From an optimization exercise on the open Yosys and OpenROAD flow, aimed at small area, a short achievable clock period and few clock cycles per item; shortcuts taken in it are not production practice.
Only simulation tests tie the RTL to the original design; equivalence was not proved.
Power is estimated from default activity; no workload was simulated.

### flow/exp_lut.hex
40
40
3f
3f
3f
3e
3e
3e
3d
3d
3d
3c
3c
3c
3b
3b
3b
3a
3a
3a
39
39
39
39
38
38
38
37
37
37
36
36
36
36
35
35
35
34
34
34
34
33
33
33
32
32
32
32
31
31
31
31
30
30
30
30
2f
2f
2f
2e
2e
2e
2e
2e
2d
2d
2d
2d
2c
2c
2c
2c
2b
2b
2b
2b
2a
2a
2a
2a
29
29
29
29
29
28
28
28
28
28
27
27
27
27
26
26
26
26
26
25
25
25
25
25
24
24
24
24
24
23
23
23
23
23
23
22
22
22
22
22
21
21
21
21
21
21
20
20
### flow/log_lut.hex
00
00
00
00
00
00
00
00
00
00
00
00
00
00
00
00
00
00
00
00
00
00
00
00
00
00
00
00
00
00
00
00
00
00
00
00
00
00
00
00
00
00
00
00
00
00
00
00
00
00
00
00
00
00
00
00
00
00
00
00
00
00
00
00
00
00
01
01
01
01
01
01
01
01
01
01
01
01
01
01
01
01
01
01
01
01
01
01
01
01
01
01
01
01
01
01
01
01
01
01
01
01
01
01
01
01
01
01
01
01
01
01
01
01
01
01
01
01
01
01
01
01
01
01
01
01
01
01
01
01
01
01
01
01
01
01
01
01
01
01
01
01
01
01
01
01
01
01
01
01
01
01
01
01
01
01
01
01
01
01
01
01
01
01
01
01
01
01
01
01
01
01
01
01
01
01
01
01
01
01
01
01
01
01
01
01
01
01
01
01
01
01
01
01
01
01
01
01
01
01
01
01
02
02
02
02
02
02
02
02
02
02
02
02
02
02
02
02
02
02
02
02
02
02
02
02
02
02
02
02
02
02
02
02
02
02
02
02
02
02
02
02
02
02
02
02
02
02
02
02
02
02
02
02
02
02
02
02
02
02
02
02
02
02
02
02
02
02
02
02
02
02
02
02
02
02
02
02
02
02
02
02
02
02
02
02
02
02
02
02
02
02
02
02
02
02
02
02
02
02
02
02
02
02
02
02
02
02
02
02
02
02
02
02
02
02
02
02
02
02
02
02
02
02
02
02
02
02
02
02
02
02
02
02
02
02
02
02
02
02
02
02
02
02
02
02
02
03
03
03
03
03
03
03
03
03
03
03
03
03
03
03
03
03
03
03
03
03
03
03
03
03
03
03
03
03
03
03
03
03
03
03
03
03
03
03
03
03
03
03
03
03
03
03
03
03
03
03
03
03
03
03
03
03
03
03
03
03
03
03
03
03
03
03
03
03
03
03
03
03
03
03
03
03
03
03
03
03
03
03
03
03
03
03
03
03
03
03
03
03
03
03
03
03
03
03
03
03
03
03
03
03
03
03
03
03
03
03
03
03
03
03
03
03
03
03
03
03
03
03
03
03
03
03
03
03
03
03
03
03
03
03
03
03
03
03
03
03
03
03
03
03
03
03
03
03
03
03
03
03
03
04
04
04
04
04
04
04
04
04
04
04
04
04
04
04
04
04
04
04
04
04
04
04
04
04
04
04
04
04
04
04
04
04
04
04
04
04
04
04
04
04
04
04
04
04
04
04
04
04
04
04
04
04
04
04
04
04
04
04
04
04
04
04
04
04
04
04
04
04
04
04
04
04
04
04
04
04
04
04
04
04
04
04
04
04
04
04
04
04
04
04
04
04
04
04
04
04
04
04
04
04
04
04
04
04
04
04
04
04
04
04
04
04
04
04
04
04
04
04
04
04
04
04
04
04
04
04
04
04
04
04
04
04
04
04
04
04
04
04
04
04
04
04
04
04
04
04
04
04
04
04
04
04
04
04
04
04
04
04
04
04
04
04
04
04
05
05
05
05
05
05
05
05
05
05
05
05
05
05
05
05
05
05
05
05
05
05
05
05
05
05
05
05
05
05
05
05
05
05
05
05
05
05
05
05
05
05
05
05
05
05
05
05
05
05
05
05
05
05
05
05
05
05
05
05
05
05
05
05
05
05
05
05
05
05
05
05
05
05
05
05
05
05
05
05
05
05
05
05
05
05
05
05
05
05
05
05
05
05
05
05
05
05
05
05
05
05
05
05
05
05
05
05
05
05
05
05
05
05
05
05
05
05
05
05
05
05
05
05
05
05
05
05
05
05
05
05
05
05
05
05
05
05
05
05
05
05
05
05
05
05
05
05
05
05
05
05
05
05
05
05
05
05
05
05
05
05
05
05
05
05
05
05
05
05
05
05
05
05
05
06
06
06
06
06
06
06
06
06
06
06
06
06
06
06
06
06
06
06
06
06
06
06
06
06
06
06
06
06
06
06
06
06
06
06
06
06
06
06
06
06
06
06
06
06
06
06
06
06
06
06
06
06
06
06
06
06
06
06
06
06
06
06
06
06
06
06
06
06
06
06
06
06
06
06
06
06
06
06
06
06
06
06
06
06
06
06
06
06
06
06
06
06
06
06
06
06
06
06
06
06
06
06
06
06
06
06
06
06
06
06
06
06
06
06
06
06
06
06
06
06
06
06
06
06
06
06
06
06
06
06
06
06
06
06
06
06
06
06
06
06
06
06
06
06
06
06
06
06
06
06
06
06
06
06
06
06
06
06
06
06
06
06
06
06
06
06
06
06
06
06
06
06
06
06
06
06
06
06
06
06
06
06
06
06
06
07
07
07
07
07
07
07
07
07
07
07
07
07
07
07
07
07
07
07
07
07
07
07
07
07
07
07
07
07
07
07
07
07
07
07
07
07
07
07
07
07
07
07
07
07
07
07
07
07
07
07
07
07
07
07
07
07
07
07
07
07
07
07
07
07
07
07
07
07
07
07
07
07
07
07
07
07
07
07
07
07
07
07
07
07
07
07
07
07
07
07
07
07
07
07
07
07
07
07
07
07
07
07
07
07
07
07
07
07
07
07
07
07
07
07
07
07
07
07
07
07
07
07
07
07
07
07
07
07
07
07
07
07
07
07
07
07
07
07
07
07
07
07
07
07
07
07
07
07
07
07
07
07
07
07
07
07
07
07
07
07
07
07
07
07
07
07
07
07
07
07
07
07
07
07
07
07
07
07
07
07
07
07
07
07
07
07
07
07
07
07
07
07
07
07
07
07
07
08
08
08
08
08
08
08
08
08
08
08
08
08
08
08
08
08
08
08
08
08
08
08
08
08
08
08
08
08
08
08
08
08
08
08
08
08
08
08
08
08
08
08
08
08
08
08
08
08
08
08
08
08
08
08
08
08
08
08
08
08
08
08
08
08
08
08
08
08
08
08
08
08
08
08
08
08
08
08
08
08
08
08
08
08
08
08
08
08
08
08
08
08
08
08
08
08
08
08
08
08
08
08
08
08
08
08
08
08
08
08
08
08
08
08
08
08
08
08
08
08
08
08
08
08
08
08
08
08
08
08
08
08
08
08
08
08
08
08
08
08
08
08
08
08
08
08
08
08
08
08
08
08
08
08
08
08
08
08
08
08
08
08
08
08
08
08
08
08
08
08
08
08
08
08
08
08
08
08
08
08
08
08
08
08
08
08
08
08
08
08
08
08
08
08
08
08
08
08
08
08
08
08
08
08
08
08
08
08
08
08
09
09
09
09
09
09
09
09
09
09
09
09
09
09
09
09
09
09
09
09
09
09
09
09
09
09
09
09
09
09
09
09
09
09
09
09
09
09
09
09
09
09
09
09
09
09
09
09
09
09
09
09
09
09
09
09
09
09
09
09
09
09
09
09
09
09
09
09
09
09
09
09
09
09
09
09
09
09
09
09
09
09
09
09
09
09
09
09
09
09
09
09
09
09
09
09
09
09
09
09
09
09
09
09
09
09
09
09
09
09
09
09
09
09
09
09
09
09
09
09
09
09
09
09
09
09
09
09
09
09
09
09
09
09
09
09
09
09
09
09
09
09
09
09
09
09
09
09
09
09
09
09
09
09
09
09
09
09
09
09
09
09
09
09
09
09
09
09
09
09
09
09
09
09
09
09
09
09
09
09
09
09
09
09
09
09
09
09
09
09
09
09
09
09
09
09
09
09
09
09
09
09
09
09
09
09
09
09
09
09
09
09
09
09
09
09
09
09
09
09
09
09
09
09
09
0a
0a
0a
0a
0a
0a
0a
0a
0a
0a
0a
0a
0a
0a
0a
0a
0a
0a
0a
0a
0a
0a
0a
0a
0a
0a
0a
0a
0a
0a
0a
0a
0a
0a
0a
0a
0a
0a
0a
0a
0a
0a
0a
0a
0a
0a
0a
0a
0a
0a
0a
0a
0a
0a
0a
0a
0a
0a
0a
0a
0a
0a
0a
0a
0a
0a
0a
0a
0a
0a
0a
0a
0a
0a
0a
0a
0a
0a
0a
0a
0a
0a
0a
0a
0a
0a
0a
0a
0a
0a
0a
0a
0a
0a
0a
0a
0a
0a
0a
0a
0a
0a
0a
0a
0a
0a
0a
0a
0a
0a
0a
0a
0a
0a
0a
0a
0a
0a
0a
0a
0a
0a
0a
0a
0a
0a
0a
0a
0a
0a
0a
0a
0a
0a
0a
0a
0a
0a
0a
0a
0a
0a
0a
0a
0a
0a
0a
0a
0a
0a
0a
0a
0a
0a
0a
0a
0a
0a
0a
0a
0a
0a
0a
0a
0a
0a
0a
0a
0a
0a
0a
0a
0a
0a
0a
0a
0a
0a
0a
0a
0a
0a
0a
0a
0a
0a
0a
0a
0a
0a
0a
0a
0a
0a
0a
0a
0a
0a
0a
0a
0a
0a
0a
0a
0a
0a
0a
0a
0a
0a
0a
0a
0a
0a
0a
0a
0a
0a
0a
0a
0a
0a
0a
0a
0a
0a
0a
0a
0a
0a
0a
0a
0a
0a
0a
0a
0a
0a
0a
0b
0b
0b
0b
0b
0b
0b
0b
0b
0b
0b
0b
0b
0b
0b
0b
0b
0b
0b
0b
0b
0b
0b
0b
0b
0b
0b
0b
0b
0b
0b
0b
0b
0b
0b
0b
0b
0b
0b
0b
0b
0b
0b
0b
0b
0b
0b
0b
0b
0b
0b
0b
0b
0b
0b
0b
0b
0b
0b
0b
0b
0b
0b
0b
0b
0b
0b
0b
0b
0b
0b
0b
0b
0b
0b
0b
0b
0b
0b
0b
0b
0b
0b
0b
0b
0b
0b
0b
0b
0b
0b
0b
0b
0b
0b
0b
0b
0b
0b
0b
0b
0b
0b
0b
0b
0b
0b
0b
0b
0b
0b
0b
0b
0b
0b
0b
0b
0b
0b
0b
0b
0b
0b
0b
0b
0b
0b
0b
0b
0b
0b
0b
0b
0b
0b
0b
0b
0b
0b
0b
0b
0b
0b
0b
0b
0b
0b
0b
### flow/run.sh
#!/bin/bash
# synth_recipe.tcl (not shown) runs the flow's synth.tcl, then flattens the netlist and writes it again
# the make line also repeats each setting of config.mk as NAME=value (left out here)
make -C /OpenROAD-flow-scripts/flow DESIGN_CONFIG=/design/flow/config.mk WORK_HOME=/design/flow/orfs CLKGATE_MAP_FILE= SYNTH_SCRIPT=/design/flow/synth_recipe.tcl finish
### flow/config.mk
export PLATFORM = sky130hd
export DESIGN_NAME = Softmax
export DESIGN_NICKNAME = Softmax
export VERILOG_FILES = /design/flow/design.v
export SDC_FILE = /design/flow/constraint.sdc
export NUM_CORES = 4
export LEC_CHECK = 0
export CAP_MARGIN = 20
export CORE_MARGIN = 2
export CORE_UTILIZATION = 40
export SLEW_MARGIN = 20
export SYNTH_MEMORY_MAX_BITS = 16384
### flow/constraint.sdc
create_clock -name core_clock -period 7.0 [get_ports {clock}]
set_input_delay 1.4000 -clock core_clock [delete_from_list [all_inputs] [get_ports {clock}]]
set_output_delay 1.4000 -clock core_clock [all_outputs]
set_load 0.01 [all_outputs]
### flow/design.v
module PipelineHsk(
  input   clock,
  input   reset,
  input   io_validPre,
  output  io_readyPre,
  input   io_lastPre,
  output  io_validNxt,
  input   io_readyNxt,
  output  io_regen_0,
  output  io_regen_1,
  output  io_lastNxt
);
  reg  valid_1_r;  
  reg  valid_2_r;  
  wire  ready_1 = io_readyNxt | ~valid_2_r;  
  wire  ready_0 = ready_1 | ~valid_1_r;  
  reg  last_1_r;  
  reg  last_2_r;  
  assign io_readyPre = ready_1 | ~valid_1_r;  
  assign io_validNxt = valid_2_r;  
  assign io_regen_0 = io_validPre & ready_0;  
  assign io_regen_1 = valid_1_r & ready_1;  
  assign io_lastNxt = last_2_r;  
  always @(posedge clock or posedge reset) begin
    if (reset) begin  
      valid_1_r <= 1'h0;  
    end else if (ready_0) begin  
      valid_1_r <= io_validPre;
    end
  end
  always @(posedge clock or posedge reset) begin
    if (reset) begin  
      valid_2_r <= 1'h0;  
    end else if (ready_1) begin  
      valid_2_r <= valid_1_r;
    end
  end
  always @(posedge clock or posedge reset) begin
    if (reset) begin  
      last_1_r <= 1'h0;  
    end else if (io_regen_0) begin  
      last_1_r <= io_lastPre;
    end
  end
  always @(posedge clock or posedge reset) begin
    if (reset) begin  
      last_2_r <= 1'h0;  
    end else if (io_regen_1) begin  
      last_2_r <= last_1_r;
    end
  end
endmodule
module Exponent(
  input        clock,
  input        reset,
  output       io_input_ready,
  input        io_input_valid,
  input  [7:0] io_input_bits_x_0,
  input  [7:0] io_input_bits_x_1,
  input  [7:0] io_input_bits_x_2,
  input  [7:0] io_input_bits_x_3,
  input  [7:0] io_input_bits_x_4,
  input  [7:0] io_input_bits_x_5,
  input  [7:0] io_input_bits_x_6,
  input  [7:0] io_input_bits_x_7,
  input  [7:0] io_input_bits_x_8,
  input  [7:0] io_input_bits_x_9,
  input  [7:0] io_input_bits_x_10,
  input  [7:0] io_input_bits_x_11,
  input  [7:0] io_input_bits_x_12,
  input  [7:0] io_input_bits_x_13,
  input  [7:0] io_input_bits_x_14,
  input  [7:0] io_input_bits_x_15,
  input        io_input_bits_last,
  input        io_output_ready,
  output       io_output_valid,
  output [7:0] io_output_bits_x_0,
  output [7:0] io_output_bits_x_1,
  output [7:0] io_output_bits_x_2,
  output [7:0] io_output_bits_x_3,
  output [7:0] io_output_bits_x_4,
  output [7:0] io_output_bits_x_5,
  output [7:0] io_output_bits_x_6,
  output [7:0] io_output_bits_x_7,
  output [7:0] io_output_bits_x_8,
  output [7:0] io_output_bits_x_9,
  output [7:0] io_output_bits_x_10,
  output [7:0] io_output_bits_x_11,
  output [7:0] io_output_bits_x_12,
  output [7:0] io_output_bits_x_13,
  output [7:0] io_output_bits_x_14,
  output [7:0] io_output_bits_x_15,
  output       io_output_bits_last
);
  wire  hsk_clock;  
  wire  hsk_reset;  
  wire  hsk_io_validPre;  
  wire  hsk_io_readyPre;  
  wire  hsk_io_lastPre;  
  wire  hsk_io_validNxt;  
  wire  hsk_io_readyNxt;  
  wire  hsk_io_regen_0;  
  wire  hsk_io_regen_1;  
  wire  hsk_io_lastNxt;  
  wire [12:0] _data1_T = $signed(io_input_bits_x_0) * 5'shc;  
  reg [12:0] data1_0;  
  wire [12:0] _data1_T_1 = $signed(io_input_bits_x_1) * 5'shc;  
  reg [12:0] data1_1;  
  wire [12:0] _data1_T_2 = $signed(io_input_bits_x_2) * 5'shc;  
  reg [12:0] data1_2;  
  wire [12:0] _data1_T_3 = $signed(io_input_bits_x_3) * 5'shc;  
  reg [12:0] data1_3;  
  wire [12:0] _data1_T_4 = $signed(io_input_bits_x_4) * 5'shc;  
  reg [12:0] data1_4;  
  wire [12:0] _data1_T_5 = $signed(io_input_bits_x_5) * 5'shc;  
  reg [12:0] data1_5;  
  wire [12:0] _data1_T_6 = $signed(io_input_bits_x_6) * 5'shc;  
  reg [12:0] data1_6;  
  wire [12:0] _data1_T_7 = $signed(io_input_bits_x_7) * 5'shc;  
  reg [12:0] data1_7;  
  wire [12:0] _data1_T_8 = $signed(io_input_bits_x_8) * 5'shc;  
  reg [12:0] data1_8;  
  wire [12:0] _data1_T_9 = $signed(io_input_bits_x_9) * 5'shc;  
  reg [12:0] data1_9;  
  wire [12:0] _data1_T_10 = $signed(io_input_bits_x_10) * 5'shc;  
  reg [12:0] data1_10;  
  wire [12:0] _data1_T_11 = $signed(io_input_bits_x_11) * 5'shc;  
  reg [12:0] data1_11;  
  wire [12:0] _data1_T_12 = $signed(io_input_bits_x_12) * 5'shc;  
  reg [12:0] data1_12;  
  wire [12:0] _data1_T_13 = $signed(io_input_bits_x_13) * 5'shc;  
  reg [12:0] data1_13;  
  wire [12:0] _data1_T_14 = $signed(io_input_bits_x_14) * 5'shc;  
  reg [12:0] data1_14;  
  wire [12:0] _data1_T_15 = $signed(io_input_bits_x_15) * 5'shc;  
  reg [12:0] data1_15;  
  wire [5:0] data1Int_0 = data1_0[12:7];  
  wire [5:0] data1Int_1 = data1_1[12:7];  
  wire [5:0] data1Int_2 = data1_2[12:7];  
  wire [5:0] data1Int_3 = data1_3[12:7];  
  wire [5:0] data1Int_4 = data1_4[12:7];  
  wire [5:0] data1Int_5 = data1_5[12:7];  
  wire [5:0] data1Int_6 = data1_6[12:7];  
  wire [5:0] data1Int_7 = data1_7[12:7];  
  wire [5:0] data1Int_8 = data1_8[12:7];  
  wire [5:0] data1Int_9 = data1_9[12:7];  
  wire [5:0] data1Int_10 = data1_10[12:7];  
  wire [5:0] data1Int_11 = data1_11[12:7];  
  wire [5:0] data1Int_12 = data1_12[12:7];  
  wire [5:0] data1Int_13 = data1_13[12:7];  
  wire [5:0] data1Int_14 = data1_14[12:7];  
  wire [5:0] data1Int_15 = data1_15[12:7];  
  wire [6:0] data1Frac_0 = data1_0[6:0];  
  wire [6:0] data1Frac_1 = data1_1[6:0];  
  wire [6:0] data1Frac_2 = data1_2[6:0];  
  wire [6:0] data1Frac_3 = data1_3[6:0];  
  wire [6:0] data1Frac_4 = data1_4[6:0];  
  wire [6:0] data1Frac_5 = data1_5[6:0];  
  wire [6:0] data1Frac_6 = data1_6[6:0];  
  wire [6:0] data1Frac_7 = data1_7[6:0];  
  wire [6:0] data1Frac_8 = data1_8[6:0];  
  wire [6:0] data1Frac_9 = data1_9[6:0];  
  wire [6:0] data1Frac_10 = data1_10[6:0];  
  wire [6:0] data1Frac_11 = data1_11[6:0];  
  wire [6:0] data1Frac_12 = data1_12[6:0];  
  wire [6:0] data1Frac_13 = data1_13[6:0];  
  wire [6:0] data1Frac_14 = data1_14[6:0];  
  wire [6:0] data1Frac_15 = data1_15[6:0];  
  reg [7:0] exp_lut [0:127];
  initial $readmemh("exp_lut.hex", exp_lut);
  wire [7:0] lutv_0 = exp_lut[data1Frac_0];
  wire [7:0] lutv_1 = exp_lut[data1Frac_1];
  wire [7:0] lutv_2 = exp_lut[data1Frac_2];
  wire [7:0] lutv_3 = exp_lut[data1Frac_3];
  wire [7:0] lutv_4 = exp_lut[data1Frac_4];
  wire [7:0] lutv_5 = exp_lut[data1Frac_5];
  wire [7:0] lutv_6 = exp_lut[data1Frac_6];
  wire [7:0] lutv_7 = exp_lut[data1Frac_7];
  wire [7:0] lutv_8 = exp_lut[data1Frac_8];
  wire [7:0] lutv_9 = exp_lut[data1Frac_9];
  wire [7:0] lutv_10 = exp_lut[data1Frac_10];
  wire [7:0] lutv_11 = exp_lut[data1Frac_11];
  wire [7:0] lutv_12 = exp_lut[data1Frac_12];
  wire [7:0] lutv_13 = exp_lut[data1Frac_13];
  wire [7:0] lutv_14 = exp_lut[data1Frac_14];
  wire [7:0] lutv_15 = exp_lut[data1Frac_15];
  wire [7:0] _data2_T_2 = $signed(lutv_0) >>> data1Int_0;  
  reg [7:0] data2_0;  
  wire [7:0] _data2_T_5 = $signed(lutv_1) >>> data1Int_1;  
  reg [7:0] data2_1;  
  wire [7:0] _data2_T_8 = $signed(lutv_2) >>> data1Int_2;  
  reg [7:0] data2_2;  
  wire [7:0] _data2_T_11 = $signed(lutv_3) >>> data1Int_3;  
  reg [7:0] data2_3;  
  wire [7:0] _data2_T_14 = $signed(lutv_4) >>> data1Int_4;  
  reg [7:0] data2_4;  
  wire [7:0] _data2_T_17 = $signed(lutv_5) >>> data1Int_5;  
  reg [7:0] data2_5;  
  wire [7:0] _data2_T_20 = $signed(lutv_6) >>> data1Int_6;  
  reg [7:0] data2_6;  
  wire [7:0] _data2_T_23 = $signed(lutv_7) >>> data1Int_7;  
  reg [7:0] data2_7;  
  wire [7:0] _data2_T_26 = $signed(lutv_8) >>> data1Int_8;  
  reg [7:0] data2_8;  
  wire [7:0] _data2_T_29 = $signed(lutv_9) >>> data1Int_9;  
  reg [7:0] data2_9;  
  wire [7:0] _data2_T_32 = $signed(lutv_10) >>> data1Int_10;  
  reg [7:0] data2_10;  
  wire [7:0] _data2_T_35 = $signed(lutv_11) >>> data1Int_11;  
  reg [7:0] data2_11;  
  wire [7:0] _data2_T_38 = $signed(lutv_12) >>> data1Int_12;  
  reg [7:0] data2_12;  
  wire [7:0] _data2_T_41 = $signed(lutv_13) >>> data1Int_13;  
  reg [7:0] data2_13;  
  wire [7:0] _data2_T_44 = $signed(lutv_14) >>> data1Int_14;  
  reg [7:0] data2_14;  
  wire [7:0] _data2_T_47 = $signed(lutv_15) >>> data1Int_15;  
  reg [7:0] data2_15;  
  PipelineHsk hsk (  
    .clock(hsk_clock),
    .reset(hsk_reset),
    .io_validPre(hsk_io_validPre),
    .io_readyPre(hsk_io_readyPre),
    .io_lastPre(hsk_io_lastPre),
    .io_validNxt(hsk_io_validNxt),
    .io_readyNxt(hsk_io_readyNxt),
    .io_regen_0(hsk_io_regen_0),
    .io_regen_1(hsk_io_regen_1),
    .io_lastNxt(hsk_io_lastNxt)
  );
  assign io_input_ready = hsk_io_readyPre;  
  assign io_output_valid = hsk_io_validNxt;  
  assign io_output_bits_x_0 = data2_0;  
  assign io_output_bits_x_1 = data2_1;  
  assign io_output_bits_x_2 = data2_2;  
  assign io_output_bits_x_3 = data2_3;  
  assign io_output_bits_x_4 = data2_4;  
  assign io_output_bits_x_5 = data2_5;  
  assign io_output_bits_x_6 = data2_6;  
  assign io_output_bits_x_7 = data2_7;  
  assign io_output_bits_x_8 = data2_8;  
  assign io_output_bits_x_9 = data2_9;  
  assign io_output_bits_x_10 = data2_10;  
  assign io_output_bits_x_11 = data2_11;  
  assign io_output_bits_x_12 = data2_12;  
  assign io_output_bits_x_13 = data2_13;  
  assign io_output_bits_x_14 = data2_14;  
  assign io_output_bits_x_15 = data2_15;  
  assign io_output_bits_last = hsk_io_lastNxt;  
  assign hsk_clock = clock;
  assign hsk_reset = reset;
  assign hsk_io_validPre = io_input_valid;  
  assign hsk_io_lastPre = io_input_bits_last;  
  assign hsk_io_readyNxt = io_output_ready;  
  always @(posedge clock) begin
    if (hsk_io_regen_0) begin  
      data1_0 <= _data1_T;  
    end
    if (hsk_io_regen_0) begin  
      data1_1 <= _data1_T_1;  
    end
    if (hsk_io_regen_0) begin  
      data1_2 <= _data1_T_2;  
    end
    if (hsk_io_regen_0) begin  
      data1_3 <= _data1_T_3;  
    end
    if (hsk_io_regen_0) begin  
      data1_4 <= _data1_T_4;  
    end
    if (hsk_io_regen_0) begin  
      data1_5 <= _data1_T_5;  
    end
    if (hsk_io_regen_0) begin  
      data1_6 <= _data1_T_6;  
    end
    if (hsk_io_regen_0) begin  
      data1_7 <= _data1_T_7;  
    end
    if (hsk_io_regen_0) begin  
      data1_8 <= _data1_T_8;  
    end
    if (hsk_io_regen_0) begin  
      data1_9 <= _data1_T_9;  
    end
    if (hsk_io_regen_0) begin  
      data1_10 <= _data1_T_10;  
    end
    if (hsk_io_regen_0) begin  
      data1_11 <= _data1_T_11;  
    end
    if (hsk_io_regen_0) begin  
      data1_12 <= _data1_T_12;  
    end
    if (hsk_io_regen_0) begin  
      data1_13 <= _data1_T_13;  
    end
    if (hsk_io_regen_0) begin  
      data1_14 <= _data1_T_14;  
    end
    if (hsk_io_regen_0) begin  
      data1_15 <= _data1_T_15;  
    end
    if (hsk_io_regen_1) begin  
      data2_0 <= _data2_T_2;  
    end
    if (hsk_io_regen_1) begin  
      data2_1 <= _data2_T_5;  
    end
    if (hsk_io_regen_1) begin  
      data2_2 <= _data2_T_8;  
    end
    if (hsk_io_regen_1) begin  
      data2_3 <= _data2_T_11;  
    end
    if (hsk_io_regen_1) begin  
      data2_4 <= _data2_T_14;  
    end
    if (hsk_io_regen_1) begin  
      data2_5 <= _data2_T_17;  
    end
    if (hsk_io_regen_1) begin  
      data2_6 <= _data2_T_20;  
    end
    if (hsk_io_regen_1) begin  
      data2_7 <= _data2_T_23;  
    end
    if (hsk_io_regen_1) begin  
      data2_8 <= _data2_T_26;  
    end
    if (hsk_io_regen_1) begin  
      data2_9 <= _data2_T_29;  
    end
    if (hsk_io_regen_1) begin  
      data2_10 <= _data2_T_32;  
    end
    if (hsk_io_regen_1) begin  
      data2_11 <= _data2_T_35;  
    end
    if (hsk_io_regen_1) begin  
      data2_12 <= _data2_T_38;  
    end
    if (hsk_io_regen_1) begin  
      data2_13 <= _data2_T_41;  
    end
    if (hsk_io_regen_1) begin  
      data2_14 <= _data2_T_44;  
    end
    if (hsk_io_regen_1) begin  
      data2_15 <= _data2_T_47;  
    end
  end
endmodule
module Hsk1ton(
  output       io_input_ready,
  input        io_input_valid,
  input  [7:0] io_input_bits_0_x_0,
  input  [7:0] io_input_bits_0_x_1,
  input  [7:0] io_input_bits_0_x_2,
  input  [7:0] io_input_bits_0_x_3,
  input  [7:0] io_input_bits_0_x_4,
  input  [7:0] io_input_bits_0_x_5,
  input  [7:0] io_input_bits_0_x_6,
  input  [7:0] io_input_bits_0_x_7,
  input  [7:0] io_input_bits_0_x_8,
  input  [7:0] io_input_bits_0_x_9,
  input  [7:0] io_input_bits_0_x_10,
  input  [7:0] io_input_bits_0_x_11,
  input  [7:0] io_input_bits_0_x_12,
  input  [7:0] io_input_bits_0_x_13,
  input  [7:0] io_input_bits_0_x_14,
  input  [7:0] io_input_bits_0_x_15,
  input        io_input_bits_0_last,
  input  [7:0] io_input_bits_1_x_0,
  input  [7:0] io_input_bits_1_x_1,
  input  [7:0] io_input_bits_1_x_2,
  input  [7:0] io_input_bits_1_x_3,
  input  [7:0] io_input_bits_1_x_4,
  input  [7:0] io_input_bits_1_x_5,
  input  [7:0] io_input_bits_1_x_6,
  input  [7:0] io_input_bits_1_x_7,
  input  [7:0] io_input_bits_1_x_8,
  input  [7:0] io_input_bits_1_x_9,
  input  [7:0] io_input_bits_1_x_10,
  input  [7:0] io_input_bits_1_x_11,
  input  [7:0] io_input_bits_1_x_12,
  input  [7:0] io_input_bits_1_x_13,
  input  [7:0] io_input_bits_1_x_14,
  input  [7:0] io_input_bits_1_x_15,
  input        io_input_bits_1_last,
  input        io_output_0_ready,
  output       io_output_0_valid,
  output [7:0] io_output_0_bits_x_0,
  output [7:0] io_output_0_bits_x_1,
  output [7:0] io_output_0_bits_x_2,
  output [7:0] io_output_0_bits_x_3,
  output [7:0] io_output_0_bits_x_4,
  output [7:0] io_output_0_bits_x_5,
  output [7:0] io_output_0_bits_x_6,
  output [7:0] io_output_0_bits_x_7,
  output [7:0] io_output_0_bits_x_8,
  output [7:0] io_output_0_bits_x_9,
  output [7:0] io_output_0_bits_x_10,
  output [7:0] io_output_0_bits_x_11,
  output [7:0] io_output_0_bits_x_12,
  output [7:0] io_output_0_bits_x_13,
  output [7:0] io_output_0_bits_x_14,
  output [7:0] io_output_0_bits_x_15,
  output       io_output_0_bits_last,
  input        io_output_1_ready,
  output       io_output_1_valid,
  output [7:0] io_output_1_bits_x_0,
  output [7:0] io_output_1_bits_x_1,
  output [7:0] io_output_1_bits_x_2,
  output [7:0] io_output_1_bits_x_3,
  output [7:0] io_output_1_bits_x_4,
  output [7:0] io_output_1_bits_x_5,
  output [7:0] io_output_1_bits_x_6,
  output [7:0] io_output_1_bits_x_7,
  output [7:0] io_output_1_bits_x_8,
  output [7:0] io_output_1_bits_x_9,
  output [7:0] io_output_1_bits_x_10,
  output [7:0] io_output_1_bits_x_11,
  output [7:0] io_output_1_bits_x_12,
  output [7:0] io_output_1_bits_x_13,
  output [7:0] io_output_1_bits_x_14,
  output [7:0] io_output_1_bits_x_15,
  output       io_output_1_bits_last
);
  assign io_input_ready = io_output_0_ready & io_output_1_ready;  
  assign io_output_0_valid = io_input_valid & (~io_output_0_ready | io_output_1_ready);  
  assign io_output_0_bits_x_0 = io_input_bits_0_x_0;  
  assign io_output_0_bits_x_1 = io_input_bits_0_x_1;  
  assign io_output_0_bits_x_2 = io_input_bits_0_x_2;  
  assign io_output_0_bits_x_3 = io_input_bits_0_x_3;  
  assign io_output_0_bits_x_4 = io_input_bits_0_x_4;  
  assign io_output_0_bits_x_5 = io_input_bits_0_x_5;  
  assign io_output_0_bits_x_6 = io_input_bits_0_x_6;  
  assign io_output_0_bits_x_7 = io_input_bits_0_x_7;  
  assign io_output_0_bits_x_8 = io_input_bits_0_x_8;  
  assign io_output_0_bits_x_9 = io_input_bits_0_x_9;  
  assign io_output_0_bits_x_10 = io_input_bits_0_x_10;  
  assign io_output_0_bits_x_11 = io_input_bits_0_x_11;  
  assign io_output_0_bits_x_12 = io_input_bits_0_x_12;  
  assign io_output_0_bits_x_13 = io_input_bits_0_x_13;  
  assign io_output_0_bits_x_14 = io_input_bits_0_x_14;  
  assign io_output_0_bits_x_15 = io_input_bits_0_x_15;  
  assign io_output_0_bits_last = io_input_bits_0_last;  
  assign io_output_1_valid = io_input_valid & (~io_output_1_ready | io_output_0_ready);  
  assign io_output_1_bits_x_0 = io_input_bits_1_x_0;  
  assign io_output_1_bits_x_1 = io_input_bits_1_x_1;  
  assign io_output_1_bits_x_2 = io_input_bits_1_x_2;  
  assign io_output_1_bits_x_3 = io_input_bits_1_x_3;  
  assign io_output_1_bits_x_4 = io_input_bits_1_x_4;  
  assign io_output_1_bits_x_5 = io_input_bits_1_x_5;  
  assign io_output_1_bits_x_6 = io_input_bits_1_x_6;  
  assign io_output_1_bits_x_7 = io_input_bits_1_x_7;  
  assign io_output_1_bits_x_8 = io_input_bits_1_x_8;  
  assign io_output_1_bits_x_9 = io_input_bits_1_x_9;  
  assign io_output_1_bits_x_10 = io_input_bits_1_x_10;  
  assign io_output_1_bits_x_11 = io_input_bits_1_x_11;  
  assign io_output_1_bits_x_12 = io_input_bits_1_x_12;  
  assign io_output_1_bits_x_13 = io_input_bits_1_x_13;  
  assign io_output_1_bits_x_14 = io_input_bits_1_x_14;  
  assign io_output_1_bits_x_15 = io_input_bits_1_x_15;  
  assign io_output_1_bits_last = io_input_bits_1_last;  
endmodule
module Arbiternto1(
  output       io_input_0_ready,
  input        io_input_0_valid,
  input  [7:0] io_input_0_bits_x_0,
  input  [7:0] io_input_0_bits_x_1,
  input  [7:0] io_input_0_bits_x_2,
  input  [7:0] io_input_0_bits_x_3,
  input  [7:0] io_input_0_bits_x_4,
  input  [7:0] io_input_0_bits_x_5,
  input  [7:0] io_input_0_bits_x_6,
  input  [7:0] io_input_0_bits_x_7,
  input  [7:0] io_input_0_bits_x_8,
  input  [7:0] io_input_0_bits_x_9,
  input  [7:0] io_input_0_bits_x_10,
  input  [7:0] io_input_0_bits_x_11,
  input  [7:0] io_input_0_bits_x_12,
  input  [7:0] io_input_0_bits_x_13,
  input  [7:0] io_input_0_bits_x_14,
  input  [7:0] io_input_0_bits_x_15,
  input        io_input_0_bits_last,
  output       io_input_1_ready,
  input        io_input_1_valid,
  input  [7:0] io_input_1_bits_x_0,
  input  [7:0] io_input_1_bits_x_1,
  input  [7:0] io_input_1_bits_x_2,
  input  [7:0] io_input_1_bits_x_3,
  input  [7:0] io_input_1_bits_x_4,
  input  [7:0] io_input_1_bits_x_5,
  input  [7:0] io_input_1_bits_x_6,
  input  [7:0] io_input_1_bits_x_7,
  input  [7:0] io_input_1_bits_x_8,
  input  [7:0] io_input_1_bits_x_9,
  input  [7:0] io_input_1_bits_x_10,
  input  [7:0] io_input_1_bits_x_11,
  input  [7:0] io_input_1_bits_x_12,
  input  [7:0] io_input_1_bits_x_13,
  input  [7:0] io_input_1_bits_x_14,
  input  [7:0] io_input_1_bits_x_15,
  input        io_input_1_bits_last,
  input        io_sel,
  input        io_output_ready,
  output       io_output_valid,
  output [7:0] io_output_bits_x_0,
  output [7:0] io_output_bits_x_1,
  output [7:0] io_output_bits_x_2,
  output [7:0] io_output_bits_x_3,
  output [7:0] io_output_bits_x_4,
  output [7:0] io_output_bits_x_5,
  output [7:0] io_output_bits_x_6,
  output [7:0] io_output_bits_x_7,
  output [7:0] io_output_bits_x_8,
  output [7:0] io_output_bits_x_9,
  output [7:0] io_output_bits_x_10,
  output [7:0] io_output_bits_x_11,
  output [7:0] io_output_bits_x_12,
  output [7:0] io_output_bits_x_13,
  output [7:0] io_output_bits_x_14,
  output [7:0] io_output_bits_x_15,
  output       io_output_bits_last
);
  assign io_input_0_ready = ~io_sel & io_output_ready;  
  assign io_input_1_ready = io_sel & io_output_ready;  
  assign io_output_valid = io_sel ? io_input_1_valid : io_input_0_valid;  
  assign io_output_bits_x_0 = io_sel ? $signed(io_input_1_bits_x_0) : $signed(io_input_0_bits_x_0);  
  assign io_output_bits_x_1 = io_sel ? $signed(io_input_1_bits_x_1) : $signed(io_input_0_bits_x_1);  
  assign io_output_bits_x_2 = io_sel ? $signed(io_input_1_bits_x_2) : $signed(io_input_0_bits_x_2);  
  assign io_output_bits_x_3 = io_sel ? $signed(io_input_1_bits_x_3) : $signed(io_input_0_bits_x_3);  
  assign io_output_bits_x_4 = io_sel ? $signed(io_input_1_bits_x_4) : $signed(io_input_0_bits_x_4);  
  assign io_output_bits_x_5 = io_sel ? $signed(io_input_1_bits_x_5) : $signed(io_input_0_bits_x_5);  
  assign io_output_bits_x_6 = io_sel ? $signed(io_input_1_bits_x_6) : $signed(io_input_0_bits_x_6);  
  assign io_output_bits_x_7 = io_sel ? $signed(io_input_1_bits_x_7) : $signed(io_input_0_bits_x_7);  
  assign io_output_bits_x_8 = io_sel ? $signed(io_input_1_bits_x_8) : $signed(io_input_0_bits_x_8);  
  assign io_output_bits_x_9 = io_sel ? $signed(io_input_1_bits_x_9) : $signed(io_input_0_bits_x_9);  
  assign io_output_bits_x_10 = io_sel ? $signed(io_input_1_bits_x_10) : $signed(io_input_0_bits_x_10);  
  assign io_output_bits_x_11 = io_sel ? $signed(io_input_1_bits_x_11) : $signed(io_input_0_bits_x_11);  
  assign io_output_bits_x_12 = io_sel ? $signed(io_input_1_bits_x_12) : $signed(io_input_0_bits_x_12);  
  assign io_output_bits_x_13 = io_sel ? $signed(io_input_1_bits_x_13) : $signed(io_input_0_bits_x_13);  
  assign io_output_bits_x_14 = io_sel ? $signed(io_input_1_bits_x_14) : $signed(io_input_0_bits_x_14);  
  assign io_output_bits_x_15 = io_sel ? $signed(io_input_1_bits_x_15) : $signed(io_input_0_bits_x_15);  
  assign io_output_bits_last = io_sel ? io_input_1_bits_last : io_input_0_bits_last;  
endmodule
module Arbiter1ton(
  output       io_input_ready,
  input        io_input_valid,
  input  [7:0] io_input_bits_x_0,
  input  [7:0] io_input_bits_x_1,
  input  [7:0] io_input_bits_x_2,
  input  [7:0] io_input_bits_x_3,
  input  [7:0] io_input_bits_x_4,
  input  [7:0] io_input_bits_x_5,
  input  [7:0] io_input_bits_x_6,
  input  [7:0] io_input_bits_x_7,
  input  [7:0] io_input_bits_x_8,
  input  [7:0] io_input_bits_x_9,
  input  [7:0] io_input_bits_x_10,
  input  [7:0] io_input_bits_x_11,
  input  [7:0] io_input_bits_x_12,
  input  [7:0] io_input_bits_x_13,
  input  [7:0] io_input_bits_x_14,
  input  [7:0] io_input_bits_x_15,
  input        io_input_bits_last,
  input        io_sel,
  input        io_output_0_ready,
  output       io_output_0_valid,
  output [7:0] io_output_0_bits_x_0,
  output [7:0] io_output_0_bits_x_1,
  output [7:0] io_output_0_bits_x_2,
  output [7:0] io_output_0_bits_x_3,
  output [7:0] io_output_0_bits_x_4,
  output [7:0] io_output_0_bits_x_5,
  output [7:0] io_output_0_bits_x_6,
  output [7:0] io_output_0_bits_x_7,
  output [7:0] io_output_0_bits_x_8,
  output [7:0] io_output_0_bits_x_9,
  output [7:0] io_output_0_bits_x_10,
  output [7:0] io_output_0_bits_x_11,
  output [7:0] io_output_0_bits_x_12,
  output [7:0] io_output_0_bits_x_13,
  output [7:0] io_output_0_bits_x_14,
  output [7:0] io_output_0_bits_x_15,
  output       io_output_0_bits_last,
  input        io_output_1_ready,
  output       io_output_1_valid,
  output [7:0] io_output_1_bits_x_0,
  output [7:0] io_output_1_bits_x_1,
  output [7:0] io_output_1_bits_x_2,
  output [7:0] io_output_1_bits_x_3,
  output [7:0] io_output_1_bits_x_4,
  output [7:0] io_output_1_bits_x_5,
  output [7:0] io_output_1_bits_x_6,
  output [7:0] io_output_1_bits_x_7,
  output [7:0] io_output_1_bits_x_8,
  output [7:0] io_output_1_bits_x_9,
  output [7:0] io_output_1_bits_x_10,
  output [7:0] io_output_1_bits_x_11,
  output [7:0] io_output_1_bits_x_12,
  output [7:0] io_output_1_bits_x_13,
  output [7:0] io_output_1_bits_x_14,
  output [7:0] io_output_1_bits_x_15,
  output       io_output_1_bits_last
);
  assign io_input_ready = io_sel ? io_output_1_ready : io_output_0_ready;  
  assign io_output_0_valid = ~io_sel & io_input_valid;  
  assign io_output_0_bits_x_0 = io_input_bits_x_0;  
  assign io_output_0_bits_x_1 = io_input_bits_x_1;  
  assign io_output_0_bits_x_2 = io_input_bits_x_2;  
  assign io_output_0_bits_x_3 = io_input_bits_x_3;  
  assign io_output_0_bits_x_4 = io_input_bits_x_4;  
  assign io_output_0_bits_x_5 = io_input_bits_x_5;  
  assign io_output_0_bits_x_6 = io_input_bits_x_6;  
  assign io_output_0_bits_x_7 = io_input_bits_x_7;  
  assign io_output_0_bits_x_8 = io_input_bits_x_8;  
  assign io_output_0_bits_x_9 = io_input_bits_x_9;  
  assign io_output_0_bits_x_10 = io_input_bits_x_10;  
  assign io_output_0_bits_x_11 = io_input_bits_x_11;  
  assign io_output_0_bits_x_12 = io_input_bits_x_12;  
  assign io_output_0_bits_x_13 = io_input_bits_x_13;  
  assign io_output_0_bits_x_14 = io_input_bits_x_14;  
  assign io_output_0_bits_x_15 = io_input_bits_x_15;  
  assign io_output_0_bits_last = io_input_bits_last;  
  assign io_output_1_valid = io_sel & io_input_valid;  
  assign io_output_1_bits_x_0 = io_input_bits_x_0;  
  assign io_output_1_bits_x_1 = io_input_bits_x_1;  
  assign io_output_1_bits_x_2 = io_input_bits_x_2;  
  assign io_output_1_bits_x_3 = io_input_bits_x_3;  
  assign io_output_1_bits_x_4 = io_input_bits_x_4;  
  assign io_output_1_bits_x_5 = io_input_bits_x_5;  
  assign io_output_1_bits_x_6 = io_input_bits_x_6;  
  assign io_output_1_bits_x_7 = io_input_bits_x_7;  
  assign io_output_1_bits_x_8 = io_input_bits_x_8;  
  assign io_output_1_bits_x_9 = io_input_bits_x_9;  
  assign io_output_1_bits_x_10 = io_input_bits_x_10;  
  assign io_output_1_bits_x_11 = io_input_bits_x_11;  
  assign io_output_1_bits_x_12 = io_input_bits_x_12;  
  assign io_output_1_bits_x_13 = io_input_bits_x_13;  
  assign io_output_1_bits_x_14 = io_input_bits_x_14;  
  assign io_output_1_bits_x_15 = io_input_bits_x_15;  
  assign io_output_1_bits_last = io_input_bits_last;  
endmodule
module Queue(
  input        clock,
  input        reset,
  output       io_enq_ready,
  input        io_enq_valid,
  input  [7:0] io_enq_bits_x_0,
  input  [7:0] io_enq_bits_x_1,
  input  [7:0] io_enq_bits_x_2,
  input  [7:0] io_enq_bits_x_3,
  input  [7:0] io_enq_bits_x_4,
  input  [7:0] io_enq_bits_x_5,
  input  [7:0] io_enq_bits_x_6,
  input  [7:0] io_enq_bits_x_7,
  input  [7:0] io_enq_bits_x_8,
  input  [7:0] io_enq_bits_x_9,
  input  [7:0] io_enq_bits_x_10,
  input  [7:0] io_enq_bits_x_11,
  input  [7:0] io_enq_bits_x_12,
  input  [7:0] io_enq_bits_x_13,
  input  [7:0] io_enq_bits_x_14,
  input  [7:0] io_enq_bits_x_15,
  input        io_enq_bits_last,
  input        io_deq_ready,
  output       io_deq_valid,
  output [7:0] io_deq_bits_x_0,
  output [7:0] io_deq_bits_x_1,
  output [7:0] io_deq_bits_x_2,
  output [7:0] io_deq_bits_x_3,
  output [7:0] io_deq_bits_x_4,
  output [7:0] io_deq_bits_x_5,
  output [7:0] io_deq_bits_x_6,
  output [7:0] io_deq_bits_x_7,
  output [7:0] io_deq_bits_x_8,
  output [7:0] io_deq_bits_x_9,
  output [7:0] io_deq_bits_x_10,
  output [7:0] io_deq_bits_x_11,
  output [7:0] io_deq_bits_x_12,
  output [7:0] io_deq_bits_x_13,
  output [7:0] io_deq_bits_x_14,
  output [7:0] io_deq_bits_x_15,
  output       io_deq_bits_last
);
  reg [7:0] ram_x_0 [0:0];  
  wire  ram_x_0_io_deq_bits_MPORT_en;  
  wire  ram_x_0_io_deq_bits_MPORT_addr;  
  wire [7:0] ram_x_0_io_deq_bits_MPORT_data;  
  wire [7:0] ram_x_0_MPORT_data;  
  wire  ram_x_0_MPORT_addr;  
  wire  ram_x_0_MPORT_mask;  
  wire  ram_x_0_MPORT_en;  
  reg [7:0] ram_x_1 [0:0];  
  wire  ram_x_1_io_deq_bits_MPORT_en;  
  wire  ram_x_1_io_deq_bits_MPORT_addr;  
  wire [7:0] ram_x_1_io_deq_bits_MPORT_data;  
  wire [7:0] ram_x_1_MPORT_data;  
  wire  ram_x_1_MPORT_addr;  
  wire  ram_x_1_MPORT_mask;  
  wire  ram_x_1_MPORT_en;  
  reg [7:0] ram_x_2 [0:0];  
  wire  ram_x_2_io_deq_bits_MPORT_en;  
  wire  ram_x_2_io_deq_bits_MPORT_addr;  
  wire [7:0] ram_x_2_io_deq_bits_MPORT_data;  
  wire [7:0] ram_x_2_MPORT_data;  
  wire  ram_x_2_MPORT_addr;  
  wire  ram_x_2_MPORT_mask;  
  wire  ram_x_2_MPORT_en;  
  reg [7:0] ram_x_3 [0:0];  
  wire  ram_x_3_io_deq_bits_MPORT_en;  
  wire  ram_x_3_io_deq_bits_MPORT_addr;  
  wire [7:0] ram_x_3_io_deq_bits_MPORT_data;  
  wire [7:0] ram_x_3_MPORT_data;  
  wire  ram_x_3_MPORT_addr;  
  wire  ram_x_3_MPORT_mask;  
  wire  ram_x_3_MPORT_en;  
  reg [7:0] ram_x_4 [0:0];  
  wire  ram_x_4_io_deq_bits_MPORT_en;  
  wire  ram_x_4_io_deq_bits_MPORT_addr;  
  wire [7:0] ram_x_4_io_deq_bits_MPORT_data;  
  wire [7:0] ram_x_4_MPORT_data;  
  wire  ram_x_4_MPORT_addr;  
  wire  ram_x_4_MPORT_mask;  
  wire  ram_x_4_MPORT_en;  
  reg [7:0] ram_x_5 [0:0];  
  wire  ram_x_5_io_deq_bits_MPORT_en;  
  wire  ram_x_5_io_deq_bits_MPORT_addr;  
  wire [7:0] ram_x_5_io_deq_bits_MPORT_data;  
  wire [7:0] ram_x_5_MPORT_data;  
  wire  ram_x_5_MPORT_addr;  
  wire  ram_x_5_MPORT_mask;  
  wire  ram_x_5_MPORT_en;  
  reg [7:0] ram_x_6 [0:0];  
  wire  ram_x_6_io_deq_bits_MPORT_en;  
  wire  ram_x_6_io_deq_bits_MPORT_addr;  
  wire [7:0] ram_x_6_io_deq_bits_MPORT_data;  
  wire [7:0] ram_x_6_MPORT_data;  
  wire  ram_x_6_MPORT_addr;  
  wire  ram_x_6_MPORT_mask;  
  wire  ram_x_6_MPORT_en;  
  reg [7:0] ram_x_7 [0:0];  
  wire  ram_x_7_io_deq_bits_MPORT_en;  
  wire  ram_x_7_io_deq_bits_MPORT_addr;  
  wire [7:0] ram_x_7_io_deq_bits_MPORT_data;  
  wire [7:0] ram_x_7_MPORT_data;  
  wire  ram_x_7_MPORT_addr;  
  wire  ram_x_7_MPORT_mask;  
  wire  ram_x_7_MPORT_en;  
  reg [7:0] ram_x_8 [0:0];  
  wire  ram_x_8_io_deq_bits_MPORT_en;  
  wire  ram_x_8_io_deq_bits_MPORT_addr;  
  wire [7:0] ram_x_8_io_deq_bits_MPORT_data;  
  wire [7:0] ram_x_8_MPORT_data;  
  wire  ram_x_8_MPORT_addr;  
  wire  ram_x_8_MPORT_mask;  
  wire  ram_x_8_MPORT_en;  
  reg [7:0] ram_x_9 [0:0];  
  wire  ram_x_9_io_deq_bits_MPORT_en;  
  wire  ram_x_9_io_deq_bits_MPORT_addr;  
  wire [7:0] ram_x_9_io_deq_bits_MPORT_data;  
  wire [7:0] ram_x_9_MPORT_data;  
  wire  ram_x_9_MPORT_addr;  
  wire  ram_x_9_MPORT_mask;  
  wire  ram_x_9_MPORT_en;  
  reg [7:0] ram_x_10 [0:0];  
  wire  ram_x_10_io_deq_bits_MPORT_en;  
  wire  ram_x_10_io_deq_bits_MPORT_addr;  
  wire [7:0] ram_x_10_io_deq_bits_MPORT_data;  
  wire [7:0] ram_x_10_MPORT_data;  
  wire  ram_x_10_MPORT_addr;  
  wire  ram_x_10_MPORT_mask;  
  wire  ram_x_10_MPORT_en;  
  reg [7:0] ram_x_11 [0:0];  
  wire  ram_x_11_io_deq_bits_MPORT_en;  
  wire  ram_x_11_io_deq_bits_MPORT_addr;  
  wire [7:0] ram_x_11_io_deq_bits_MPORT_data;  
  wire [7:0] ram_x_11_MPORT_data;  
  wire  ram_x_11_MPORT_addr;  
  wire  ram_x_11_MPORT_mask;  
  wire  ram_x_11_MPORT_en;  
  reg [7:0] ram_x_12 [0:0];  
  wire  ram_x_12_io_deq_bits_MPORT_en;  
  wire  ram_x_12_io_deq_bits_MPORT_addr;  
  wire [7:0] ram_x_12_io_deq_bits_MPORT_data;  
  wire [7:0] ram_x_12_MPORT_data;  
  wire  ram_x_12_MPORT_addr;  
  wire  ram_x_12_MPORT_mask;  
  wire  ram_x_12_MPORT_en;  
  reg [7:0] ram_x_13 [0:0];  
  wire  ram_x_13_io_deq_bits_MPORT_en;  
  wire  ram_x_13_io_deq_bits_MPORT_addr;  
  wire [7:0] ram_x_13_io_deq_bits_MPORT_data;  
  wire [7:0] ram_x_13_MPORT_data;  
  wire  ram_x_13_MPORT_addr;  
  wire  ram_x_13_MPORT_mask;  
  wire  ram_x_13_MPORT_en;  
  reg [7:0] ram_x_14 [0:0];  
  wire  ram_x_14_io_deq_bits_MPORT_en;  
  wire  ram_x_14_io_deq_bits_MPORT_addr;  
  wire [7:0] ram_x_14_io_deq_bits_MPORT_data;  
  wire [7:0] ram_x_14_MPORT_data;  
  wire  ram_x_14_MPORT_addr;  
  wire  ram_x_14_MPORT_mask;  
  wire  ram_x_14_MPORT_en;  
  reg [7:0] ram_x_15 [0:0];  
  wire  ram_x_15_io_deq_bits_MPORT_en;  
  wire  ram_x_15_io_deq_bits_MPORT_addr;  
  wire [7:0] ram_x_15_io_deq_bits_MPORT_data;  
  wire [7:0] ram_x_15_MPORT_data;  
  wire  ram_x_15_MPORT_addr;  
  wire  ram_x_15_MPORT_mask;  
  wire  ram_x_15_MPORT_en;  
  reg  ram_last [0:0];  
  wire  ram_last_io_deq_bits_MPORT_en;  
  wire  ram_last_io_deq_bits_MPORT_addr;  
  wire  ram_last_io_deq_bits_MPORT_data;  
  wire  ram_last_MPORT_data;  
  wire  ram_last_MPORT_addr;  
  wire  ram_last_MPORT_mask;  
  wire  ram_last_MPORT_en;  
  reg  maybe_full;  
  wire  empty = ~maybe_full;  
  wire  do_enq = io_enq_ready & io_enq_valid;  
  wire  do_deq = io_deq_ready & io_deq_valid;  
  assign ram_x_0_io_deq_bits_MPORT_en = 1'h1;
  assign ram_x_0_io_deq_bits_MPORT_addr = 1'h0;
  assign ram_x_0_io_deq_bits_MPORT_data = ram_x_0[ram_x_0_io_deq_bits_MPORT_addr];  
  assign ram_x_0_MPORT_data = io_enq_bits_x_0;
  assign ram_x_0_MPORT_addr = 1'h0;
  assign ram_x_0_MPORT_mask = 1'h1;
  assign ram_x_0_MPORT_en = io_enq_ready & io_enq_valid;
  assign ram_x_1_io_deq_bits_MPORT_en = 1'h1;
  assign ram_x_1_io_deq_bits_MPORT_addr = 1'h0;
  assign ram_x_1_io_deq_bits_MPORT_data = ram_x_1[ram_x_1_io_deq_bits_MPORT_addr];  
  assign ram_x_1_MPORT_data = io_enq_bits_x_1;
  assign ram_x_1_MPORT_addr = 1'h0;
  assign ram_x_1_MPORT_mask = 1'h1;
  assign ram_x_1_MPORT_en = io_enq_ready & io_enq_valid;
  assign ram_x_2_io_deq_bits_MPORT_en = 1'h1;
  assign ram_x_2_io_deq_bits_MPORT_addr = 1'h0;
  assign ram_x_2_io_deq_bits_MPORT_data = ram_x_2[ram_x_2_io_deq_bits_MPORT_addr];  
  assign ram_x_2_MPORT_data = io_enq_bits_x_2;
  assign ram_x_2_MPORT_addr = 1'h0;
  assign ram_x_2_MPORT_mask = 1'h1;
  assign ram_x_2_MPORT_en = io_enq_ready & io_enq_valid;
  assign ram_x_3_io_deq_bits_MPORT_en = 1'h1;
  assign ram_x_3_io_deq_bits_MPORT_addr = 1'h0;
  assign ram_x_3_io_deq_bits_MPORT_data = ram_x_3[ram_x_3_io_deq_bits_MPORT_addr];  
  assign ram_x_3_MPORT_data = io_enq_bits_x_3;
  assign ram_x_3_MPORT_addr = 1'h0;
  assign ram_x_3_MPORT_mask = 1'h1;
  assign ram_x_3_MPORT_en = io_enq_ready & io_enq_valid;
  assign ram_x_4_io_deq_bits_MPORT_en = 1'h1;
  assign ram_x_4_io_deq_bits_MPORT_addr = 1'h0;
  assign ram_x_4_io_deq_bits_MPORT_data = ram_x_4[ram_x_4_io_deq_bits_MPORT_addr];  
  assign ram_x_4_MPORT_data = io_enq_bits_x_4;
  assign ram_x_4_MPORT_addr = 1'h0;
  assign ram_x_4_MPORT_mask = 1'h1;
  assign ram_x_4_MPORT_en = io_enq_ready & io_enq_valid;
  assign ram_x_5_io_deq_bits_MPORT_en = 1'h1;
  assign ram_x_5_io_deq_bits_MPORT_addr = 1'h0;
  assign ram_x_5_io_deq_bits_MPORT_data = ram_x_5[ram_x_5_io_deq_bits_MPORT_addr];  
  assign ram_x_5_MPORT_data = io_enq_bits_x_5;
  assign ram_x_5_MPORT_addr = 1'h0;
  assign ram_x_5_MPORT_mask = 1'h1;
  assign ram_x_5_MPORT_en = io_enq_ready & io_enq_valid;
  assign ram_x_6_io_deq_bits_MPORT_en = 1'h1;
  assign ram_x_6_io_deq_bits_MPORT_addr = 1'h0;
  assign ram_x_6_io_deq_bits_MPORT_data = ram_x_6[ram_x_6_io_deq_bits_MPORT_addr];  
  assign ram_x_6_MPORT_data = io_enq_bits_x_6;
  assign ram_x_6_MPORT_addr = 1'h0;
  assign ram_x_6_MPORT_mask = 1'h1;
  assign ram_x_6_MPORT_en = io_enq_ready & io_enq_valid;
  assign ram_x_7_io_deq_bits_MPORT_en = 1'h1;
  assign ram_x_7_io_deq_bits_MPORT_addr = 1'h0;
  assign ram_x_7_io_deq_bits_MPORT_data = ram_x_7[ram_x_7_io_deq_bits_MPORT_addr];  
  assign ram_x_7_MPORT_data = io_enq_bits_x_7;
  assign ram_x_7_MPORT_addr = 1'h0;
  assign ram_x_7_MPORT_mask = 1'h1;
  assign ram_x_7_MPORT_en = io_enq_ready & io_enq_valid;
  assign ram_x_8_io_deq_bits_MPORT_en = 1'h1;
  assign ram_x_8_io_deq_bits_MPORT_addr = 1'h0;
  assign ram_x_8_io_deq_bits_MPORT_data = ram_x_8[ram_x_8_io_deq_bits_MPORT_addr];  
  assign ram_x_8_MPORT_data = io_enq_bits_x_8;
  assign ram_x_8_MPORT_addr = 1'h0;
  assign ram_x_8_MPORT_mask = 1'h1;
  assign ram_x_8_MPORT_en = io_enq_ready & io_enq_valid;
  assign ram_x_9_io_deq_bits_MPORT_en = 1'h1;
  assign ram_x_9_io_deq_bits_MPORT_addr = 1'h0;
  assign ram_x_9_io_deq_bits_MPORT_data = ram_x_9[ram_x_9_io_deq_bits_MPORT_addr];  
  assign ram_x_9_MPORT_data = io_enq_bits_x_9;
  assign ram_x_9_MPORT_addr = 1'h0;
  assign ram_x_9_MPORT_mask = 1'h1;
  assign ram_x_9_MPORT_en = io_enq_ready & io_enq_valid;
  assign ram_x_10_io_deq_bits_MPORT_en = 1'h1;
  assign ram_x_10_io_deq_bits_MPORT_addr = 1'h0;
  assign ram_x_10_io_deq_bits_MPORT_data = ram_x_10[ram_x_10_io_deq_bits_MPORT_addr];  
  assign ram_x_10_MPORT_data = io_enq_bits_x_10;
  assign ram_x_10_MPORT_addr = 1'h0;
  assign ram_x_10_MPORT_mask = 1'h1;
  assign ram_x_10_MPORT_en = io_enq_ready & io_enq_valid;
  assign ram_x_11_io_deq_bits_MPORT_en = 1'h1;
  assign ram_x_11_io_deq_bits_MPORT_addr = 1'h0;
  assign ram_x_11_io_deq_bits_MPORT_data = ram_x_11[ram_x_11_io_deq_bits_MPORT_addr];  
  assign ram_x_11_MPORT_data = io_enq_bits_x_11;
  assign ram_x_11_MPORT_addr = 1'h0;
  assign ram_x_11_MPORT_mask = 1'h1;
  assign ram_x_11_MPORT_en = io_enq_ready & io_enq_valid;
  assign ram_x_12_io_deq_bits_MPORT_en = 1'h1;
  assign ram_x_12_io_deq_bits_MPORT_addr = 1'h0;
  assign ram_x_12_io_deq_bits_MPORT_data = ram_x_12[ram_x_12_io_deq_bits_MPORT_addr];  
  assign ram_x_12_MPORT_data = io_enq_bits_x_12;
  assign ram_x_12_MPORT_addr = 1'h0;
  assign ram_x_12_MPORT_mask = 1'h1;
  assign ram_x_12_MPORT_en = io_enq_ready & io_enq_valid;
  assign ram_x_13_io_deq_bits_MPORT_en = 1'h1;
  assign ram_x_13_io_deq_bits_MPORT_addr = 1'h0;
  assign ram_x_13_io_deq_bits_MPORT_data = ram_x_13[ram_x_13_io_deq_bits_MPORT_addr];  
  assign ram_x_13_MPORT_data = io_enq_bits_x_13;
  assign ram_x_13_MPORT_addr = 1'h0;
  assign ram_x_13_MPORT_mask = 1'h1;
  assign ram_x_13_MPORT_en = io_enq_ready & io_enq_valid;
  assign ram_x_14_io_deq_bits_MPORT_en = 1'h1;
  assign ram_x_14_io_deq_bits_MPORT_addr = 1'h0;
  assign ram_x_14_io_deq_bits_MPORT_data = ram_x_14[ram_x_14_io_deq_bits_MPORT_addr];  
  assign ram_x_14_MPORT_data = io_enq_bits_x_14;
  assign ram_x_14_MPORT_addr = 1'h0;
  assign ram_x_14_MPORT_mask = 1'h1;
  assign ram_x_14_MPORT_en = io_enq_ready & io_enq_valid;
  assign ram_x_15_io_deq_bits_MPORT_en = 1'h1;
  assign ram_x_15_io_deq_bits_MPORT_addr = 1'h0;
  assign ram_x_15_io_deq_bits_MPORT_data = ram_x_15[ram_x_15_io_deq_bits_MPORT_addr];  
  assign ram_x_15_MPORT_data = io_enq_bits_x_15;
  assign ram_x_15_MPORT_addr = 1'h0;
  assign ram_x_15_MPORT_mask = 1'h1;
  assign ram_x_15_MPORT_en = io_enq_ready & io_enq_valid;
  assign ram_last_io_deq_bits_MPORT_en = 1'h1;
  assign ram_last_io_deq_bits_MPORT_addr = 1'h0;
  assign ram_last_io_deq_bits_MPORT_data = ram_last[ram_last_io_deq_bits_MPORT_addr];  
  assign ram_last_MPORT_data = io_enq_bits_last;
  assign ram_last_MPORT_addr = 1'h0;
  assign ram_last_MPORT_mask = 1'h1;
  assign ram_last_MPORT_en = io_enq_ready & io_enq_valid;
  assign io_enq_ready = ~maybe_full;  
  assign io_deq_valid = ~empty;  
  assign io_deq_bits_x_0 = ram_x_0_io_deq_bits_MPORT_data;  
  assign io_deq_bits_x_1 = ram_x_1_io_deq_bits_MPORT_data;  
  assign io_deq_bits_x_2 = ram_x_2_io_deq_bits_MPORT_data;  
  assign io_deq_bits_x_3 = ram_x_3_io_deq_bits_MPORT_data;  
  assign io_deq_bits_x_4 = ram_x_4_io_deq_bits_MPORT_data;  
  assign io_deq_bits_x_5 = ram_x_5_io_deq_bits_MPORT_data;  
  assign io_deq_bits_x_6 = ram_x_6_io_deq_bits_MPORT_data;  
  assign io_deq_bits_x_7 = ram_x_7_io_deq_bits_MPORT_data;  
  assign io_deq_bits_x_8 = ram_x_8_io_deq_bits_MPORT_data;  
  assign io_deq_bits_x_9 = ram_x_9_io_deq_bits_MPORT_data;  
  assign io_deq_bits_x_10 = ram_x_10_io_deq_bits_MPORT_data;  
  assign io_deq_bits_x_11 = ram_x_11_io_deq_bits_MPORT_data;  
  assign io_deq_bits_x_12 = ram_x_12_io_deq_bits_MPORT_data;  
  assign io_deq_bits_x_13 = ram_x_13_io_deq_bits_MPORT_data;  
  assign io_deq_bits_x_14 = ram_x_14_io_deq_bits_MPORT_data;  
  assign io_deq_bits_x_15 = ram_x_15_io_deq_bits_MPORT_data;  
  assign io_deq_bits_last = ram_last_io_deq_bits_MPORT_data;  
  always @(posedge clock) begin
    if (ram_x_0_MPORT_en & ram_x_0_MPORT_mask) begin
      ram_x_0[ram_x_0_MPORT_addr] <= ram_x_0_MPORT_data;  
    end
    if (ram_x_1_MPORT_en & ram_x_1_MPORT_mask) begin
      ram_x_1[ram_x_1_MPORT_addr] <= ram_x_1_MPORT_data;  
    end
    if (ram_x_2_MPORT_en & ram_x_2_MPORT_mask) begin
      ram_x_2[ram_x_2_MPORT_addr] <= ram_x_2_MPORT_data;  
    end
    if (ram_x_3_MPORT_en & ram_x_3_MPORT_mask) begin
      ram_x_3[ram_x_3_MPORT_addr] <= ram_x_3_MPORT_data;  
    end
    if (ram_x_4_MPORT_en & ram_x_4_MPORT_mask) begin
      ram_x_4[ram_x_4_MPORT_addr] <= ram_x_4_MPORT_data;  
    end
    if (ram_x_5_MPORT_en & ram_x_5_MPORT_mask) begin
      ram_x_5[ram_x_5_MPORT_addr] <= ram_x_5_MPORT_data;  
    end
    if (ram_x_6_MPORT_en & ram_x_6_MPORT_mask) begin
      ram_x_6[ram_x_6_MPORT_addr] <= ram_x_6_MPORT_data;  
    end
    if (ram_x_7_MPORT_en & ram_x_7_MPORT_mask) begin
      ram_x_7[ram_x_7_MPORT_addr] <= ram_x_7_MPORT_data;  
    end
    if (ram_x_8_MPORT_en & ram_x_8_MPORT_mask) begin
      ram_x_8[ram_x_8_MPORT_addr] <= ram_x_8_MPORT_data;  
    end
    if (ram_x_9_MPORT_en & ram_x_9_MPORT_mask) begin
      ram_x_9[ram_x_9_MPORT_addr] <= ram_x_9_MPORT_data;  
    end
    if (ram_x_10_MPORT_en & ram_x_10_MPORT_mask) begin
      ram_x_10[ram_x_10_MPORT_addr] <= ram_x_10_MPORT_data;  
    end
    if (ram_x_11_MPORT_en & ram_x_11_MPORT_mask) begin
      ram_x_11[ram_x_11_MPORT_addr] <= ram_x_11_MPORT_data;  
    end
    if (ram_x_12_MPORT_en & ram_x_12_MPORT_mask) begin
      ram_x_12[ram_x_12_MPORT_addr] <= ram_x_12_MPORT_data;  
    end
    if (ram_x_13_MPORT_en & ram_x_13_MPORT_mask) begin
      ram_x_13[ram_x_13_MPORT_addr] <= ram_x_13_MPORT_data;  
    end
    if (ram_x_14_MPORT_en & ram_x_14_MPORT_mask) begin
      ram_x_14[ram_x_14_MPORT_addr] <= ram_x_14_MPORT_data;  
    end
    if (ram_x_15_MPORT_en & ram_x_15_MPORT_mask) begin
      ram_x_15[ram_x_15_MPORT_addr] <= ram_x_15_MPORT_data;  
    end
    if (ram_last_MPORT_en & ram_last_MPORT_mask) begin
      ram_last[ram_last_MPORT_addr] <= ram_last_MPORT_data;  
    end
  end
  always @(posedge clock or posedge reset) begin
    if (reset) begin  
      maybe_full <= 1'h0;  
    end else if (do_enq != do_deq) begin  
      maybe_full <= do_enq;
    end
  end
endmodule
module PipelineHsk_1(
  input   clock,
  input   reset,
  input   io_validPre,
  output  io_readyPre,
  input   io_lastPre,
  output  io_validNxt,
  input   io_readyNxt,
  output  io_regen_0,
  output  io_lastNxt
);
  reg  valid_1_r;  
  wire  ready_0 = io_readyNxt | ~valid_1_r;  
  reg  last_1_r;  
  assign io_readyPre = io_readyNxt | ~valid_1_r;  
  assign io_validNxt = valid_1_r;  
  assign io_regen_0 = io_validPre & ready_0;  
  assign io_lastNxt = last_1_r;  
  always @(posedge clock or posedge reset) begin
    if (reset) begin  
      valid_1_r <= 1'h0;  
    end else if (ready_0) begin  
      valid_1_r <= io_validPre;
    end
  end
  always @(posedge clock or posedge reset) begin
    if (reset) begin  
      last_1_r <= 1'h0;  
    end else if (io_regen_0) begin  
      last_1_r <= io_lastPre;
    end
  end
endmodule
module Adder2to1(
  input        clock,
  input        reset,
  output       io_input_ready,
  input        io_input_valid,
  input  [7:0] io_input_bits_x_0,
  input  [7:0] io_input_bits_x_1,
  input  [7:0] io_input_bits_x_2,
  input  [7:0] io_input_bits_x_3,
  input  [7:0] io_input_bits_x_4,
  input  [7:0] io_input_bits_x_5,
  input  [7:0] io_input_bits_x_6,
  input  [7:0] io_input_bits_x_7,
  input  [7:0] io_input_bits_x_8,
  input  [7:0] io_input_bits_x_9,
  input  [7:0] io_input_bits_x_10,
  input  [7:0] io_input_bits_x_11,
  input  [7:0] io_input_bits_x_12,
  input  [7:0] io_input_bits_x_13,
  input  [7:0] io_input_bits_x_14,
  input  [7:0] io_input_bits_x_15,
  input  [7:0] io_input_bits_x_16,
  input  [7:0] io_input_bits_x_17,
  input  [7:0] io_input_bits_x_18,
  input  [7:0] io_input_bits_x_19,
  input  [7:0] io_input_bits_x_20,
  input  [7:0] io_input_bits_x_21,
  input  [7:0] io_input_bits_x_22,
  input  [7:0] io_input_bits_x_23,
  input  [7:0] io_input_bits_x_24,
  input  [7:0] io_input_bits_x_25,
  input  [7:0] io_input_bits_x_26,
  input  [7:0] io_input_bits_x_27,
  input  [7:0] io_input_bits_x_28,
  input  [7:0] io_input_bits_x_29,
  input  [7:0] io_input_bits_x_30,
  input  [7:0] io_input_bits_x_31,
  input        io_input_bits_last,
  input        io_output_ready,
  output       io_output_valid,
  output [7:0] io_output_bits_x_0,
  output [7:0] io_output_bits_x_1,
  output [7:0] io_output_bits_x_2,
  output [7:0] io_output_bits_x_3,
  output [7:0] io_output_bits_x_4,
  output [7:0] io_output_bits_x_5,
  output [7:0] io_output_bits_x_6,
  output [7:0] io_output_bits_x_7,
  output [7:0] io_output_bits_x_8,
  output [7:0] io_output_bits_x_9,
  output [7:0] io_output_bits_x_10,
  output [7:0] io_output_bits_x_11,
  output [7:0] io_output_bits_x_12,
  output [7:0] io_output_bits_x_13,
  output [7:0] io_output_bits_x_14,
  output [7:0] io_output_bits_x_15,
  output       io_output_bits_last
);
  wire  hsk_clock;  
  wire  hsk_reset;  
  wire  hsk_io_validPre;  
  wire  hsk_io_readyPre;  
  wire  hsk_io_lastPre;  
  wire  hsk_io_validNxt;  
  wire  hsk_io_readyNxt;  
  wire  hsk_io_regen_0;  
  wire  hsk_io_lastNxt;  
  wire [7:0] sum_0 = $signed(io_input_bits_x_0) + $signed(io_input_bits_x_16);  
  wire [7:0] sum_1 = $signed(io_input_bits_x_1) + $signed(io_input_bits_x_17);  
  wire [7:0] sum_2 = $signed(io_input_bits_x_2) + $signed(io_input_bits_x_18);  
  wire [7:0] sum_3 = $signed(io_input_bits_x_3) + $signed(io_input_bits_x_19);  
  wire [7:0] sum_4 = $signed(io_input_bits_x_4) + $signed(io_input_bits_x_20);  
  wire [7:0] sum_5 = $signed(io_input_bits_x_5) + $signed(io_input_bits_x_21);  
  wire [7:0] sum_6 = $signed(io_input_bits_x_6) + $signed(io_input_bits_x_22);  
  wire [7:0] sum_7 = $signed(io_input_bits_x_7) + $signed(io_input_bits_x_23);  
  wire [7:0] sum_8 = $signed(io_input_bits_x_8) + $signed(io_input_bits_x_24);  
  wire [7:0] sum_9 = $signed(io_input_bits_x_9) + $signed(io_input_bits_x_25);  
  wire [7:0] sum_10 = $signed(io_input_bits_x_10) + $signed(io_input_bits_x_26);  
  wire [7:0] sum_11 = $signed(io_input_bits_x_11) + $signed(io_input_bits_x_27);  
  wire [7:0] sum_12 = $signed(io_input_bits_x_12) + $signed(io_input_bits_x_28);  
  wire [7:0] sum_13 = $signed(io_input_bits_x_13) + $signed(io_input_bits_x_29);  
  wire [7:0] sum_14 = $signed(io_input_bits_x_14) + $signed(io_input_bits_x_30);  
  wire [7:0] sum_15 = $signed(io_input_bits_x_15) + $signed(io_input_bits_x_31);  
  reg [7:0] r_0;  
  reg [7:0] r_1;  
  reg [7:0] r_2;  
  reg [7:0] r_3;  
  reg [7:0] r_4;  
  reg [7:0] r_5;  
  reg [7:0] r_6;  
  reg [7:0] r_7;  
  reg [7:0] r_8;  
  reg [7:0] r_9;  
  reg [7:0] r_10;  
  reg [7:0] r_11;  
  reg [7:0] r_12;  
  reg [7:0] r_13;  
  reg [7:0] r_14;  
  reg [7:0] r_15;  
  PipelineHsk_1 hsk (  
    .clock(hsk_clock),
    .reset(hsk_reset),
    .io_validPre(hsk_io_validPre),
    .io_readyPre(hsk_io_readyPre),
    .io_lastPre(hsk_io_lastPre),
    .io_validNxt(hsk_io_validNxt),
    .io_readyNxt(hsk_io_readyNxt),
    .io_regen_0(hsk_io_regen_0),
    .io_lastNxt(hsk_io_lastNxt)
  );
  assign io_input_ready = hsk_io_readyPre;  
  assign io_output_valid = hsk_io_validNxt;  
  assign io_output_bits_x_0 = r_0;  
  assign io_output_bits_x_1 = r_1;  
  assign io_output_bits_x_2 = r_2;  
  assign io_output_bits_x_3 = r_3;  
  assign io_output_bits_x_4 = r_4;  
  assign io_output_bits_x_5 = r_5;  
  assign io_output_bits_x_6 = r_6;  
  assign io_output_bits_x_7 = r_7;  
  assign io_output_bits_x_8 = r_8;  
  assign io_output_bits_x_9 = r_9;  
  assign io_output_bits_x_10 = r_10;  
  assign io_output_bits_x_11 = r_11;  
  assign io_output_bits_x_12 = r_12;  
  assign io_output_bits_x_13 = r_13;  
  assign io_output_bits_x_14 = r_14;  
  assign io_output_bits_x_15 = r_15;  
  assign io_output_bits_last = hsk_io_lastNxt;  
  assign hsk_clock = clock;
  assign hsk_reset = reset;
  assign hsk_io_validPre = io_input_valid;  
  assign hsk_io_lastPre = io_input_bits_last;  
  assign hsk_io_readyNxt = io_output_ready;  
  always @(posedge clock) begin
    if (hsk_io_regen_0) begin  
      r_0 <= sum_0;  
    end
    if (hsk_io_regen_0) begin  
      r_1 <= sum_1;  
    end
    if (hsk_io_regen_0) begin  
      r_2 <= sum_2;  
    end
    if (hsk_io_regen_0) begin  
      r_3 <= sum_3;  
    end
    if (hsk_io_regen_0) begin  
      r_4 <= sum_4;  
    end
    if (hsk_io_regen_0) begin  
      r_5 <= sum_5;  
    end
    if (hsk_io_regen_0) begin  
      r_6 <= sum_6;  
    end
    if (hsk_io_regen_0) begin  
      r_7 <= sum_7;  
    end
    if (hsk_io_regen_0) begin  
      r_8 <= sum_8;  
    end
    if (hsk_io_regen_0) begin  
      r_9 <= sum_9;  
    end
    if (hsk_io_regen_0) begin  
      r_10 <= sum_10;  
    end
    if (hsk_io_regen_0) begin  
      r_11 <= sum_11;  
    end
    if (hsk_io_regen_0) begin  
      r_12 <= sum_12;  
    end
    if (hsk_io_regen_0) begin  
      r_13 <= sum_13;  
    end
    if (hsk_io_regen_0) begin  
      r_14 <= sum_14;  
    end
    if (hsk_io_regen_0) begin  
      r_15 <= sum_15;  
    end
  end
endmodule
module PipelineHsk_2(
  input   clock,
  input   reset,
  input   io_validPre,
  output  io_readyPre,
  input   io_lastPre,
  output  io_validNxt,
  input   io_readyNxt,
  output  io_regen_0,
  output  io_regen_1,
  output  io_regen_2,
  output  io_regen_3,
  output  io_lastNxt
);
  reg  valid_1_r;  
  reg  valid_4_r;  
  wire  ready_3 = io_readyNxt | ~valid_4_r;  
  reg  valid_3_r;  
  wire  ready_2 = ready_3 | ~valid_3_r;  
  reg  valid_2_r;  
  wire  ready_1 = ready_2 | ~valid_2_r;  
  wire  ready_0 = ready_1 | ~valid_1_r;  
  reg  last_1_r;  
  reg  last_2_r;  
  reg  last_3_r;  
  reg  last_4_r;  
  assign io_readyPre = ready_1 | ~valid_1_r;  
  assign io_validNxt = valid_4_r;  
  assign io_regen_0 = io_validPre & ready_0;  
  assign io_regen_1 = valid_1_r & ready_1;  
  assign io_regen_2 = valid_2_r & ready_2;  
  assign io_regen_3 = valid_3_r & ready_3;  
  assign io_lastNxt = last_4_r;  
  always @(posedge clock or posedge reset) begin
    if (reset) begin  
      valid_1_r <= 1'h0;  
    end else if (ready_0) begin  
      valid_1_r <= io_validPre;
    end
  end
  always @(posedge clock or posedge reset) begin
    if (reset) begin  
      valid_4_r <= 1'h0;  
    end else if (ready_3) begin  
      valid_4_r <= valid_3_r;
    end
  end
  always @(posedge clock or posedge reset) begin
    if (reset) begin  
      valid_3_r <= 1'h0;  
    end else if (ready_2) begin  
      valid_3_r <= valid_2_r;
    end
  end
  always @(posedge clock or posedge reset) begin
    if (reset) begin  
      valid_2_r <= 1'h0;  
    end else if (ready_1) begin  
      valid_2_r <= valid_1_r;
    end
  end
  always @(posedge clock or posedge reset) begin
    if (reset) begin  
      last_1_r <= 1'h0;  
    end else if (io_regen_0) begin  
      last_1_r <= io_lastPre;
    end
  end
  always @(posedge clock or posedge reset) begin
    if (reset) begin  
      last_2_r <= 1'h0;  
    end else if (io_regen_1) begin  
      last_2_r <= last_1_r;
    end
  end
  always @(posedge clock or posedge reset) begin
    if (reset) begin  
      last_3_r <= 1'h0;  
    end else if (io_regen_2) begin  
      last_3_r <= last_2_r;
    end
  end
  always @(posedge clock or posedge reset) begin
    if (reset) begin  
      last_4_r <= 1'h0;  
    end else if (io_regen_3) begin  
      last_4_r <= last_3_r;
    end
  end
endmodule
module AdderTree(
  input         clock,
  input         reset,
  output        io_input_ready,
  input         io_input_valid,
  input  [11:0] io_input_bits_x_0,
  input  [11:0] io_input_bits_x_1,
  input  [11:0] io_input_bits_x_2,
  input  [11:0] io_input_bits_x_3,
  input  [11:0] io_input_bits_x_4,
  input  [11:0] io_input_bits_x_5,
  input  [11:0] io_input_bits_x_6,
  input  [11:0] io_input_bits_x_7,
  input  [11:0] io_input_bits_x_8,
  input  [11:0] io_input_bits_x_9,
  input  [11:0] io_input_bits_x_10,
  input  [11:0] io_input_bits_x_11,
  input  [11:0] io_input_bits_x_12,
  input  [11:0] io_input_bits_x_13,
  input  [11:0] io_input_bits_x_14,
  input  [11:0] io_input_bits_x_15,
  input         io_input_bits_last,
  output        io_output_valid,
  output [11:0] io_output_bits_x_0,
  output        io_output_bits_last
);
  wire  hsk_clock;  
  wire  hsk_reset;  
  wire  hsk_io_validPre;  
  wire  hsk_io_readyPre;  
  wire  hsk_io_lastPre;  
  wire  hsk_io_validNxt;  
  wire  hsk_io_readyNxt;  
  wire  hsk_io_regen_0;  
  wire  hsk_io_regen_1;  
  wire  hsk_io_regen_2;  
  wire  hsk_io_regen_3;  
  wire  hsk_io_lastNxt;  
  reg [11:0] r;  
  wire [11:0] _s_T_2 = io_input_bits_x_0 ^ io_input_bits_x_4;  
  wire [11:0] s = _s_T_2 ^ io_input_bits_x_8;  
  wire [11:0] _c_T_2 = io_input_bits_x_0 & io_input_bits_x_4;  
  wire [11:0] _c_T_5 = io_input_bits_x_0 & io_input_bits_x_8;  
  wire [11:0] _c_T_6 = _c_T_2 | _c_T_5;  
  wire [11:0] _c_T_9 = io_input_bits_x_4 & io_input_bits_x_8;  
  wire [11:0] _c_T_10 = _c_T_6 | _c_T_9;  
  wire [12:0] _c_T_11 = {_c_T_10, 1'h0};  
  wire [11:0] c = _c_T_11[11:0];  
  wire [11:0] _sumIn_1_0_T = s ^ c;  
  wire [11:0] sumIn_1_0 = _sumIn_1_0_T ^ io_input_bits_x_12;  
  reg [11:0] r_1;  
  wire [11:0] _s_T_7 = io_input_bits_x_1 ^ io_input_bits_x_5;  
  wire [11:0] s_1 = _s_T_7 ^ io_input_bits_x_9;  
  wire [11:0] _c_T_14 = io_input_bits_x_1 & io_input_bits_x_5;  
  wire [11:0] _c_T_17 = io_input_bits_x_1 & io_input_bits_x_9;  
  wire [11:0] _c_T_18 = _c_T_14 | _c_T_17;  
  wire [11:0] _c_T_21 = io_input_bits_x_5 & io_input_bits_x_9;  
  wire [11:0] _c_T_22 = _c_T_18 | _c_T_21;  
  wire [12:0] _c_T_23 = {_c_T_22, 1'h0};  
  wire [11:0] c_1 = _c_T_23[11:0];  
  wire [11:0] _sumIn_1_1_T = s_1 ^ c_1;  
  wire [11:0] sumIn_1_1 = _sumIn_1_1_T ^ io_input_bits_x_13;  
  reg [11:0] r_2;  
  wire [11:0] _s_T_12 = io_input_bits_x_2 ^ io_input_bits_x_6;  
  wire [11:0] s_2 = _s_T_12 ^ io_input_bits_x_10;  
  wire [11:0] _c_T_26 = io_input_bits_x_2 & io_input_bits_x_6;  
  wire [11:0] _c_T_29 = io_input_bits_x_2 & io_input_bits_x_10;  
  wire [11:0] _c_T_30 = _c_T_26 | _c_T_29;  
  wire [11:0] _c_T_33 = io_input_bits_x_6 & io_input_bits_x_10;  
  wire [11:0] _c_T_34 = _c_T_30 | _c_T_33;  
  wire [12:0] _c_T_35 = {_c_T_34, 1'h0};  
  wire [11:0] c_2 = _c_T_35[11:0];  
  wire [11:0] _sumIn_1_2_T = s_2 ^ c_2;  
  wire [11:0] sumIn_1_2 = _sumIn_1_2_T ^ io_input_bits_x_14;  
  reg [11:0] r_3;  
  wire [11:0] _s_T_17 = io_input_bits_x_3 ^ io_input_bits_x_7;  
  wire [11:0] s_3 = _s_T_17 ^ io_input_bits_x_11;  
  wire [11:0] _c_T_38 = io_input_bits_x_3 & io_input_bits_x_7;  
  wire [11:0] _c_T_41 = io_input_bits_x_3 & io_input_bits_x_11;  
  wire [11:0] _c_T_42 = _c_T_38 | _c_T_41;  
  wire [11:0] _c_T_45 = io_input_bits_x_7 & io_input_bits_x_11;  
  wire [11:0] _c_T_46 = _c_T_42 | _c_T_45;  
  wire [12:0] _c_T_47 = {_c_T_46, 1'h0};  
  wire [11:0] c_3 = _c_T_47[11:0];  
  wire [11:0] _sumIn_1_3_T = s_3 ^ c_3;  
  wire [11:0] sumIn_1_3 = _sumIn_1_3_T ^ io_input_bits_x_15;  
  reg [11:0] r_4;  
  wire [11:0] _sumIn_1_4_T = s & c;  
  wire [11:0] _sumIn_1_4_T_2 = s & io_input_bits_x_12;  
  wire [11:0] _sumIn_1_4_T_3 = _sumIn_1_4_T | _sumIn_1_4_T_2;  
  wire [11:0] _sumIn_1_4_T_5 = c & io_input_bits_x_12;  
  wire [11:0] _sumIn_1_4_T_7 = _sumIn_1_4_T_3 | _sumIn_1_4_T_5;  
  wire [12:0] _sumIn_1_4_T_8 = {$signed(_sumIn_1_4_T_7), 1'h0};  
  wire [11:0] sumIn_1_4 = _sumIn_1_4_T_8[11:0];  
  reg [11:0] r_5;  
  wire [11:0] _sumIn_1_5_T = s_1 & c_1;  
  wire [11:0] _sumIn_1_5_T_2 = s_1 & io_input_bits_x_13;  
  wire [11:0] _sumIn_1_5_T_3 = _sumIn_1_5_T | _sumIn_1_5_T_2;  
  wire [11:0] _sumIn_1_5_T_5 = c_1 & io_input_bits_x_13;  
  wire [11:0] _sumIn_1_5_T_7 = _sumIn_1_5_T_3 | _sumIn_1_5_T_5;  
  wire [12:0] _sumIn_1_5_T_8 = {$signed(_sumIn_1_5_T_7), 1'h0};  
  wire [11:0] sumIn_1_5 = _sumIn_1_5_T_8[11:0];  
  reg [11:0] r_6;  
  wire [11:0] _sumIn_1_6_T = s_2 & c_2;  
  wire [11:0] _sumIn_1_6_T_2 = s_2 & io_input_bits_x_14;  
  wire [11:0] _sumIn_1_6_T_3 = _sumIn_1_6_T | _sumIn_1_6_T_2;  
  wire [11:0] _sumIn_1_6_T_5 = c_2 & io_input_bits_x_14;  
  wire [11:0] _sumIn_1_6_T_7 = _sumIn_1_6_T_3 | _sumIn_1_6_T_5;  
  wire [12:0] _sumIn_1_6_T_8 = {$signed(_sumIn_1_6_T_7), 1'h0};  
  wire [11:0] sumIn_1_6 = _sumIn_1_6_T_8[11:0];  
  reg [11:0] r_7;  
  wire [11:0] _sumIn_1_7_T = s_3 & c_3;  
  wire [11:0] _sumIn_1_7_T_2 = s_3 & io_input_bits_x_15;  
  wire [11:0] _sumIn_1_7_T_3 = _sumIn_1_7_T | _sumIn_1_7_T_2;  
  wire [11:0] _sumIn_1_7_T_5 = c_3 & io_input_bits_x_15;  
  wire [11:0] _sumIn_1_7_T_7 = _sumIn_1_7_T_3 | _sumIn_1_7_T_5;  
  wire [12:0] _sumIn_1_7_T_8 = {$signed(_sumIn_1_7_T_7), 1'h0};  
  wire [11:0] sumIn_1_7 = _sumIn_1_7_T_8[11:0];  
  reg [11:0] r_16;  
  wire [11:0] _s_T_22 = r ^ r_2;  
  wire [11:0] s_4 = _s_T_22 ^ r_4;  
  wire [11:0] _c_T_50 = r & r_2;  
  wire [11:0] _c_T_53 = r & r_4;  
  wire [11:0] _c_T_54 = _c_T_50 | _c_T_53;  
  wire [11:0] _c_T_57 = r_2 & r_4;  
  wire [11:0] _c_T_58 = _c_T_54 | _c_T_57;  
  wire [12:0] _c_T_59 = {_c_T_58, 1'h0};  
  wire [11:0] c_4 = _c_T_59[11:0];  
  wire [11:0] _sumIn_2_0_T = s_4 ^ c_4;  
  wire [11:0] sumIn_2_0 = _sumIn_2_0_T ^ r_6;  
  reg [11:0] r_17;  
  wire [11:0] _s_T_27 = r_1 ^ r_3;  
  wire [11:0] s_5 = _s_T_27 ^ r_5;  
  wire [11:0] _c_T_62 = r_1 & r_3;  
  wire [11:0] _c_T_65 = r_1 & r_5;  
  wire [11:0] _c_T_66 = _c_T_62 | _c_T_65;  
  wire [11:0] _c_T_69 = r_3 & r_5;  
  wire [11:0] _c_T_70 = _c_T_66 | _c_T_69;  
  wire [12:0] _c_T_71 = {_c_T_70, 1'h0};  
  wire [11:0] c_5 = _c_T_71[11:0];  
  wire [11:0] _sumIn_2_1_T = s_5 ^ c_5;  
  wire [11:0] sumIn_2_1 = _sumIn_2_1_T ^ r_7;  
  reg [11:0] r_18;  
  wire [11:0] _sumIn_2_2_T = s_4 & c_4;  
  wire [11:0] _sumIn_2_2_T_2 = s_4 & r_6;  
  wire [11:0] _sumIn_2_2_T_3 = _sumIn_2_2_T | _sumIn_2_2_T_2;  
  wire [11:0] _sumIn_2_2_T_5 = c_4 & r_6;  
  wire [11:0] _sumIn_2_2_T_7 = _sumIn_2_2_T_3 | _sumIn_2_2_T_5;  
  wire [12:0] _sumIn_2_2_T_8 = {$signed(_sumIn_2_2_T_7), 1'h0};  
  wire [11:0] sumIn_2_2 = _sumIn_2_2_T_8[11:0];  
  reg [11:0] r_19;  
  wire [11:0] _sumIn_2_3_T = s_5 & c_5;  
  wire [11:0] _sumIn_2_3_T_2 = s_5 & r_7;  
  wire [11:0] _sumIn_2_3_T_3 = _sumIn_2_3_T | _sumIn_2_3_T_2;  
  wire [11:0] _sumIn_2_3_T_5 = c_5 & r_7;  
  wire [11:0] _sumIn_2_3_T_7 = _sumIn_2_3_T_3 | _sumIn_2_3_T_5;  
  wire [12:0] _sumIn_2_3_T_8 = {$signed(_sumIn_2_3_T_7), 1'h0};  
  wire [11:0] sumIn_2_3 = _sumIn_2_3_T_8[11:0];  
  reg [11:0] r_32;  
  wire [11:0] _s_T_32 = r_16 ^ r_17;  
  wire [11:0] s_6 = _s_T_32 ^ r_18;  
  wire [11:0] _c_T_74 = r_16 & r_17;  
  wire [11:0] _c_T_77 = r_16 & r_18;  
  wire [11:0] _c_T_78 = _c_T_74 | _c_T_77;  
  wire [11:0] _c_T_81 = r_17 & r_18;  
  wire [11:0] _c_T_82 = _c_T_78 | _c_T_81;  
  wire [12:0] _c_T_83 = {_c_T_82, 1'h0};  
  wire [11:0] c_6 = _c_T_83[11:0];  
  wire [11:0] _sumIn_3_0_T = s_6 ^ c_6;  
  wire [11:0] sumIn_3_0 = _sumIn_3_0_T ^ r_19;  
  reg [11:0] r_33;  
  wire [11:0] _sumIn_3_1_T = s_6 & c_6;  
  wire [11:0] _sumIn_3_1_T_2 = s_6 & r_19;  
  wire [11:0] _sumIn_3_1_T_3 = _sumIn_3_1_T | _sumIn_3_1_T_2;  
  wire [11:0] _sumIn_3_1_T_5 = c_6 & r_19;  
  wire [11:0] _sumIn_3_1_T_7 = _sumIn_3_1_T_3 | _sumIn_3_1_T_5;  
  wire [12:0] _sumIn_3_1_T_8 = {$signed(_sumIn_3_1_T_7), 1'h0};  
  wire [11:0] sumIn_3_1 = _sumIn_3_1_T_8[11:0];  
  reg [11:0] r_48;  
  wire [11:0] sumIn_4_0 = $signed(r_32) + $signed(r_33);  
  PipelineHsk_2 hsk (  
    .clock(hsk_clock),
    .reset(hsk_reset),
    .io_validPre(hsk_io_validPre),
    .io_readyPre(hsk_io_readyPre),
    .io_lastPre(hsk_io_lastPre),
    .io_validNxt(hsk_io_validNxt),
    .io_readyNxt(hsk_io_readyNxt),
    .io_regen_0(hsk_io_regen_0),
    .io_regen_1(hsk_io_regen_1),
    .io_regen_2(hsk_io_regen_2),
    .io_regen_3(hsk_io_regen_3),
    .io_lastNxt(hsk_io_lastNxt)
  );
  assign io_input_ready = hsk_io_readyPre;  
  assign io_output_valid = hsk_io_validNxt;  
  assign io_output_bits_x_0 = r_48;  
  assign io_output_bits_last = hsk_io_lastNxt;  
  assign hsk_clock = clock;
  assign hsk_reset = reset;
  assign hsk_io_validPre = io_input_valid;  
  assign hsk_io_lastPre = io_input_bits_last;  
  assign hsk_io_readyNxt = 1'h1;  
  always @(posedge clock) begin
    if (hsk_io_regen_0) begin  
      r <= sumIn_1_0;  
    end
    if (hsk_io_regen_0) begin  
      r_1 <= sumIn_1_1;  
    end
    if (hsk_io_regen_0) begin  
      r_2 <= sumIn_1_2;  
    end
    if (hsk_io_regen_0) begin  
      r_3 <= sumIn_1_3;  
    end
    if (hsk_io_regen_0) begin  
      r_4 <= sumIn_1_4;  
    end
    if (hsk_io_regen_0) begin  
      r_5 <= sumIn_1_5;  
    end
    if (hsk_io_regen_0) begin  
      r_6 <= sumIn_1_6;  
    end
    if (hsk_io_regen_0) begin  
      r_7 <= sumIn_1_7;  
    end
    if (hsk_io_regen_1) begin  
      r_16 <= sumIn_2_0;  
    end
    if (hsk_io_regen_1) begin  
      r_17 <= sumIn_2_1;  
    end
    if (hsk_io_regen_1) begin  
      r_18 <= sumIn_2_2;  
    end
    if (hsk_io_regen_1) begin  
      r_19 <= sumIn_2_3;  
    end
    if (hsk_io_regen_2) begin  
      r_32 <= sumIn_3_0;  
    end
    if (hsk_io_regen_2) begin  
      r_33 <= sumIn_3_1;  
    end
    if (hsk_io_regen_3) begin  
      r_48 <= sumIn_4_0;  
    end
  end
endmodule
module Accumulator2to1(
  input         clock,
  input         reset,
  output        io_input_ready,
  input         io_input_valid,
  input  [11:0] io_input_bits_x_0,
  input         io_input_bits_last,
  input         io_output_ready,
  output        io_output_valid,
  output [11:0] io_output_bits_x_0,
  output        io_output_bits_last
);
  wire  _io_output_bits_last_T = io_input_valid & io_input_ready;  
  reg  io_output_bits_last_r;  
  reg [11:0] io_output_bits_x_0_r;  
  wire [11:0] _sumNxt_T_2 = $signed(io_output_bits_x_0) + $signed(io_input_bits_x_0);  
  reg  io_output_valid_r;
  assign io_input_ready = ~io_output_valid_r | io_output_ready;
  assign io_output_valid = io_output_valid_r;
  assign io_output_bits_x_0 = io_output_bits_x_0_r;  
  assign io_output_bits_last = io_output_bits_last_r;  
  always @(posedge clock or posedge reset) begin
    if (reset) begin
      io_output_valid_r <= 1'h0;
    end else if (_io_output_bits_last_T & io_input_bits_last) begin
      io_output_valid_r <= 1'h1;
    end else if (io_output_ready) begin
      io_output_valid_r <= 1'h0;
    end
  end
  always @(posedge clock or posedge reset) begin
    if (reset) begin  
      io_output_bits_last_r <= 1'h0;  
    end else if (_io_output_bits_last_T) begin  
      io_output_bits_last_r <= io_input_bits_last;
    end
  end
  always @(posedge clock or posedge reset) begin
    if (reset) begin  
      io_output_bits_x_0_r <= 12'sh0;  
    end else if (_io_output_bits_last_T) begin  
      if (io_output_bits_last) begin
        io_output_bits_x_0_r <= io_input_bits_x_0;
      end else begin
        io_output_bits_x_0_r <= _sumNxt_T_2;
      end
    end
  end
endmodule
module Logarithm(
  input         clock,
  input         reset,
  output        io_input_ready,
  input         io_input_valid,
  input  [11:0] io_input_bits_x_0,
  input         io_input_bits_last,
  input         io_output_ready,
  output        io_output_valid,
  output [7:0]  io_output_bits_x_0
);
  wire  hsk_clock;  
  wire  hsk_reset;  
  wire  hsk_io_validPre;  
  wire  hsk_io_readyPre;  
  wire  hsk_io_lastPre;  
  wire  hsk_io_validNxt;  
  wire  hsk_io_readyNxt;  
  wire  hsk_io_regen_0;  
  wire  hsk_io_regen_1;  
  wire  hsk_io_regen_2;  
  wire  hsk_io_regen_3;  
  wire  hsk_io_lastNxt;  
  wire  lod_0_12 = io_input_bits_x_0[11];  
  wire  lod_0_0 = $signed(io_input_bits_x_0) == 12'sh0;  
  wire  lod_0_1 = ~(io_input_bits_x_0[1] | io_input_bits_x_0[2] | io_input_bits_x_0[3] | io_input_bits_x_0[4] |
    io_input_bits_x_0[5] | io_input_bits_x_0[6] | io_input_bits_x_0[7] | io_input_bits_x_0[8] | io_input_bits_x_0[9] |
    io_input_bits_x_0[10] | io_input_bits_x_0[11]) & io_input_bits_x_0[0];  
  wire  lod_0_2 = ~(io_input_bits_x_0[2] | io_input_bits_x_0[3] | io_input_bits_x_0[4] | io_input_bits_x_0[5] |
    io_input_bits_x_0[6] | io_input_bits_x_0[7] | io_input_bits_x_0[8] | io_input_bits_x_0[9] | io_input_bits_x_0[10] |
    io_input_bits_x_0[11]) & io_input_bits_x_0[1];  
  wire  lod_0_3 = ~(io_input_bits_x_0[3] | io_input_bits_x_0[4] | io_input_bits_x_0[5] | io_input_bits_x_0[6] |
    io_input_bits_x_0[7] | io_input_bits_x_0[8] | io_input_bits_x_0[9] | io_input_bits_x_0[10] | io_input_bits_x_0[11])
     & io_input_bits_x_0[2];  
  wire  lod_0_4 = ~(io_input_bits_x_0[4] | io_input_bits_x_0[5] | io_input_bits_x_0[6] | io_input_bits_x_0[7] |
    io_input_bits_x_0[8] | io_input_bits_x_0[9] | io_input_bits_x_0[10] | io_input_bits_x_0[11]) & io_input_bits_x_0[3];  
  wire  lod_0_5 = ~(io_input_bits_x_0[5] | io_input_bits_x_0[6] | io_input_bits_x_0[7] | io_input_bits_x_0[8] |
    io_input_bits_x_0[9] | io_input_bits_x_0[10] | io_input_bits_x_0[11]) & io_input_bits_x_0[4];  
  wire  lod_0_6 = ~(io_input_bits_x_0[6] | io_input_bits_x_0[7] | io_input_bits_x_0[8] | io_input_bits_x_0[9] |
    io_input_bits_x_0[10] | io_input_bits_x_0[11]) & io_input_bits_x_0[5];  
  wire  lod_0_7 = ~(io_input_bits_x_0[7] | io_input_bits_x_0[8] | io_input_bits_x_0[9] | io_input_bits_x_0[10] |
    io_input_bits_x_0[11]) & io_input_bits_x_0[6];  
  wire  lod_0_8 = ~(io_input_bits_x_0[8] | io_input_bits_x_0[9] | io_input_bits_x_0[10] | io_input_bits_x_0[11]) &
    io_input_bits_x_0[7];  
  wire  lod_0_9 = ~(io_input_bits_x_0[9] | io_input_bits_x_0[10] | io_input_bits_x_0[11]) & io_input_bits_x_0[8];  
  wire  lod_0_10 = ~(io_input_bits_x_0[10] | io_input_bits_x_0[11]) & io_input_bits_x_0[9];  
  wire  lod_0_11 = ~lod_0_12 & io_input_bits_x_0[10];  
  reg  data1Lod_0_0;  
  reg  data1Lod_0_1;  
  reg  data1Lod_0_2;  
  reg  data1Lod_0_3;  
  reg  data1Lod_0_4;  
  reg  data1Lod_0_5;  
  reg  data1Lod_0_6;  
  reg  data1Lod_0_7;  
  reg  data1Lod_0_8;  
  reg  data1Lod_0_9;  
  reg  data1Lod_0_10;  
  reg  data1Lod_0_11;  
  reg  data1Lod_0_12;  
  reg [11:0] data1In_0;  
  wire [23:0] _data2InMux_0_T = {$signed(data1In_0), 12'h0};  
  wire [11:0] _data2InMux_0_T_2 = data1Lod_0_0 ? _data2InMux_0_T[11:0] : 12'h0;  
  wire [22:0] _data2InMux_0_T_3 = {$signed(data1In_0), 11'h0};  
  wire [11:0] _data2InMux_0_T_5 = data1Lod_0_1 ? _data2InMux_0_T_3[11:0] : 12'h0;  
  wire [21:0] _data2InMux_0_T_6 = {$signed(data1In_0), 10'h0};  
  wire [11:0] _data2InMux_0_T_8 = data1Lod_0_2 ? _data2InMux_0_T_6[11:0] : 12'h0;  
  wire [20:0] _data2InMux_0_T_9 = {$signed(data1In_0), 9'h0};  
  wire [11:0] _data2InMux_0_T_11 = data1Lod_0_3 ? _data2InMux_0_T_9[11:0] : 12'h0;  
  wire [19:0] _data2InMux_0_T_12 = {$signed(data1In_0), 8'h0};  
  wire [11:0] _data2InMux_0_T_14 = data1Lod_0_4 ? _data2InMux_0_T_12[11:0] : 12'h0;  
  wire [18:0] _data2InMux_0_T_15 = {$signed(data1In_0), 7'h0};  
  wire [11:0] _data2InMux_0_T_17 = data1Lod_0_5 ? _data2InMux_0_T_15[11:0] : 12'h0;  
  wire [17:0] _data2InMux_0_T_18 = {$signed(data1In_0), 6'h0};  
  wire [11:0] _data2InMux_0_T_20 = data1Lod_0_6 ? _data2InMux_0_T_18[11:0] : 12'h0;  
  wire [16:0] _data2InMux_0_T_21 = {$signed(data1In_0), 5'h0};  
  wire [11:0] _data2InMux_0_T_23 = data1Lod_0_7 ? _data2InMux_0_T_21[11:0] : 12'h0;  
  wire [15:0] _data2InMux_0_T_24 = {$signed(data1In_0), 4'h0};  
  wire [11:0] _data2InMux_0_T_26 = data1Lod_0_8 ? _data2InMux_0_T_24[11:0] : 12'h0;  
  wire [14:0] _data2InMux_0_T_27 = {$signed(data1In_0), 3'h0};  
  wire [11:0] _data2InMux_0_T_29 = data1Lod_0_9 ? _data2InMux_0_T_27[11:0] : 12'h0;  
  wire [13:0] _data2InMux_0_T_30 = {$signed(data1In_0), 2'h0};  
  wire [11:0] _data2InMux_0_T_32 = data1Lod_0_10 ? _data2InMux_0_T_30[11:0] : 12'h0;  
  wire [12:0] _data2InMux_0_T_33 = {$signed(data1In_0), 1'h0};  
  wire [11:0] _data2InMux_0_T_35 = data1Lod_0_11 ? _data2InMux_0_T_33[11:0] : 12'h0;  
  wire [11:0] _data2InMux_0_T_38 = data1Lod_0_12 ? data1In_0 : 12'h0;  
  wire [11:0] _data2InMux_0_T_40 = _data2InMux_0_T_2 | _data2InMux_0_T_5;  
  wire [11:0] _data2InMux_0_T_41 = _data2InMux_0_T_40 | _data2InMux_0_T_8;  
  wire [11:0] _data2InMux_0_T_42 = _data2InMux_0_T_41 | _data2InMux_0_T_11;  
  wire [11:0] _data2InMux_0_T_43 = _data2InMux_0_T_42 | _data2InMux_0_T_14;  
  wire [11:0] _data2InMux_0_T_44 = _data2InMux_0_T_43 | _data2InMux_0_T_17;  
  wire [11:0] _data2InMux_0_T_45 = _data2InMux_0_T_44 | _data2InMux_0_T_20;  
  wire [11:0] _data2InMux_0_T_46 = _data2InMux_0_T_45 | _data2InMux_0_T_23;  
  wire [11:0] _data2InMux_0_T_47 = _data2InMux_0_T_46 | _data2InMux_0_T_26;  
  wire [11:0] _data2InMux_0_T_48 = _data2InMux_0_T_47 | _data2InMux_0_T_29;  
  wire [11:0] _data2InMux_0_T_49 = _data2InMux_0_T_48 | _data2InMux_0_T_32;  
  wire [11:0] _data2InMux_0_T_50 = _data2InMux_0_T_49 | _data2InMux_0_T_35;  
  wire [11:0] data2InMux_0 = _data2InMux_0_T_50 | _data2InMux_0_T_38;  
  wire [4:0] _T_1 = data1Lod_0_1 ? $signed(-5'sh6) : $signed(5'sh0);  
  wire [4:0] _T_2 = data1Lod_0_2 ? $signed(-5'sh5) : $signed(5'sh0);  
  wire [4:0] _T_3 = data1Lod_0_3 ? $signed(-5'sh4) : $signed(5'sh0);  
  wire [4:0] _T_4 = data1Lod_0_4 ? $signed(-5'sh3) : $signed(5'sh0);  
  wire [4:0] _T_5 = data1Lod_0_5 ? $signed(-5'sh2) : $signed(5'sh0);  
  wire [4:0] _T_6 = data1Lod_0_6 ? $signed(-5'sh1) : $signed(5'sh0);  
  wire [4:0] _T_8 = data1Lod_0_8 ? $signed(5'sh1) : $signed(5'sh0);  
  wire [4:0] _T_9 = data1Lod_0_9 ? $signed(5'sh2) : $signed(5'sh0);  
  wire [4:0] _T_10 = data1Lod_0_10 ? $signed(5'sh3) : $signed(5'sh0);  
  wire [4:0] _T_11 = data1Lod_0_11 ? $signed(5'sh4) : $signed(5'sh0);  
  wire [4:0] _T_12 = data1Lod_0_12 ? $signed(5'sh5) : $signed(5'sh0);  
  wire [4:0] _T_14 = data1Lod_0_0 ? $signed(-5'sh7) : $signed(5'sh0);  
  wire [4:0] _T_16 = $signed(_T_14) | $signed(_T_1);  
  wire [4:0] _T_18 = $signed(_T_16) | $signed(_T_2);  
  wire [4:0] _T_20 = $signed(_T_18) | $signed(_T_3);  
  wire [4:0] _T_22 = $signed(_T_20) | $signed(_T_4);  
  wire [4:0] _T_24 = $signed(_T_22) | $signed(_T_5);  
  wire [4:0] _T_28 = $signed(_T_24) | $signed(_T_6);  
  wire [4:0] _T_30 = $signed(_T_28) | $signed(_T_8);  
  wire [4:0] _T_32 = $signed(_T_30) | $signed(_T_9);  
  wire [4:0] _T_34 = $signed(_T_32) | $signed(_T_10);  
  wire [4:0] _T_36 = $signed(_T_34) | $signed(_T_11);  
  wire [4:0] data2CountMux_0 = $signed(_T_36) | $signed(_T_12);  
  reg [11:0] data2In_0;  
  reg [4:0] data2Count_0;  
  reg [4:0] data3In1_0;  
  reg [4:0] log_lut [0:2047];
  initial $readmemh("log_lut.hex", log_lut);
  wire [9:0] _data3In2_T_1 = 5'shb * $signed(data2Count_0);  
  reg [9:0] data3In2_0;  
  wire [9:0] _GEN_2067 = {{5{data3In1_0[4]}},data3In1_0};  
  wire [9:0] _data4_T_2 = $signed(_GEN_2067) + $signed(data3In2_0);  
  reg [9:0] data4_0;  
  PipelineHsk_2 hsk (  
    .clock(hsk_clock),
    .reset(hsk_reset),
    .io_validPre(hsk_io_validPre),
    .io_readyPre(hsk_io_readyPre),
    .io_lastPre(hsk_io_lastPre),
    .io_validNxt(hsk_io_validNxt),
    .io_readyNxt(hsk_io_readyNxt),
    .io_regen_0(hsk_io_regen_0),
    .io_regen_1(hsk_io_regen_1),
    .io_regen_2(hsk_io_regen_2),
    .io_regen_3(hsk_io_regen_3),
    .io_lastNxt(hsk_io_lastNxt)
  );
  assign io_input_ready = hsk_io_readyPre;
  assign io_output_valid = hsk_io_validNxt;  
  assign io_output_bits_x_0 = data4_0[7:0];  
  assign hsk_clock = clock;
  assign hsk_reset = reset;
  assign hsk_io_validPre = io_input_valid;  
  assign hsk_io_lastPre = io_input_bits_last;  
  assign hsk_io_readyNxt = io_output_ready;  
  always @(posedge clock) begin
    if (hsk_io_regen_0) begin  
      data1Lod_0_0 <= lod_0_0;  
    end
    if (hsk_io_regen_0) begin  
      data1Lod_0_1 <= lod_0_1;  
    end
    if (hsk_io_regen_0) begin  
      data1Lod_0_2 <= lod_0_2;  
    end
    if (hsk_io_regen_0) begin  
      data1Lod_0_3 <= lod_0_3;  
    end
    if (hsk_io_regen_0) begin  
      data1Lod_0_4 <= lod_0_4;  
    end
    if (hsk_io_regen_0) begin  
      data1Lod_0_5 <= lod_0_5;  
    end
    if (hsk_io_regen_0) begin  
      data1Lod_0_6 <= lod_0_6;  
    end
    if (hsk_io_regen_0) begin  
      data1Lod_0_7 <= lod_0_7;  
    end
    if (hsk_io_regen_0) begin  
      data1Lod_0_8 <= lod_0_8;  
    end
    if (hsk_io_regen_0) begin  
      data1Lod_0_9 <= lod_0_9;  
    end
    if (hsk_io_regen_0) begin  
      data1Lod_0_10 <= lod_0_10;  
    end
    if (hsk_io_regen_0) begin  
      data1Lod_0_11 <= lod_0_11;  
    end
    if (hsk_io_regen_0) begin  
      data1Lod_0_12 <= lod_0_12;  
    end
    if (hsk_io_regen_0) begin  
      data1In_0 <= io_input_bits_x_0;  
    end
    if (hsk_io_regen_1) begin  
      data2In_0 <= data2InMux_0;  
    end
    if (hsk_io_regen_1) begin  
      data2Count_0 <= data2CountMux_0;  
    end
    if (hsk_io_regen_2) begin  
      data3In1_0 <= log_lut[data2In_0[10:0]];
    end
    if (hsk_io_regen_2) begin  
      data3In2_0 <= _data3In2_T_1;  
    end
    if (hsk_io_regen_3) begin  
      data4_0 <= _data4_T_2;  
    end
  end
endmodule
module Hsknto1(
  output       io_input_0_ready,
  input        io_input_0_valid,
  input  [7:0] io_input_0_bits_x_0,
  input  [7:0] io_input_0_bits_x_1,
  input  [7:0] io_input_0_bits_x_2,
  input  [7:0] io_input_0_bits_x_3,
  input  [7:0] io_input_0_bits_x_4,
  input  [7:0] io_input_0_bits_x_5,
  input  [7:0] io_input_0_bits_x_6,
  input  [7:0] io_input_0_bits_x_7,
  input  [7:0] io_input_0_bits_x_8,
  input  [7:0] io_input_0_bits_x_9,
  input  [7:0] io_input_0_bits_x_10,
  input  [7:0] io_input_0_bits_x_11,
  input  [7:0] io_input_0_bits_x_12,
  input  [7:0] io_input_0_bits_x_13,
  input  [7:0] io_input_0_bits_x_14,
  input  [7:0] io_input_0_bits_x_15,
  input        io_input_0_bits_last,
  output       io_input_1_ready,
  input        io_input_1_valid,
  input  [7:0] io_input_1_bits_x_0,
  input  [7:0] io_input_1_bits_x_1,
  input  [7:0] io_input_1_bits_x_2,
  input  [7:0] io_input_1_bits_x_3,
  input  [7:0] io_input_1_bits_x_4,
  input  [7:0] io_input_1_bits_x_5,
  input  [7:0] io_input_1_bits_x_6,
  input  [7:0] io_input_1_bits_x_7,
  input  [7:0] io_input_1_bits_x_8,
  input  [7:0] io_input_1_bits_x_9,
  input  [7:0] io_input_1_bits_x_10,
  input  [7:0] io_input_1_bits_x_11,
  input  [7:0] io_input_1_bits_x_12,
  input  [7:0] io_input_1_bits_x_13,
  input  [7:0] io_input_1_bits_x_14,
  input  [7:0] io_input_1_bits_x_15,
  input        io_output_ready,
  output       io_output_valid,
  output [7:0] io_output_bits_0_x_0,
  output [7:0] io_output_bits_0_x_1,
  output [7:0] io_output_bits_0_x_2,
  output [7:0] io_output_bits_0_x_3,
  output [7:0] io_output_bits_0_x_4,
  output [7:0] io_output_bits_0_x_5,
  output [7:0] io_output_bits_0_x_6,
  output [7:0] io_output_bits_0_x_7,
  output [7:0] io_output_bits_0_x_8,
  output [7:0] io_output_bits_0_x_9,
  output [7:0] io_output_bits_0_x_10,
  output [7:0] io_output_bits_0_x_11,
  output [7:0] io_output_bits_0_x_12,
  output [7:0] io_output_bits_0_x_13,
  output [7:0] io_output_bits_0_x_14,
  output [7:0] io_output_bits_0_x_15,
  output       io_output_bits_0_last,
  output [7:0] io_output_bits_1_x_0,
  output [7:0] io_output_bits_1_x_1,
  output [7:0] io_output_bits_1_x_2,
  output [7:0] io_output_bits_1_x_3,
  output [7:0] io_output_bits_1_x_4,
  output [7:0] io_output_bits_1_x_5,
  output [7:0] io_output_bits_1_x_6,
  output [7:0] io_output_bits_1_x_7,
  output [7:0] io_output_bits_1_x_8,
  output [7:0] io_output_bits_1_x_9,
  output [7:0] io_output_bits_1_x_10,
  output [7:0] io_output_bits_1_x_11,
  output [7:0] io_output_bits_1_x_12,
  output [7:0] io_output_bits_1_x_13,
  output [7:0] io_output_bits_1_x_14,
  output [7:0] io_output_bits_1_x_15
);
  assign io_input_0_ready = io_output_ready & (~io_input_0_valid | io_input_1_valid);  
  assign io_input_1_ready = io_output_ready & (~io_input_1_valid | io_input_0_valid);  
  assign io_output_valid = io_input_0_valid & io_input_1_valid;  
  assign io_output_bits_0_x_0 = io_input_0_bits_x_0;  
  assign io_output_bits_0_x_1 = io_input_0_bits_x_1;  
  assign io_output_bits_0_x_2 = io_input_0_bits_x_2;  
  assign io_output_bits_0_x_3 = io_input_0_bits_x_3;  
  assign io_output_bits_0_x_4 = io_input_0_bits_x_4;  
  assign io_output_bits_0_x_5 = io_input_0_bits_x_5;  
  assign io_output_bits_0_x_6 = io_input_0_bits_x_6;  
  assign io_output_bits_0_x_7 = io_input_0_bits_x_7;  
  assign io_output_bits_0_x_8 = io_input_0_bits_x_8;  
  assign io_output_bits_0_x_9 = io_input_0_bits_x_9;  
  assign io_output_bits_0_x_10 = io_input_0_bits_x_10;  
  assign io_output_bits_0_x_11 = io_input_0_bits_x_11;  
  assign io_output_bits_0_x_12 = io_input_0_bits_x_12;  
  assign io_output_bits_0_x_13 = io_input_0_bits_x_13;  
  assign io_output_bits_0_x_14 = io_input_0_bits_x_14;  
  assign io_output_bits_0_x_15 = io_input_0_bits_x_15;  
  assign io_output_bits_0_last = io_input_0_bits_last;  
  assign io_output_bits_1_x_0 = io_input_1_bits_x_0;  
  assign io_output_bits_1_x_1 = io_input_1_bits_x_1;  
  assign io_output_bits_1_x_2 = io_input_1_bits_x_2;  
  assign io_output_bits_1_x_3 = io_input_1_bits_x_3;  
  assign io_output_bits_1_x_4 = io_input_1_bits_x_4;  
  assign io_output_bits_1_x_5 = io_input_1_bits_x_5;  
  assign io_output_bits_1_x_6 = io_input_1_bits_x_6;  
  assign io_output_bits_1_x_7 = io_input_1_bits_x_7;  
  assign io_output_bits_1_x_8 = io_input_1_bits_x_8;  
  assign io_output_bits_1_x_9 = io_input_1_bits_x_9;  
  assign io_output_bits_1_x_10 = io_input_1_bits_x_10;  
  assign io_output_bits_1_x_11 = io_input_1_bits_x_11;  
  assign io_output_bits_1_x_12 = io_input_1_bits_x_12;  
  assign io_output_bits_1_x_13 = io_input_1_bits_x_13;  
  assign io_output_bits_1_x_14 = io_input_1_bits_x_14;  
  assign io_output_bits_1_x_15 = io_input_1_bits_x_15;  
endmodule
module Softmax(
  input        clock,
  input        reset,
  output       io_input_ready,
  input        io_input_valid,
  input  [7:0] io_input_bits_x_0,
  input  [7:0] io_input_bits_x_1,
  input  [7:0] io_input_bits_x_2,
  input  [7:0] io_input_bits_x_3,
  input  [7:0] io_input_bits_x_4,
  input  [7:0] io_input_bits_x_5,
  input  [7:0] io_input_bits_x_6,
  input  [7:0] io_input_bits_x_7,
  input  [7:0] io_input_bits_x_8,
  input  [7:0] io_input_bits_x_9,
  input  [7:0] io_input_bits_x_10,
  input  [7:0] io_input_bits_x_11,
  input  [7:0] io_input_bits_x_12,
  input  [7:0] io_input_bits_x_13,
  input  [7:0] io_input_bits_x_14,
  input  [7:0] io_input_bits_x_15,
  input        io_input_bits_last,
  input        io_output_ready,
  output       io_output_valid,
  output [7:0] io_output_bits_x_0,
  output [7:0] io_output_bits_x_1,
  output [7:0] io_output_bits_x_2,
  output [7:0] io_output_bits_x_3,
  output [7:0] io_output_bits_x_4,
  output [7:0] io_output_bits_x_5,
  output [7:0] io_output_bits_x_6,
  output [7:0] io_output_bits_x_7,
  output [7:0] io_output_bits_x_8,
  output [7:0] io_output_bits_x_9,
  output [7:0] io_output_bits_x_10,
  output [7:0] io_output_bits_x_11,
  output [7:0] io_output_bits_x_12,
  output [7:0] io_output_bits_x_13,
  output [7:0] io_output_bits_x_14,
  output [7:0] io_output_bits_x_15,
  output       io_output_bits_last,
  input        rst
);
  wire  exponentArray_clock;  
  wire  exponentArray_reset;  
  wire  exponentArray_io_input_ready;  
  wire  exponentArray_io_input_valid;  
  wire [7:0] exponentArray_io_input_bits_x_0;  
  wire [7:0] exponentArray_io_input_bits_x_1;  
  wire [7:0] exponentArray_io_input_bits_x_2;  
  wire [7:0] exponentArray_io_input_bits_x_3;  
  wire [7:0] exponentArray_io_input_bits_x_4;  
  wire [7:0] exponentArray_io_input_bits_x_5;  
  wire [7:0] exponentArray_io_input_bits_x_6;  
  wire [7:0] exponentArray_io_input_bits_x_7;  
  wire [7:0] exponentArray_io_input_bits_x_8;  
  wire [7:0] exponentArray_io_input_bits_x_9;  
  wire [7:0] exponentArray_io_input_bits_x_10;  
  wire [7:0] exponentArray_io_input_bits_x_11;  
  wire [7:0] exponentArray_io_input_bits_x_12;  
  wire [7:0] exponentArray_io_input_bits_x_13;  
  wire [7:0] exponentArray_io_input_bits_x_14;  
  wire [7:0] exponentArray_io_input_bits_x_15;  
  wire  exponentArray_io_input_bits_last;  
  wire  exponentArray_io_output_ready;  
  wire  exponentArray_io_output_valid;  
  wire [7:0] exponentArray_io_output_bits_x_0;  
  wire [7:0] exponentArray_io_output_bits_x_1;  
  wire [7:0] exponentArray_io_output_bits_x_2;  
  wire [7:0] exponentArray_io_output_bits_x_3;  
  wire [7:0] exponentArray_io_output_bits_x_4;  
  wire [7:0] exponentArray_io_output_bits_x_5;  
  wire [7:0] exponentArray_io_output_bits_x_6;  
  wire [7:0] exponentArray_io_output_bits_x_7;  
  wire [7:0] exponentArray_io_output_bits_x_8;  
  wire [7:0] exponentArray_io_output_bits_x_9;  
  wire [7:0] exponentArray_io_output_bits_x_10;  
  wire [7:0] exponentArray_io_output_bits_x_11;  
  wire [7:0] exponentArray_io_output_bits_x_12;  
  wire [7:0] exponentArray_io_output_bits_x_13;  
  wire [7:0] exponentArray_io_output_bits_x_14;  
  wire [7:0] exponentArray_io_output_bits_x_15;  
  wire  exponentArray_io_output_bits_last;  
  wire  exponentArrayInHsk_io_input_ready;  
  wire  exponentArrayInHsk_io_input_valid;  
  wire [7:0] exponentArrayInHsk_io_input_bits_0_x_0;  
  wire [7:0] exponentArrayInHsk_io_input_bits_0_x_1;  
  wire [7:0] exponentArrayInHsk_io_input_bits_0_x_2;  
  wire [7:0] exponentArrayInHsk_io_input_bits_0_x_3;  
  wire [7:0] exponentArrayInHsk_io_input_bits_0_x_4;  
  wire [7:0] exponentArrayInHsk_io_input_bits_0_x_5;  
  wire [7:0] exponentArrayInHsk_io_input_bits_0_x_6;  
  wire [7:0] exponentArrayInHsk_io_input_bits_0_x_7;  
  wire [7:0] exponentArrayInHsk_io_input_bits_0_x_8;  
  wire [7:0] exponentArrayInHsk_io_input_bits_0_x_9;  
  wire [7:0] exponentArrayInHsk_io_input_bits_0_x_10;  
  wire [7:0] exponentArrayInHsk_io_input_bits_0_x_11;  
  wire [7:0] exponentArrayInHsk_io_input_bits_0_x_12;  
  wire [7:0] exponentArrayInHsk_io_input_bits_0_x_13;  
  wire [7:0] exponentArrayInHsk_io_input_bits_0_x_14;  
  wire [7:0] exponentArrayInHsk_io_input_bits_0_x_15;  
  wire  exponentArrayInHsk_io_input_bits_0_last;  
  wire [7:0] exponentArrayInHsk_io_input_bits_1_x_0;  
  wire [7:0] exponentArrayInHsk_io_input_bits_1_x_1;  
  wire [7:0] exponentArrayInHsk_io_input_bits_1_x_2;  
  wire [7:0] exponentArrayInHsk_io_input_bits_1_x_3;  
  wire [7:0] exponentArrayInHsk_io_input_bits_1_x_4;  
  wire [7:0] exponentArrayInHsk_io_input_bits_1_x_5;  
  wire [7:0] exponentArrayInHsk_io_input_bits_1_x_6;  
  wire [7:0] exponentArrayInHsk_io_input_bits_1_x_7;  
  wire [7:0] exponentArrayInHsk_io_input_bits_1_x_8;  
  wire [7:0] exponentArrayInHsk_io_input_bits_1_x_9;  
  wire [7:0] exponentArrayInHsk_io_input_bits_1_x_10;  
  wire [7:0] exponentArrayInHsk_io_input_bits_1_x_11;  
  wire [7:0] exponentArrayInHsk_io_input_bits_1_x_12;  
  wire [7:0] exponentArrayInHsk_io_input_bits_1_x_13;  
  wire [7:0] exponentArrayInHsk_io_input_bits_1_x_14;  
  wire [7:0] exponentArrayInHsk_io_input_bits_1_x_15;  
  wire  exponentArrayInHsk_io_input_bits_1_last;  
  wire  exponentArrayInHsk_io_output_0_ready;  
  wire  exponentArrayInHsk_io_output_0_valid;  
  wire [7:0] exponentArrayInHsk_io_output_0_bits_x_0;  
  wire [7:0] exponentArrayInHsk_io_output_0_bits_x_1;  
  wire [7:0] exponentArrayInHsk_io_output_0_bits_x_2;  
  wire [7:0] exponentArrayInHsk_io_output_0_bits_x_3;  
  wire [7:0] exponentArrayInHsk_io_output_0_bits_x_4;  
  wire [7:0] exponentArrayInHsk_io_output_0_bits_x_5;  
  wire [7:0] exponentArrayInHsk_io_output_0_bits_x_6;  
  wire [7:0] exponentArrayInHsk_io_output_0_bits_x_7;  
  wire [7:0] exponentArrayInHsk_io_output_0_bits_x_8;  
  wire [7:0] exponentArrayInHsk_io_output_0_bits_x_9;  
  wire [7:0] exponentArrayInHsk_io_output_0_bits_x_10;  
  wire [7:0] exponentArrayInHsk_io_output_0_bits_x_11;  
  wire [7:0] exponentArrayInHsk_io_output_0_bits_x_12;  
  wire [7:0] exponentArrayInHsk_io_output_0_bits_x_13;  
  wire [7:0] exponentArrayInHsk_io_output_0_bits_x_14;  
  wire [7:0] exponentArrayInHsk_io_output_0_bits_x_15;  
  wire  exponentArrayInHsk_io_output_0_bits_last;  
  wire  exponentArrayInHsk_io_output_1_ready;  
  wire  exponentArrayInHsk_io_output_1_valid;  
  wire [7:0] exponentArrayInHsk_io_output_1_bits_x_0;  
  wire [7:0] exponentArrayInHsk_io_output_1_bits_x_1;  
  wire [7:0] exponentArrayInHsk_io_output_1_bits_x_2;  
  wire [7:0] exponentArrayInHsk_io_output_1_bits_x_3;  
  wire [7:0] exponentArrayInHsk_io_output_1_bits_x_4;  
  wire [7:0] exponentArrayInHsk_io_output_1_bits_x_5;  
  wire [7:0] exponentArrayInHsk_io_output_1_bits_x_6;  
  wire [7:0] exponentArrayInHsk_io_output_1_bits_x_7;  
  wire [7:0] exponentArrayInHsk_io_output_1_bits_x_8;  
  wire [7:0] exponentArrayInHsk_io_output_1_bits_x_9;  
  wire [7:0] exponentArrayInHsk_io_output_1_bits_x_10;  
  wire [7:0] exponentArrayInHsk_io_output_1_bits_x_11;  
  wire [7:0] exponentArrayInHsk_io_output_1_bits_x_12;  
  wire [7:0] exponentArrayInHsk_io_output_1_bits_x_13;  
  wire [7:0] exponentArrayInHsk_io_output_1_bits_x_14;  
  wire [7:0] exponentArrayInHsk_io_output_1_bits_x_15;  
  wire  exponentArrayInHsk_io_output_1_bits_last;  
  wire  exponentArrayInMux_io_input_0_ready;  
  wire  exponentArrayInMux_io_input_0_valid;  
  wire [7:0] exponentArrayInMux_io_input_0_bits_x_0;  
  wire [7:0] exponentArrayInMux_io_input_0_bits_x_1;  
  wire [7:0] exponentArrayInMux_io_input_0_bits_x_2;  
  wire [7:0] exponentArrayInMux_io_input_0_bits_x_3;  
  wire [7:0] exponentArrayInMux_io_input_0_bits_x_4;  
  wire [7:0] exponentArrayInMux_io_input_0_bits_x_5;  
  wire [7:0] exponentArrayInMux_io_input_0_bits_x_6;  
  wire [7:0] exponentArrayInMux_io_input_0_bits_x_7;  
  wire [7:0] exponentArrayInMux_io_input_0_bits_x_8;  
  wire [7:0] exponentArrayInMux_io_input_0_bits_x_9;  
  wire [7:0] exponentArrayInMux_io_input_0_bits_x_10;  
  wire [7:0] exponentArrayInMux_io_input_0_bits_x_11;  
  wire [7:0] exponentArrayInMux_io_input_0_bits_x_12;  
  wire [7:0] exponentArrayInMux_io_input_0_bits_x_13;  
  wire [7:0] exponentArrayInMux_io_input_0_bits_x_14;  
  wire [7:0] exponentArrayInMux_io_input_0_bits_x_15;  
  wire  exponentArrayInMux_io_input_0_bits_last;  
  wire  exponentArrayInMux_io_input_1_ready;  
  wire  exponentArrayInMux_io_input_1_valid;  
  wire [7:0] exponentArrayInMux_io_input_1_bits_x_0;  
  wire [7:0] exponentArrayInMux_io_input_1_bits_x_1;  
  wire [7:0] exponentArrayInMux_io_input_1_bits_x_2;  
  wire [7:0] exponentArrayInMux_io_input_1_bits_x_3;  
  wire [7:0] exponentArrayInMux_io_input_1_bits_x_4;  
  wire [7:0] exponentArrayInMux_io_input_1_bits_x_5;  
  wire [7:0] exponentArrayInMux_io_input_1_bits_x_6;  
  wire [7:0] exponentArrayInMux_io_input_1_bits_x_7;  
  wire [7:0] exponentArrayInMux_io_input_1_bits_x_8;  
  wire [7:0] exponentArrayInMux_io_input_1_bits_x_9;  
  wire [7:0] exponentArrayInMux_io_input_1_bits_x_10;  
  wire [7:0] exponentArrayInMux_io_input_1_bits_x_11;  
  wire [7:0] exponentArrayInMux_io_input_1_bits_x_12;  
  wire [7:0] exponentArrayInMux_io_input_1_bits_x_13;  
  wire [7:0] exponentArrayInMux_io_input_1_bits_x_14;  
  wire [7:0] exponentArrayInMux_io_input_1_bits_x_15;  
  wire  exponentArrayInMux_io_input_1_bits_last;  
  wire  exponentArrayInMux_io_sel;  
  wire  exponentArrayInMux_io_output_ready;  
  wire  exponentArrayInMux_io_output_valid;  
  wire [7:0] exponentArrayInMux_io_output_bits_x_0;  
  wire [7:0] exponentArrayInMux_io_output_bits_x_1;  
  wire [7:0] exponentArrayInMux_io_output_bits_x_2;  
  wire [7:0] exponentArrayInMux_io_output_bits_x_3;  
  wire [7:0] exponentArrayInMux_io_output_bits_x_4;  
  wire [7:0] exponentArrayInMux_io_output_bits_x_5;  
  wire [7:0] exponentArrayInMux_io_output_bits_x_6;  
  wire [7:0] exponentArrayInMux_io_output_bits_x_7;  
  wire [7:0] exponentArrayInMux_io_output_bits_x_8;  
  wire [7:0] exponentArrayInMux_io_output_bits_x_9;  
  wire [7:0] exponentArrayInMux_io_output_bits_x_10;  
  wire [7:0] exponentArrayInMux_io_output_bits_x_11;  
  wire [7:0] exponentArrayInMux_io_output_bits_x_12;  
  wire [7:0] exponentArrayInMux_io_output_bits_x_13;  
  wire [7:0] exponentArrayInMux_io_output_bits_x_14;  
  wire [7:0] exponentArrayInMux_io_output_bits_x_15;  
  wire  exponentArrayInMux_io_output_bits_last;  
  wire  exponentArrayOutMux_io_input_ready;  
  wire  exponentArrayOutMux_io_input_valid;  
  wire [7:0] exponentArrayOutMux_io_input_bits_x_0;  
  wire [7:0] exponentArrayOutMux_io_input_bits_x_1;  
  wire [7:0] exponentArrayOutMux_io_input_bits_x_2;  
  wire [7:0] exponentArrayOutMux_io_input_bits_x_3;  
  wire [7:0] exponentArrayOutMux_io_input_bits_x_4;  
  wire [7:0] exponentArrayOutMux_io_input_bits_x_5;  
  wire [7:0] exponentArrayOutMux_io_input_bits_x_6;  
  wire [7:0] exponentArrayOutMux_io_input_bits_x_7;  
  wire [7:0] exponentArrayOutMux_io_input_bits_x_8;  
  wire [7:0] exponentArrayOutMux_io_input_bits_x_9;  
  wire [7:0] exponentArrayOutMux_io_input_bits_x_10;  
  wire [7:0] exponentArrayOutMux_io_input_bits_x_11;  
  wire [7:0] exponentArrayOutMux_io_input_bits_x_12;  
  wire [7:0] exponentArrayOutMux_io_input_bits_x_13;  
  wire [7:0] exponentArrayOutMux_io_input_bits_x_14;  
  wire [7:0] exponentArrayOutMux_io_input_bits_x_15;  
  wire  exponentArrayOutMux_io_input_bits_last;  
  wire  exponentArrayOutMux_io_sel;  
  wire  exponentArrayOutMux_io_output_0_ready;  
  wire  exponentArrayOutMux_io_output_0_valid;  
  wire [7:0] exponentArrayOutMux_io_output_0_bits_x_0;  
  wire [7:0] exponentArrayOutMux_io_output_0_bits_x_1;  
  wire [7:0] exponentArrayOutMux_io_output_0_bits_x_2;  
  wire [7:0] exponentArrayOutMux_io_output_0_bits_x_3;  
  wire [7:0] exponentArrayOutMux_io_output_0_bits_x_4;  
  wire [7:0] exponentArrayOutMux_io_output_0_bits_x_5;  
  wire [7:0] exponentArrayOutMux_io_output_0_bits_x_6;  
  wire [7:0] exponentArrayOutMux_io_output_0_bits_x_7;  
  wire [7:0] exponentArrayOutMux_io_output_0_bits_x_8;  
  wire [7:0] exponentArrayOutMux_io_output_0_bits_x_9;  
  wire [7:0] exponentArrayOutMux_io_output_0_bits_x_10;  
  wire [7:0] exponentArrayOutMux_io_output_0_bits_x_11;  
  wire [7:0] exponentArrayOutMux_io_output_0_bits_x_12;  
  wire [7:0] exponentArrayOutMux_io_output_0_bits_x_13;  
  wire [7:0] exponentArrayOutMux_io_output_0_bits_x_14;  
  wire [7:0] exponentArrayOutMux_io_output_0_bits_x_15;  
  wire  exponentArrayOutMux_io_output_0_bits_last;  
  wire  exponentArrayOutMux_io_output_1_ready;  
  wire  exponentArrayOutMux_io_output_1_valid;  
  wire [7:0] exponentArrayOutMux_io_output_1_bits_x_0;  
  wire [7:0] exponentArrayOutMux_io_output_1_bits_x_1;  
  wire [7:0] exponentArrayOutMux_io_output_1_bits_x_2;  
  wire [7:0] exponentArrayOutMux_io_output_1_bits_x_3;  
  wire [7:0] exponentArrayOutMux_io_output_1_bits_x_4;  
  wire [7:0] exponentArrayOutMux_io_output_1_bits_x_5;  
  wire [7:0] exponentArrayOutMux_io_output_1_bits_x_6;  
  wire [7:0] exponentArrayOutMux_io_output_1_bits_x_7;  
  wire [7:0] exponentArrayOutMux_io_output_1_bits_x_8;  
  wire [7:0] exponentArrayOutMux_io_output_1_bits_x_9;  
  wire [7:0] exponentArrayOutMux_io_output_1_bits_x_10;  
  wire [7:0] exponentArrayOutMux_io_output_1_bits_x_11;  
  wire [7:0] exponentArrayOutMux_io_output_1_bits_x_12;  
  wire [7:0] exponentArrayOutMux_io_output_1_bits_x_13;  
  wire [7:0] exponentArrayOutMux_io_output_1_bits_x_14;  
  wire [7:0] exponentArrayOutMux_io_output_1_bits_x_15;  
  wire  exponentArrayOutMux_io_output_1_bits_last;  
  wire  queue_clock;  
  wire  queue_reset;  
  wire  queue_io_enq_ready;  
  wire  queue_io_enq_valid;  
  wire [7:0] queue_io_enq_bits_x_0;  
  wire [7:0] queue_io_enq_bits_x_1;  
  wire [7:0] queue_io_enq_bits_x_2;  
  wire [7:0] queue_io_enq_bits_x_3;  
  wire [7:0] queue_io_enq_bits_x_4;  
  wire [7:0] queue_io_enq_bits_x_5;  
  wire [7:0] queue_io_enq_bits_x_6;  
  wire [7:0] queue_io_enq_bits_x_7;  
  wire [7:0] queue_io_enq_bits_x_8;  
  wire [7:0] queue_io_enq_bits_x_9;  
  wire [7:0] queue_io_enq_bits_x_10;  
  wire [7:0] queue_io_enq_bits_x_11;  
  wire [7:0] queue_io_enq_bits_x_12;  
  wire [7:0] queue_io_enq_bits_x_13;  
  wire [7:0] queue_io_enq_bits_x_14;  
  wire [7:0] queue_io_enq_bits_x_15;  
  wire  queue_io_enq_bits_last;  
  wire  queue_io_deq_ready;  
  wire  queue_io_deq_valid;  
  wire [7:0] queue_io_deq_bits_x_0;  
  wire [7:0] queue_io_deq_bits_x_1;  
  wire [7:0] queue_io_deq_bits_x_2;  
  wire [7:0] queue_io_deq_bits_x_3;  
  wire [7:0] queue_io_deq_bits_x_4;  
  wire [7:0] queue_io_deq_bits_x_5;  
  wire [7:0] queue_io_deq_bits_x_6;  
  wire [7:0] queue_io_deq_bits_x_7;  
  wire [7:0] queue_io_deq_bits_x_8;  
  wire [7:0] queue_io_deq_bits_x_9;  
  wire [7:0] queue_io_deq_bits_x_10;  
  wire [7:0] queue_io_deq_bits_x_11;  
  wire [7:0] queue_io_deq_bits_x_12;  
  wire [7:0] queue_io_deq_bits_x_13;  
  wire [7:0] queue_io_deq_bits_x_14;  
  wire [7:0] queue_io_deq_bits_x_15;  
  wire  queue_io_deq_bits_last;  
  wire  adder_clock;  
  wire  adder_reset;  
  wire  adder_io_input_ready;  
  wire  adder_io_input_valid;  
  wire [7:0] adder_io_input_bits_x_0;  
  wire [7:0] adder_io_input_bits_x_1;  
  wire [7:0] adder_io_input_bits_x_2;  
  wire [7:0] adder_io_input_bits_x_3;  
  wire [7:0] adder_io_input_bits_x_4;  
  wire [7:0] adder_io_input_bits_x_5;  
  wire [7:0] adder_io_input_bits_x_6;  
  wire [7:0] adder_io_input_bits_x_7;  
  wire [7:0] adder_io_input_bits_x_8;  
  wire [7:0] adder_io_input_bits_x_9;  
  wire [7:0] adder_io_input_bits_x_10;  
  wire [7:0] adder_io_input_bits_x_11;  
  wire [7:0] adder_io_input_bits_x_12;  
  wire [7:0] adder_io_input_bits_x_13;  
  wire [7:0] adder_io_input_bits_x_14;  
  wire [7:0] adder_io_input_bits_x_15;  
  wire [7:0] adder_io_input_bits_x_16;  
  wire [7:0] adder_io_input_bits_x_17;  
  wire [7:0] adder_io_input_bits_x_18;  
  wire [7:0] adder_io_input_bits_x_19;  
  wire [7:0] adder_io_input_bits_x_20;  
  wire [7:0] adder_io_input_bits_x_21;  
  wire [7:0] adder_io_input_bits_x_22;  
  wire [7:0] adder_io_input_bits_x_23;  
  wire [7:0] adder_io_input_bits_x_24;  
  wire [7:0] adder_io_input_bits_x_25;  
  wire [7:0] adder_io_input_bits_x_26;  
  wire [7:0] adder_io_input_bits_x_27;  
  wire [7:0] adder_io_input_bits_x_28;  
  wire [7:0] adder_io_input_bits_x_29;  
  wire [7:0] adder_io_input_bits_x_30;  
  wire [7:0] adder_io_input_bits_x_31;  
  wire  adder_io_input_bits_last;  
  wire  adder_io_output_ready;  
  wire  adder_io_output_valid;  
  wire [7:0] adder_io_output_bits_x_0;  
  wire [7:0] adder_io_output_bits_x_1;  
  wire [7:0] adder_io_output_bits_x_2;  
  wire [7:0] adder_io_output_bits_x_3;  
  wire [7:0] adder_io_output_bits_x_4;  
  wire [7:0] adder_io_output_bits_x_5;  
  wire [7:0] adder_io_output_bits_x_6;  
  wire [7:0] adder_io_output_bits_x_7;  
  wire [7:0] adder_io_output_bits_x_8;  
  wire [7:0] adder_io_output_bits_x_9;  
  wire [7:0] adder_io_output_bits_x_10;  
  wire [7:0] adder_io_output_bits_x_11;  
  wire [7:0] adder_io_output_bits_x_12;  
  wire [7:0] adder_io_output_bits_x_13;  
  wire [7:0] adder_io_output_bits_x_14;  
  wire [7:0] adder_io_output_bits_x_15;  
  wire  adder_io_output_bits_last;  
  wire  adderTree_clock;  
  wire  adderTree_reset;  
  wire  adderTree_io_input_ready;  
  wire  adderTree_io_input_valid;  
  wire [11:0] adderTree_io_input_bits_x_0;  
  wire [11:0] adderTree_io_input_bits_x_1;  
  wire [11:0] adderTree_io_input_bits_x_2;  
  wire [11:0] adderTree_io_input_bits_x_3;  
  wire [11:0] adderTree_io_input_bits_x_4;  
  wire [11:0] adderTree_io_input_bits_x_5;  
  wire [11:0] adderTree_io_input_bits_x_6;  
  wire [11:0] adderTree_io_input_bits_x_7;  
  wire [11:0] adderTree_io_input_bits_x_8;  
  wire [11:0] adderTree_io_input_bits_x_9;  
  wire [11:0] adderTree_io_input_bits_x_10;  
  wire [11:0] adderTree_io_input_bits_x_11;  
  wire [11:0] adderTree_io_input_bits_x_12;  
  wire [11:0] adderTree_io_input_bits_x_13;  
  wire [11:0] adderTree_io_input_bits_x_14;  
  wire [11:0] adderTree_io_input_bits_x_15;  
  wire  adderTree_io_input_bits_last;  
  wire  adderTree_io_output_valid;  
  wire [11:0] adderTree_io_output_bits_x_0;  
  wire  adderTree_io_output_bits_last;  
  wire  accumulator_clock;  
  wire  accumulator_reset;  
  wire  accumulator_io_input_ready;  
  wire  accumulator_io_input_valid;  
  wire [11:0] accumulator_io_input_bits_x_0;  
  wire  accumulator_io_input_bits_last;  
  wire  accumulator_io_output_ready;
  wire  accumulator_io_output_valid;  
  wire [11:0] accumulator_io_output_bits_x_0;  
  wire  accumulator_io_output_bits_last;  
  wire  logarithm_clock;  
  wire  logarithm_reset;  
  wire  logarithm_io_input_ready;
  wire  logarithm_io_input_valid;  
  wire [11:0] logarithm_io_input_bits_x_0;  
  wire  logarithm_io_input_bits_last;  
  wire  logarithm_io_output_ready;  
  wire  logarithm_io_output_valid;  
  wire [7:0] logarithm_io_output_bits_x_0;  
  wire  queueOutHsk_io_input_0_ready;  
  wire  queueOutHsk_io_input_0_valid;  
  wire [7:0] queueOutHsk_io_input_0_bits_x_0;  
  wire [7:0] queueOutHsk_io_input_0_bits_x_1;  
  wire [7:0] queueOutHsk_io_input_0_bits_x_2;  
  wire [7:0] queueOutHsk_io_input_0_bits_x_3;  
  wire [7:0] queueOutHsk_io_input_0_bits_x_4;  
  wire [7:0] queueOutHsk_io_input_0_bits_x_5;  
  wire [7:0] queueOutHsk_io_input_0_bits_x_6;  
  wire [7:0] queueOutHsk_io_input_0_bits_x_7;  
  wire [7:0] queueOutHsk_io_input_0_bits_x_8;  
  wire [7:0] queueOutHsk_io_input_0_bits_x_9;  
  wire [7:0] queueOutHsk_io_input_0_bits_x_10;  
  wire [7:0] queueOutHsk_io_input_0_bits_x_11;  
  wire [7:0] queueOutHsk_io_input_0_bits_x_12;  
  wire [7:0] queueOutHsk_io_input_0_bits_x_13;  
  wire [7:0] queueOutHsk_io_input_0_bits_x_14;  
  wire [7:0] queueOutHsk_io_input_0_bits_x_15;  
  wire  queueOutHsk_io_input_0_bits_last;  
  wire  queueOutHsk_io_input_1_ready;  
  wire  queueOutHsk_io_input_1_valid;  
  wire [7:0] queueOutHsk_io_input_1_bits_x_0;  
  wire [7:0] queueOutHsk_io_input_1_bits_x_1;  
  wire [7:0] queueOutHsk_io_input_1_bits_x_2;  
  wire [7:0] queueOutHsk_io_input_1_bits_x_3;  
  wire [7:0] queueOutHsk_io_input_1_bits_x_4;  
  wire [7:0] queueOutHsk_io_input_1_bits_x_5;  
  wire [7:0] queueOutHsk_io_input_1_bits_x_6;  
  wire [7:0] queueOutHsk_io_input_1_bits_x_7;  
  wire [7:0] queueOutHsk_io_input_1_bits_x_8;  
  wire [7:0] queueOutHsk_io_input_1_bits_x_9;  
  wire [7:0] queueOutHsk_io_input_1_bits_x_10;  
  wire [7:0] queueOutHsk_io_input_1_bits_x_11;  
  wire [7:0] queueOutHsk_io_input_1_bits_x_12;  
  wire [7:0] queueOutHsk_io_input_1_bits_x_13;  
  wire [7:0] queueOutHsk_io_input_1_bits_x_14;  
  wire [7:0] queueOutHsk_io_input_1_bits_x_15;  
  wire  queueOutHsk_io_output_ready;  
  wire  queueOutHsk_io_output_valid;  
  wire [7:0] queueOutHsk_io_output_bits_0_x_0;  
  wire [7:0] queueOutHsk_io_output_bits_0_x_1;  
  wire [7:0] queueOutHsk_io_output_bits_0_x_2;  
  wire [7:0] queueOutHsk_io_output_bits_0_x_3;  
  wire [7:0] queueOutHsk_io_output_bits_0_x_4;  
  wire [7:0] queueOutHsk_io_output_bits_0_x_5;  
  wire [7:0] queueOutHsk_io_output_bits_0_x_6;  
  wire [7:0] queueOutHsk_io_output_bits_0_x_7;  
  wire [7:0] queueOutHsk_io_output_bits_0_x_8;  
  wire [7:0] queueOutHsk_io_output_bits_0_x_9;  
  wire [7:0] queueOutHsk_io_output_bits_0_x_10;  
  wire [7:0] queueOutHsk_io_output_bits_0_x_11;  
  wire [7:0] queueOutHsk_io_output_bits_0_x_12;  
  wire [7:0] queueOutHsk_io_output_bits_0_x_13;  
  wire [7:0] queueOutHsk_io_output_bits_0_x_14;  
  wire [7:0] queueOutHsk_io_output_bits_0_x_15;  
  wire  queueOutHsk_io_output_bits_0_last;  
  wire [7:0] queueOutHsk_io_output_bits_1_x_0;  
  wire [7:0] queueOutHsk_io_output_bits_1_x_1;  
  wire [7:0] queueOutHsk_io_output_bits_1_x_2;  
  wire [7:0] queueOutHsk_io_output_bits_1_x_3;  
  wire [7:0] queueOutHsk_io_output_bits_1_x_4;  
  wire [7:0] queueOutHsk_io_output_bits_1_x_5;  
  wire [7:0] queueOutHsk_io_output_bits_1_x_6;  
  wire [7:0] queueOutHsk_io_output_bits_1_x_7;  
  wire [7:0] queueOutHsk_io_output_bits_1_x_8;  
  wire [7:0] queueOutHsk_io_output_bits_1_x_9;  
  wire [7:0] queueOutHsk_io_output_bits_1_x_10;  
  wire [7:0] queueOutHsk_io_output_bits_1_x_11;  
  wire [7:0] queueOutHsk_io_output_bits_1_x_12;  
  wire [7:0] queueOutHsk_io_output_bits_1_x_13;  
  wire [7:0] queueOutHsk_io_output_bits_1_x_14;  
  wire [7:0] queueOutHsk_io_output_bits_1_x_15;  
  reg  inPathSel;  
  wire  inPathSelEn = exponentArray_io_input_valid & exponentArray_io_input_ready & exponentArray_io_input_bits_last;  
  wire  inPathSelNxt = ~inPathSel;  
  reg  outPathSel;  
  wire  outPathSelEn = exponentArray_io_output_valid & exponentArray_io_output_ready & exponentArray_io_output_bits_last
    ;  
  wire  outPathSelNxt = ~outPathSel;  
  Exponent exponentArray (  
    .clock(exponentArray_clock),
    .reset(exponentArray_reset),
    .io_input_ready(exponentArray_io_input_ready),
    .io_input_valid(exponentArray_io_input_valid),
    .io_input_bits_x_0(exponentArray_io_input_bits_x_0),
    .io_input_bits_x_1(exponentArray_io_input_bits_x_1),
    .io_input_bits_x_2(exponentArray_io_input_bits_x_2),
    .io_input_bits_x_3(exponentArray_io_input_bits_x_3),
    .io_input_bits_x_4(exponentArray_io_input_bits_x_4),
    .io_input_bits_x_5(exponentArray_io_input_bits_x_5),
    .io_input_bits_x_6(exponentArray_io_input_bits_x_6),
    .io_input_bits_x_7(exponentArray_io_input_bits_x_7),
    .io_input_bits_x_8(exponentArray_io_input_bits_x_8),
    .io_input_bits_x_9(exponentArray_io_input_bits_x_9),
    .io_input_bits_x_10(exponentArray_io_input_bits_x_10),
    .io_input_bits_x_11(exponentArray_io_input_bits_x_11),
    .io_input_bits_x_12(exponentArray_io_input_bits_x_12),
    .io_input_bits_x_13(exponentArray_io_input_bits_x_13),
    .io_input_bits_x_14(exponentArray_io_input_bits_x_14),
    .io_input_bits_x_15(exponentArray_io_input_bits_x_15),
    .io_input_bits_last(exponentArray_io_input_bits_last),
    .io_output_ready(exponentArray_io_output_ready),
    .io_output_valid(exponentArray_io_output_valid),
    .io_output_bits_x_0(exponentArray_io_output_bits_x_0),
    .io_output_bits_x_1(exponentArray_io_output_bits_x_1),
    .io_output_bits_x_2(exponentArray_io_output_bits_x_2),
    .io_output_bits_x_3(exponentArray_io_output_bits_x_3),
    .io_output_bits_x_4(exponentArray_io_output_bits_x_4),
    .io_output_bits_x_5(exponentArray_io_output_bits_x_5),
    .io_output_bits_x_6(exponentArray_io_output_bits_x_6),
    .io_output_bits_x_7(exponentArray_io_output_bits_x_7),
    .io_output_bits_x_8(exponentArray_io_output_bits_x_8),
    .io_output_bits_x_9(exponentArray_io_output_bits_x_9),
    .io_output_bits_x_10(exponentArray_io_output_bits_x_10),
    .io_output_bits_x_11(exponentArray_io_output_bits_x_11),
    .io_output_bits_x_12(exponentArray_io_output_bits_x_12),
    .io_output_bits_x_13(exponentArray_io_output_bits_x_13),
    .io_output_bits_x_14(exponentArray_io_output_bits_x_14),
    .io_output_bits_x_15(exponentArray_io_output_bits_x_15),
    .io_output_bits_last(exponentArray_io_output_bits_last)
  );
  Hsk1ton exponentArrayInHsk (  
    .io_input_ready(exponentArrayInHsk_io_input_ready),
    .io_input_valid(exponentArrayInHsk_io_input_valid),
    .io_input_bits_0_x_0(exponentArrayInHsk_io_input_bits_0_x_0),
    .io_input_bits_0_x_1(exponentArrayInHsk_io_input_bits_0_x_1),
    .io_input_bits_0_x_2(exponentArrayInHsk_io_input_bits_0_x_2),
    .io_input_bits_0_x_3(exponentArrayInHsk_io_input_bits_0_x_3),
    .io_input_bits_0_x_4(exponentArrayInHsk_io_input_bits_0_x_4),
    .io_input_bits_0_x_5(exponentArrayInHsk_io_input_bits_0_x_5),
    .io_input_bits_0_x_6(exponentArrayInHsk_io_input_bits_0_x_6),
    .io_input_bits_0_x_7(exponentArrayInHsk_io_input_bits_0_x_7),
    .io_input_bits_0_x_8(exponentArrayInHsk_io_input_bits_0_x_8),
    .io_input_bits_0_x_9(exponentArrayInHsk_io_input_bits_0_x_9),
    .io_input_bits_0_x_10(exponentArrayInHsk_io_input_bits_0_x_10),
    .io_input_bits_0_x_11(exponentArrayInHsk_io_input_bits_0_x_11),
    .io_input_bits_0_x_12(exponentArrayInHsk_io_input_bits_0_x_12),
    .io_input_bits_0_x_13(exponentArrayInHsk_io_input_bits_0_x_13),
    .io_input_bits_0_x_14(exponentArrayInHsk_io_input_bits_0_x_14),
    .io_input_bits_0_x_15(exponentArrayInHsk_io_input_bits_0_x_15),
    .io_input_bits_0_last(exponentArrayInHsk_io_input_bits_0_last),
    .io_input_bits_1_x_0(exponentArrayInHsk_io_input_bits_1_x_0),
    .io_input_bits_1_x_1(exponentArrayInHsk_io_input_bits_1_x_1),
    .io_input_bits_1_x_2(exponentArrayInHsk_io_input_bits_1_x_2),
    .io_input_bits_1_x_3(exponentArrayInHsk_io_input_bits_1_x_3),
    .io_input_bits_1_x_4(exponentArrayInHsk_io_input_bits_1_x_4),
    .io_input_bits_1_x_5(exponentArrayInHsk_io_input_bits_1_x_5),
    .io_input_bits_1_x_6(exponentArrayInHsk_io_input_bits_1_x_6),
    .io_input_bits_1_x_7(exponentArrayInHsk_io_input_bits_1_x_7),
    .io_input_bits_1_x_8(exponentArrayInHsk_io_input_bits_1_x_8),
    .io_input_bits_1_x_9(exponentArrayInHsk_io_input_bits_1_x_9),
    .io_input_bits_1_x_10(exponentArrayInHsk_io_input_bits_1_x_10),
    .io_input_bits_1_x_11(exponentArrayInHsk_io_input_bits_1_x_11),
    .io_input_bits_1_x_12(exponentArrayInHsk_io_input_bits_1_x_12),
    .io_input_bits_1_x_13(exponentArrayInHsk_io_input_bits_1_x_13),
    .io_input_bits_1_x_14(exponentArrayInHsk_io_input_bits_1_x_14),
    .io_input_bits_1_x_15(exponentArrayInHsk_io_input_bits_1_x_15),
    .io_input_bits_1_last(exponentArrayInHsk_io_input_bits_1_last),
    .io_output_0_ready(exponentArrayInHsk_io_output_0_ready),
    .io_output_0_valid(exponentArrayInHsk_io_output_0_valid),
    .io_output_0_bits_x_0(exponentArrayInHsk_io_output_0_bits_x_0),
    .io_output_0_bits_x_1(exponentArrayInHsk_io_output_0_bits_x_1),
    .io_output_0_bits_x_2(exponentArrayInHsk_io_output_0_bits_x_2),
    .io_output_0_bits_x_3(exponentArrayInHsk_io_output_0_bits_x_3),
    .io_output_0_bits_x_4(exponentArrayInHsk_io_output_0_bits_x_4),
    .io_output_0_bits_x_5(exponentArrayInHsk_io_output_0_bits_x_5),
    .io_output_0_bits_x_6(exponentArrayInHsk_io_output_0_bits_x_6),
    .io_output_0_bits_x_7(exponentArrayInHsk_io_output_0_bits_x_7),
    .io_output_0_bits_x_8(exponentArrayInHsk_io_output_0_bits_x_8),
    .io_output_0_bits_x_9(exponentArrayInHsk_io_output_0_bits_x_9),
    .io_output_0_bits_x_10(exponentArrayInHsk_io_output_0_bits_x_10),
    .io_output_0_bits_x_11(exponentArrayInHsk_io_output_0_bits_x_11),
    .io_output_0_bits_x_12(exponentArrayInHsk_io_output_0_bits_x_12),
    .io_output_0_bits_x_13(exponentArrayInHsk_io_output_0_bits_x_13),
    .io_output_0_bits_x_14(exponentArrayInHsk_io_output_0_bits_x_14),
    .io_output_0_bits_x_15(exponentArrayInHsk_io_output_0_bits_x_15),
    .io_output_0_bits_last(exponentArrayInHsk_io_output_0_bits_last),
    .io_output_1_ready(exponentArrayInHsk_io_output_1_ready),
    .io_output_1_valid(exponentArrayInHsk_io_output_1_valid),
    .io_output_1_bits_x_0(exponentArrayInHsk_io_output_1_bits_x_0),
    .io_output_1_bits_x_1(exponentArrayInHsk_io_output_1_bits_x_1),
    .io_output_1_bits_x_2(exponentArrayInHsk_io_output_1_bits_x_2),
    .io_output_1_bits_x_3(exponentArrayInHsk_io_output_1_bits_x_3),
    .io_output_1_bits_x_4(exponentArrayInHsk_io_output_1_bits_x_4),
    .io_output_1_bits_x_5(exponentArrayInHsk_io_output_1_bits_x_5),
    .io_output_1_bits_x_6(exponentArrayInHsk_io_output_1_bits_x_6),
    .io_output_1_bits_x_7(exponentArrayInHsk_io_output_1_bits_x_7),
    .io_output_1_bits_x_8(exponentArrayInHsk_io_output_1_bits_x_8),
    .io_output_1_bits_x_9(exponentArrayInHsk_io_output_1_bits_x_9),
    .io_output_1_bits_x_10(exponentArrayInHsk_io_output_1_bits_x_10),
    .io_output_1_bits_x_11(exponentArrayInHsk_io_output_1_bits_x_11),
    .io_output_1_bits_x_12(exponentArrayInHsk_io_output_1_bits_x_12),
    .io_output_1_bits_x_13(exponentArrayInHsk_io_output_1_bits_x_13),
    .io_output_1_bits_x_14(exponentArrayInHsk_io_output_1_bits_x_14),
    .io_output_1_bits_x_15(exponentArrayInHsk_io_output_1_bits_x_15),
    .io_output_1_bits_last(exponentArrayInHsk_io_output_1_bits_last)
  );
  Arbiternto1 exponentArrayInMux (  
    .io_input_0_ready(exponentArrayInMux_io_input_0_ready),
    .io_input_0_valid(exponentArrayInMux_io_input_0_valid),
    .io_input_0_bits_x_0(exponentArrayInMux_io_input_0_bits_x_0),
    .io_input_0_bits_x_1(exponentArrayInMux_io_input_0_bits_x_1),
    .io_input_0_bits_x_2(exponentArrayInMux_io_input_0_bits_x_2),
    .io_input_0_bits_x_3(exponentArrayInMux_io_input_0_bits_x_3),
    .io_input_0_bits_x_4(exponentArrayInMux_io_input_0_bits_x_4),
    .io_input_0_bits_x_5(exponentArrayInMux_io_input_0_bits_x_5),
    .io_input_0_bits_x_6(exponentArrayInMux_io_input_0_bits_x_6),
    .io_input_0_bits_x_7(exponentArrayInMux_io_input_0_bits_x_7),
    .io_input_0_bits_x_8(exponentArrayInMux_io_input_0_bits_x_8),
    .io_input_0_bits_x_9(exponentArrayInMux_io_input_0_bits_x_9),
    .io_input_0_bits_x_10(exponentArrayInMux_io_input_0_bits_x_10),
    .io_input_0_bits_x_11(exponentArrayInMux_io_input_0_bits_x_11),
    .io_input_0_bits_x_12(exponentArrayInMux_io_input_0_bits_x_12),
    .io_input_0_bits_x_13(exponentArrayInMux_io_input_0_bits_x_13),
    .io_input_0_bits_x_14(exponentArrayInMux_io_input_0_bits_x_14),
    .io_input_0_bits_x_15(exponentArrayInMux_io_input_0_bits_x_15),
    .io_input_0_bits_last(exponentArrayInMux_io_input_0_bits_last),
    .io_input_1_ready(exponentArrayInMux_io_input_1_ready),
    .io_input_1_valid(exponentArrayInMux_io_input_1_valid),
    .io_input_1_bits_x_0(exponentArrayInMux_io_input_1_bits_x_0),
    .io_input_1_bits_x_1(exponentArrayInMux_io_input_1_bits_x_1),
    .io_input_1_bits_x_2(exponentArrayInMux_io_input_1_bits_x_2),
    .io_input_1_bits_x_3(exponentArrayInMux_io_input_1_bits_x_3),
    .io_input_1_bits_x_4(exponentArrayInMux_io_input_1_bits_x_4),
    .io_input_1_bits_x_5(exponentArrayInMux_io_input_1_bits_x_5),
    .io_input_1_bits_x_6(exponentArrayInMux_io_input_1_bits_x_6),
    .io_input_1_bits_x_7(exponentArrayInMux_io_input_1_bits_x_7),
    .io_input_1_bits_x_8(exponentArrayInMux_io_input_1_bits_x_8),
    .io_input_1_bits_x_9(exponentArrayInMux_io_input_1_bits_x_9),
    .io_input_1_bits_x_10(exponentArrayInMux_io_input_1_bits_x_10),
    .io_input_1_bits_x_11(exponentArrayInMux_io_input_1_bits_x_11),
    .io_input_1_bits_x_12(exponentArrayInMux_io_input_1_bits_x_12),
    .io_input_1_bits_x_13(exponentArrayInMux_io_input_1_bits_x_13),
    .io_input_1_bits_x_14(exponentArrayInMux_io_input_1_bits_x_14),
    .io_input_1_bits_x_15(exponentArrayInMux_io_input_1_bits_x_15),
    .io_input_1_bits_last(exponentArrayInMux_io_input_1_bits_last),
    .io_sel(exponentArrayInMux_io_sel),
    .io_output_ready(exponentArrayInMux_io_output_ready),
    .io_output_valid(exponentArrayInMux_io_output_valid),
    .io_output_bits_x_0(exponentArrayInMux_io_output_bits_x_0),
    .io_output_bits_x_1(exponentArrayInMux_io_output_bits_x_1),
    .io_output_bits_x_2(exponentArrayInMux_io_output_bits_x_2),
    .io_output_bits_x_3(exponentArrayInMux_io_output_bits_x_3),
    .io_output_bits_x_4(exponentArrayInMux_io_output_bits_x_4),
    .io_output_bits_x_5(exponentArrayInMux_io_output_bits_x_5),
    .io_output_bits_x_6(exponentArrayInMux_io_output_bits_x_6),
    .io_output_bits_x_7(exponentArrayInMux_io_output_bits_x_7),
    .io_output_bits_x_8(exponentArrayInMux_io_output_bits_x_8),
    .io_output_bits_x_9(exponentArrayInMux_io_output_bits_x_9),
    .io_output_bits_x_10(exponentArrayInMux_io_output_bits_x_10),
    .io_output_bits_x_11(exponentArrayInMux_io_output_bits_x_11),
    .io_output_bits_x_12(exponentArrayInMux_io_output_bits_x_12),
    .io_output_bits_x_13(exponentArrayInMux_io_output_bits_x_13),
    .io_output_bits_x_14(exponentArrayInMux_io_output_bits_x_14),
    .io_output_bits_x_15(exponentArrayInMux_io_output_bits_x_15),
    .io_output_bits_last(exponentArrayInMux_io_output_bits_last)
  );
  Arbiter1ton exponentArrayOutMux (  
    .io_input_ready(exponentArrayOutMux_io_input_ready),
    .io_input_valid(exponentArrayOutMux_io_input_valid),
    .io_input_bits_x_0(exponentArrayOutMux_io_input_bits_x_0),
    .io_input_bits_x_1(exponentArrayOutMux_io_input_bits_x_1),
    .io_input_bits_x_2(exponentArrayOutMux_io_input_bits_x_2),
    .io_input_bits_x_3(exponentArrayOutMux_io_input_bits_x_3),
    .io_input_bits_x_4(exponentArrayOutMux_io_input_bits_x_4),
    .io_input_bits_x_5(exponentArrayOutMux_io_input_bits_x_5),
    .io_input_bits_x_6(exponentArrayOutMux_io_input_bits_x_6),
    .io_input_bits_x_7(exponentArrayOutMux_io_input_bits_x_7),
    .io_input_bits_x_8(exponentArrayOutMux_io_input_bits_x_8),
    .io_input_bits_x_9(exponentArrayOutMux_io_input_bits_x_9),
    .io_input_bits_x_10(exponentArrayOutMux_io_input_bits_x_10),
    .io_input_bits_x_11(exponentArrayOutMux_io_input_bits_x_11),
    .io_input_bits_x_12(exponentArrayOutMux_io_input_bits_x_12),
    .io_input_bits_x_13(exponentArrayOutMux_io_input_bits_x_13),
    .io_input_bits_x_14(exponentArrayOutMux_io_input_bits_x_14),
    .io_input_bits_x_15(exponentArrayOutMux_io_input_bits_x_15),
    .io_input_bits_last(exponentArrayOutMux_io_input_bits_last),
    .io_sel(exponentArrayOutMux_io_sel),
    .io_output_0_ready(exponentArrayOutMux_io_output_0_ready),
    .io_output_0_valid(exponentArrayOutMux_io_output_0_valid),
    .io_output_0_bits_x_0(exponentArrayOutMux_io_output_0_bits_x_0),
    .io_output_0_bits_x_1(exponentArrayOutMux_io_output_0_bits_x_1),
    .io_output_0_bits_x_2(exponentArrayOutMux_io_output_0_bits_x_2),
    .io_output_0_bits_x_3(exponentArrayOutMux_io_output_0_bits_x_3),
    .io_output_0_bits_x_4(exponentArrayOutMux_io_output_0_bits_x_4),
    .io_output_0_bits_x_5(exponentArrayOutMux_io_output_0_bits_x_5),
    .io_output_0_bits_x_6(exponentArrayOutMux_io_output_0_bits_x_6),
    .io_output_0_bits_x_7(exponentArrayOutMux_io_output_0_bits_x_7),
    .io_output_0_bits_x_8(exponentArrayOutMux_io_output_0_bits_x_8),
    .io_output_0_bits_x_9(exponentArrayOutMux_io_output_0_bits_x_9),
    .io_output_0_bits_x_10(exponentArrayOutMux_io_output_0_bits_x_10),
    .io_output_0_bits_x_11(exponentArrayOutMux_io_output_0_bits_x_11),
    .io_output_0_bits_x_12(exponentArrayOutMux_io_output_0_bits_x_12),
    .io_output_0_bits_x_13(exponentArrayOutMux_io_output_0_bits_x_13),
    .io_output_0_bits_x_14(exponentArrayOutMux_io_output_0_bits_x_14),
    .io_output_0_bits_x_15(exponentArrayOutMux_io_output_0_bits_x_15),
    .io_output_0_bits_last(exponentArrayOutMux_io_output_0_bits_last),
    .io_output_1_ready(exponentArrayOutMux_io_output_1_ready),
    .io_output_1_valid(exponentArrayOutMux_io_output_1_valid),
    .io_output_1_bits_x_0(exponentArrayOutMux_io_output_1_bits_x_0),
    .io_output_1_bits_x_1(exponentArrayOutMux_io_output_1_bits_x_1),
    .io_output_1_bits_x_2(exponentArrayOutMux_io_output_1_bits_x_2),
    .io_output_1_bits_x_3(exponentArrayOutMux_io_output_1_bits_x_3),
    .io_output_1_bits_x_4(exponentArrayOutMux_io_output_1_bits_x_4),
    .io_output_1_bits_x_5(exponentArrayOutMux_io_output_1_bits_x_5),
    .io_output_1_bits_x_6(exponentArrayOutMux_io_output_1_bits_x_6),
    .io_output_1_bits_x_7(exponentArrayOutMux_io_output_1_bits_x_7),
    .io_output_1_bits_x_8(exponentArrayOutMux_io_output_1_bits_x_8),
    .io_output_1_bits_x_9(exponentArrayOutMux_io_output_1_bits_x_9),
    .io_output_1_bits_x_10(exponentArrayOutMux_io_output_1_bits_x_10),
    .io_output_1_bits_x_11(exponentArrayOutMux_io_output_1_bits_x_11),
    .io_output_1_bits_x_12(exponentArrayOutMux_io_output_1_bits_x_12),
    .io_output_1_bits_x_13(exponentArrayOutMux_io_output_1_bits_x_13),
    .io_output_1_bits_x_14(exponentArrayOutMux_io_output_1_bits_x_14),
    .io_output_1_bits_x_15(exponentArrayOutMux_io_output_1_bits_x_15),
    .io_output_1_bits_last(exponentArrayOutMux_io_output_1_bits_last)
  );
  Queue queue (  
    .clock(queue_clock),
    .reset(queue_reset),
    .io_enq_ready(queue_io_enq_ready),
    .io_enq_valid(queue_io_enq_valid),
    .io_enq_bits_x_0(queue_io_enq_bits_x_0),
    .io_enq_bits_x_1(queue_io_enq_bits_x_1),
    .io_enq_bits_x_2(queue_io_enq_bits_x_2),
    .io_enq_bits_x_3(queue_io_enq_bits_x_3),
    .io_enq_bits_x_4(queue_io_enq_bits_x_4),
    .io_enq_bits_x_5(queue_io_enq_bits_x_5),
    .io_enq_bits_x_6(queue_io_enq_bits_x_6),
    .io_enq_bits_x_7(queue_io_enq_bits_x_7),
    .io_enq_bits_x_8(queue_io_enq_bits_x_8),
    .io_enq_bits_x_9(queue_io_enq_bits_x_9),
    .io_enq_bits_x_10(queue_io_enq_bits_x_10),
    .io_enq_bits_x_11(queue_io_enq_bits_x_11),
    .io_enq_bits_x_12(queue_io_enq_bits_x_12),
    .io_enq_bits_x_13(queue_io_enq_bits_x_13),
    .io_enq_bits_x_14(queue_io_enq_bits_x_14),
    .io_enq_bits_x_15(queue_io_enq_bits_x_15),
    .io_enq_bits_last(queue_io_enq_bits_last),
    .io_deq_ready(queue_io_deq_ready),
    .io_deq_valid(queue_io_deq_valid),
    .io_deq_bits_x_0(queue_io_deq_bits_x_0),
    .io_deq_bits_x_1(queue_io_deq_bits_x_1),
    .io_deq_bits_x_2(queue_io_deq_bits_x_2),
    .io_deq_bits_x_3(queue_io_deq_bits_x_3),
    .io_deq_bits_x_4(queue_io_deq_bits_x_4),
    .io_deq_bits_x_5(queue_io_deq_bits_x_5),
    .io_deq_bits_x_6(queue_io_deq_bits_x_6),
    .io_deq_bits_x_7(queue_io_deq_bits_x_7),
    .io_deq_bits_x_8(queue_io_deq_bits_x_8),
    .io_deq_bits_x_9(queue_io_deq_bits_x_9),
    .io_deq_bits_x_10(queue_io_deq_bits_x_10),
    .io_deq_bits_x_11(queue_io_deq_bits_x_11),
    .io_deq_bits_x_12(queue_io_deq_bits_x_12),
    .io_deq_bits_x_13(queue_io_deq_bits_x_13),
    .io_deq_bits_x_14(queue_io_deq_bits_x_14),
    .io_deq_bits_x_15(queue_io_deq_bits_x_15),
    .io_deq_bits_last(queue_io_deq_bits_last)
  );
  Adder2to1 adder (  
    .clock(adder_clock),
    .reset(adder_reset),
    .io_input_ready(adder_io_input_ready),
    .io_input_valid(adder_io_input_valid),
    .io_input_bits_x_0(adder_io_input_bits_x_0),
    .io_input_bits_x_1(adder_io_input_bits_x_1),
    .io_input_bits_x_2(adder_io_input_bits_x_2),
    .io_input_bits_x_3(adder_io_input_bits_x_3),
    .io_input_bits_x_4(adder_io_input_bits_x_4),
    .io_input_bits_x_5(adder_io_input_bits_x_5),
    .io_input_bits_x_6(adder_io_input_bits_x_6),
    .io_input_bits_x_7(adder_io_input_bits_x_7),
    .io_input_bits_x_8(adder_io_input_bits_x_8),
    .io_input_bits_x_9(adder_io_input_bits_x_9),
    .io_input_bits_x_10(adder_io_input_bits_x_10),
    .io_input_bits_x_11(adder_io_input_bits_x_11),
    .io_input_bits_x_12(adder_io_input_bits_x_12),
    .io_input_bits_x_13(adder_io_input_bits_x_13),
    .io_input_bits_x_14(adder_io_input_bits_x_14),
    .io_input_bits_x_15(adder_io_input_bits_x_15),
    .io_input_bits_x_16(adder_io_input_bits_x_16),
    .io_input_bits_x_17(adder_io_input_bits_x_17),
    .io_input_bits_x_18(adder_io_input_bits_x_18),
    .io_input_bits_x_19(adder_io_input_bits_x_19),
    .io_input_bits_x_20(adder_io_input_bits_x_20),
    .io_input_bits_x_21(adder_io_input_bits_x_21),
    .io_input_bits_x_22(adder_io_input_bits_x_22),
    .io_input_bits_x_23(adder_io_input_bits_x_23),
    .io_input_bits_x_24(adder_io_input_bits_x_24),
    .io_input_bits_x_25(adder_io_input_bits_x_25),
    .io_input_bits_x_26(adder_io_input_bits_x_26),
    .io_input_bits_x_27(adder_io_input_bits_x_27),
    .io_input_bits_x_28(adder_io_input_bits_x_28),
    .io_input_bits_x_29(adder_io_input_bits_x_29),
    .io_input_bits_x_30(adder_io_input_bits_x_30),
    .io_input_bits_x_31(adder_io_input_bits_x_31),
    .io_input_bits_last(adder_io_input_bits_last),
    .io_output_ready(adder_io_output_ready),
    .io_output_valid(adder_io_output_valid),
    .io_output_bits_x_0(adder_io_output_bits_x_0),
    .io_output_bits_x_1(adder_io_output_bits_x_1),
    .io_output_bits_x_2(adder_io_output_bits_x_2),
    .io_output_bits_x_3(adder_io_output_bits_x_3),
    .io_output_bits_x_4(adder_io_output_bits_x_4),
    .io_output_bits_x_5(adder_io_output_bits_x_5),
    .io_output_bits_x_6(adder_io_output_bits_x_6),
    .io_output_bits_x_7(adder_io_output_bits_x_7),
    .io_output_bits_x_8(adder_io_output_bits_x_8),
    .io_output_bits_x_9(adder_io_output_bits_x_9),
    .io_output_bits_x_10(adder_io_output_bits_x_10),
    .io_output_bits_x_11(adder_io_output_bits_x_11),
    .io_output_bits_x_12(adder_io_output_bits_x_12),
    .io_output_bits_x_13(adder_io_output_bits_x_13),
    .io_output_bits_x_14(adder_io_output_bits_x_14),
    .io_output_bits_x_15(adder_io_output_bits_x_15),
    .io_output_bits_last(adder_io_output_bits_last)
  );
  AdderTree adderTree (  
    .clock(adderTree_clock),
    .reset(adderTree_reset),
    .io_input_ready(adderTree_io_input_ready),
    .io_input_valid(adderTree_io_input_valid),
    .io_input_bits_x_0(adderTree_io_input_bits_x_0),
    .io_input_bits_x_1(adderTree_io_input_bits_x_1),
    .io_input_bits_x_2(adderTree_io_input_bits_x_2),
    .io_input_bits_x_3(adderTree_io_input_bits_x_3),
    .io_input_bits_x_4(adderTree_io_input_bits_x_4),
    .io_input_bits_x_5(adderTree_io_input_bits_x_5),
    .io_input_bits_x_6(adderTree_io_input_bits_x_6),
    .io_input_bits_x_7(adderTree_io_input_bits_x_7),
    .io_input_bits_x_8(adderTree_io_input_bits_x_8),
    .io_input_bits_x_9(adderTree_io_input_bits_x_9),
    .io_input_bits_x_10(adderTree_io_input_bits_x_10),
    .io_input_bits_x_11(adderTree_io_input_bits_x_11),
    .io_input_bits_x_12(adderTree_io_input_bits_x_12),
    .io_input_bits_x_13(adderTree_io_input_bits_x_13),
    .io_input_bits_x_14(adderTree_io_input_bits_x_14),
    .io_input_bits_x_15(adderTree_io_input_bits_x_15),
    .io_input_bits_last(adderTree_io_input_bits_last),
    .io_output_valid(adderTree_io_output_valid),
    .io_output_bits_x_0(adderTree_io_output_bits_x_0),
    .io_output_bits_last(adderTree_io_output_bits_last)
  );
  Accumulator2to1 accumulator (  
    .clock(accumulator_clock),
    .reset(accumulator_reset),
    .io_input_ready(accumulator_io_input_ready),
    .io_input_valid(accumulator_io_input_valid),
    .io_input_bits_x_0(accumulator_io_input_bits_x_0),
    .io_input_bits_last(accumulator_io_input_bits_last),
    .io_output_ready(accumulator_io_output_ready),
    .io_output_valid(accumulator_io_output_valid),
    .io_output_bits_x_0(accumulator_io_output_bits_x_0),
    .io_output_bits_last(accumulator_io_output_bits_last)
  );
  Logarithm logarithm (  
    .clock(logarithm_clock),
    .reset(logarithm_reset),
    .io_input_ready(logarithm_io_input_ready),
    .io_input_valid(logarithm_io_input_valid),
    .io_input_bits_x_0(logarithm_io_input_bits_x_0),
    .io_input_bits_last(logarithm_io_input_bits_last),
    .io_output_ready(logarithm_io_output_ready),
    .io_output_valid(logarithm_io_output_valid),
    .io_output_bits_x_0(logarithm_io_output_bits_x_0)
  );
  Hsknto1 queueOutHsk (  
    .io_input_0_ready(queueOutHsk_io_input_0_ready),
    .io_input_0_valid(queueOutHsk_io_input_0_valid),
    .io_input_0_bits_x_0(queueOutHsk_io_input_0_bits_x_0),
    .io_input_0_bits_x_1(queueOutHsk_io_input_0_bits_x_1),
    .io_input_0_bits_x_2(queueOutHsk_io_input_0_bits_x_2),
    .io_input_0_bits_x_3(queueOutHsk_io_input_0_bits_x_3),
    .io_input_0_bits_x_4(queueOutHsk_io_input_0_bits_x_4),
    .io_input_0_bits_x_5(queueOutHsk_io_input_0_bits_x_5),
    .io_input_0_bits_x_6(queueOutHsk_io_input_0_bits_x_6),
    .io_input_0_bits_x_7(queueOutHsk_io_input_0_bits_x_7),
    .io_input_0_bits_x_8(queueOutHsk_io_input_0_bits_x_8),
    .io_input_0_bits_x_9(queueOutHsk_io_input_0_bits_x_9),
    .io_input_0_bits_x_10(queueOutHsk_io_input_0_bits_x_10),
    .io_input_0_bits_x_11(queueOutHsk_io_input_0_bits_x_11),
    .io_input_0_bits_x_12(queueOutHsk_io_input_0_bits_x_12),
    .io_input_0_bits_x_13(queueOutHsk_io_input_0_bits_x_13),
    .io_input_0_bits_x_14(queueOutHsk_io_input_0_bits_x_14),
    .io_input_0_bits_x_15(queueOutHsk_io_input_0_bits_x_15),
    .io_input_0_bits_last(queueOutHsk_io_input_0_bits_last),
    .io_input_1_ready(queueOutHsk_io_input_1_ready),
    .io_input_1_valid(queueOutHsk_io_input_1_valid),
    .io_input_1_bits_x_0(queueOutHsk_io_input_1_bits_x_0),
    .io_input_1_bits_x_1(queueOutHsk_io_input_1_bits_x_1),
    .io_input_1_bits_x_2(queueOutHsk_io_input_1_bits_x_2),
    .io_input_1_bits_x_3(queueOutHsk_io_input_1_bits_x_3),
    .io_input_1_bits_x_4(queueOutHsk_io_input_1_bits_x_4),
    .io_input_1_bits_x_5(queueOutHsk_io_input_1_bits_x_5),
    .io_input_1_bits_x_6(queueOutHsk_io_input_1_bits_x_6),
    .io_input_1_bits_x_7(queueOutHsk_io_input_1_bits_x_7),
    .io_input_1_bits_x_8(queueOutHsk_io_input_1_bits_x_8),
    .io_input_1_bits_x_9(queueOutHsk_io_input_1_bits_x_9),
    .io_input_1_bits_x_10(queueOutHsk_io_input_1_bits_x_10),
    .io_input_1_bits_x_11(queueOutHsk_io_input_1_bits_x_11),
    .io_input_1_bits_x_12(queueOutHsk_io_input_1_bits_x_12),
    .io_input_1_bits_x_13(queueOutHsk_io_input_1_bits_x_13),
    .io_input_1_bits_x_14(queueOutHsk_io_input_1_bits_x_14),
    .io_input_1_bits_x_15(queueOutHsk_io_input_1_bits_x_15),
    .io_output_ready(queueOutHsk_io_output_ready),
    .io_output_valid(queueOutHsk_io_output_valid),
    .io_output_bits_0_x_0(queueOutHsk_io_output_bits_0_x_0),
    .io_output_bits_0_x_1(queueOutHsk_io_output_bits_0_x_1),
    .io_output_bits_0_x_2(queueOutHsk_io_output_bits_0_x_2),
    .io_output_bits_0_x_3(queueOutHsk_io_output_bits_0_x_3),
    .io_output_bits_0_x_4(queueOutHsk_io_output_bits_0_x_4),
    .io_output_bits_0_x_5(queueOutHsk_io_output_bits_0_x_5),
    .io_output_bits_0_x_6(queueOutHsk_io_output_bits_0_x_6),
    .io_output_bits_0_x_7(queueOutHsk_io_output_bits_0_x_7),
    .io_output_bits_0_x_8(queueOutHsk_io_output_bits_0_x_8),
    .io_output_bits_0_x_9(queueOutHsk_io_output_bits_0_x_9),
    .io_output_bits_0_x_10(queueOutHsk_io_output_bits_0_x_10),
    .io_output_bits_0_x_11(queueOutHsk_io_output_bits_0_x_11),
    .io_output_bits_0_x_12(queueOutHsk_io_output_bits_0_x_12),
    .io_output_bits_0_x_13(queueOutHsk_io_output_bits_0_x_13),
    .io_output_bits_0_x_14(queueOutHsk_io_output_bits_0_x_14),
    .io_output_bits_0_x_15(queueOutHsk_io_output_bits_0_x_15),
    .io_output_bits_0_last(queueOutHsk_io_output_bits_0_last),
    .io_output_bits_1_x_0(queueOutHsk_io_output_bits_1_x_0),
    .io_output_bits_1_x_1(queueOutHsk_io_output_bits_1_x_1),
    .io_output_bits_1_x_2(queueOutHsk_io_output_bits_1_x_2),
    .io_output_bits_1_x_3(queueOutHsk_io_output_bits_1_x_3),
    .io_output_bits_1_x_4(queueOutHsk_io_output_bits_1_x_4),
    .io_output_bits_1_x_5(queueOutHsk_io_output_bits_1_x_5),
    .io_output_bits_1_x_6(queueOutHsk_io_output_bits_1_x_6),
    .io_output_bits_1_x_7(queueOutHsk_io_output_bits_1_x_7),
    .io_output_bits_1_x_8(queueOutHsk_io_output_bits_1_x_8),
    .io_output_bits_1_x_9(queueOutHsk_io_output_bits_1_x_9),
    .io_output_bits_1_x_10(queueOutHsk_io_output_bits_1_x_10),
    .io_output_bits_1_x_11(queueOutHsk_io_output_bits_1_x_11),
    .io_output_bits_1_x_12(queueOutHsk_io_output_bits_1_x_12),
    .io_output_bits_1_x_13(queueOutHsk_io_output_bits_1_x_13),
    .io_output_bits_1_x_14(queueOutHsk_io_output_bits_1_x_14),
    .io_output_bits_1_x_15(queueOutHsk_io_output_bits_1_x_15)
  );
  assign io_input_ready = exponentArrayInHsk_io_input_ready;  
  assign io_output_valid = exponentArrayOutMux_io_output_1_valid;  
  assign io_output_bits_x_0 = exponentArrayOutMux_io_output_1_bits_x_0;  
  assign io_output_bits_x_1 = exponentArrayOutMux_io_output_1_bits_x_1;  
  assign io_output_bits_x_2 = exponentArrayOutMux_io_output_1_bits_x_2;  
  assign io_output_bits_x_3 = exponentArrayOutMux_io_output_1_bits_x_3;  
  assign io_output_bits_x_4 = exponentArrayOutMux_io_output_1_bits_x_4;  
  assign io_output_bits_x_5 = exponentArrayOutMux_io_output_1_bits_x_5;  
  assign io_output_bits_x_6 = exponentArrayOutMux_io_output_1_bits_x_6;  
  assign io_output_bits_x_7 = exponentArrayOutMux_io_output_1_bits_x_7;  
  assign io_output_bits_x_8 = exponentArrayOutMux_io_output_1_bits_x_8;  
  assign io_output_bits_x_9 = exponentArrayOutMux_io_output_1_bits_x_9;  
  assign io_output_bits_x_10 = exponentArrayOutMux_io_output_1_bits_x_10;  
  assign io_output_bits_x_11 = exponentArrayOutMux_io_output_1_bits_x_11;  
  assign io_output_bits_x_12 = exponentArrayOutMux_io_output_1_bits_x_12;  
  assign io_output_bits_x_13 = exponentArrayOutMux_io_output_1_bits_x_13;  
  assign io_output_bits_x_14 = exponentArrayOutMux_io_output_1_bits_x_14;  
  assign io_output_bits_x_15 = exponentArrayOutMux_io_output_1_bits_x_15;  
  assign io_output_bits_last = exponentArrayOutMux_io_output_1_bits_last;  
  assign exponentArray_clock = clock;
  assign exponentArray_reset = rst;
  assign exponentArray_io_input_valid = exponentArrayInMux_io_output_valid;  
  assign exponentArray_io_input_bits_x_0 = exponentArrayInMux_io_output_bits_x_0;  
  assign exponentArray_io_input_bits_x_1 = exponentArrayInMux_io_output_bits_x_1;  
  assign exponentArray_io_input_bits_x_2 = exponentArrayInMux_io_output_bits_x_2;  
  assign exponentArray_io_input_bits_x_3 = exponentArrayInMux_io_output_bits_x_3;  
  assign exponentArray_io_input_bits_x_4 = exponentArrayInMux_io_output_bits_x_4;  
  assign exponentArray_io_input_bits_x_5 = exponentArrayInMux_io_output_bits_x_5;  
  assign exponentArray_io_input_bits_x_6 = exponentArrayInMux_io_output_bits_x_6;  
  assign exponentArray_io_input_bits_x_7 = exponentArrayInMux_io_output_bits_x_7;  
  assign exponentArray_io_input_bits_x_8 = exponentArrayInMux_io_output_bits_x_8;  
  assign exponentArray_io_input_bits_x_9 = exponentArrayInMux_io_output_bits_x_9;  
  assign exponentArray_io_input_bits_x_10 = exponentArrayInMux_io_output_bits_x_10;  
  assign exponentArray_io_input_bits_x_11 = exponentArrayInMux_io_output_bits_x_11;  
  assign exponentArray_io_input_bits_x_12 = exponentArrayInMux_io_output_bits_x_12;  
  assign exponentArray_io_input_bits_x_13 = exponentArrayInMux_io_output_bits_x_13;  
  assign exponentArray_io_input_bits_x_14 = exponentArrayInMux_io_output_bits_x_14;  
  assign exponentArray_io_input_bits_x_15 = exponentArrayInMux_io_output_bits_x_15;  
  assign exponentArray_io_input_bits_last = exponentArrayInMux_io_output_bits_last;  
  assign exponentArray_io_output_ready = exponentArrayOutMux_io_input_ready;  
  assign exponentArrayInHsk_io_input_valid = io_input_valid;  
  assign exponentArrayInHsk_io_input_bits_0_x_0 = io_input_bits_x_0;  
  assign exponentArrayInHsk_io_input_bits_0_x_1 = io_input_bits_x_1;  
  assign exponentArrayInHsk_io_input_bits_0_x_2 = io_input_bits_x_2;  
  assign exponentArrayInHsk_io_input_bits_0_x_3 = io_input_bits_x_3;  
  assign exponentArrayInHsk_io_input_bits_0_x_4 = io_input_bits_x_4;  
  assign exponentArrayInHsk_io_input_bits_0_x_5 = io_input_bits_x_5;  
  assign exponentArrayInHsk_io_input_bits_0_x_6 = io_input_bits_x_6;  
  assign exponentArrayInHsk_io_input_bits_0_x_7 = io_input_bits_x_7;  
  assign exponentArrayInHsk_io_input_bits_0_x_8 = io_input_bits_x_8;  
  assign exponentArrayInHsk_io_input_bits_0_x_9 = io_input_bits_x_9;  
  assign exponentArrayInHsk_io_input_bits_0_x_10 = io_input_bits_x_10;  
  assign exponentArrayInHsk_io_input_bits_0_x_11 = io_input_bits_x_11;  
  assign exponentArrayInHsk_io_input_bits_0_x_12 = io_input_bits_x_12;  
  assign exponentArrayInHsk_io_input_bits_0_x_13 = io_input_bits_x_13;  
  assign exponentArrayInHsk_io_input_bits_0_x_14 = io_input_bits_x_14;  
  assign exponentArrayInHsk_io_input_bits_0_x_15 = io_input_bits_x_15;  
  assign exponentArrayInHsk_io_input_bits_0_last = io_input_bits_last;  
  assign exponentArrayInHsk_io_input_bits_1_x_0 = io_input_bits_x_0;  
  assign exponentArrayInHsk_io_input_bits_1_x_1 = io_input_bits_x_1;  
  assign exponentArrayInHsk_io_input_bits_1_x_2 = io_input_bits_x_2;  
  assign exponentArrayInHsk_io_input_bits_1_x_3 = io_input_bits_x_3;  
  assign exponentArrayInHsk_io_input_bits_1_x_4 = io_input_bits_x_4;  
  assign exponentArrayInHsk_io_input_bits_1_x_5 = io_input_bits_x_5;  
  assign exponentArrayInHsk_io_input_bits_1_x_6 = io_input_bits_x_6;  
  assign exponentArrayInHsk_io_input_bits_1_x_7 = io_input_bits_x_7;  
  assign exponentArrayInHsk_io_input_bits_1_x_8 = io_input_bits_x_8;  
  assign exponentArrayInHsk_io_input_bits_1_x_9 = io_input_bits_x_9;  
  assign exponentArrayInHsk_io_input_bits_1_x_10 = io_input_bits_x_10;  
  assign exponentArrayInHsk_io_input_bits_1_x_11 = io_input_bits_x_11;  
  assign exponentArrayInHsk_io_input_bits_1_x_12 = io_input_bits_x_12;  
  assign exponentArrayInHsk_io_input_bits_1_x_13 = io_input_bits_x_13;  
  assign exponentArrayInHsk_io_input_bits_1_x_14 = io_input_bits_x_14;  
  assign exponentArrayInHsk_io_input_bits_1_x_15 = io_input_bits_x_15;  
  assign exponentArrayInHsk_io_input_bits_1_last = io_input_bits_last;  
  assign exponentArrayInHsk_io_output_0_ready = exponentArrayInMux_io_input_0_ready;  
  assign exponentArrayInHsk_io_output_1_ready = queue_io_enq_ready;  
  assign exponentArrayInMux_io_input_0_valid = exponentArrayInHsk_io_output_0_valid;  
  assign exponentArrayInMux_io_input_0_bits_x_0 = exponentArrayInHsk_io_output_0_bits_x_0;  
  assign exponentArrayInMux_io_input_0_bits_x_1 = exponentArrayInHsk_io_output_0_bits_x_1;  
  assign exponentArrayInMux_io_input_0_bits_x_2 = exponentArrayInHsk_io_output_0_bits_x_2;  
  assign exponentArrayInMux_io_input_0_bits_x_3 = exponentArrayInHsk_io_output_0_bits_x_3;  
  assign exponentArrayInMux_io_input_0_bits_x_4 = exponentArrayInHsk_io_output_0_bits_x_4;  
  assign exponentArrayInMux_io_input_0_bits_x_5 = exponentArrayInHsk_io_output_0_bits_x_5;  
  assign exponentArrayInMux_io_input_0_bits_x_6 = exponentArrayInHsk_io_output_0_bits_x_6;  
  assign exponentArrayInMux_io_input_0_bits_x_7 = exponentArrayInHsk_io_output_0_bits_x_7;  
  assign exponentArrayInMux_io_input_0_bits_x_8 = exponentArrayInHsk_io_output_0_bits_x_8;  
  assign exponentArrayInMux_io_input_0_bits_x_9 = exponentArrayInHsk_io_output_0_bits_x_9;  
  assign exponentArrayInMux_io_input_0_bits_x_10 = exponentArrayInHsk_io_output_0_bits_x_10;  
  assign exponentArrayInMux_io_input_0_bits_x_11 = exponentArrayInHsk_io_output_0_bits_x_11;  
  assign exponentArrayInMux_io_input_0_bits_x_12 = exponentArrayInHsk_io_output_0_bits_x_12;  
  assign exponentArrayInMux_io_input_0_bits_x_13 = exponentArrayInHsk_io_output_0_bits_x_13;  
  assign exponentArrayInMux_io_input_0_bits_x_14 = exponentArrayInHsk_io_output_0_bits_x_14;  
  assign exponentArrayInMux_io_input_0_bits_x_15 = exponentArrayInHsk_io_output_0_bits_x_15;  
  assign exponentArrayInMux_io_input_0_bits_last = exponentArrayInHsk_io_output_0_bits_last;  
  assign exponentArrayInMux_io_input_1_valid = adder_io_output_valid;  
  assign exponentArrayInMux_io_input_1_bits_x_0 = adder_io_output_bits_x_0;  
  assign exponentArrayInMux_io_input_1_bits_x_1 = adder_io_output_bits_x_1;  
  assign exponentArrayInMux_io_input_1_bits_x_2 = adder_io_output_bits_x_2;  
  assign exponentArrayInMux_io_input_1_bits_x_3 = adder_io_output_bits_x_3;  
  assign exponentArrayInMux_io_input_1_bits_x_4 = adder_io_output_bits_x_4;  
  assign exponentArrayInMux_io_input_1_bits_x_5 = adder_io_output_bits_x_5;  
  assign exponentArrayInMux_io_input_1_bits_x_6 = adder_io_output_bits_x_6;  
  assign exponentArrayInMux_io_input_1_bits_x_7 = adder_io_output_bits_x_7;  
  assign exponentArrayInMux_io_input_1_bits_x_8 = adder_io_output_bits_x_8;  
  assign exponentArrayInMux_io_input_1_bits_x_9 = adder_io_output_bits_x_9;  
  assign exponentArrayInMux_io_input_1_bits_x_10 = adder_io_output_bits_x_10;  
  assign exponentArrayInMux_io_input_1_bits_x_11 = adder_io_output_bits_x_11;  
  assign exponentArrayInMux_io_input_1_bits_x_12 = adder_io_output_bits_x_12;  
  assign exponentArrayInMux_io_input_1_bits_x_13 = adder_io_output_bits_x_13;  
  assign exponentArrayInMux_io_input_1_bits_x_14 = adder_io_output_bits_x_14;  
  assign exponentArrayInMux_io_input_1_bits_x_15 = adder_io_output_bits_x_15;  
  assign exponentArrayInMux_io_input_1_bits_last = adder_io_output_bits_last;  
  assign exponentArrayInMux_io_sel = inPathSel;  
  assign exponentArrayInMux_io_output_ready = exponentArray_io_input_ready;  
  assign exponentArrayOutMux_io_input_valid = exponentArray_io_output_valid;  
  assign exponentArrayOutMux_io_input_bits_x_0 = exponentArray_io_output_bits_x_0;  
  assign exponentArrayOutMux_io_input_bits_x_1 = exponentArray_io_output_bits_x_1;  
  assign exponentArrayOutMux_io_input_bits_x_2 = exponentArray_io_output_bits_x_2;  
  assign exponentArrayOutMux_io_input_bits_x_3 = exponentArray_io_output_bits_x_3;  
  assign exponentArrayOutMux_io_input_bits_x_4 = exponentArray_io_output_bits_x_4;  
  assign exponentArrayOutMux_io_input_bits_x_5 = exponentArray_io_output_bits_x_5;  
  assign exponentArrayOutMux_io_input_bits_x_6 = exponentArray_io_output_bits_x_6;  
  assign exponentArrayOutMux_io_input_bits_x_7 = exponentArray_io_output_bits_x_7;  
  assign exponentArrayOutMux_io_input_bits_x_8 = exponentArray_io_output_bits_x_8;  
  assign exponentArrayOutMux_io_input_bits_x_9 = exponentArray_io_output_bits_x_9;  
  assign exponentArrayOutMux_io_input_bits_x_10 = exponentArray_io_output_bits_x_10;  
  assign exponentArrayOutMux_io_input_bits_x_11 = exponentArray_io_output_bits_x_11;  
  assign exponentArrayOutMux_io_input_bits_x_12 = exponentArray_io_output_bits_x_12;  
  assign exponentArrayOutMux_io_input_bits_x_13 = exponentArray_io_output_bits_x_13;  
  assign exponentArrayOutMux_io_input_bits_x_14 = exponentArray_io_output_bits_x_14;  
  assign exponentArrayOutMux_io_input_bits_x_15 = exponentArray_io_output_bits_x_15;  
  assign exponentArrayOutMux_io_input_bits_last = exponentArray_io_output_bits_last;  
  assign exponentArrayOutMux_io_sel = outPathSel;  
  assign exponentArrayOutMux_io_output_0_ready = adderTree_io_input_ready;  
  assign exponentArrayOutMux_io_output_1_ready = io_output_ready;  
  assign queue_clock = clock;
  assign queue_reset = rst;
  assign queue_io_enq_valid = exponentArrayInHsk_io_output_1_valid;  
  assign queue_io_enq_bits_x_0 = exponentArrayInHsk_io_output_1_bits_x_0;  
  assign queue_io_enq_bits_x_1 = exponentArrayInHsk_io_output_1_bits_x_1;  
  assign queue_io_enq_bits_x_2 = exponentArrayInHsk_io_output_1_bits_x_2;  
  assign queue_io_enq_bits_x_3 = exponentArrayInHsk_io_output_1_bits_x_3;  
  assign queue_io_enq_bits_x_4 = exponentArrayInHsk_io_output_1_bits_x_4;  
  assign queue_io_enq_bits_x_5 = exponentArrayInHsk_io_output_1_bits_x_5;  
  assign queue_io_enq_bits_x_6 = exponentArrayInHsk_io_output_1_bits_x_6;  
  assign queue_io_enq_bits_x_7 = exponentArrayInHsk_io_output_1_bits_x_7;  
  assign queue_io_enq_bits_x_8 = exponentArrayInHsk_io_output_1_bits_x_8;  
  assign queue_io_enq_bits_x_9 = exponentArrayInHsk_io_output_1_bits_x_9;  
  assign queue_io_enq_bits_x_10 = exponentArrayInHsk_io_output_1_bits_x_10;  
  assign queue_io_enq_bits_x_11 = exponentArrayInHsk_io_output_1_bits_x_11;  
  assign queue_io_enq_bits_x_12 = exponentArrayInHsk_io_output_1_bits_x_12;  
  assign queue_io_enq_bits_x_13 = exponentArrayInHsk_io_output_1_bits_x_13;  
  assign queue_io_enq_bits_x_14 = exponentArrayInHsk_io_output_1_bits_x_14;  
  assign queue_io_enq_bits_x_15 = exponentArrayInHsk_io_output_1_bits_x_15;  
  assign queue_io_enq_bits_last = exponentArrayInHsk_io_output_1_bits_last;  
  assign queue_io_deq_ready = queueOutHsk_io_input_0_ready;  
  assign adder_clock = clock;
  assign adder_reset = rst;
  assign adder_io_input_valid = queueOutHsk_io_output_valid;  
  assign adder_io_input_bits_x_0 = queueOutHsk_io_output_bits_0_x_0;  
  assign adder_io_input_bits_x_1 = queueOutHsk_io_output_bits_0_x_1;  
  assign adder_io_input_bits_x_2 = queueOutHsk_io_output_bits_0_x_2;  
  assign adder_io_input_bits_x_3 = queueOutHsk_io_output_bits_0_x_3;  
  assign adder_io_input_bits_x_4 = queueOutHsk_io_output_bits_0_x_4;  
  assign adder_io_input_bits_x_5 = queueOutHsk_io_output_bits_0_x_5;  
  assign adder_io_input_bits_x_6 = queueOutHsk_io_output_bits_0_x_6;  
  assign adder_io_input_bits_x_7 = queueOutHsk_io_output_bits_0_x_7;  
  assign adder_io_input_bits_x_8 = queueOutHsk_io_output_bits_0_x_8;  
  assign adder_io_input_bits_x_9 = queueOutHsk_io_output_bits_0_x_9;  
  assign adder_io_input_bits_x_10 = queueOutHsk_io_output_bits_0_x_10;  
  assign adder_io_input_bits_x_11 = queueOutHsk_io_output_bits_0_x_11;  
  assign adder_io_input_bits_x_12 = queueOutHsk_io_output_bits_0_x_12;  
  assign adder_io_input_bits_x_13 = queueOutHsk_io_output_bits_0_x_13;  
  assign adder_io_input_bits_x_14 = queueOutHsk_io_output_bits_0_x_14;  
  assign adder_io_input_bits_x_15 = queueOutHsk_io_output_bits_0_x_15;  
  assign adder_io_input_bits_x_16 = queueOutHsk_io_output_bits_1_x_0;  
  assign adder_io_input_bits_x_17 = queueOutHsk_io_output_bits_1_x_1;  
  assign adder_io_input_bits_x_18 = queueOutHsk_io_output_bits_1_x_2;  
  assign adder_io_input_bits_x_19 = queueOutHsk_io_output_bits_1_x_3;  
  assign adder_io_input_bits_x_20 = queueOutHsk_io_output_bits_1_x_4;  
  assign adder_io_input_bits_x_21 = queueOutHsk_io_output_bits_1_x_5;  
  assign adder_io_input_bits_x_22 = queueOutHsk_io_output_bits_1_x_6;  
  assign adder_io_input_bits_x_23 = queueOutHsk_io_output_bits_1_x_7;  
  assign adder_io_input_bits_x_24 = queueOutHsk_io_output_bits_1_x_8;  
  assign adder_io_input_bits_x_25 = queueOutHsk_io_output_bits_1_x_9;  
  assign adder_io_input_bits_x_26 = queueOutHsk_io_output_bits_1_x_10;  
  assign adder_io_input_bits_x_27 = queueOutHsk_io_output_bits_1_x_11;  
  assign adder_io_input_bits_x_28 = queueOutHsk_io_output_bits_1_x_12;  
  assign adder_io_input_bits_x_29 = queueOutHsk_io_output_bits_1_x_13;  
  assign adder_io_input_bits_x_30 = queueOutHsk_io_output_bits_1_x_14;  
  assign adder_io_input_bits_x_31 = queueOutHsk_io_output_bits_1_x_15;  
  assign adder_io_input_bits_last = queueOutHsk_io_output_bits_0_last;  
  assign adder_io_output_ready = exponentArrayInMux_io_input_1_ready;  
  assign adderTree_clock = clock;
  assign adderTree_reset = rst;
  assign adderTree_io_input_valid = exponentArrayOutMux_io_output_0_valid;  
  assign adderTree_io_input_bits_x_0 = {{4{exponentArrayOutMux_io_output_0_bits_x_0[7]}},
    exponentArrayOutMux_io_output_0_bits_x_0};  
  assign adderTree_io_input_bits_x_1 = {{4{exponentArrayOutMux_io_output_0_bits_x_1[7]}},
    exponentArrayOutMux_io_output_0_bits_x_1};  
  assign adderTree_io_input_bits_x_2 = {{4{exponentArrayOutMux_io_output_0_bits_x_2[7]}},
    exponentArrayOutMux_io_output_0_bits_x_2};  
  assign adderTree_io_input_bits_x_3 = {{4{exponentArrayOutMux_io_output_0_bits_x_3[7]}},
    exponentArrayOutMux_io_output_0_bits_x_3};  
  assign adderTree_io_input_bits_x_4 = {{4{exponentArrayOutMux_io_output_0_bits_x_4[7]}},
    exponentArrayOutMux_io_output_0_bits_x_4};  
  assign adderTree_io_input_bits_x_5 = {{4{exponentArrayOutMux_io_output_0_bits_x_5[7]}},
    exponentArrayOutMux_io_output_0_bits_x_5};  
  assign adderTree_io_input_bits_x_6 = {{4{exponentArrayOutMux_io_output_0_bits_x_6[7]}},
    exponentArrayOutMux_io_output_0_bits_x_6};  
  assign adderTree_io_input_bits_x_7 = {{4{exponentArrayOutMux_io_output_0_bits_x_7[7]}},
    exponentArrayOutMux_io_output_0_bits_x_7};  
  assign adderTree_io_input_bits_x_8 = {{4{exponentArrayOutMux_io_output_0_bits_x_8[7]}},
    exponentArrayOutMux_io_output_0_bits_x_8};  
  assign adderTree_io_input_bits_x_9 = {{4{exponentArrayOutMux_io_output_0_bits_x_9[7]}},
    exponentArrayOutMux_io_output_0_bits_x_9};  
  assign adderTree_io_input_bits_x_10 = {{4{exponentArrayOutMux_io_output_0_bits_x_10[7]}},
    exponentArrayOutMux_io_output_0_bits_x_10};  
  assign adderTree_io_input_bits_x_11 = {{4{exponentArrayOutMux_io_output_0_bits_x_11[7]}},
    exponentArrayOutMux_io_output_0_bits_x_11};  
  assign adderTree_io_input_bits_x_12 = {{4{exponentArrayOutMux_io_output_0_bits_x_12[7]}},
    exponentArrayOutMux_io_output_0_bits_x_12};  
  assign adderTree_io_input_bits_x_13 = {{4{exponentArrayOutMux_io_output_0_bits_x_13[7]}},
    exponentArrayOutMux_io_output_0_bits_x_13};  
  assign adderTree_io_input_bits_x_14 = {{4{exponentArrayOutMux_io_output_0_bits_x_14[7]}},
    exponentArrayOutMux_io_output_0_bits_x_14};  
  assign adderTree_io_input_bits_x_15 = {{4{exponentArrayOutMux_io_output_0_bits_x_15[7]}},
    exponentArrayOutMux_io_output_0_bits_x_15};  
  assign adderTree_io_input_bits_last = exponentArrayOutMux_io_output_0_bits_last;  
  assign accumulator_clock = clock;
  assign accumulator_reset = rst;
  assign accumulator_io_input_valid = adderTree_io_output_valid;  
  assign accumulator_io_input_bits_x_0 = adderTree_io_output_bits_x_0;  
  assign accumulator_io_input_bits_last = adderTree_io_output_bits_last;  
  assign logarithm_clock = clock;
  assign logarithm_reset = rst;
  assign accumulator_io_output_ready = logarithm_io_input_ready;
  assign logarithm_io_input_valid = accumulator_io_output_valid;  
  assign logarithm_io_input_bits_x_0 = accumulator_io_output_bits_x_0;  
  assign logarithm_io_input_bits_last = accumulator_io_output_bits_last;  
  assign logarithm_io_output_ready = queueOutHsk_io_input_1_ready;  
  assign queueOutHsk_io_input_0_valid = queue_io_deq_valid;  
  assign queueOutHsk_io_input_0_bits_x_0 = queue_io_deq_bits_x_0;  
  assign queueOutHsk_io_input_0_bits_x_1 = queue_io_deq_bits_x_1;  
  assign queueOutHsk_io_input_0_bits_x_2 = queue_io_deq_bits_x_2;  
  assign queueOutHsk_io_input_0_bits_x_3 = queue_io_deq_bits_x_3;  
  assign queueOutHsk_io_input_0_bits_x_4 = queue_io_deq_bits_x_4;  
  assign queueOutHsk_io_input_0_bits_x_5 = queue_io_deq_bits_x_5;  
  assign queueOutHsk_io_input_0_bits_x_6 = queue_io_deq_bits_x_6;  
  assign queueOutHsk_io_input_0_bits_x_7 = queue_io_deq_bits_x_7;  
  assign queueOutHsk_io_input_0_bits_x_8 = queue_io_deq_bits_x_8;  
  assign queueOutHsk_io_input_0_bits_x_9 = queue_io_deq_bits_x_9;  
  assign queueOutHsk_io_input_0_bits_x_10 = queue_io_deq_bits_x_10;  
  assign queueOutHsk_io_input_0_bits_x_11 = queue_io_deq_bits_x_11;  
  assign queueOutHsk_io_input_0_bits_x_12 = queue_io_deq_bits_x_12;  
  assign queueOutHsk_io_input_0_bits_x_13 = queue_io_deq_bits_x_13;  
  assign queueOutHsk_io_input_0_bits_x_14 = queue_io_deq_bits_x_14;  
  assign queueOutHsk_io_input_0_bits_x_15 = queue_io_deq_bits_x_15;  
  assign queueOutHsk_io_input_0_bits_last = queue_io_deq_bits_last;  
  assign queueOutHsk_io_input_1_valid = logarithm_io_output_valid;  
  assign queueOutHsk_io_input_1_bits_x_0 = logarithm_io_output_bits_x_0;  
  assign queueOutHsk_io_input_1_bits_x_1 = logarithm_io_output_bits_x_0;  
  assign queueOutHsk_io_input_1_bits_x_2 = logarithm_io_output_bits_x_0;  
  assign queueOutHsk_io_input_1_bits_x_3 = logarithm_io_output_bits_x_0;  
  assign queueOutHsk_io_input_1_bits_x_4 = logarithm_io_output_bits_x_0;  
  assign queueOutHsk_io_input_1_bits_x_5 = logarithm_io_output_bits_x_0;  
  assign queueOutHsk_io_input_1_bits_x_6 = logarithm_io_output_bits_x_0;  
  assign queueOutHsk_io_input_1_bits_x_7 = logarithm_io_output_bits_x_0;  
  assign queueOutHsk_io_input_1_bits_x_8 = logarithm_io_output_bits_x_0;  
  assign queueOutHsk_io_input_1_bits_x_9 = logarithm_io_output_bits_x_0;  
  assign queueOutHsk_io_input_1_bits_x_10 = logarithm_io_output_bits_x_0;  
  assign queueOutHsk_io_input_1_bits_x_11 = logarithm_io_output_bits_x_0;  
  assign queueOutHsk_io_input_1_bits_x_12 = logarithm_io_output_bits_x_0;  
  assign queueOutHsk_io_input_1_bits_x_13 = logarithm_io_output_bits_x_0;  
  assign queueOutHsk_io_input_1_bits_x_14 = logarithm_io_output_bits_x_0;  
  assign queueOutHsk_io_input_1_bits_x_15 = logarithm_io_output_bits_x_0;  
  assign queueOutHsk_io_output_ready = adder_io_input_ready;  
  always @(posedge clock or posedge rst) begin
    if (rst) begin  
      inPathSel <= 1'h0;  
    end else if (inPathSelEn) begin  
      inPathSel <= inPathSelNxt;
    end
  end
  always @(posedge clock or posedge rst) begin
    if (rst) begin  
      outPathSel <= 1'h0;  
    end else if (outPathSelEn) begin  
      outPathSel <= outPathSelNxt;
    end
  end
endmodule
**IR drop over the die**

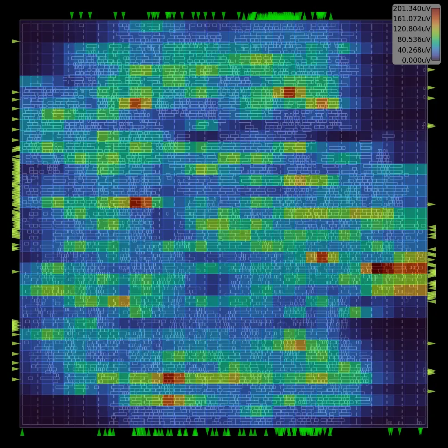
Power Total: 20.0 mW
Internal Dissipation: 13.1 mW

**A small window of the routed layout**

Region (68, 68) to (118, 118) um. Cells in gray, sequential cells in the stronger gray; small squares are vias.
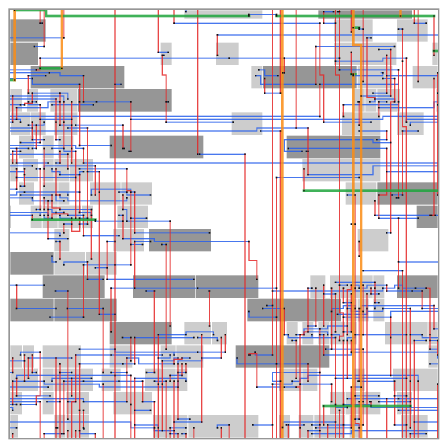
met1 -> blue
met2 -> red
met3 -> green
met4 -> orange
netlist names of flops here include = exponentArray.lutv_1 (7), exponentArray.data2_1 (3), adder.r_8 (2)
cells with their middle in the window = 110
most frequent = nor2_1 (13), a21oi_1 (9)
sequential cells in the window = 15

**Placement by cell class**

Scale: 2 px per um.
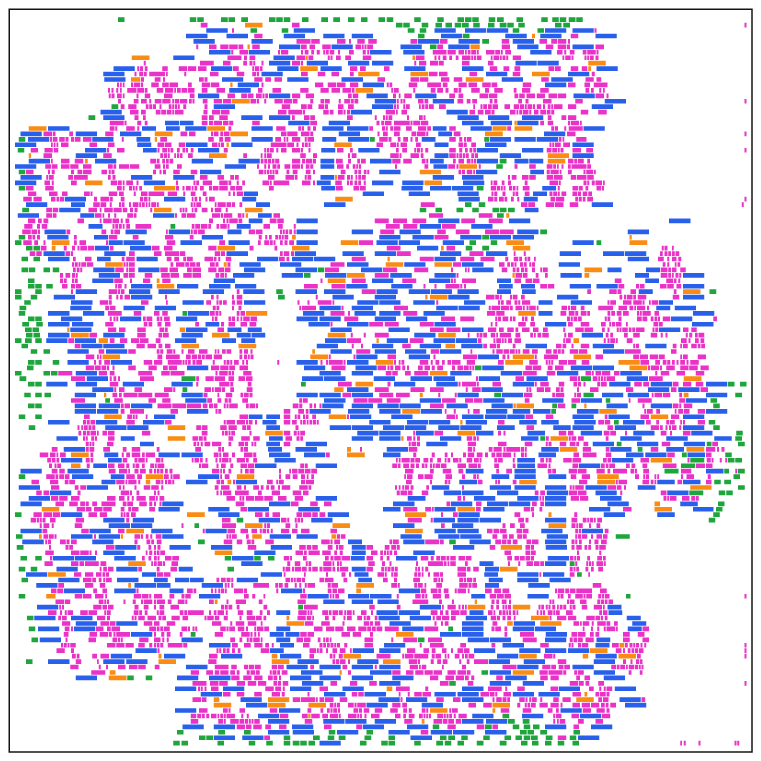
clock drivers and dummy loads -> orange  # cells 194, share of their area 6.1%
flops -> blue  # cells 872, share of their area 42%
all other logic -> magenta  # cells 3656, share of their area 47%
other buffers and delay cells -> green  # cells 281, share of their area 4.7%

**Met1 routing**

Scale: 1 px per um. Supply wires on this layer in gray.
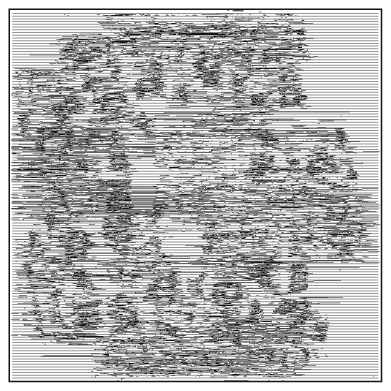
nets with wire on the layer = 5305
main direction = horizontal
share of all routed wire = 46%

**The metal 4 layer**

Scale: 1 px per um. Supply wires on this layer in gray.
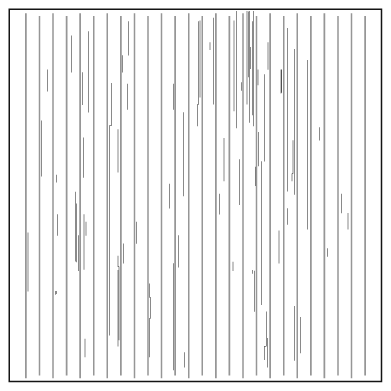
longest straight run = 210 um
nets with wire on the layer = 38

[Yosys cell counts, types with 39 or more instances]
| library cell | number | area [sq um] |
|---|---|---|
| edfxtp_1 | 725 | 21800 |
| ha_1 | 486 | 6080 |
| nor2_1 | 372 | 1400 |
| nand2_1 | 280 | 1050 |
| inv_1 | 261 | 980 |
| a21oi_1 | 239 | 1200 |
| xnor2_1 | 187 | 1640 |
| mux2i_1 | 181 | 1810 |
| nor3_1 | 170 | 851 |
| o21ai_0 | 159 | 796 |
| clkbuf_1 | 144 | 541 |
| mux2_2 | 134 | 1510 |
| fa_1 | 130 | 2600 |
| dfxtp_1 | 112 | 2240 |
| nand3_1 | 92 | 460 |
| nor2b_1 | 72 | 450 |
| a211oi_1 | 66 | 495 |
| a21o_1 | 59 | 443 |
| xor2_1 | 51 | 447 |
| o21a_1 | 48 | 360 |
| nor3b_1 | 39 | 293 |
[layout by cell type (no fill, tap or decap), drive strengths merged, types with 35 or more instances in the layout]
cell	netlist	layout
nor3b	39	39
nor2	372	372
fa	130	130
nand3	92	92
a21oi	239	239
mux2	139	139
xor2	51	51
nor3	170	170
o211ai	37	37
dfxtp	112	112
nand2b	36	36
inv	269	278
xnor2	187	187
o21a	48	48
a211oi	66	66
clkdlybuf4s50	0	247
edfxtp	725	725
o21ai	169	169
ha	486	486
dfrtp	35	35
nor2b	72	72
nor4b	35	35
nand2	280	280
clkbuf	144	131
mux2i	206	206
a21o	59	59
[cell families (layout without fill, tap and decap cells)]
family	after synthesis	count (layout)	share of synthesized area (%)
and+or+nand+nor	1272	1272	11.5
AOI/OAI and AO/OA	900	900	11.3
DFF	872	872	46.3
adders and majority gates	616	616	16.1
buffers and inverters	475	744	3.74
muxes	345	345	7.13
xor gates and xnor gates	238	238	3.88
other	1	24	0.00697
[stage by stage]
stage          hold slack [ns]  cells  power [mW]  setup WS (ns)  instance area (sq um)
6_report                 0.432   6779        20.0           2.63                  61600
4_1_cts                  0.436   6771        20.2           2.66                  61500
3_5_place_dp             0.413   6577        14.4           1.98                  57900
5_1_grt                  0.440   6775        21.4           2.36                  61600
2_1_floorplan            0.400   4734        12.6           1.41                  53800
3_3_place_gp             0.407   6575        14.3           1.98                  57900
[worst min path at each step]
| stage | from | endpoint | slack (ns) | depth (start not counted) |
|---|---|---|---|---|
| after floorplan | adderTree.r_32[0] | adderTree.r_48[0] | 0.40 | 0 |
| after global placement | adderTree.r_32[1] | adderTree.r_48[1] | 0.41 | 0 |
| after detailed placement | adderTree.r_32[1] | adderTree.r_48[1] | 0.41 | 0 |
| after CTS | adderTree.r_32[0] | adderTree.r_48[0] | 0.44 | 0 |
| after global routing | adderTree.r_32[0] | adderTree.r_48[0] | 0.44 | 0 |
| final | adderTree.r_32[0] | adderTree.r_48[0] | 0.43 | 0 |
[metal layers]
| layer | GRT usage [%] | vias to the layer above | share of wire [%] |
|---|---|---|---|
| met1 | 26.8 | 17900 | 46 |
| met2 | 30.9 | 791 | 46 |
| met5 | 0 | - | 0 |
| met3 | 3.06 | 182 | 5.1 |
| li1 | - | 17800 | - |
| met4 | 6.56 | 0 | 2.9 |
[area by class of cell]
cell class              count  share of cell area, %
diodes                      8                 0.0325
inverters                 269                   1.67
repair buffers            281                   4.58
well taps                1768                   3.59
clock inverters            63                   1.22
clock buffers             131                   4.66
flip-flops and latches    872                   40.4
multi-input cells        3387                   43.8
[where the power goes]
group	switching (mW)	internal, mW
clock	2.27	3.46
combinational	4.10	3.10
sequential	0.543	6.57
total	6.92	13.1
==> run notes <==
Status
The flow ran to the end and the layout has no timing, DRC or antenna violations.

Die
The die covers approximately 0.14 sq mm. The initial utilization of the core area, before any placement, comes to 40.3%. The horizontal die dimension is 371 um.

The standard cell core area is between 0.1 and 0.15 sq mm. The chip height is between 300 and 400 um.

Clocking
The library cell used as clock root buffer is clkbuf_16. The clock net in this run drives a total of 872 sinks. TritonCTS created approximately 100 clock buffers. The buffer levels on the longest clock path is 3. At the later pin of the worst-skew pair, clock insertion delay measures 0.70 ns. The clock tree from TritonCTS is built. In this run the number of H-tree levels came out at 3.

The number of resized instances in the post-cts repair step is 0. The hold buffer count at cts is 0.

Routing
In the final routed layout, each cell accounts on average for 19.7 um. The final wirelength is between 100 and 150 mm. Once detail routing completed, the nets flagged for antenna violations numbered 0. In the routed design, unresolved DRC markers number 0.

In the routed layout, each cell is associated on average with a via count of about 5.4. The total number of vias is around 37000.

Global route
Across every metal layer, demand over resource in global routing totals between 10% and 20%. The number of global-route vias before repair is 35500. The first global-routing pass estimated 206 mm of wire. The total overflow left after global routing is 0.

The initial antenna violation count is 14. The largest net degree at the start of global routing is 200.

Finish
The register with the most flip-flops is accumulator.io_output_bits_x_0_r. Relative to the synthesized area, the layout overhead comes to 14.5%. The register cell area after layout is roughly 0.025 sq mm. For this run, the post-layout net count is around 5700. Summing all multi-input logic gate instances after layout gives 0.0270 sq mm. The filler cell count is 12200.

The layout cell share with drive strength beyond 1 is approximately 8.4%. The number of flip-flops in the largest register is 12.

Worst hold path
The worst hold-check path type is flop to flop.

Place
Summed over all nets, the half-perimeter wirelength after detailed placement is slightly below 100 mm. Routability-driven placement finished with a final weighted congestion of a little under 0.9. The count of buffers added on input and output ports is around 250.

Worst setup path
The number of buffer and inverter instances along the worst setup path is 4. The number of cell instances on the worst register-to-register path is 11. The worst setup path category is primary input to flop.

On the worst path, the slowest cell contributes a delay of 0.46 ns. STA classifies the critical path startpoint as a primary input. The launch point of the worst path is io_input_valid.

Of all nets on the critical path, the largest fanout is 199. In this run the register-to-register setup slack is approximately 2.8 ns. The number of stages on the worst setup path is 12. The dominant delay contributor by cell family on the critical path is buffers and inverters. The critical path arrival is roughly 5 ns. The data required time at the worst endpoint is roughly 7.6 ns.

The startpoint of the worst register-to-register path is inPathSel. The endpoint class of the critical path is a flop.

Timing
The shortest period the worst path allows is roughly 4.4 ns. Setup repair after global routing left no endpoint under its margin. The count of endpoints failing hold in the final timing report was 0. The worst slew margin relative to its limit is between 30 and 40%. Of the available clock period, the critical path in the final layout requires 62.5%. For this run, the top clock speed supported by timing is about 230 MHz. Across the routed clock network, the largest skew measured is ~0.019 ns. The transition time at the pin with the least slew margin is between 0.9 and 1 ns.

The count of pins over their slew limit is 0. The final setup violation count is 0. The setup TNS is 0 ns.

Synth
After synthesis, flip-flops and latches occupy 46.3% of the total area. The synthesized netlist cell count is 4719. The number of synthesized flops with an enable pin is 725. The mapped netlist covers around 0.054 sq mm. In this run the mean area of a mapped cell was about 11 sq um.

The number of distinct standard cells referenced by the synthesized netlist is 83. The predominant post-synthesis flop cell is edfxtp_1. For this run, asynchronously set or reset flops after synthesis account for 4.01%. The count of warnings emitted by yosys is 10.

Pwr
For this design the static power due to leakage is around 23 nW. The power density normalized to cell area is about 330 mW/mm^2.

Run
The tool flagged a number of max-cap violations equal to 0.
Testbench counts, summed over its fixed seeds: cycles 31,216, items 2,400.

## re-timing with driven ports
Ports are ideal in the flow. The routed layout listed here was re-timed in OpenROAD. Step 1 (the two cells are an assumption about what drives the block):
set clk [get_ports {clock}]
set_driving_cell -lib_cell sky130_fd_sc_hd__clkbuf_16 $clk
set_driving_cell -lib_cell sky130_fd_sc_hd__buf_2 [delete_from_list [all_inputs] $clk]
Step 2 times the ports against the registers' clock, not the clock port: input delays grow and output delays shrink by t, the midpoint of the rising clock arrivals with the driver on. Slacks: no drivers / after step 1 / after step 2; pairs: no drivers / after step 1.
t, ns: 0.766
slack for setup (ns): 2.625 / 2.645 / 1.899
clock arrival spread, ns: 0.028 / 0.028
After both steps setup and hold are still met in this run. For this run, drivers alone change the setup slack by +0.020 ns; drivers and shift together by -0.726 ns.
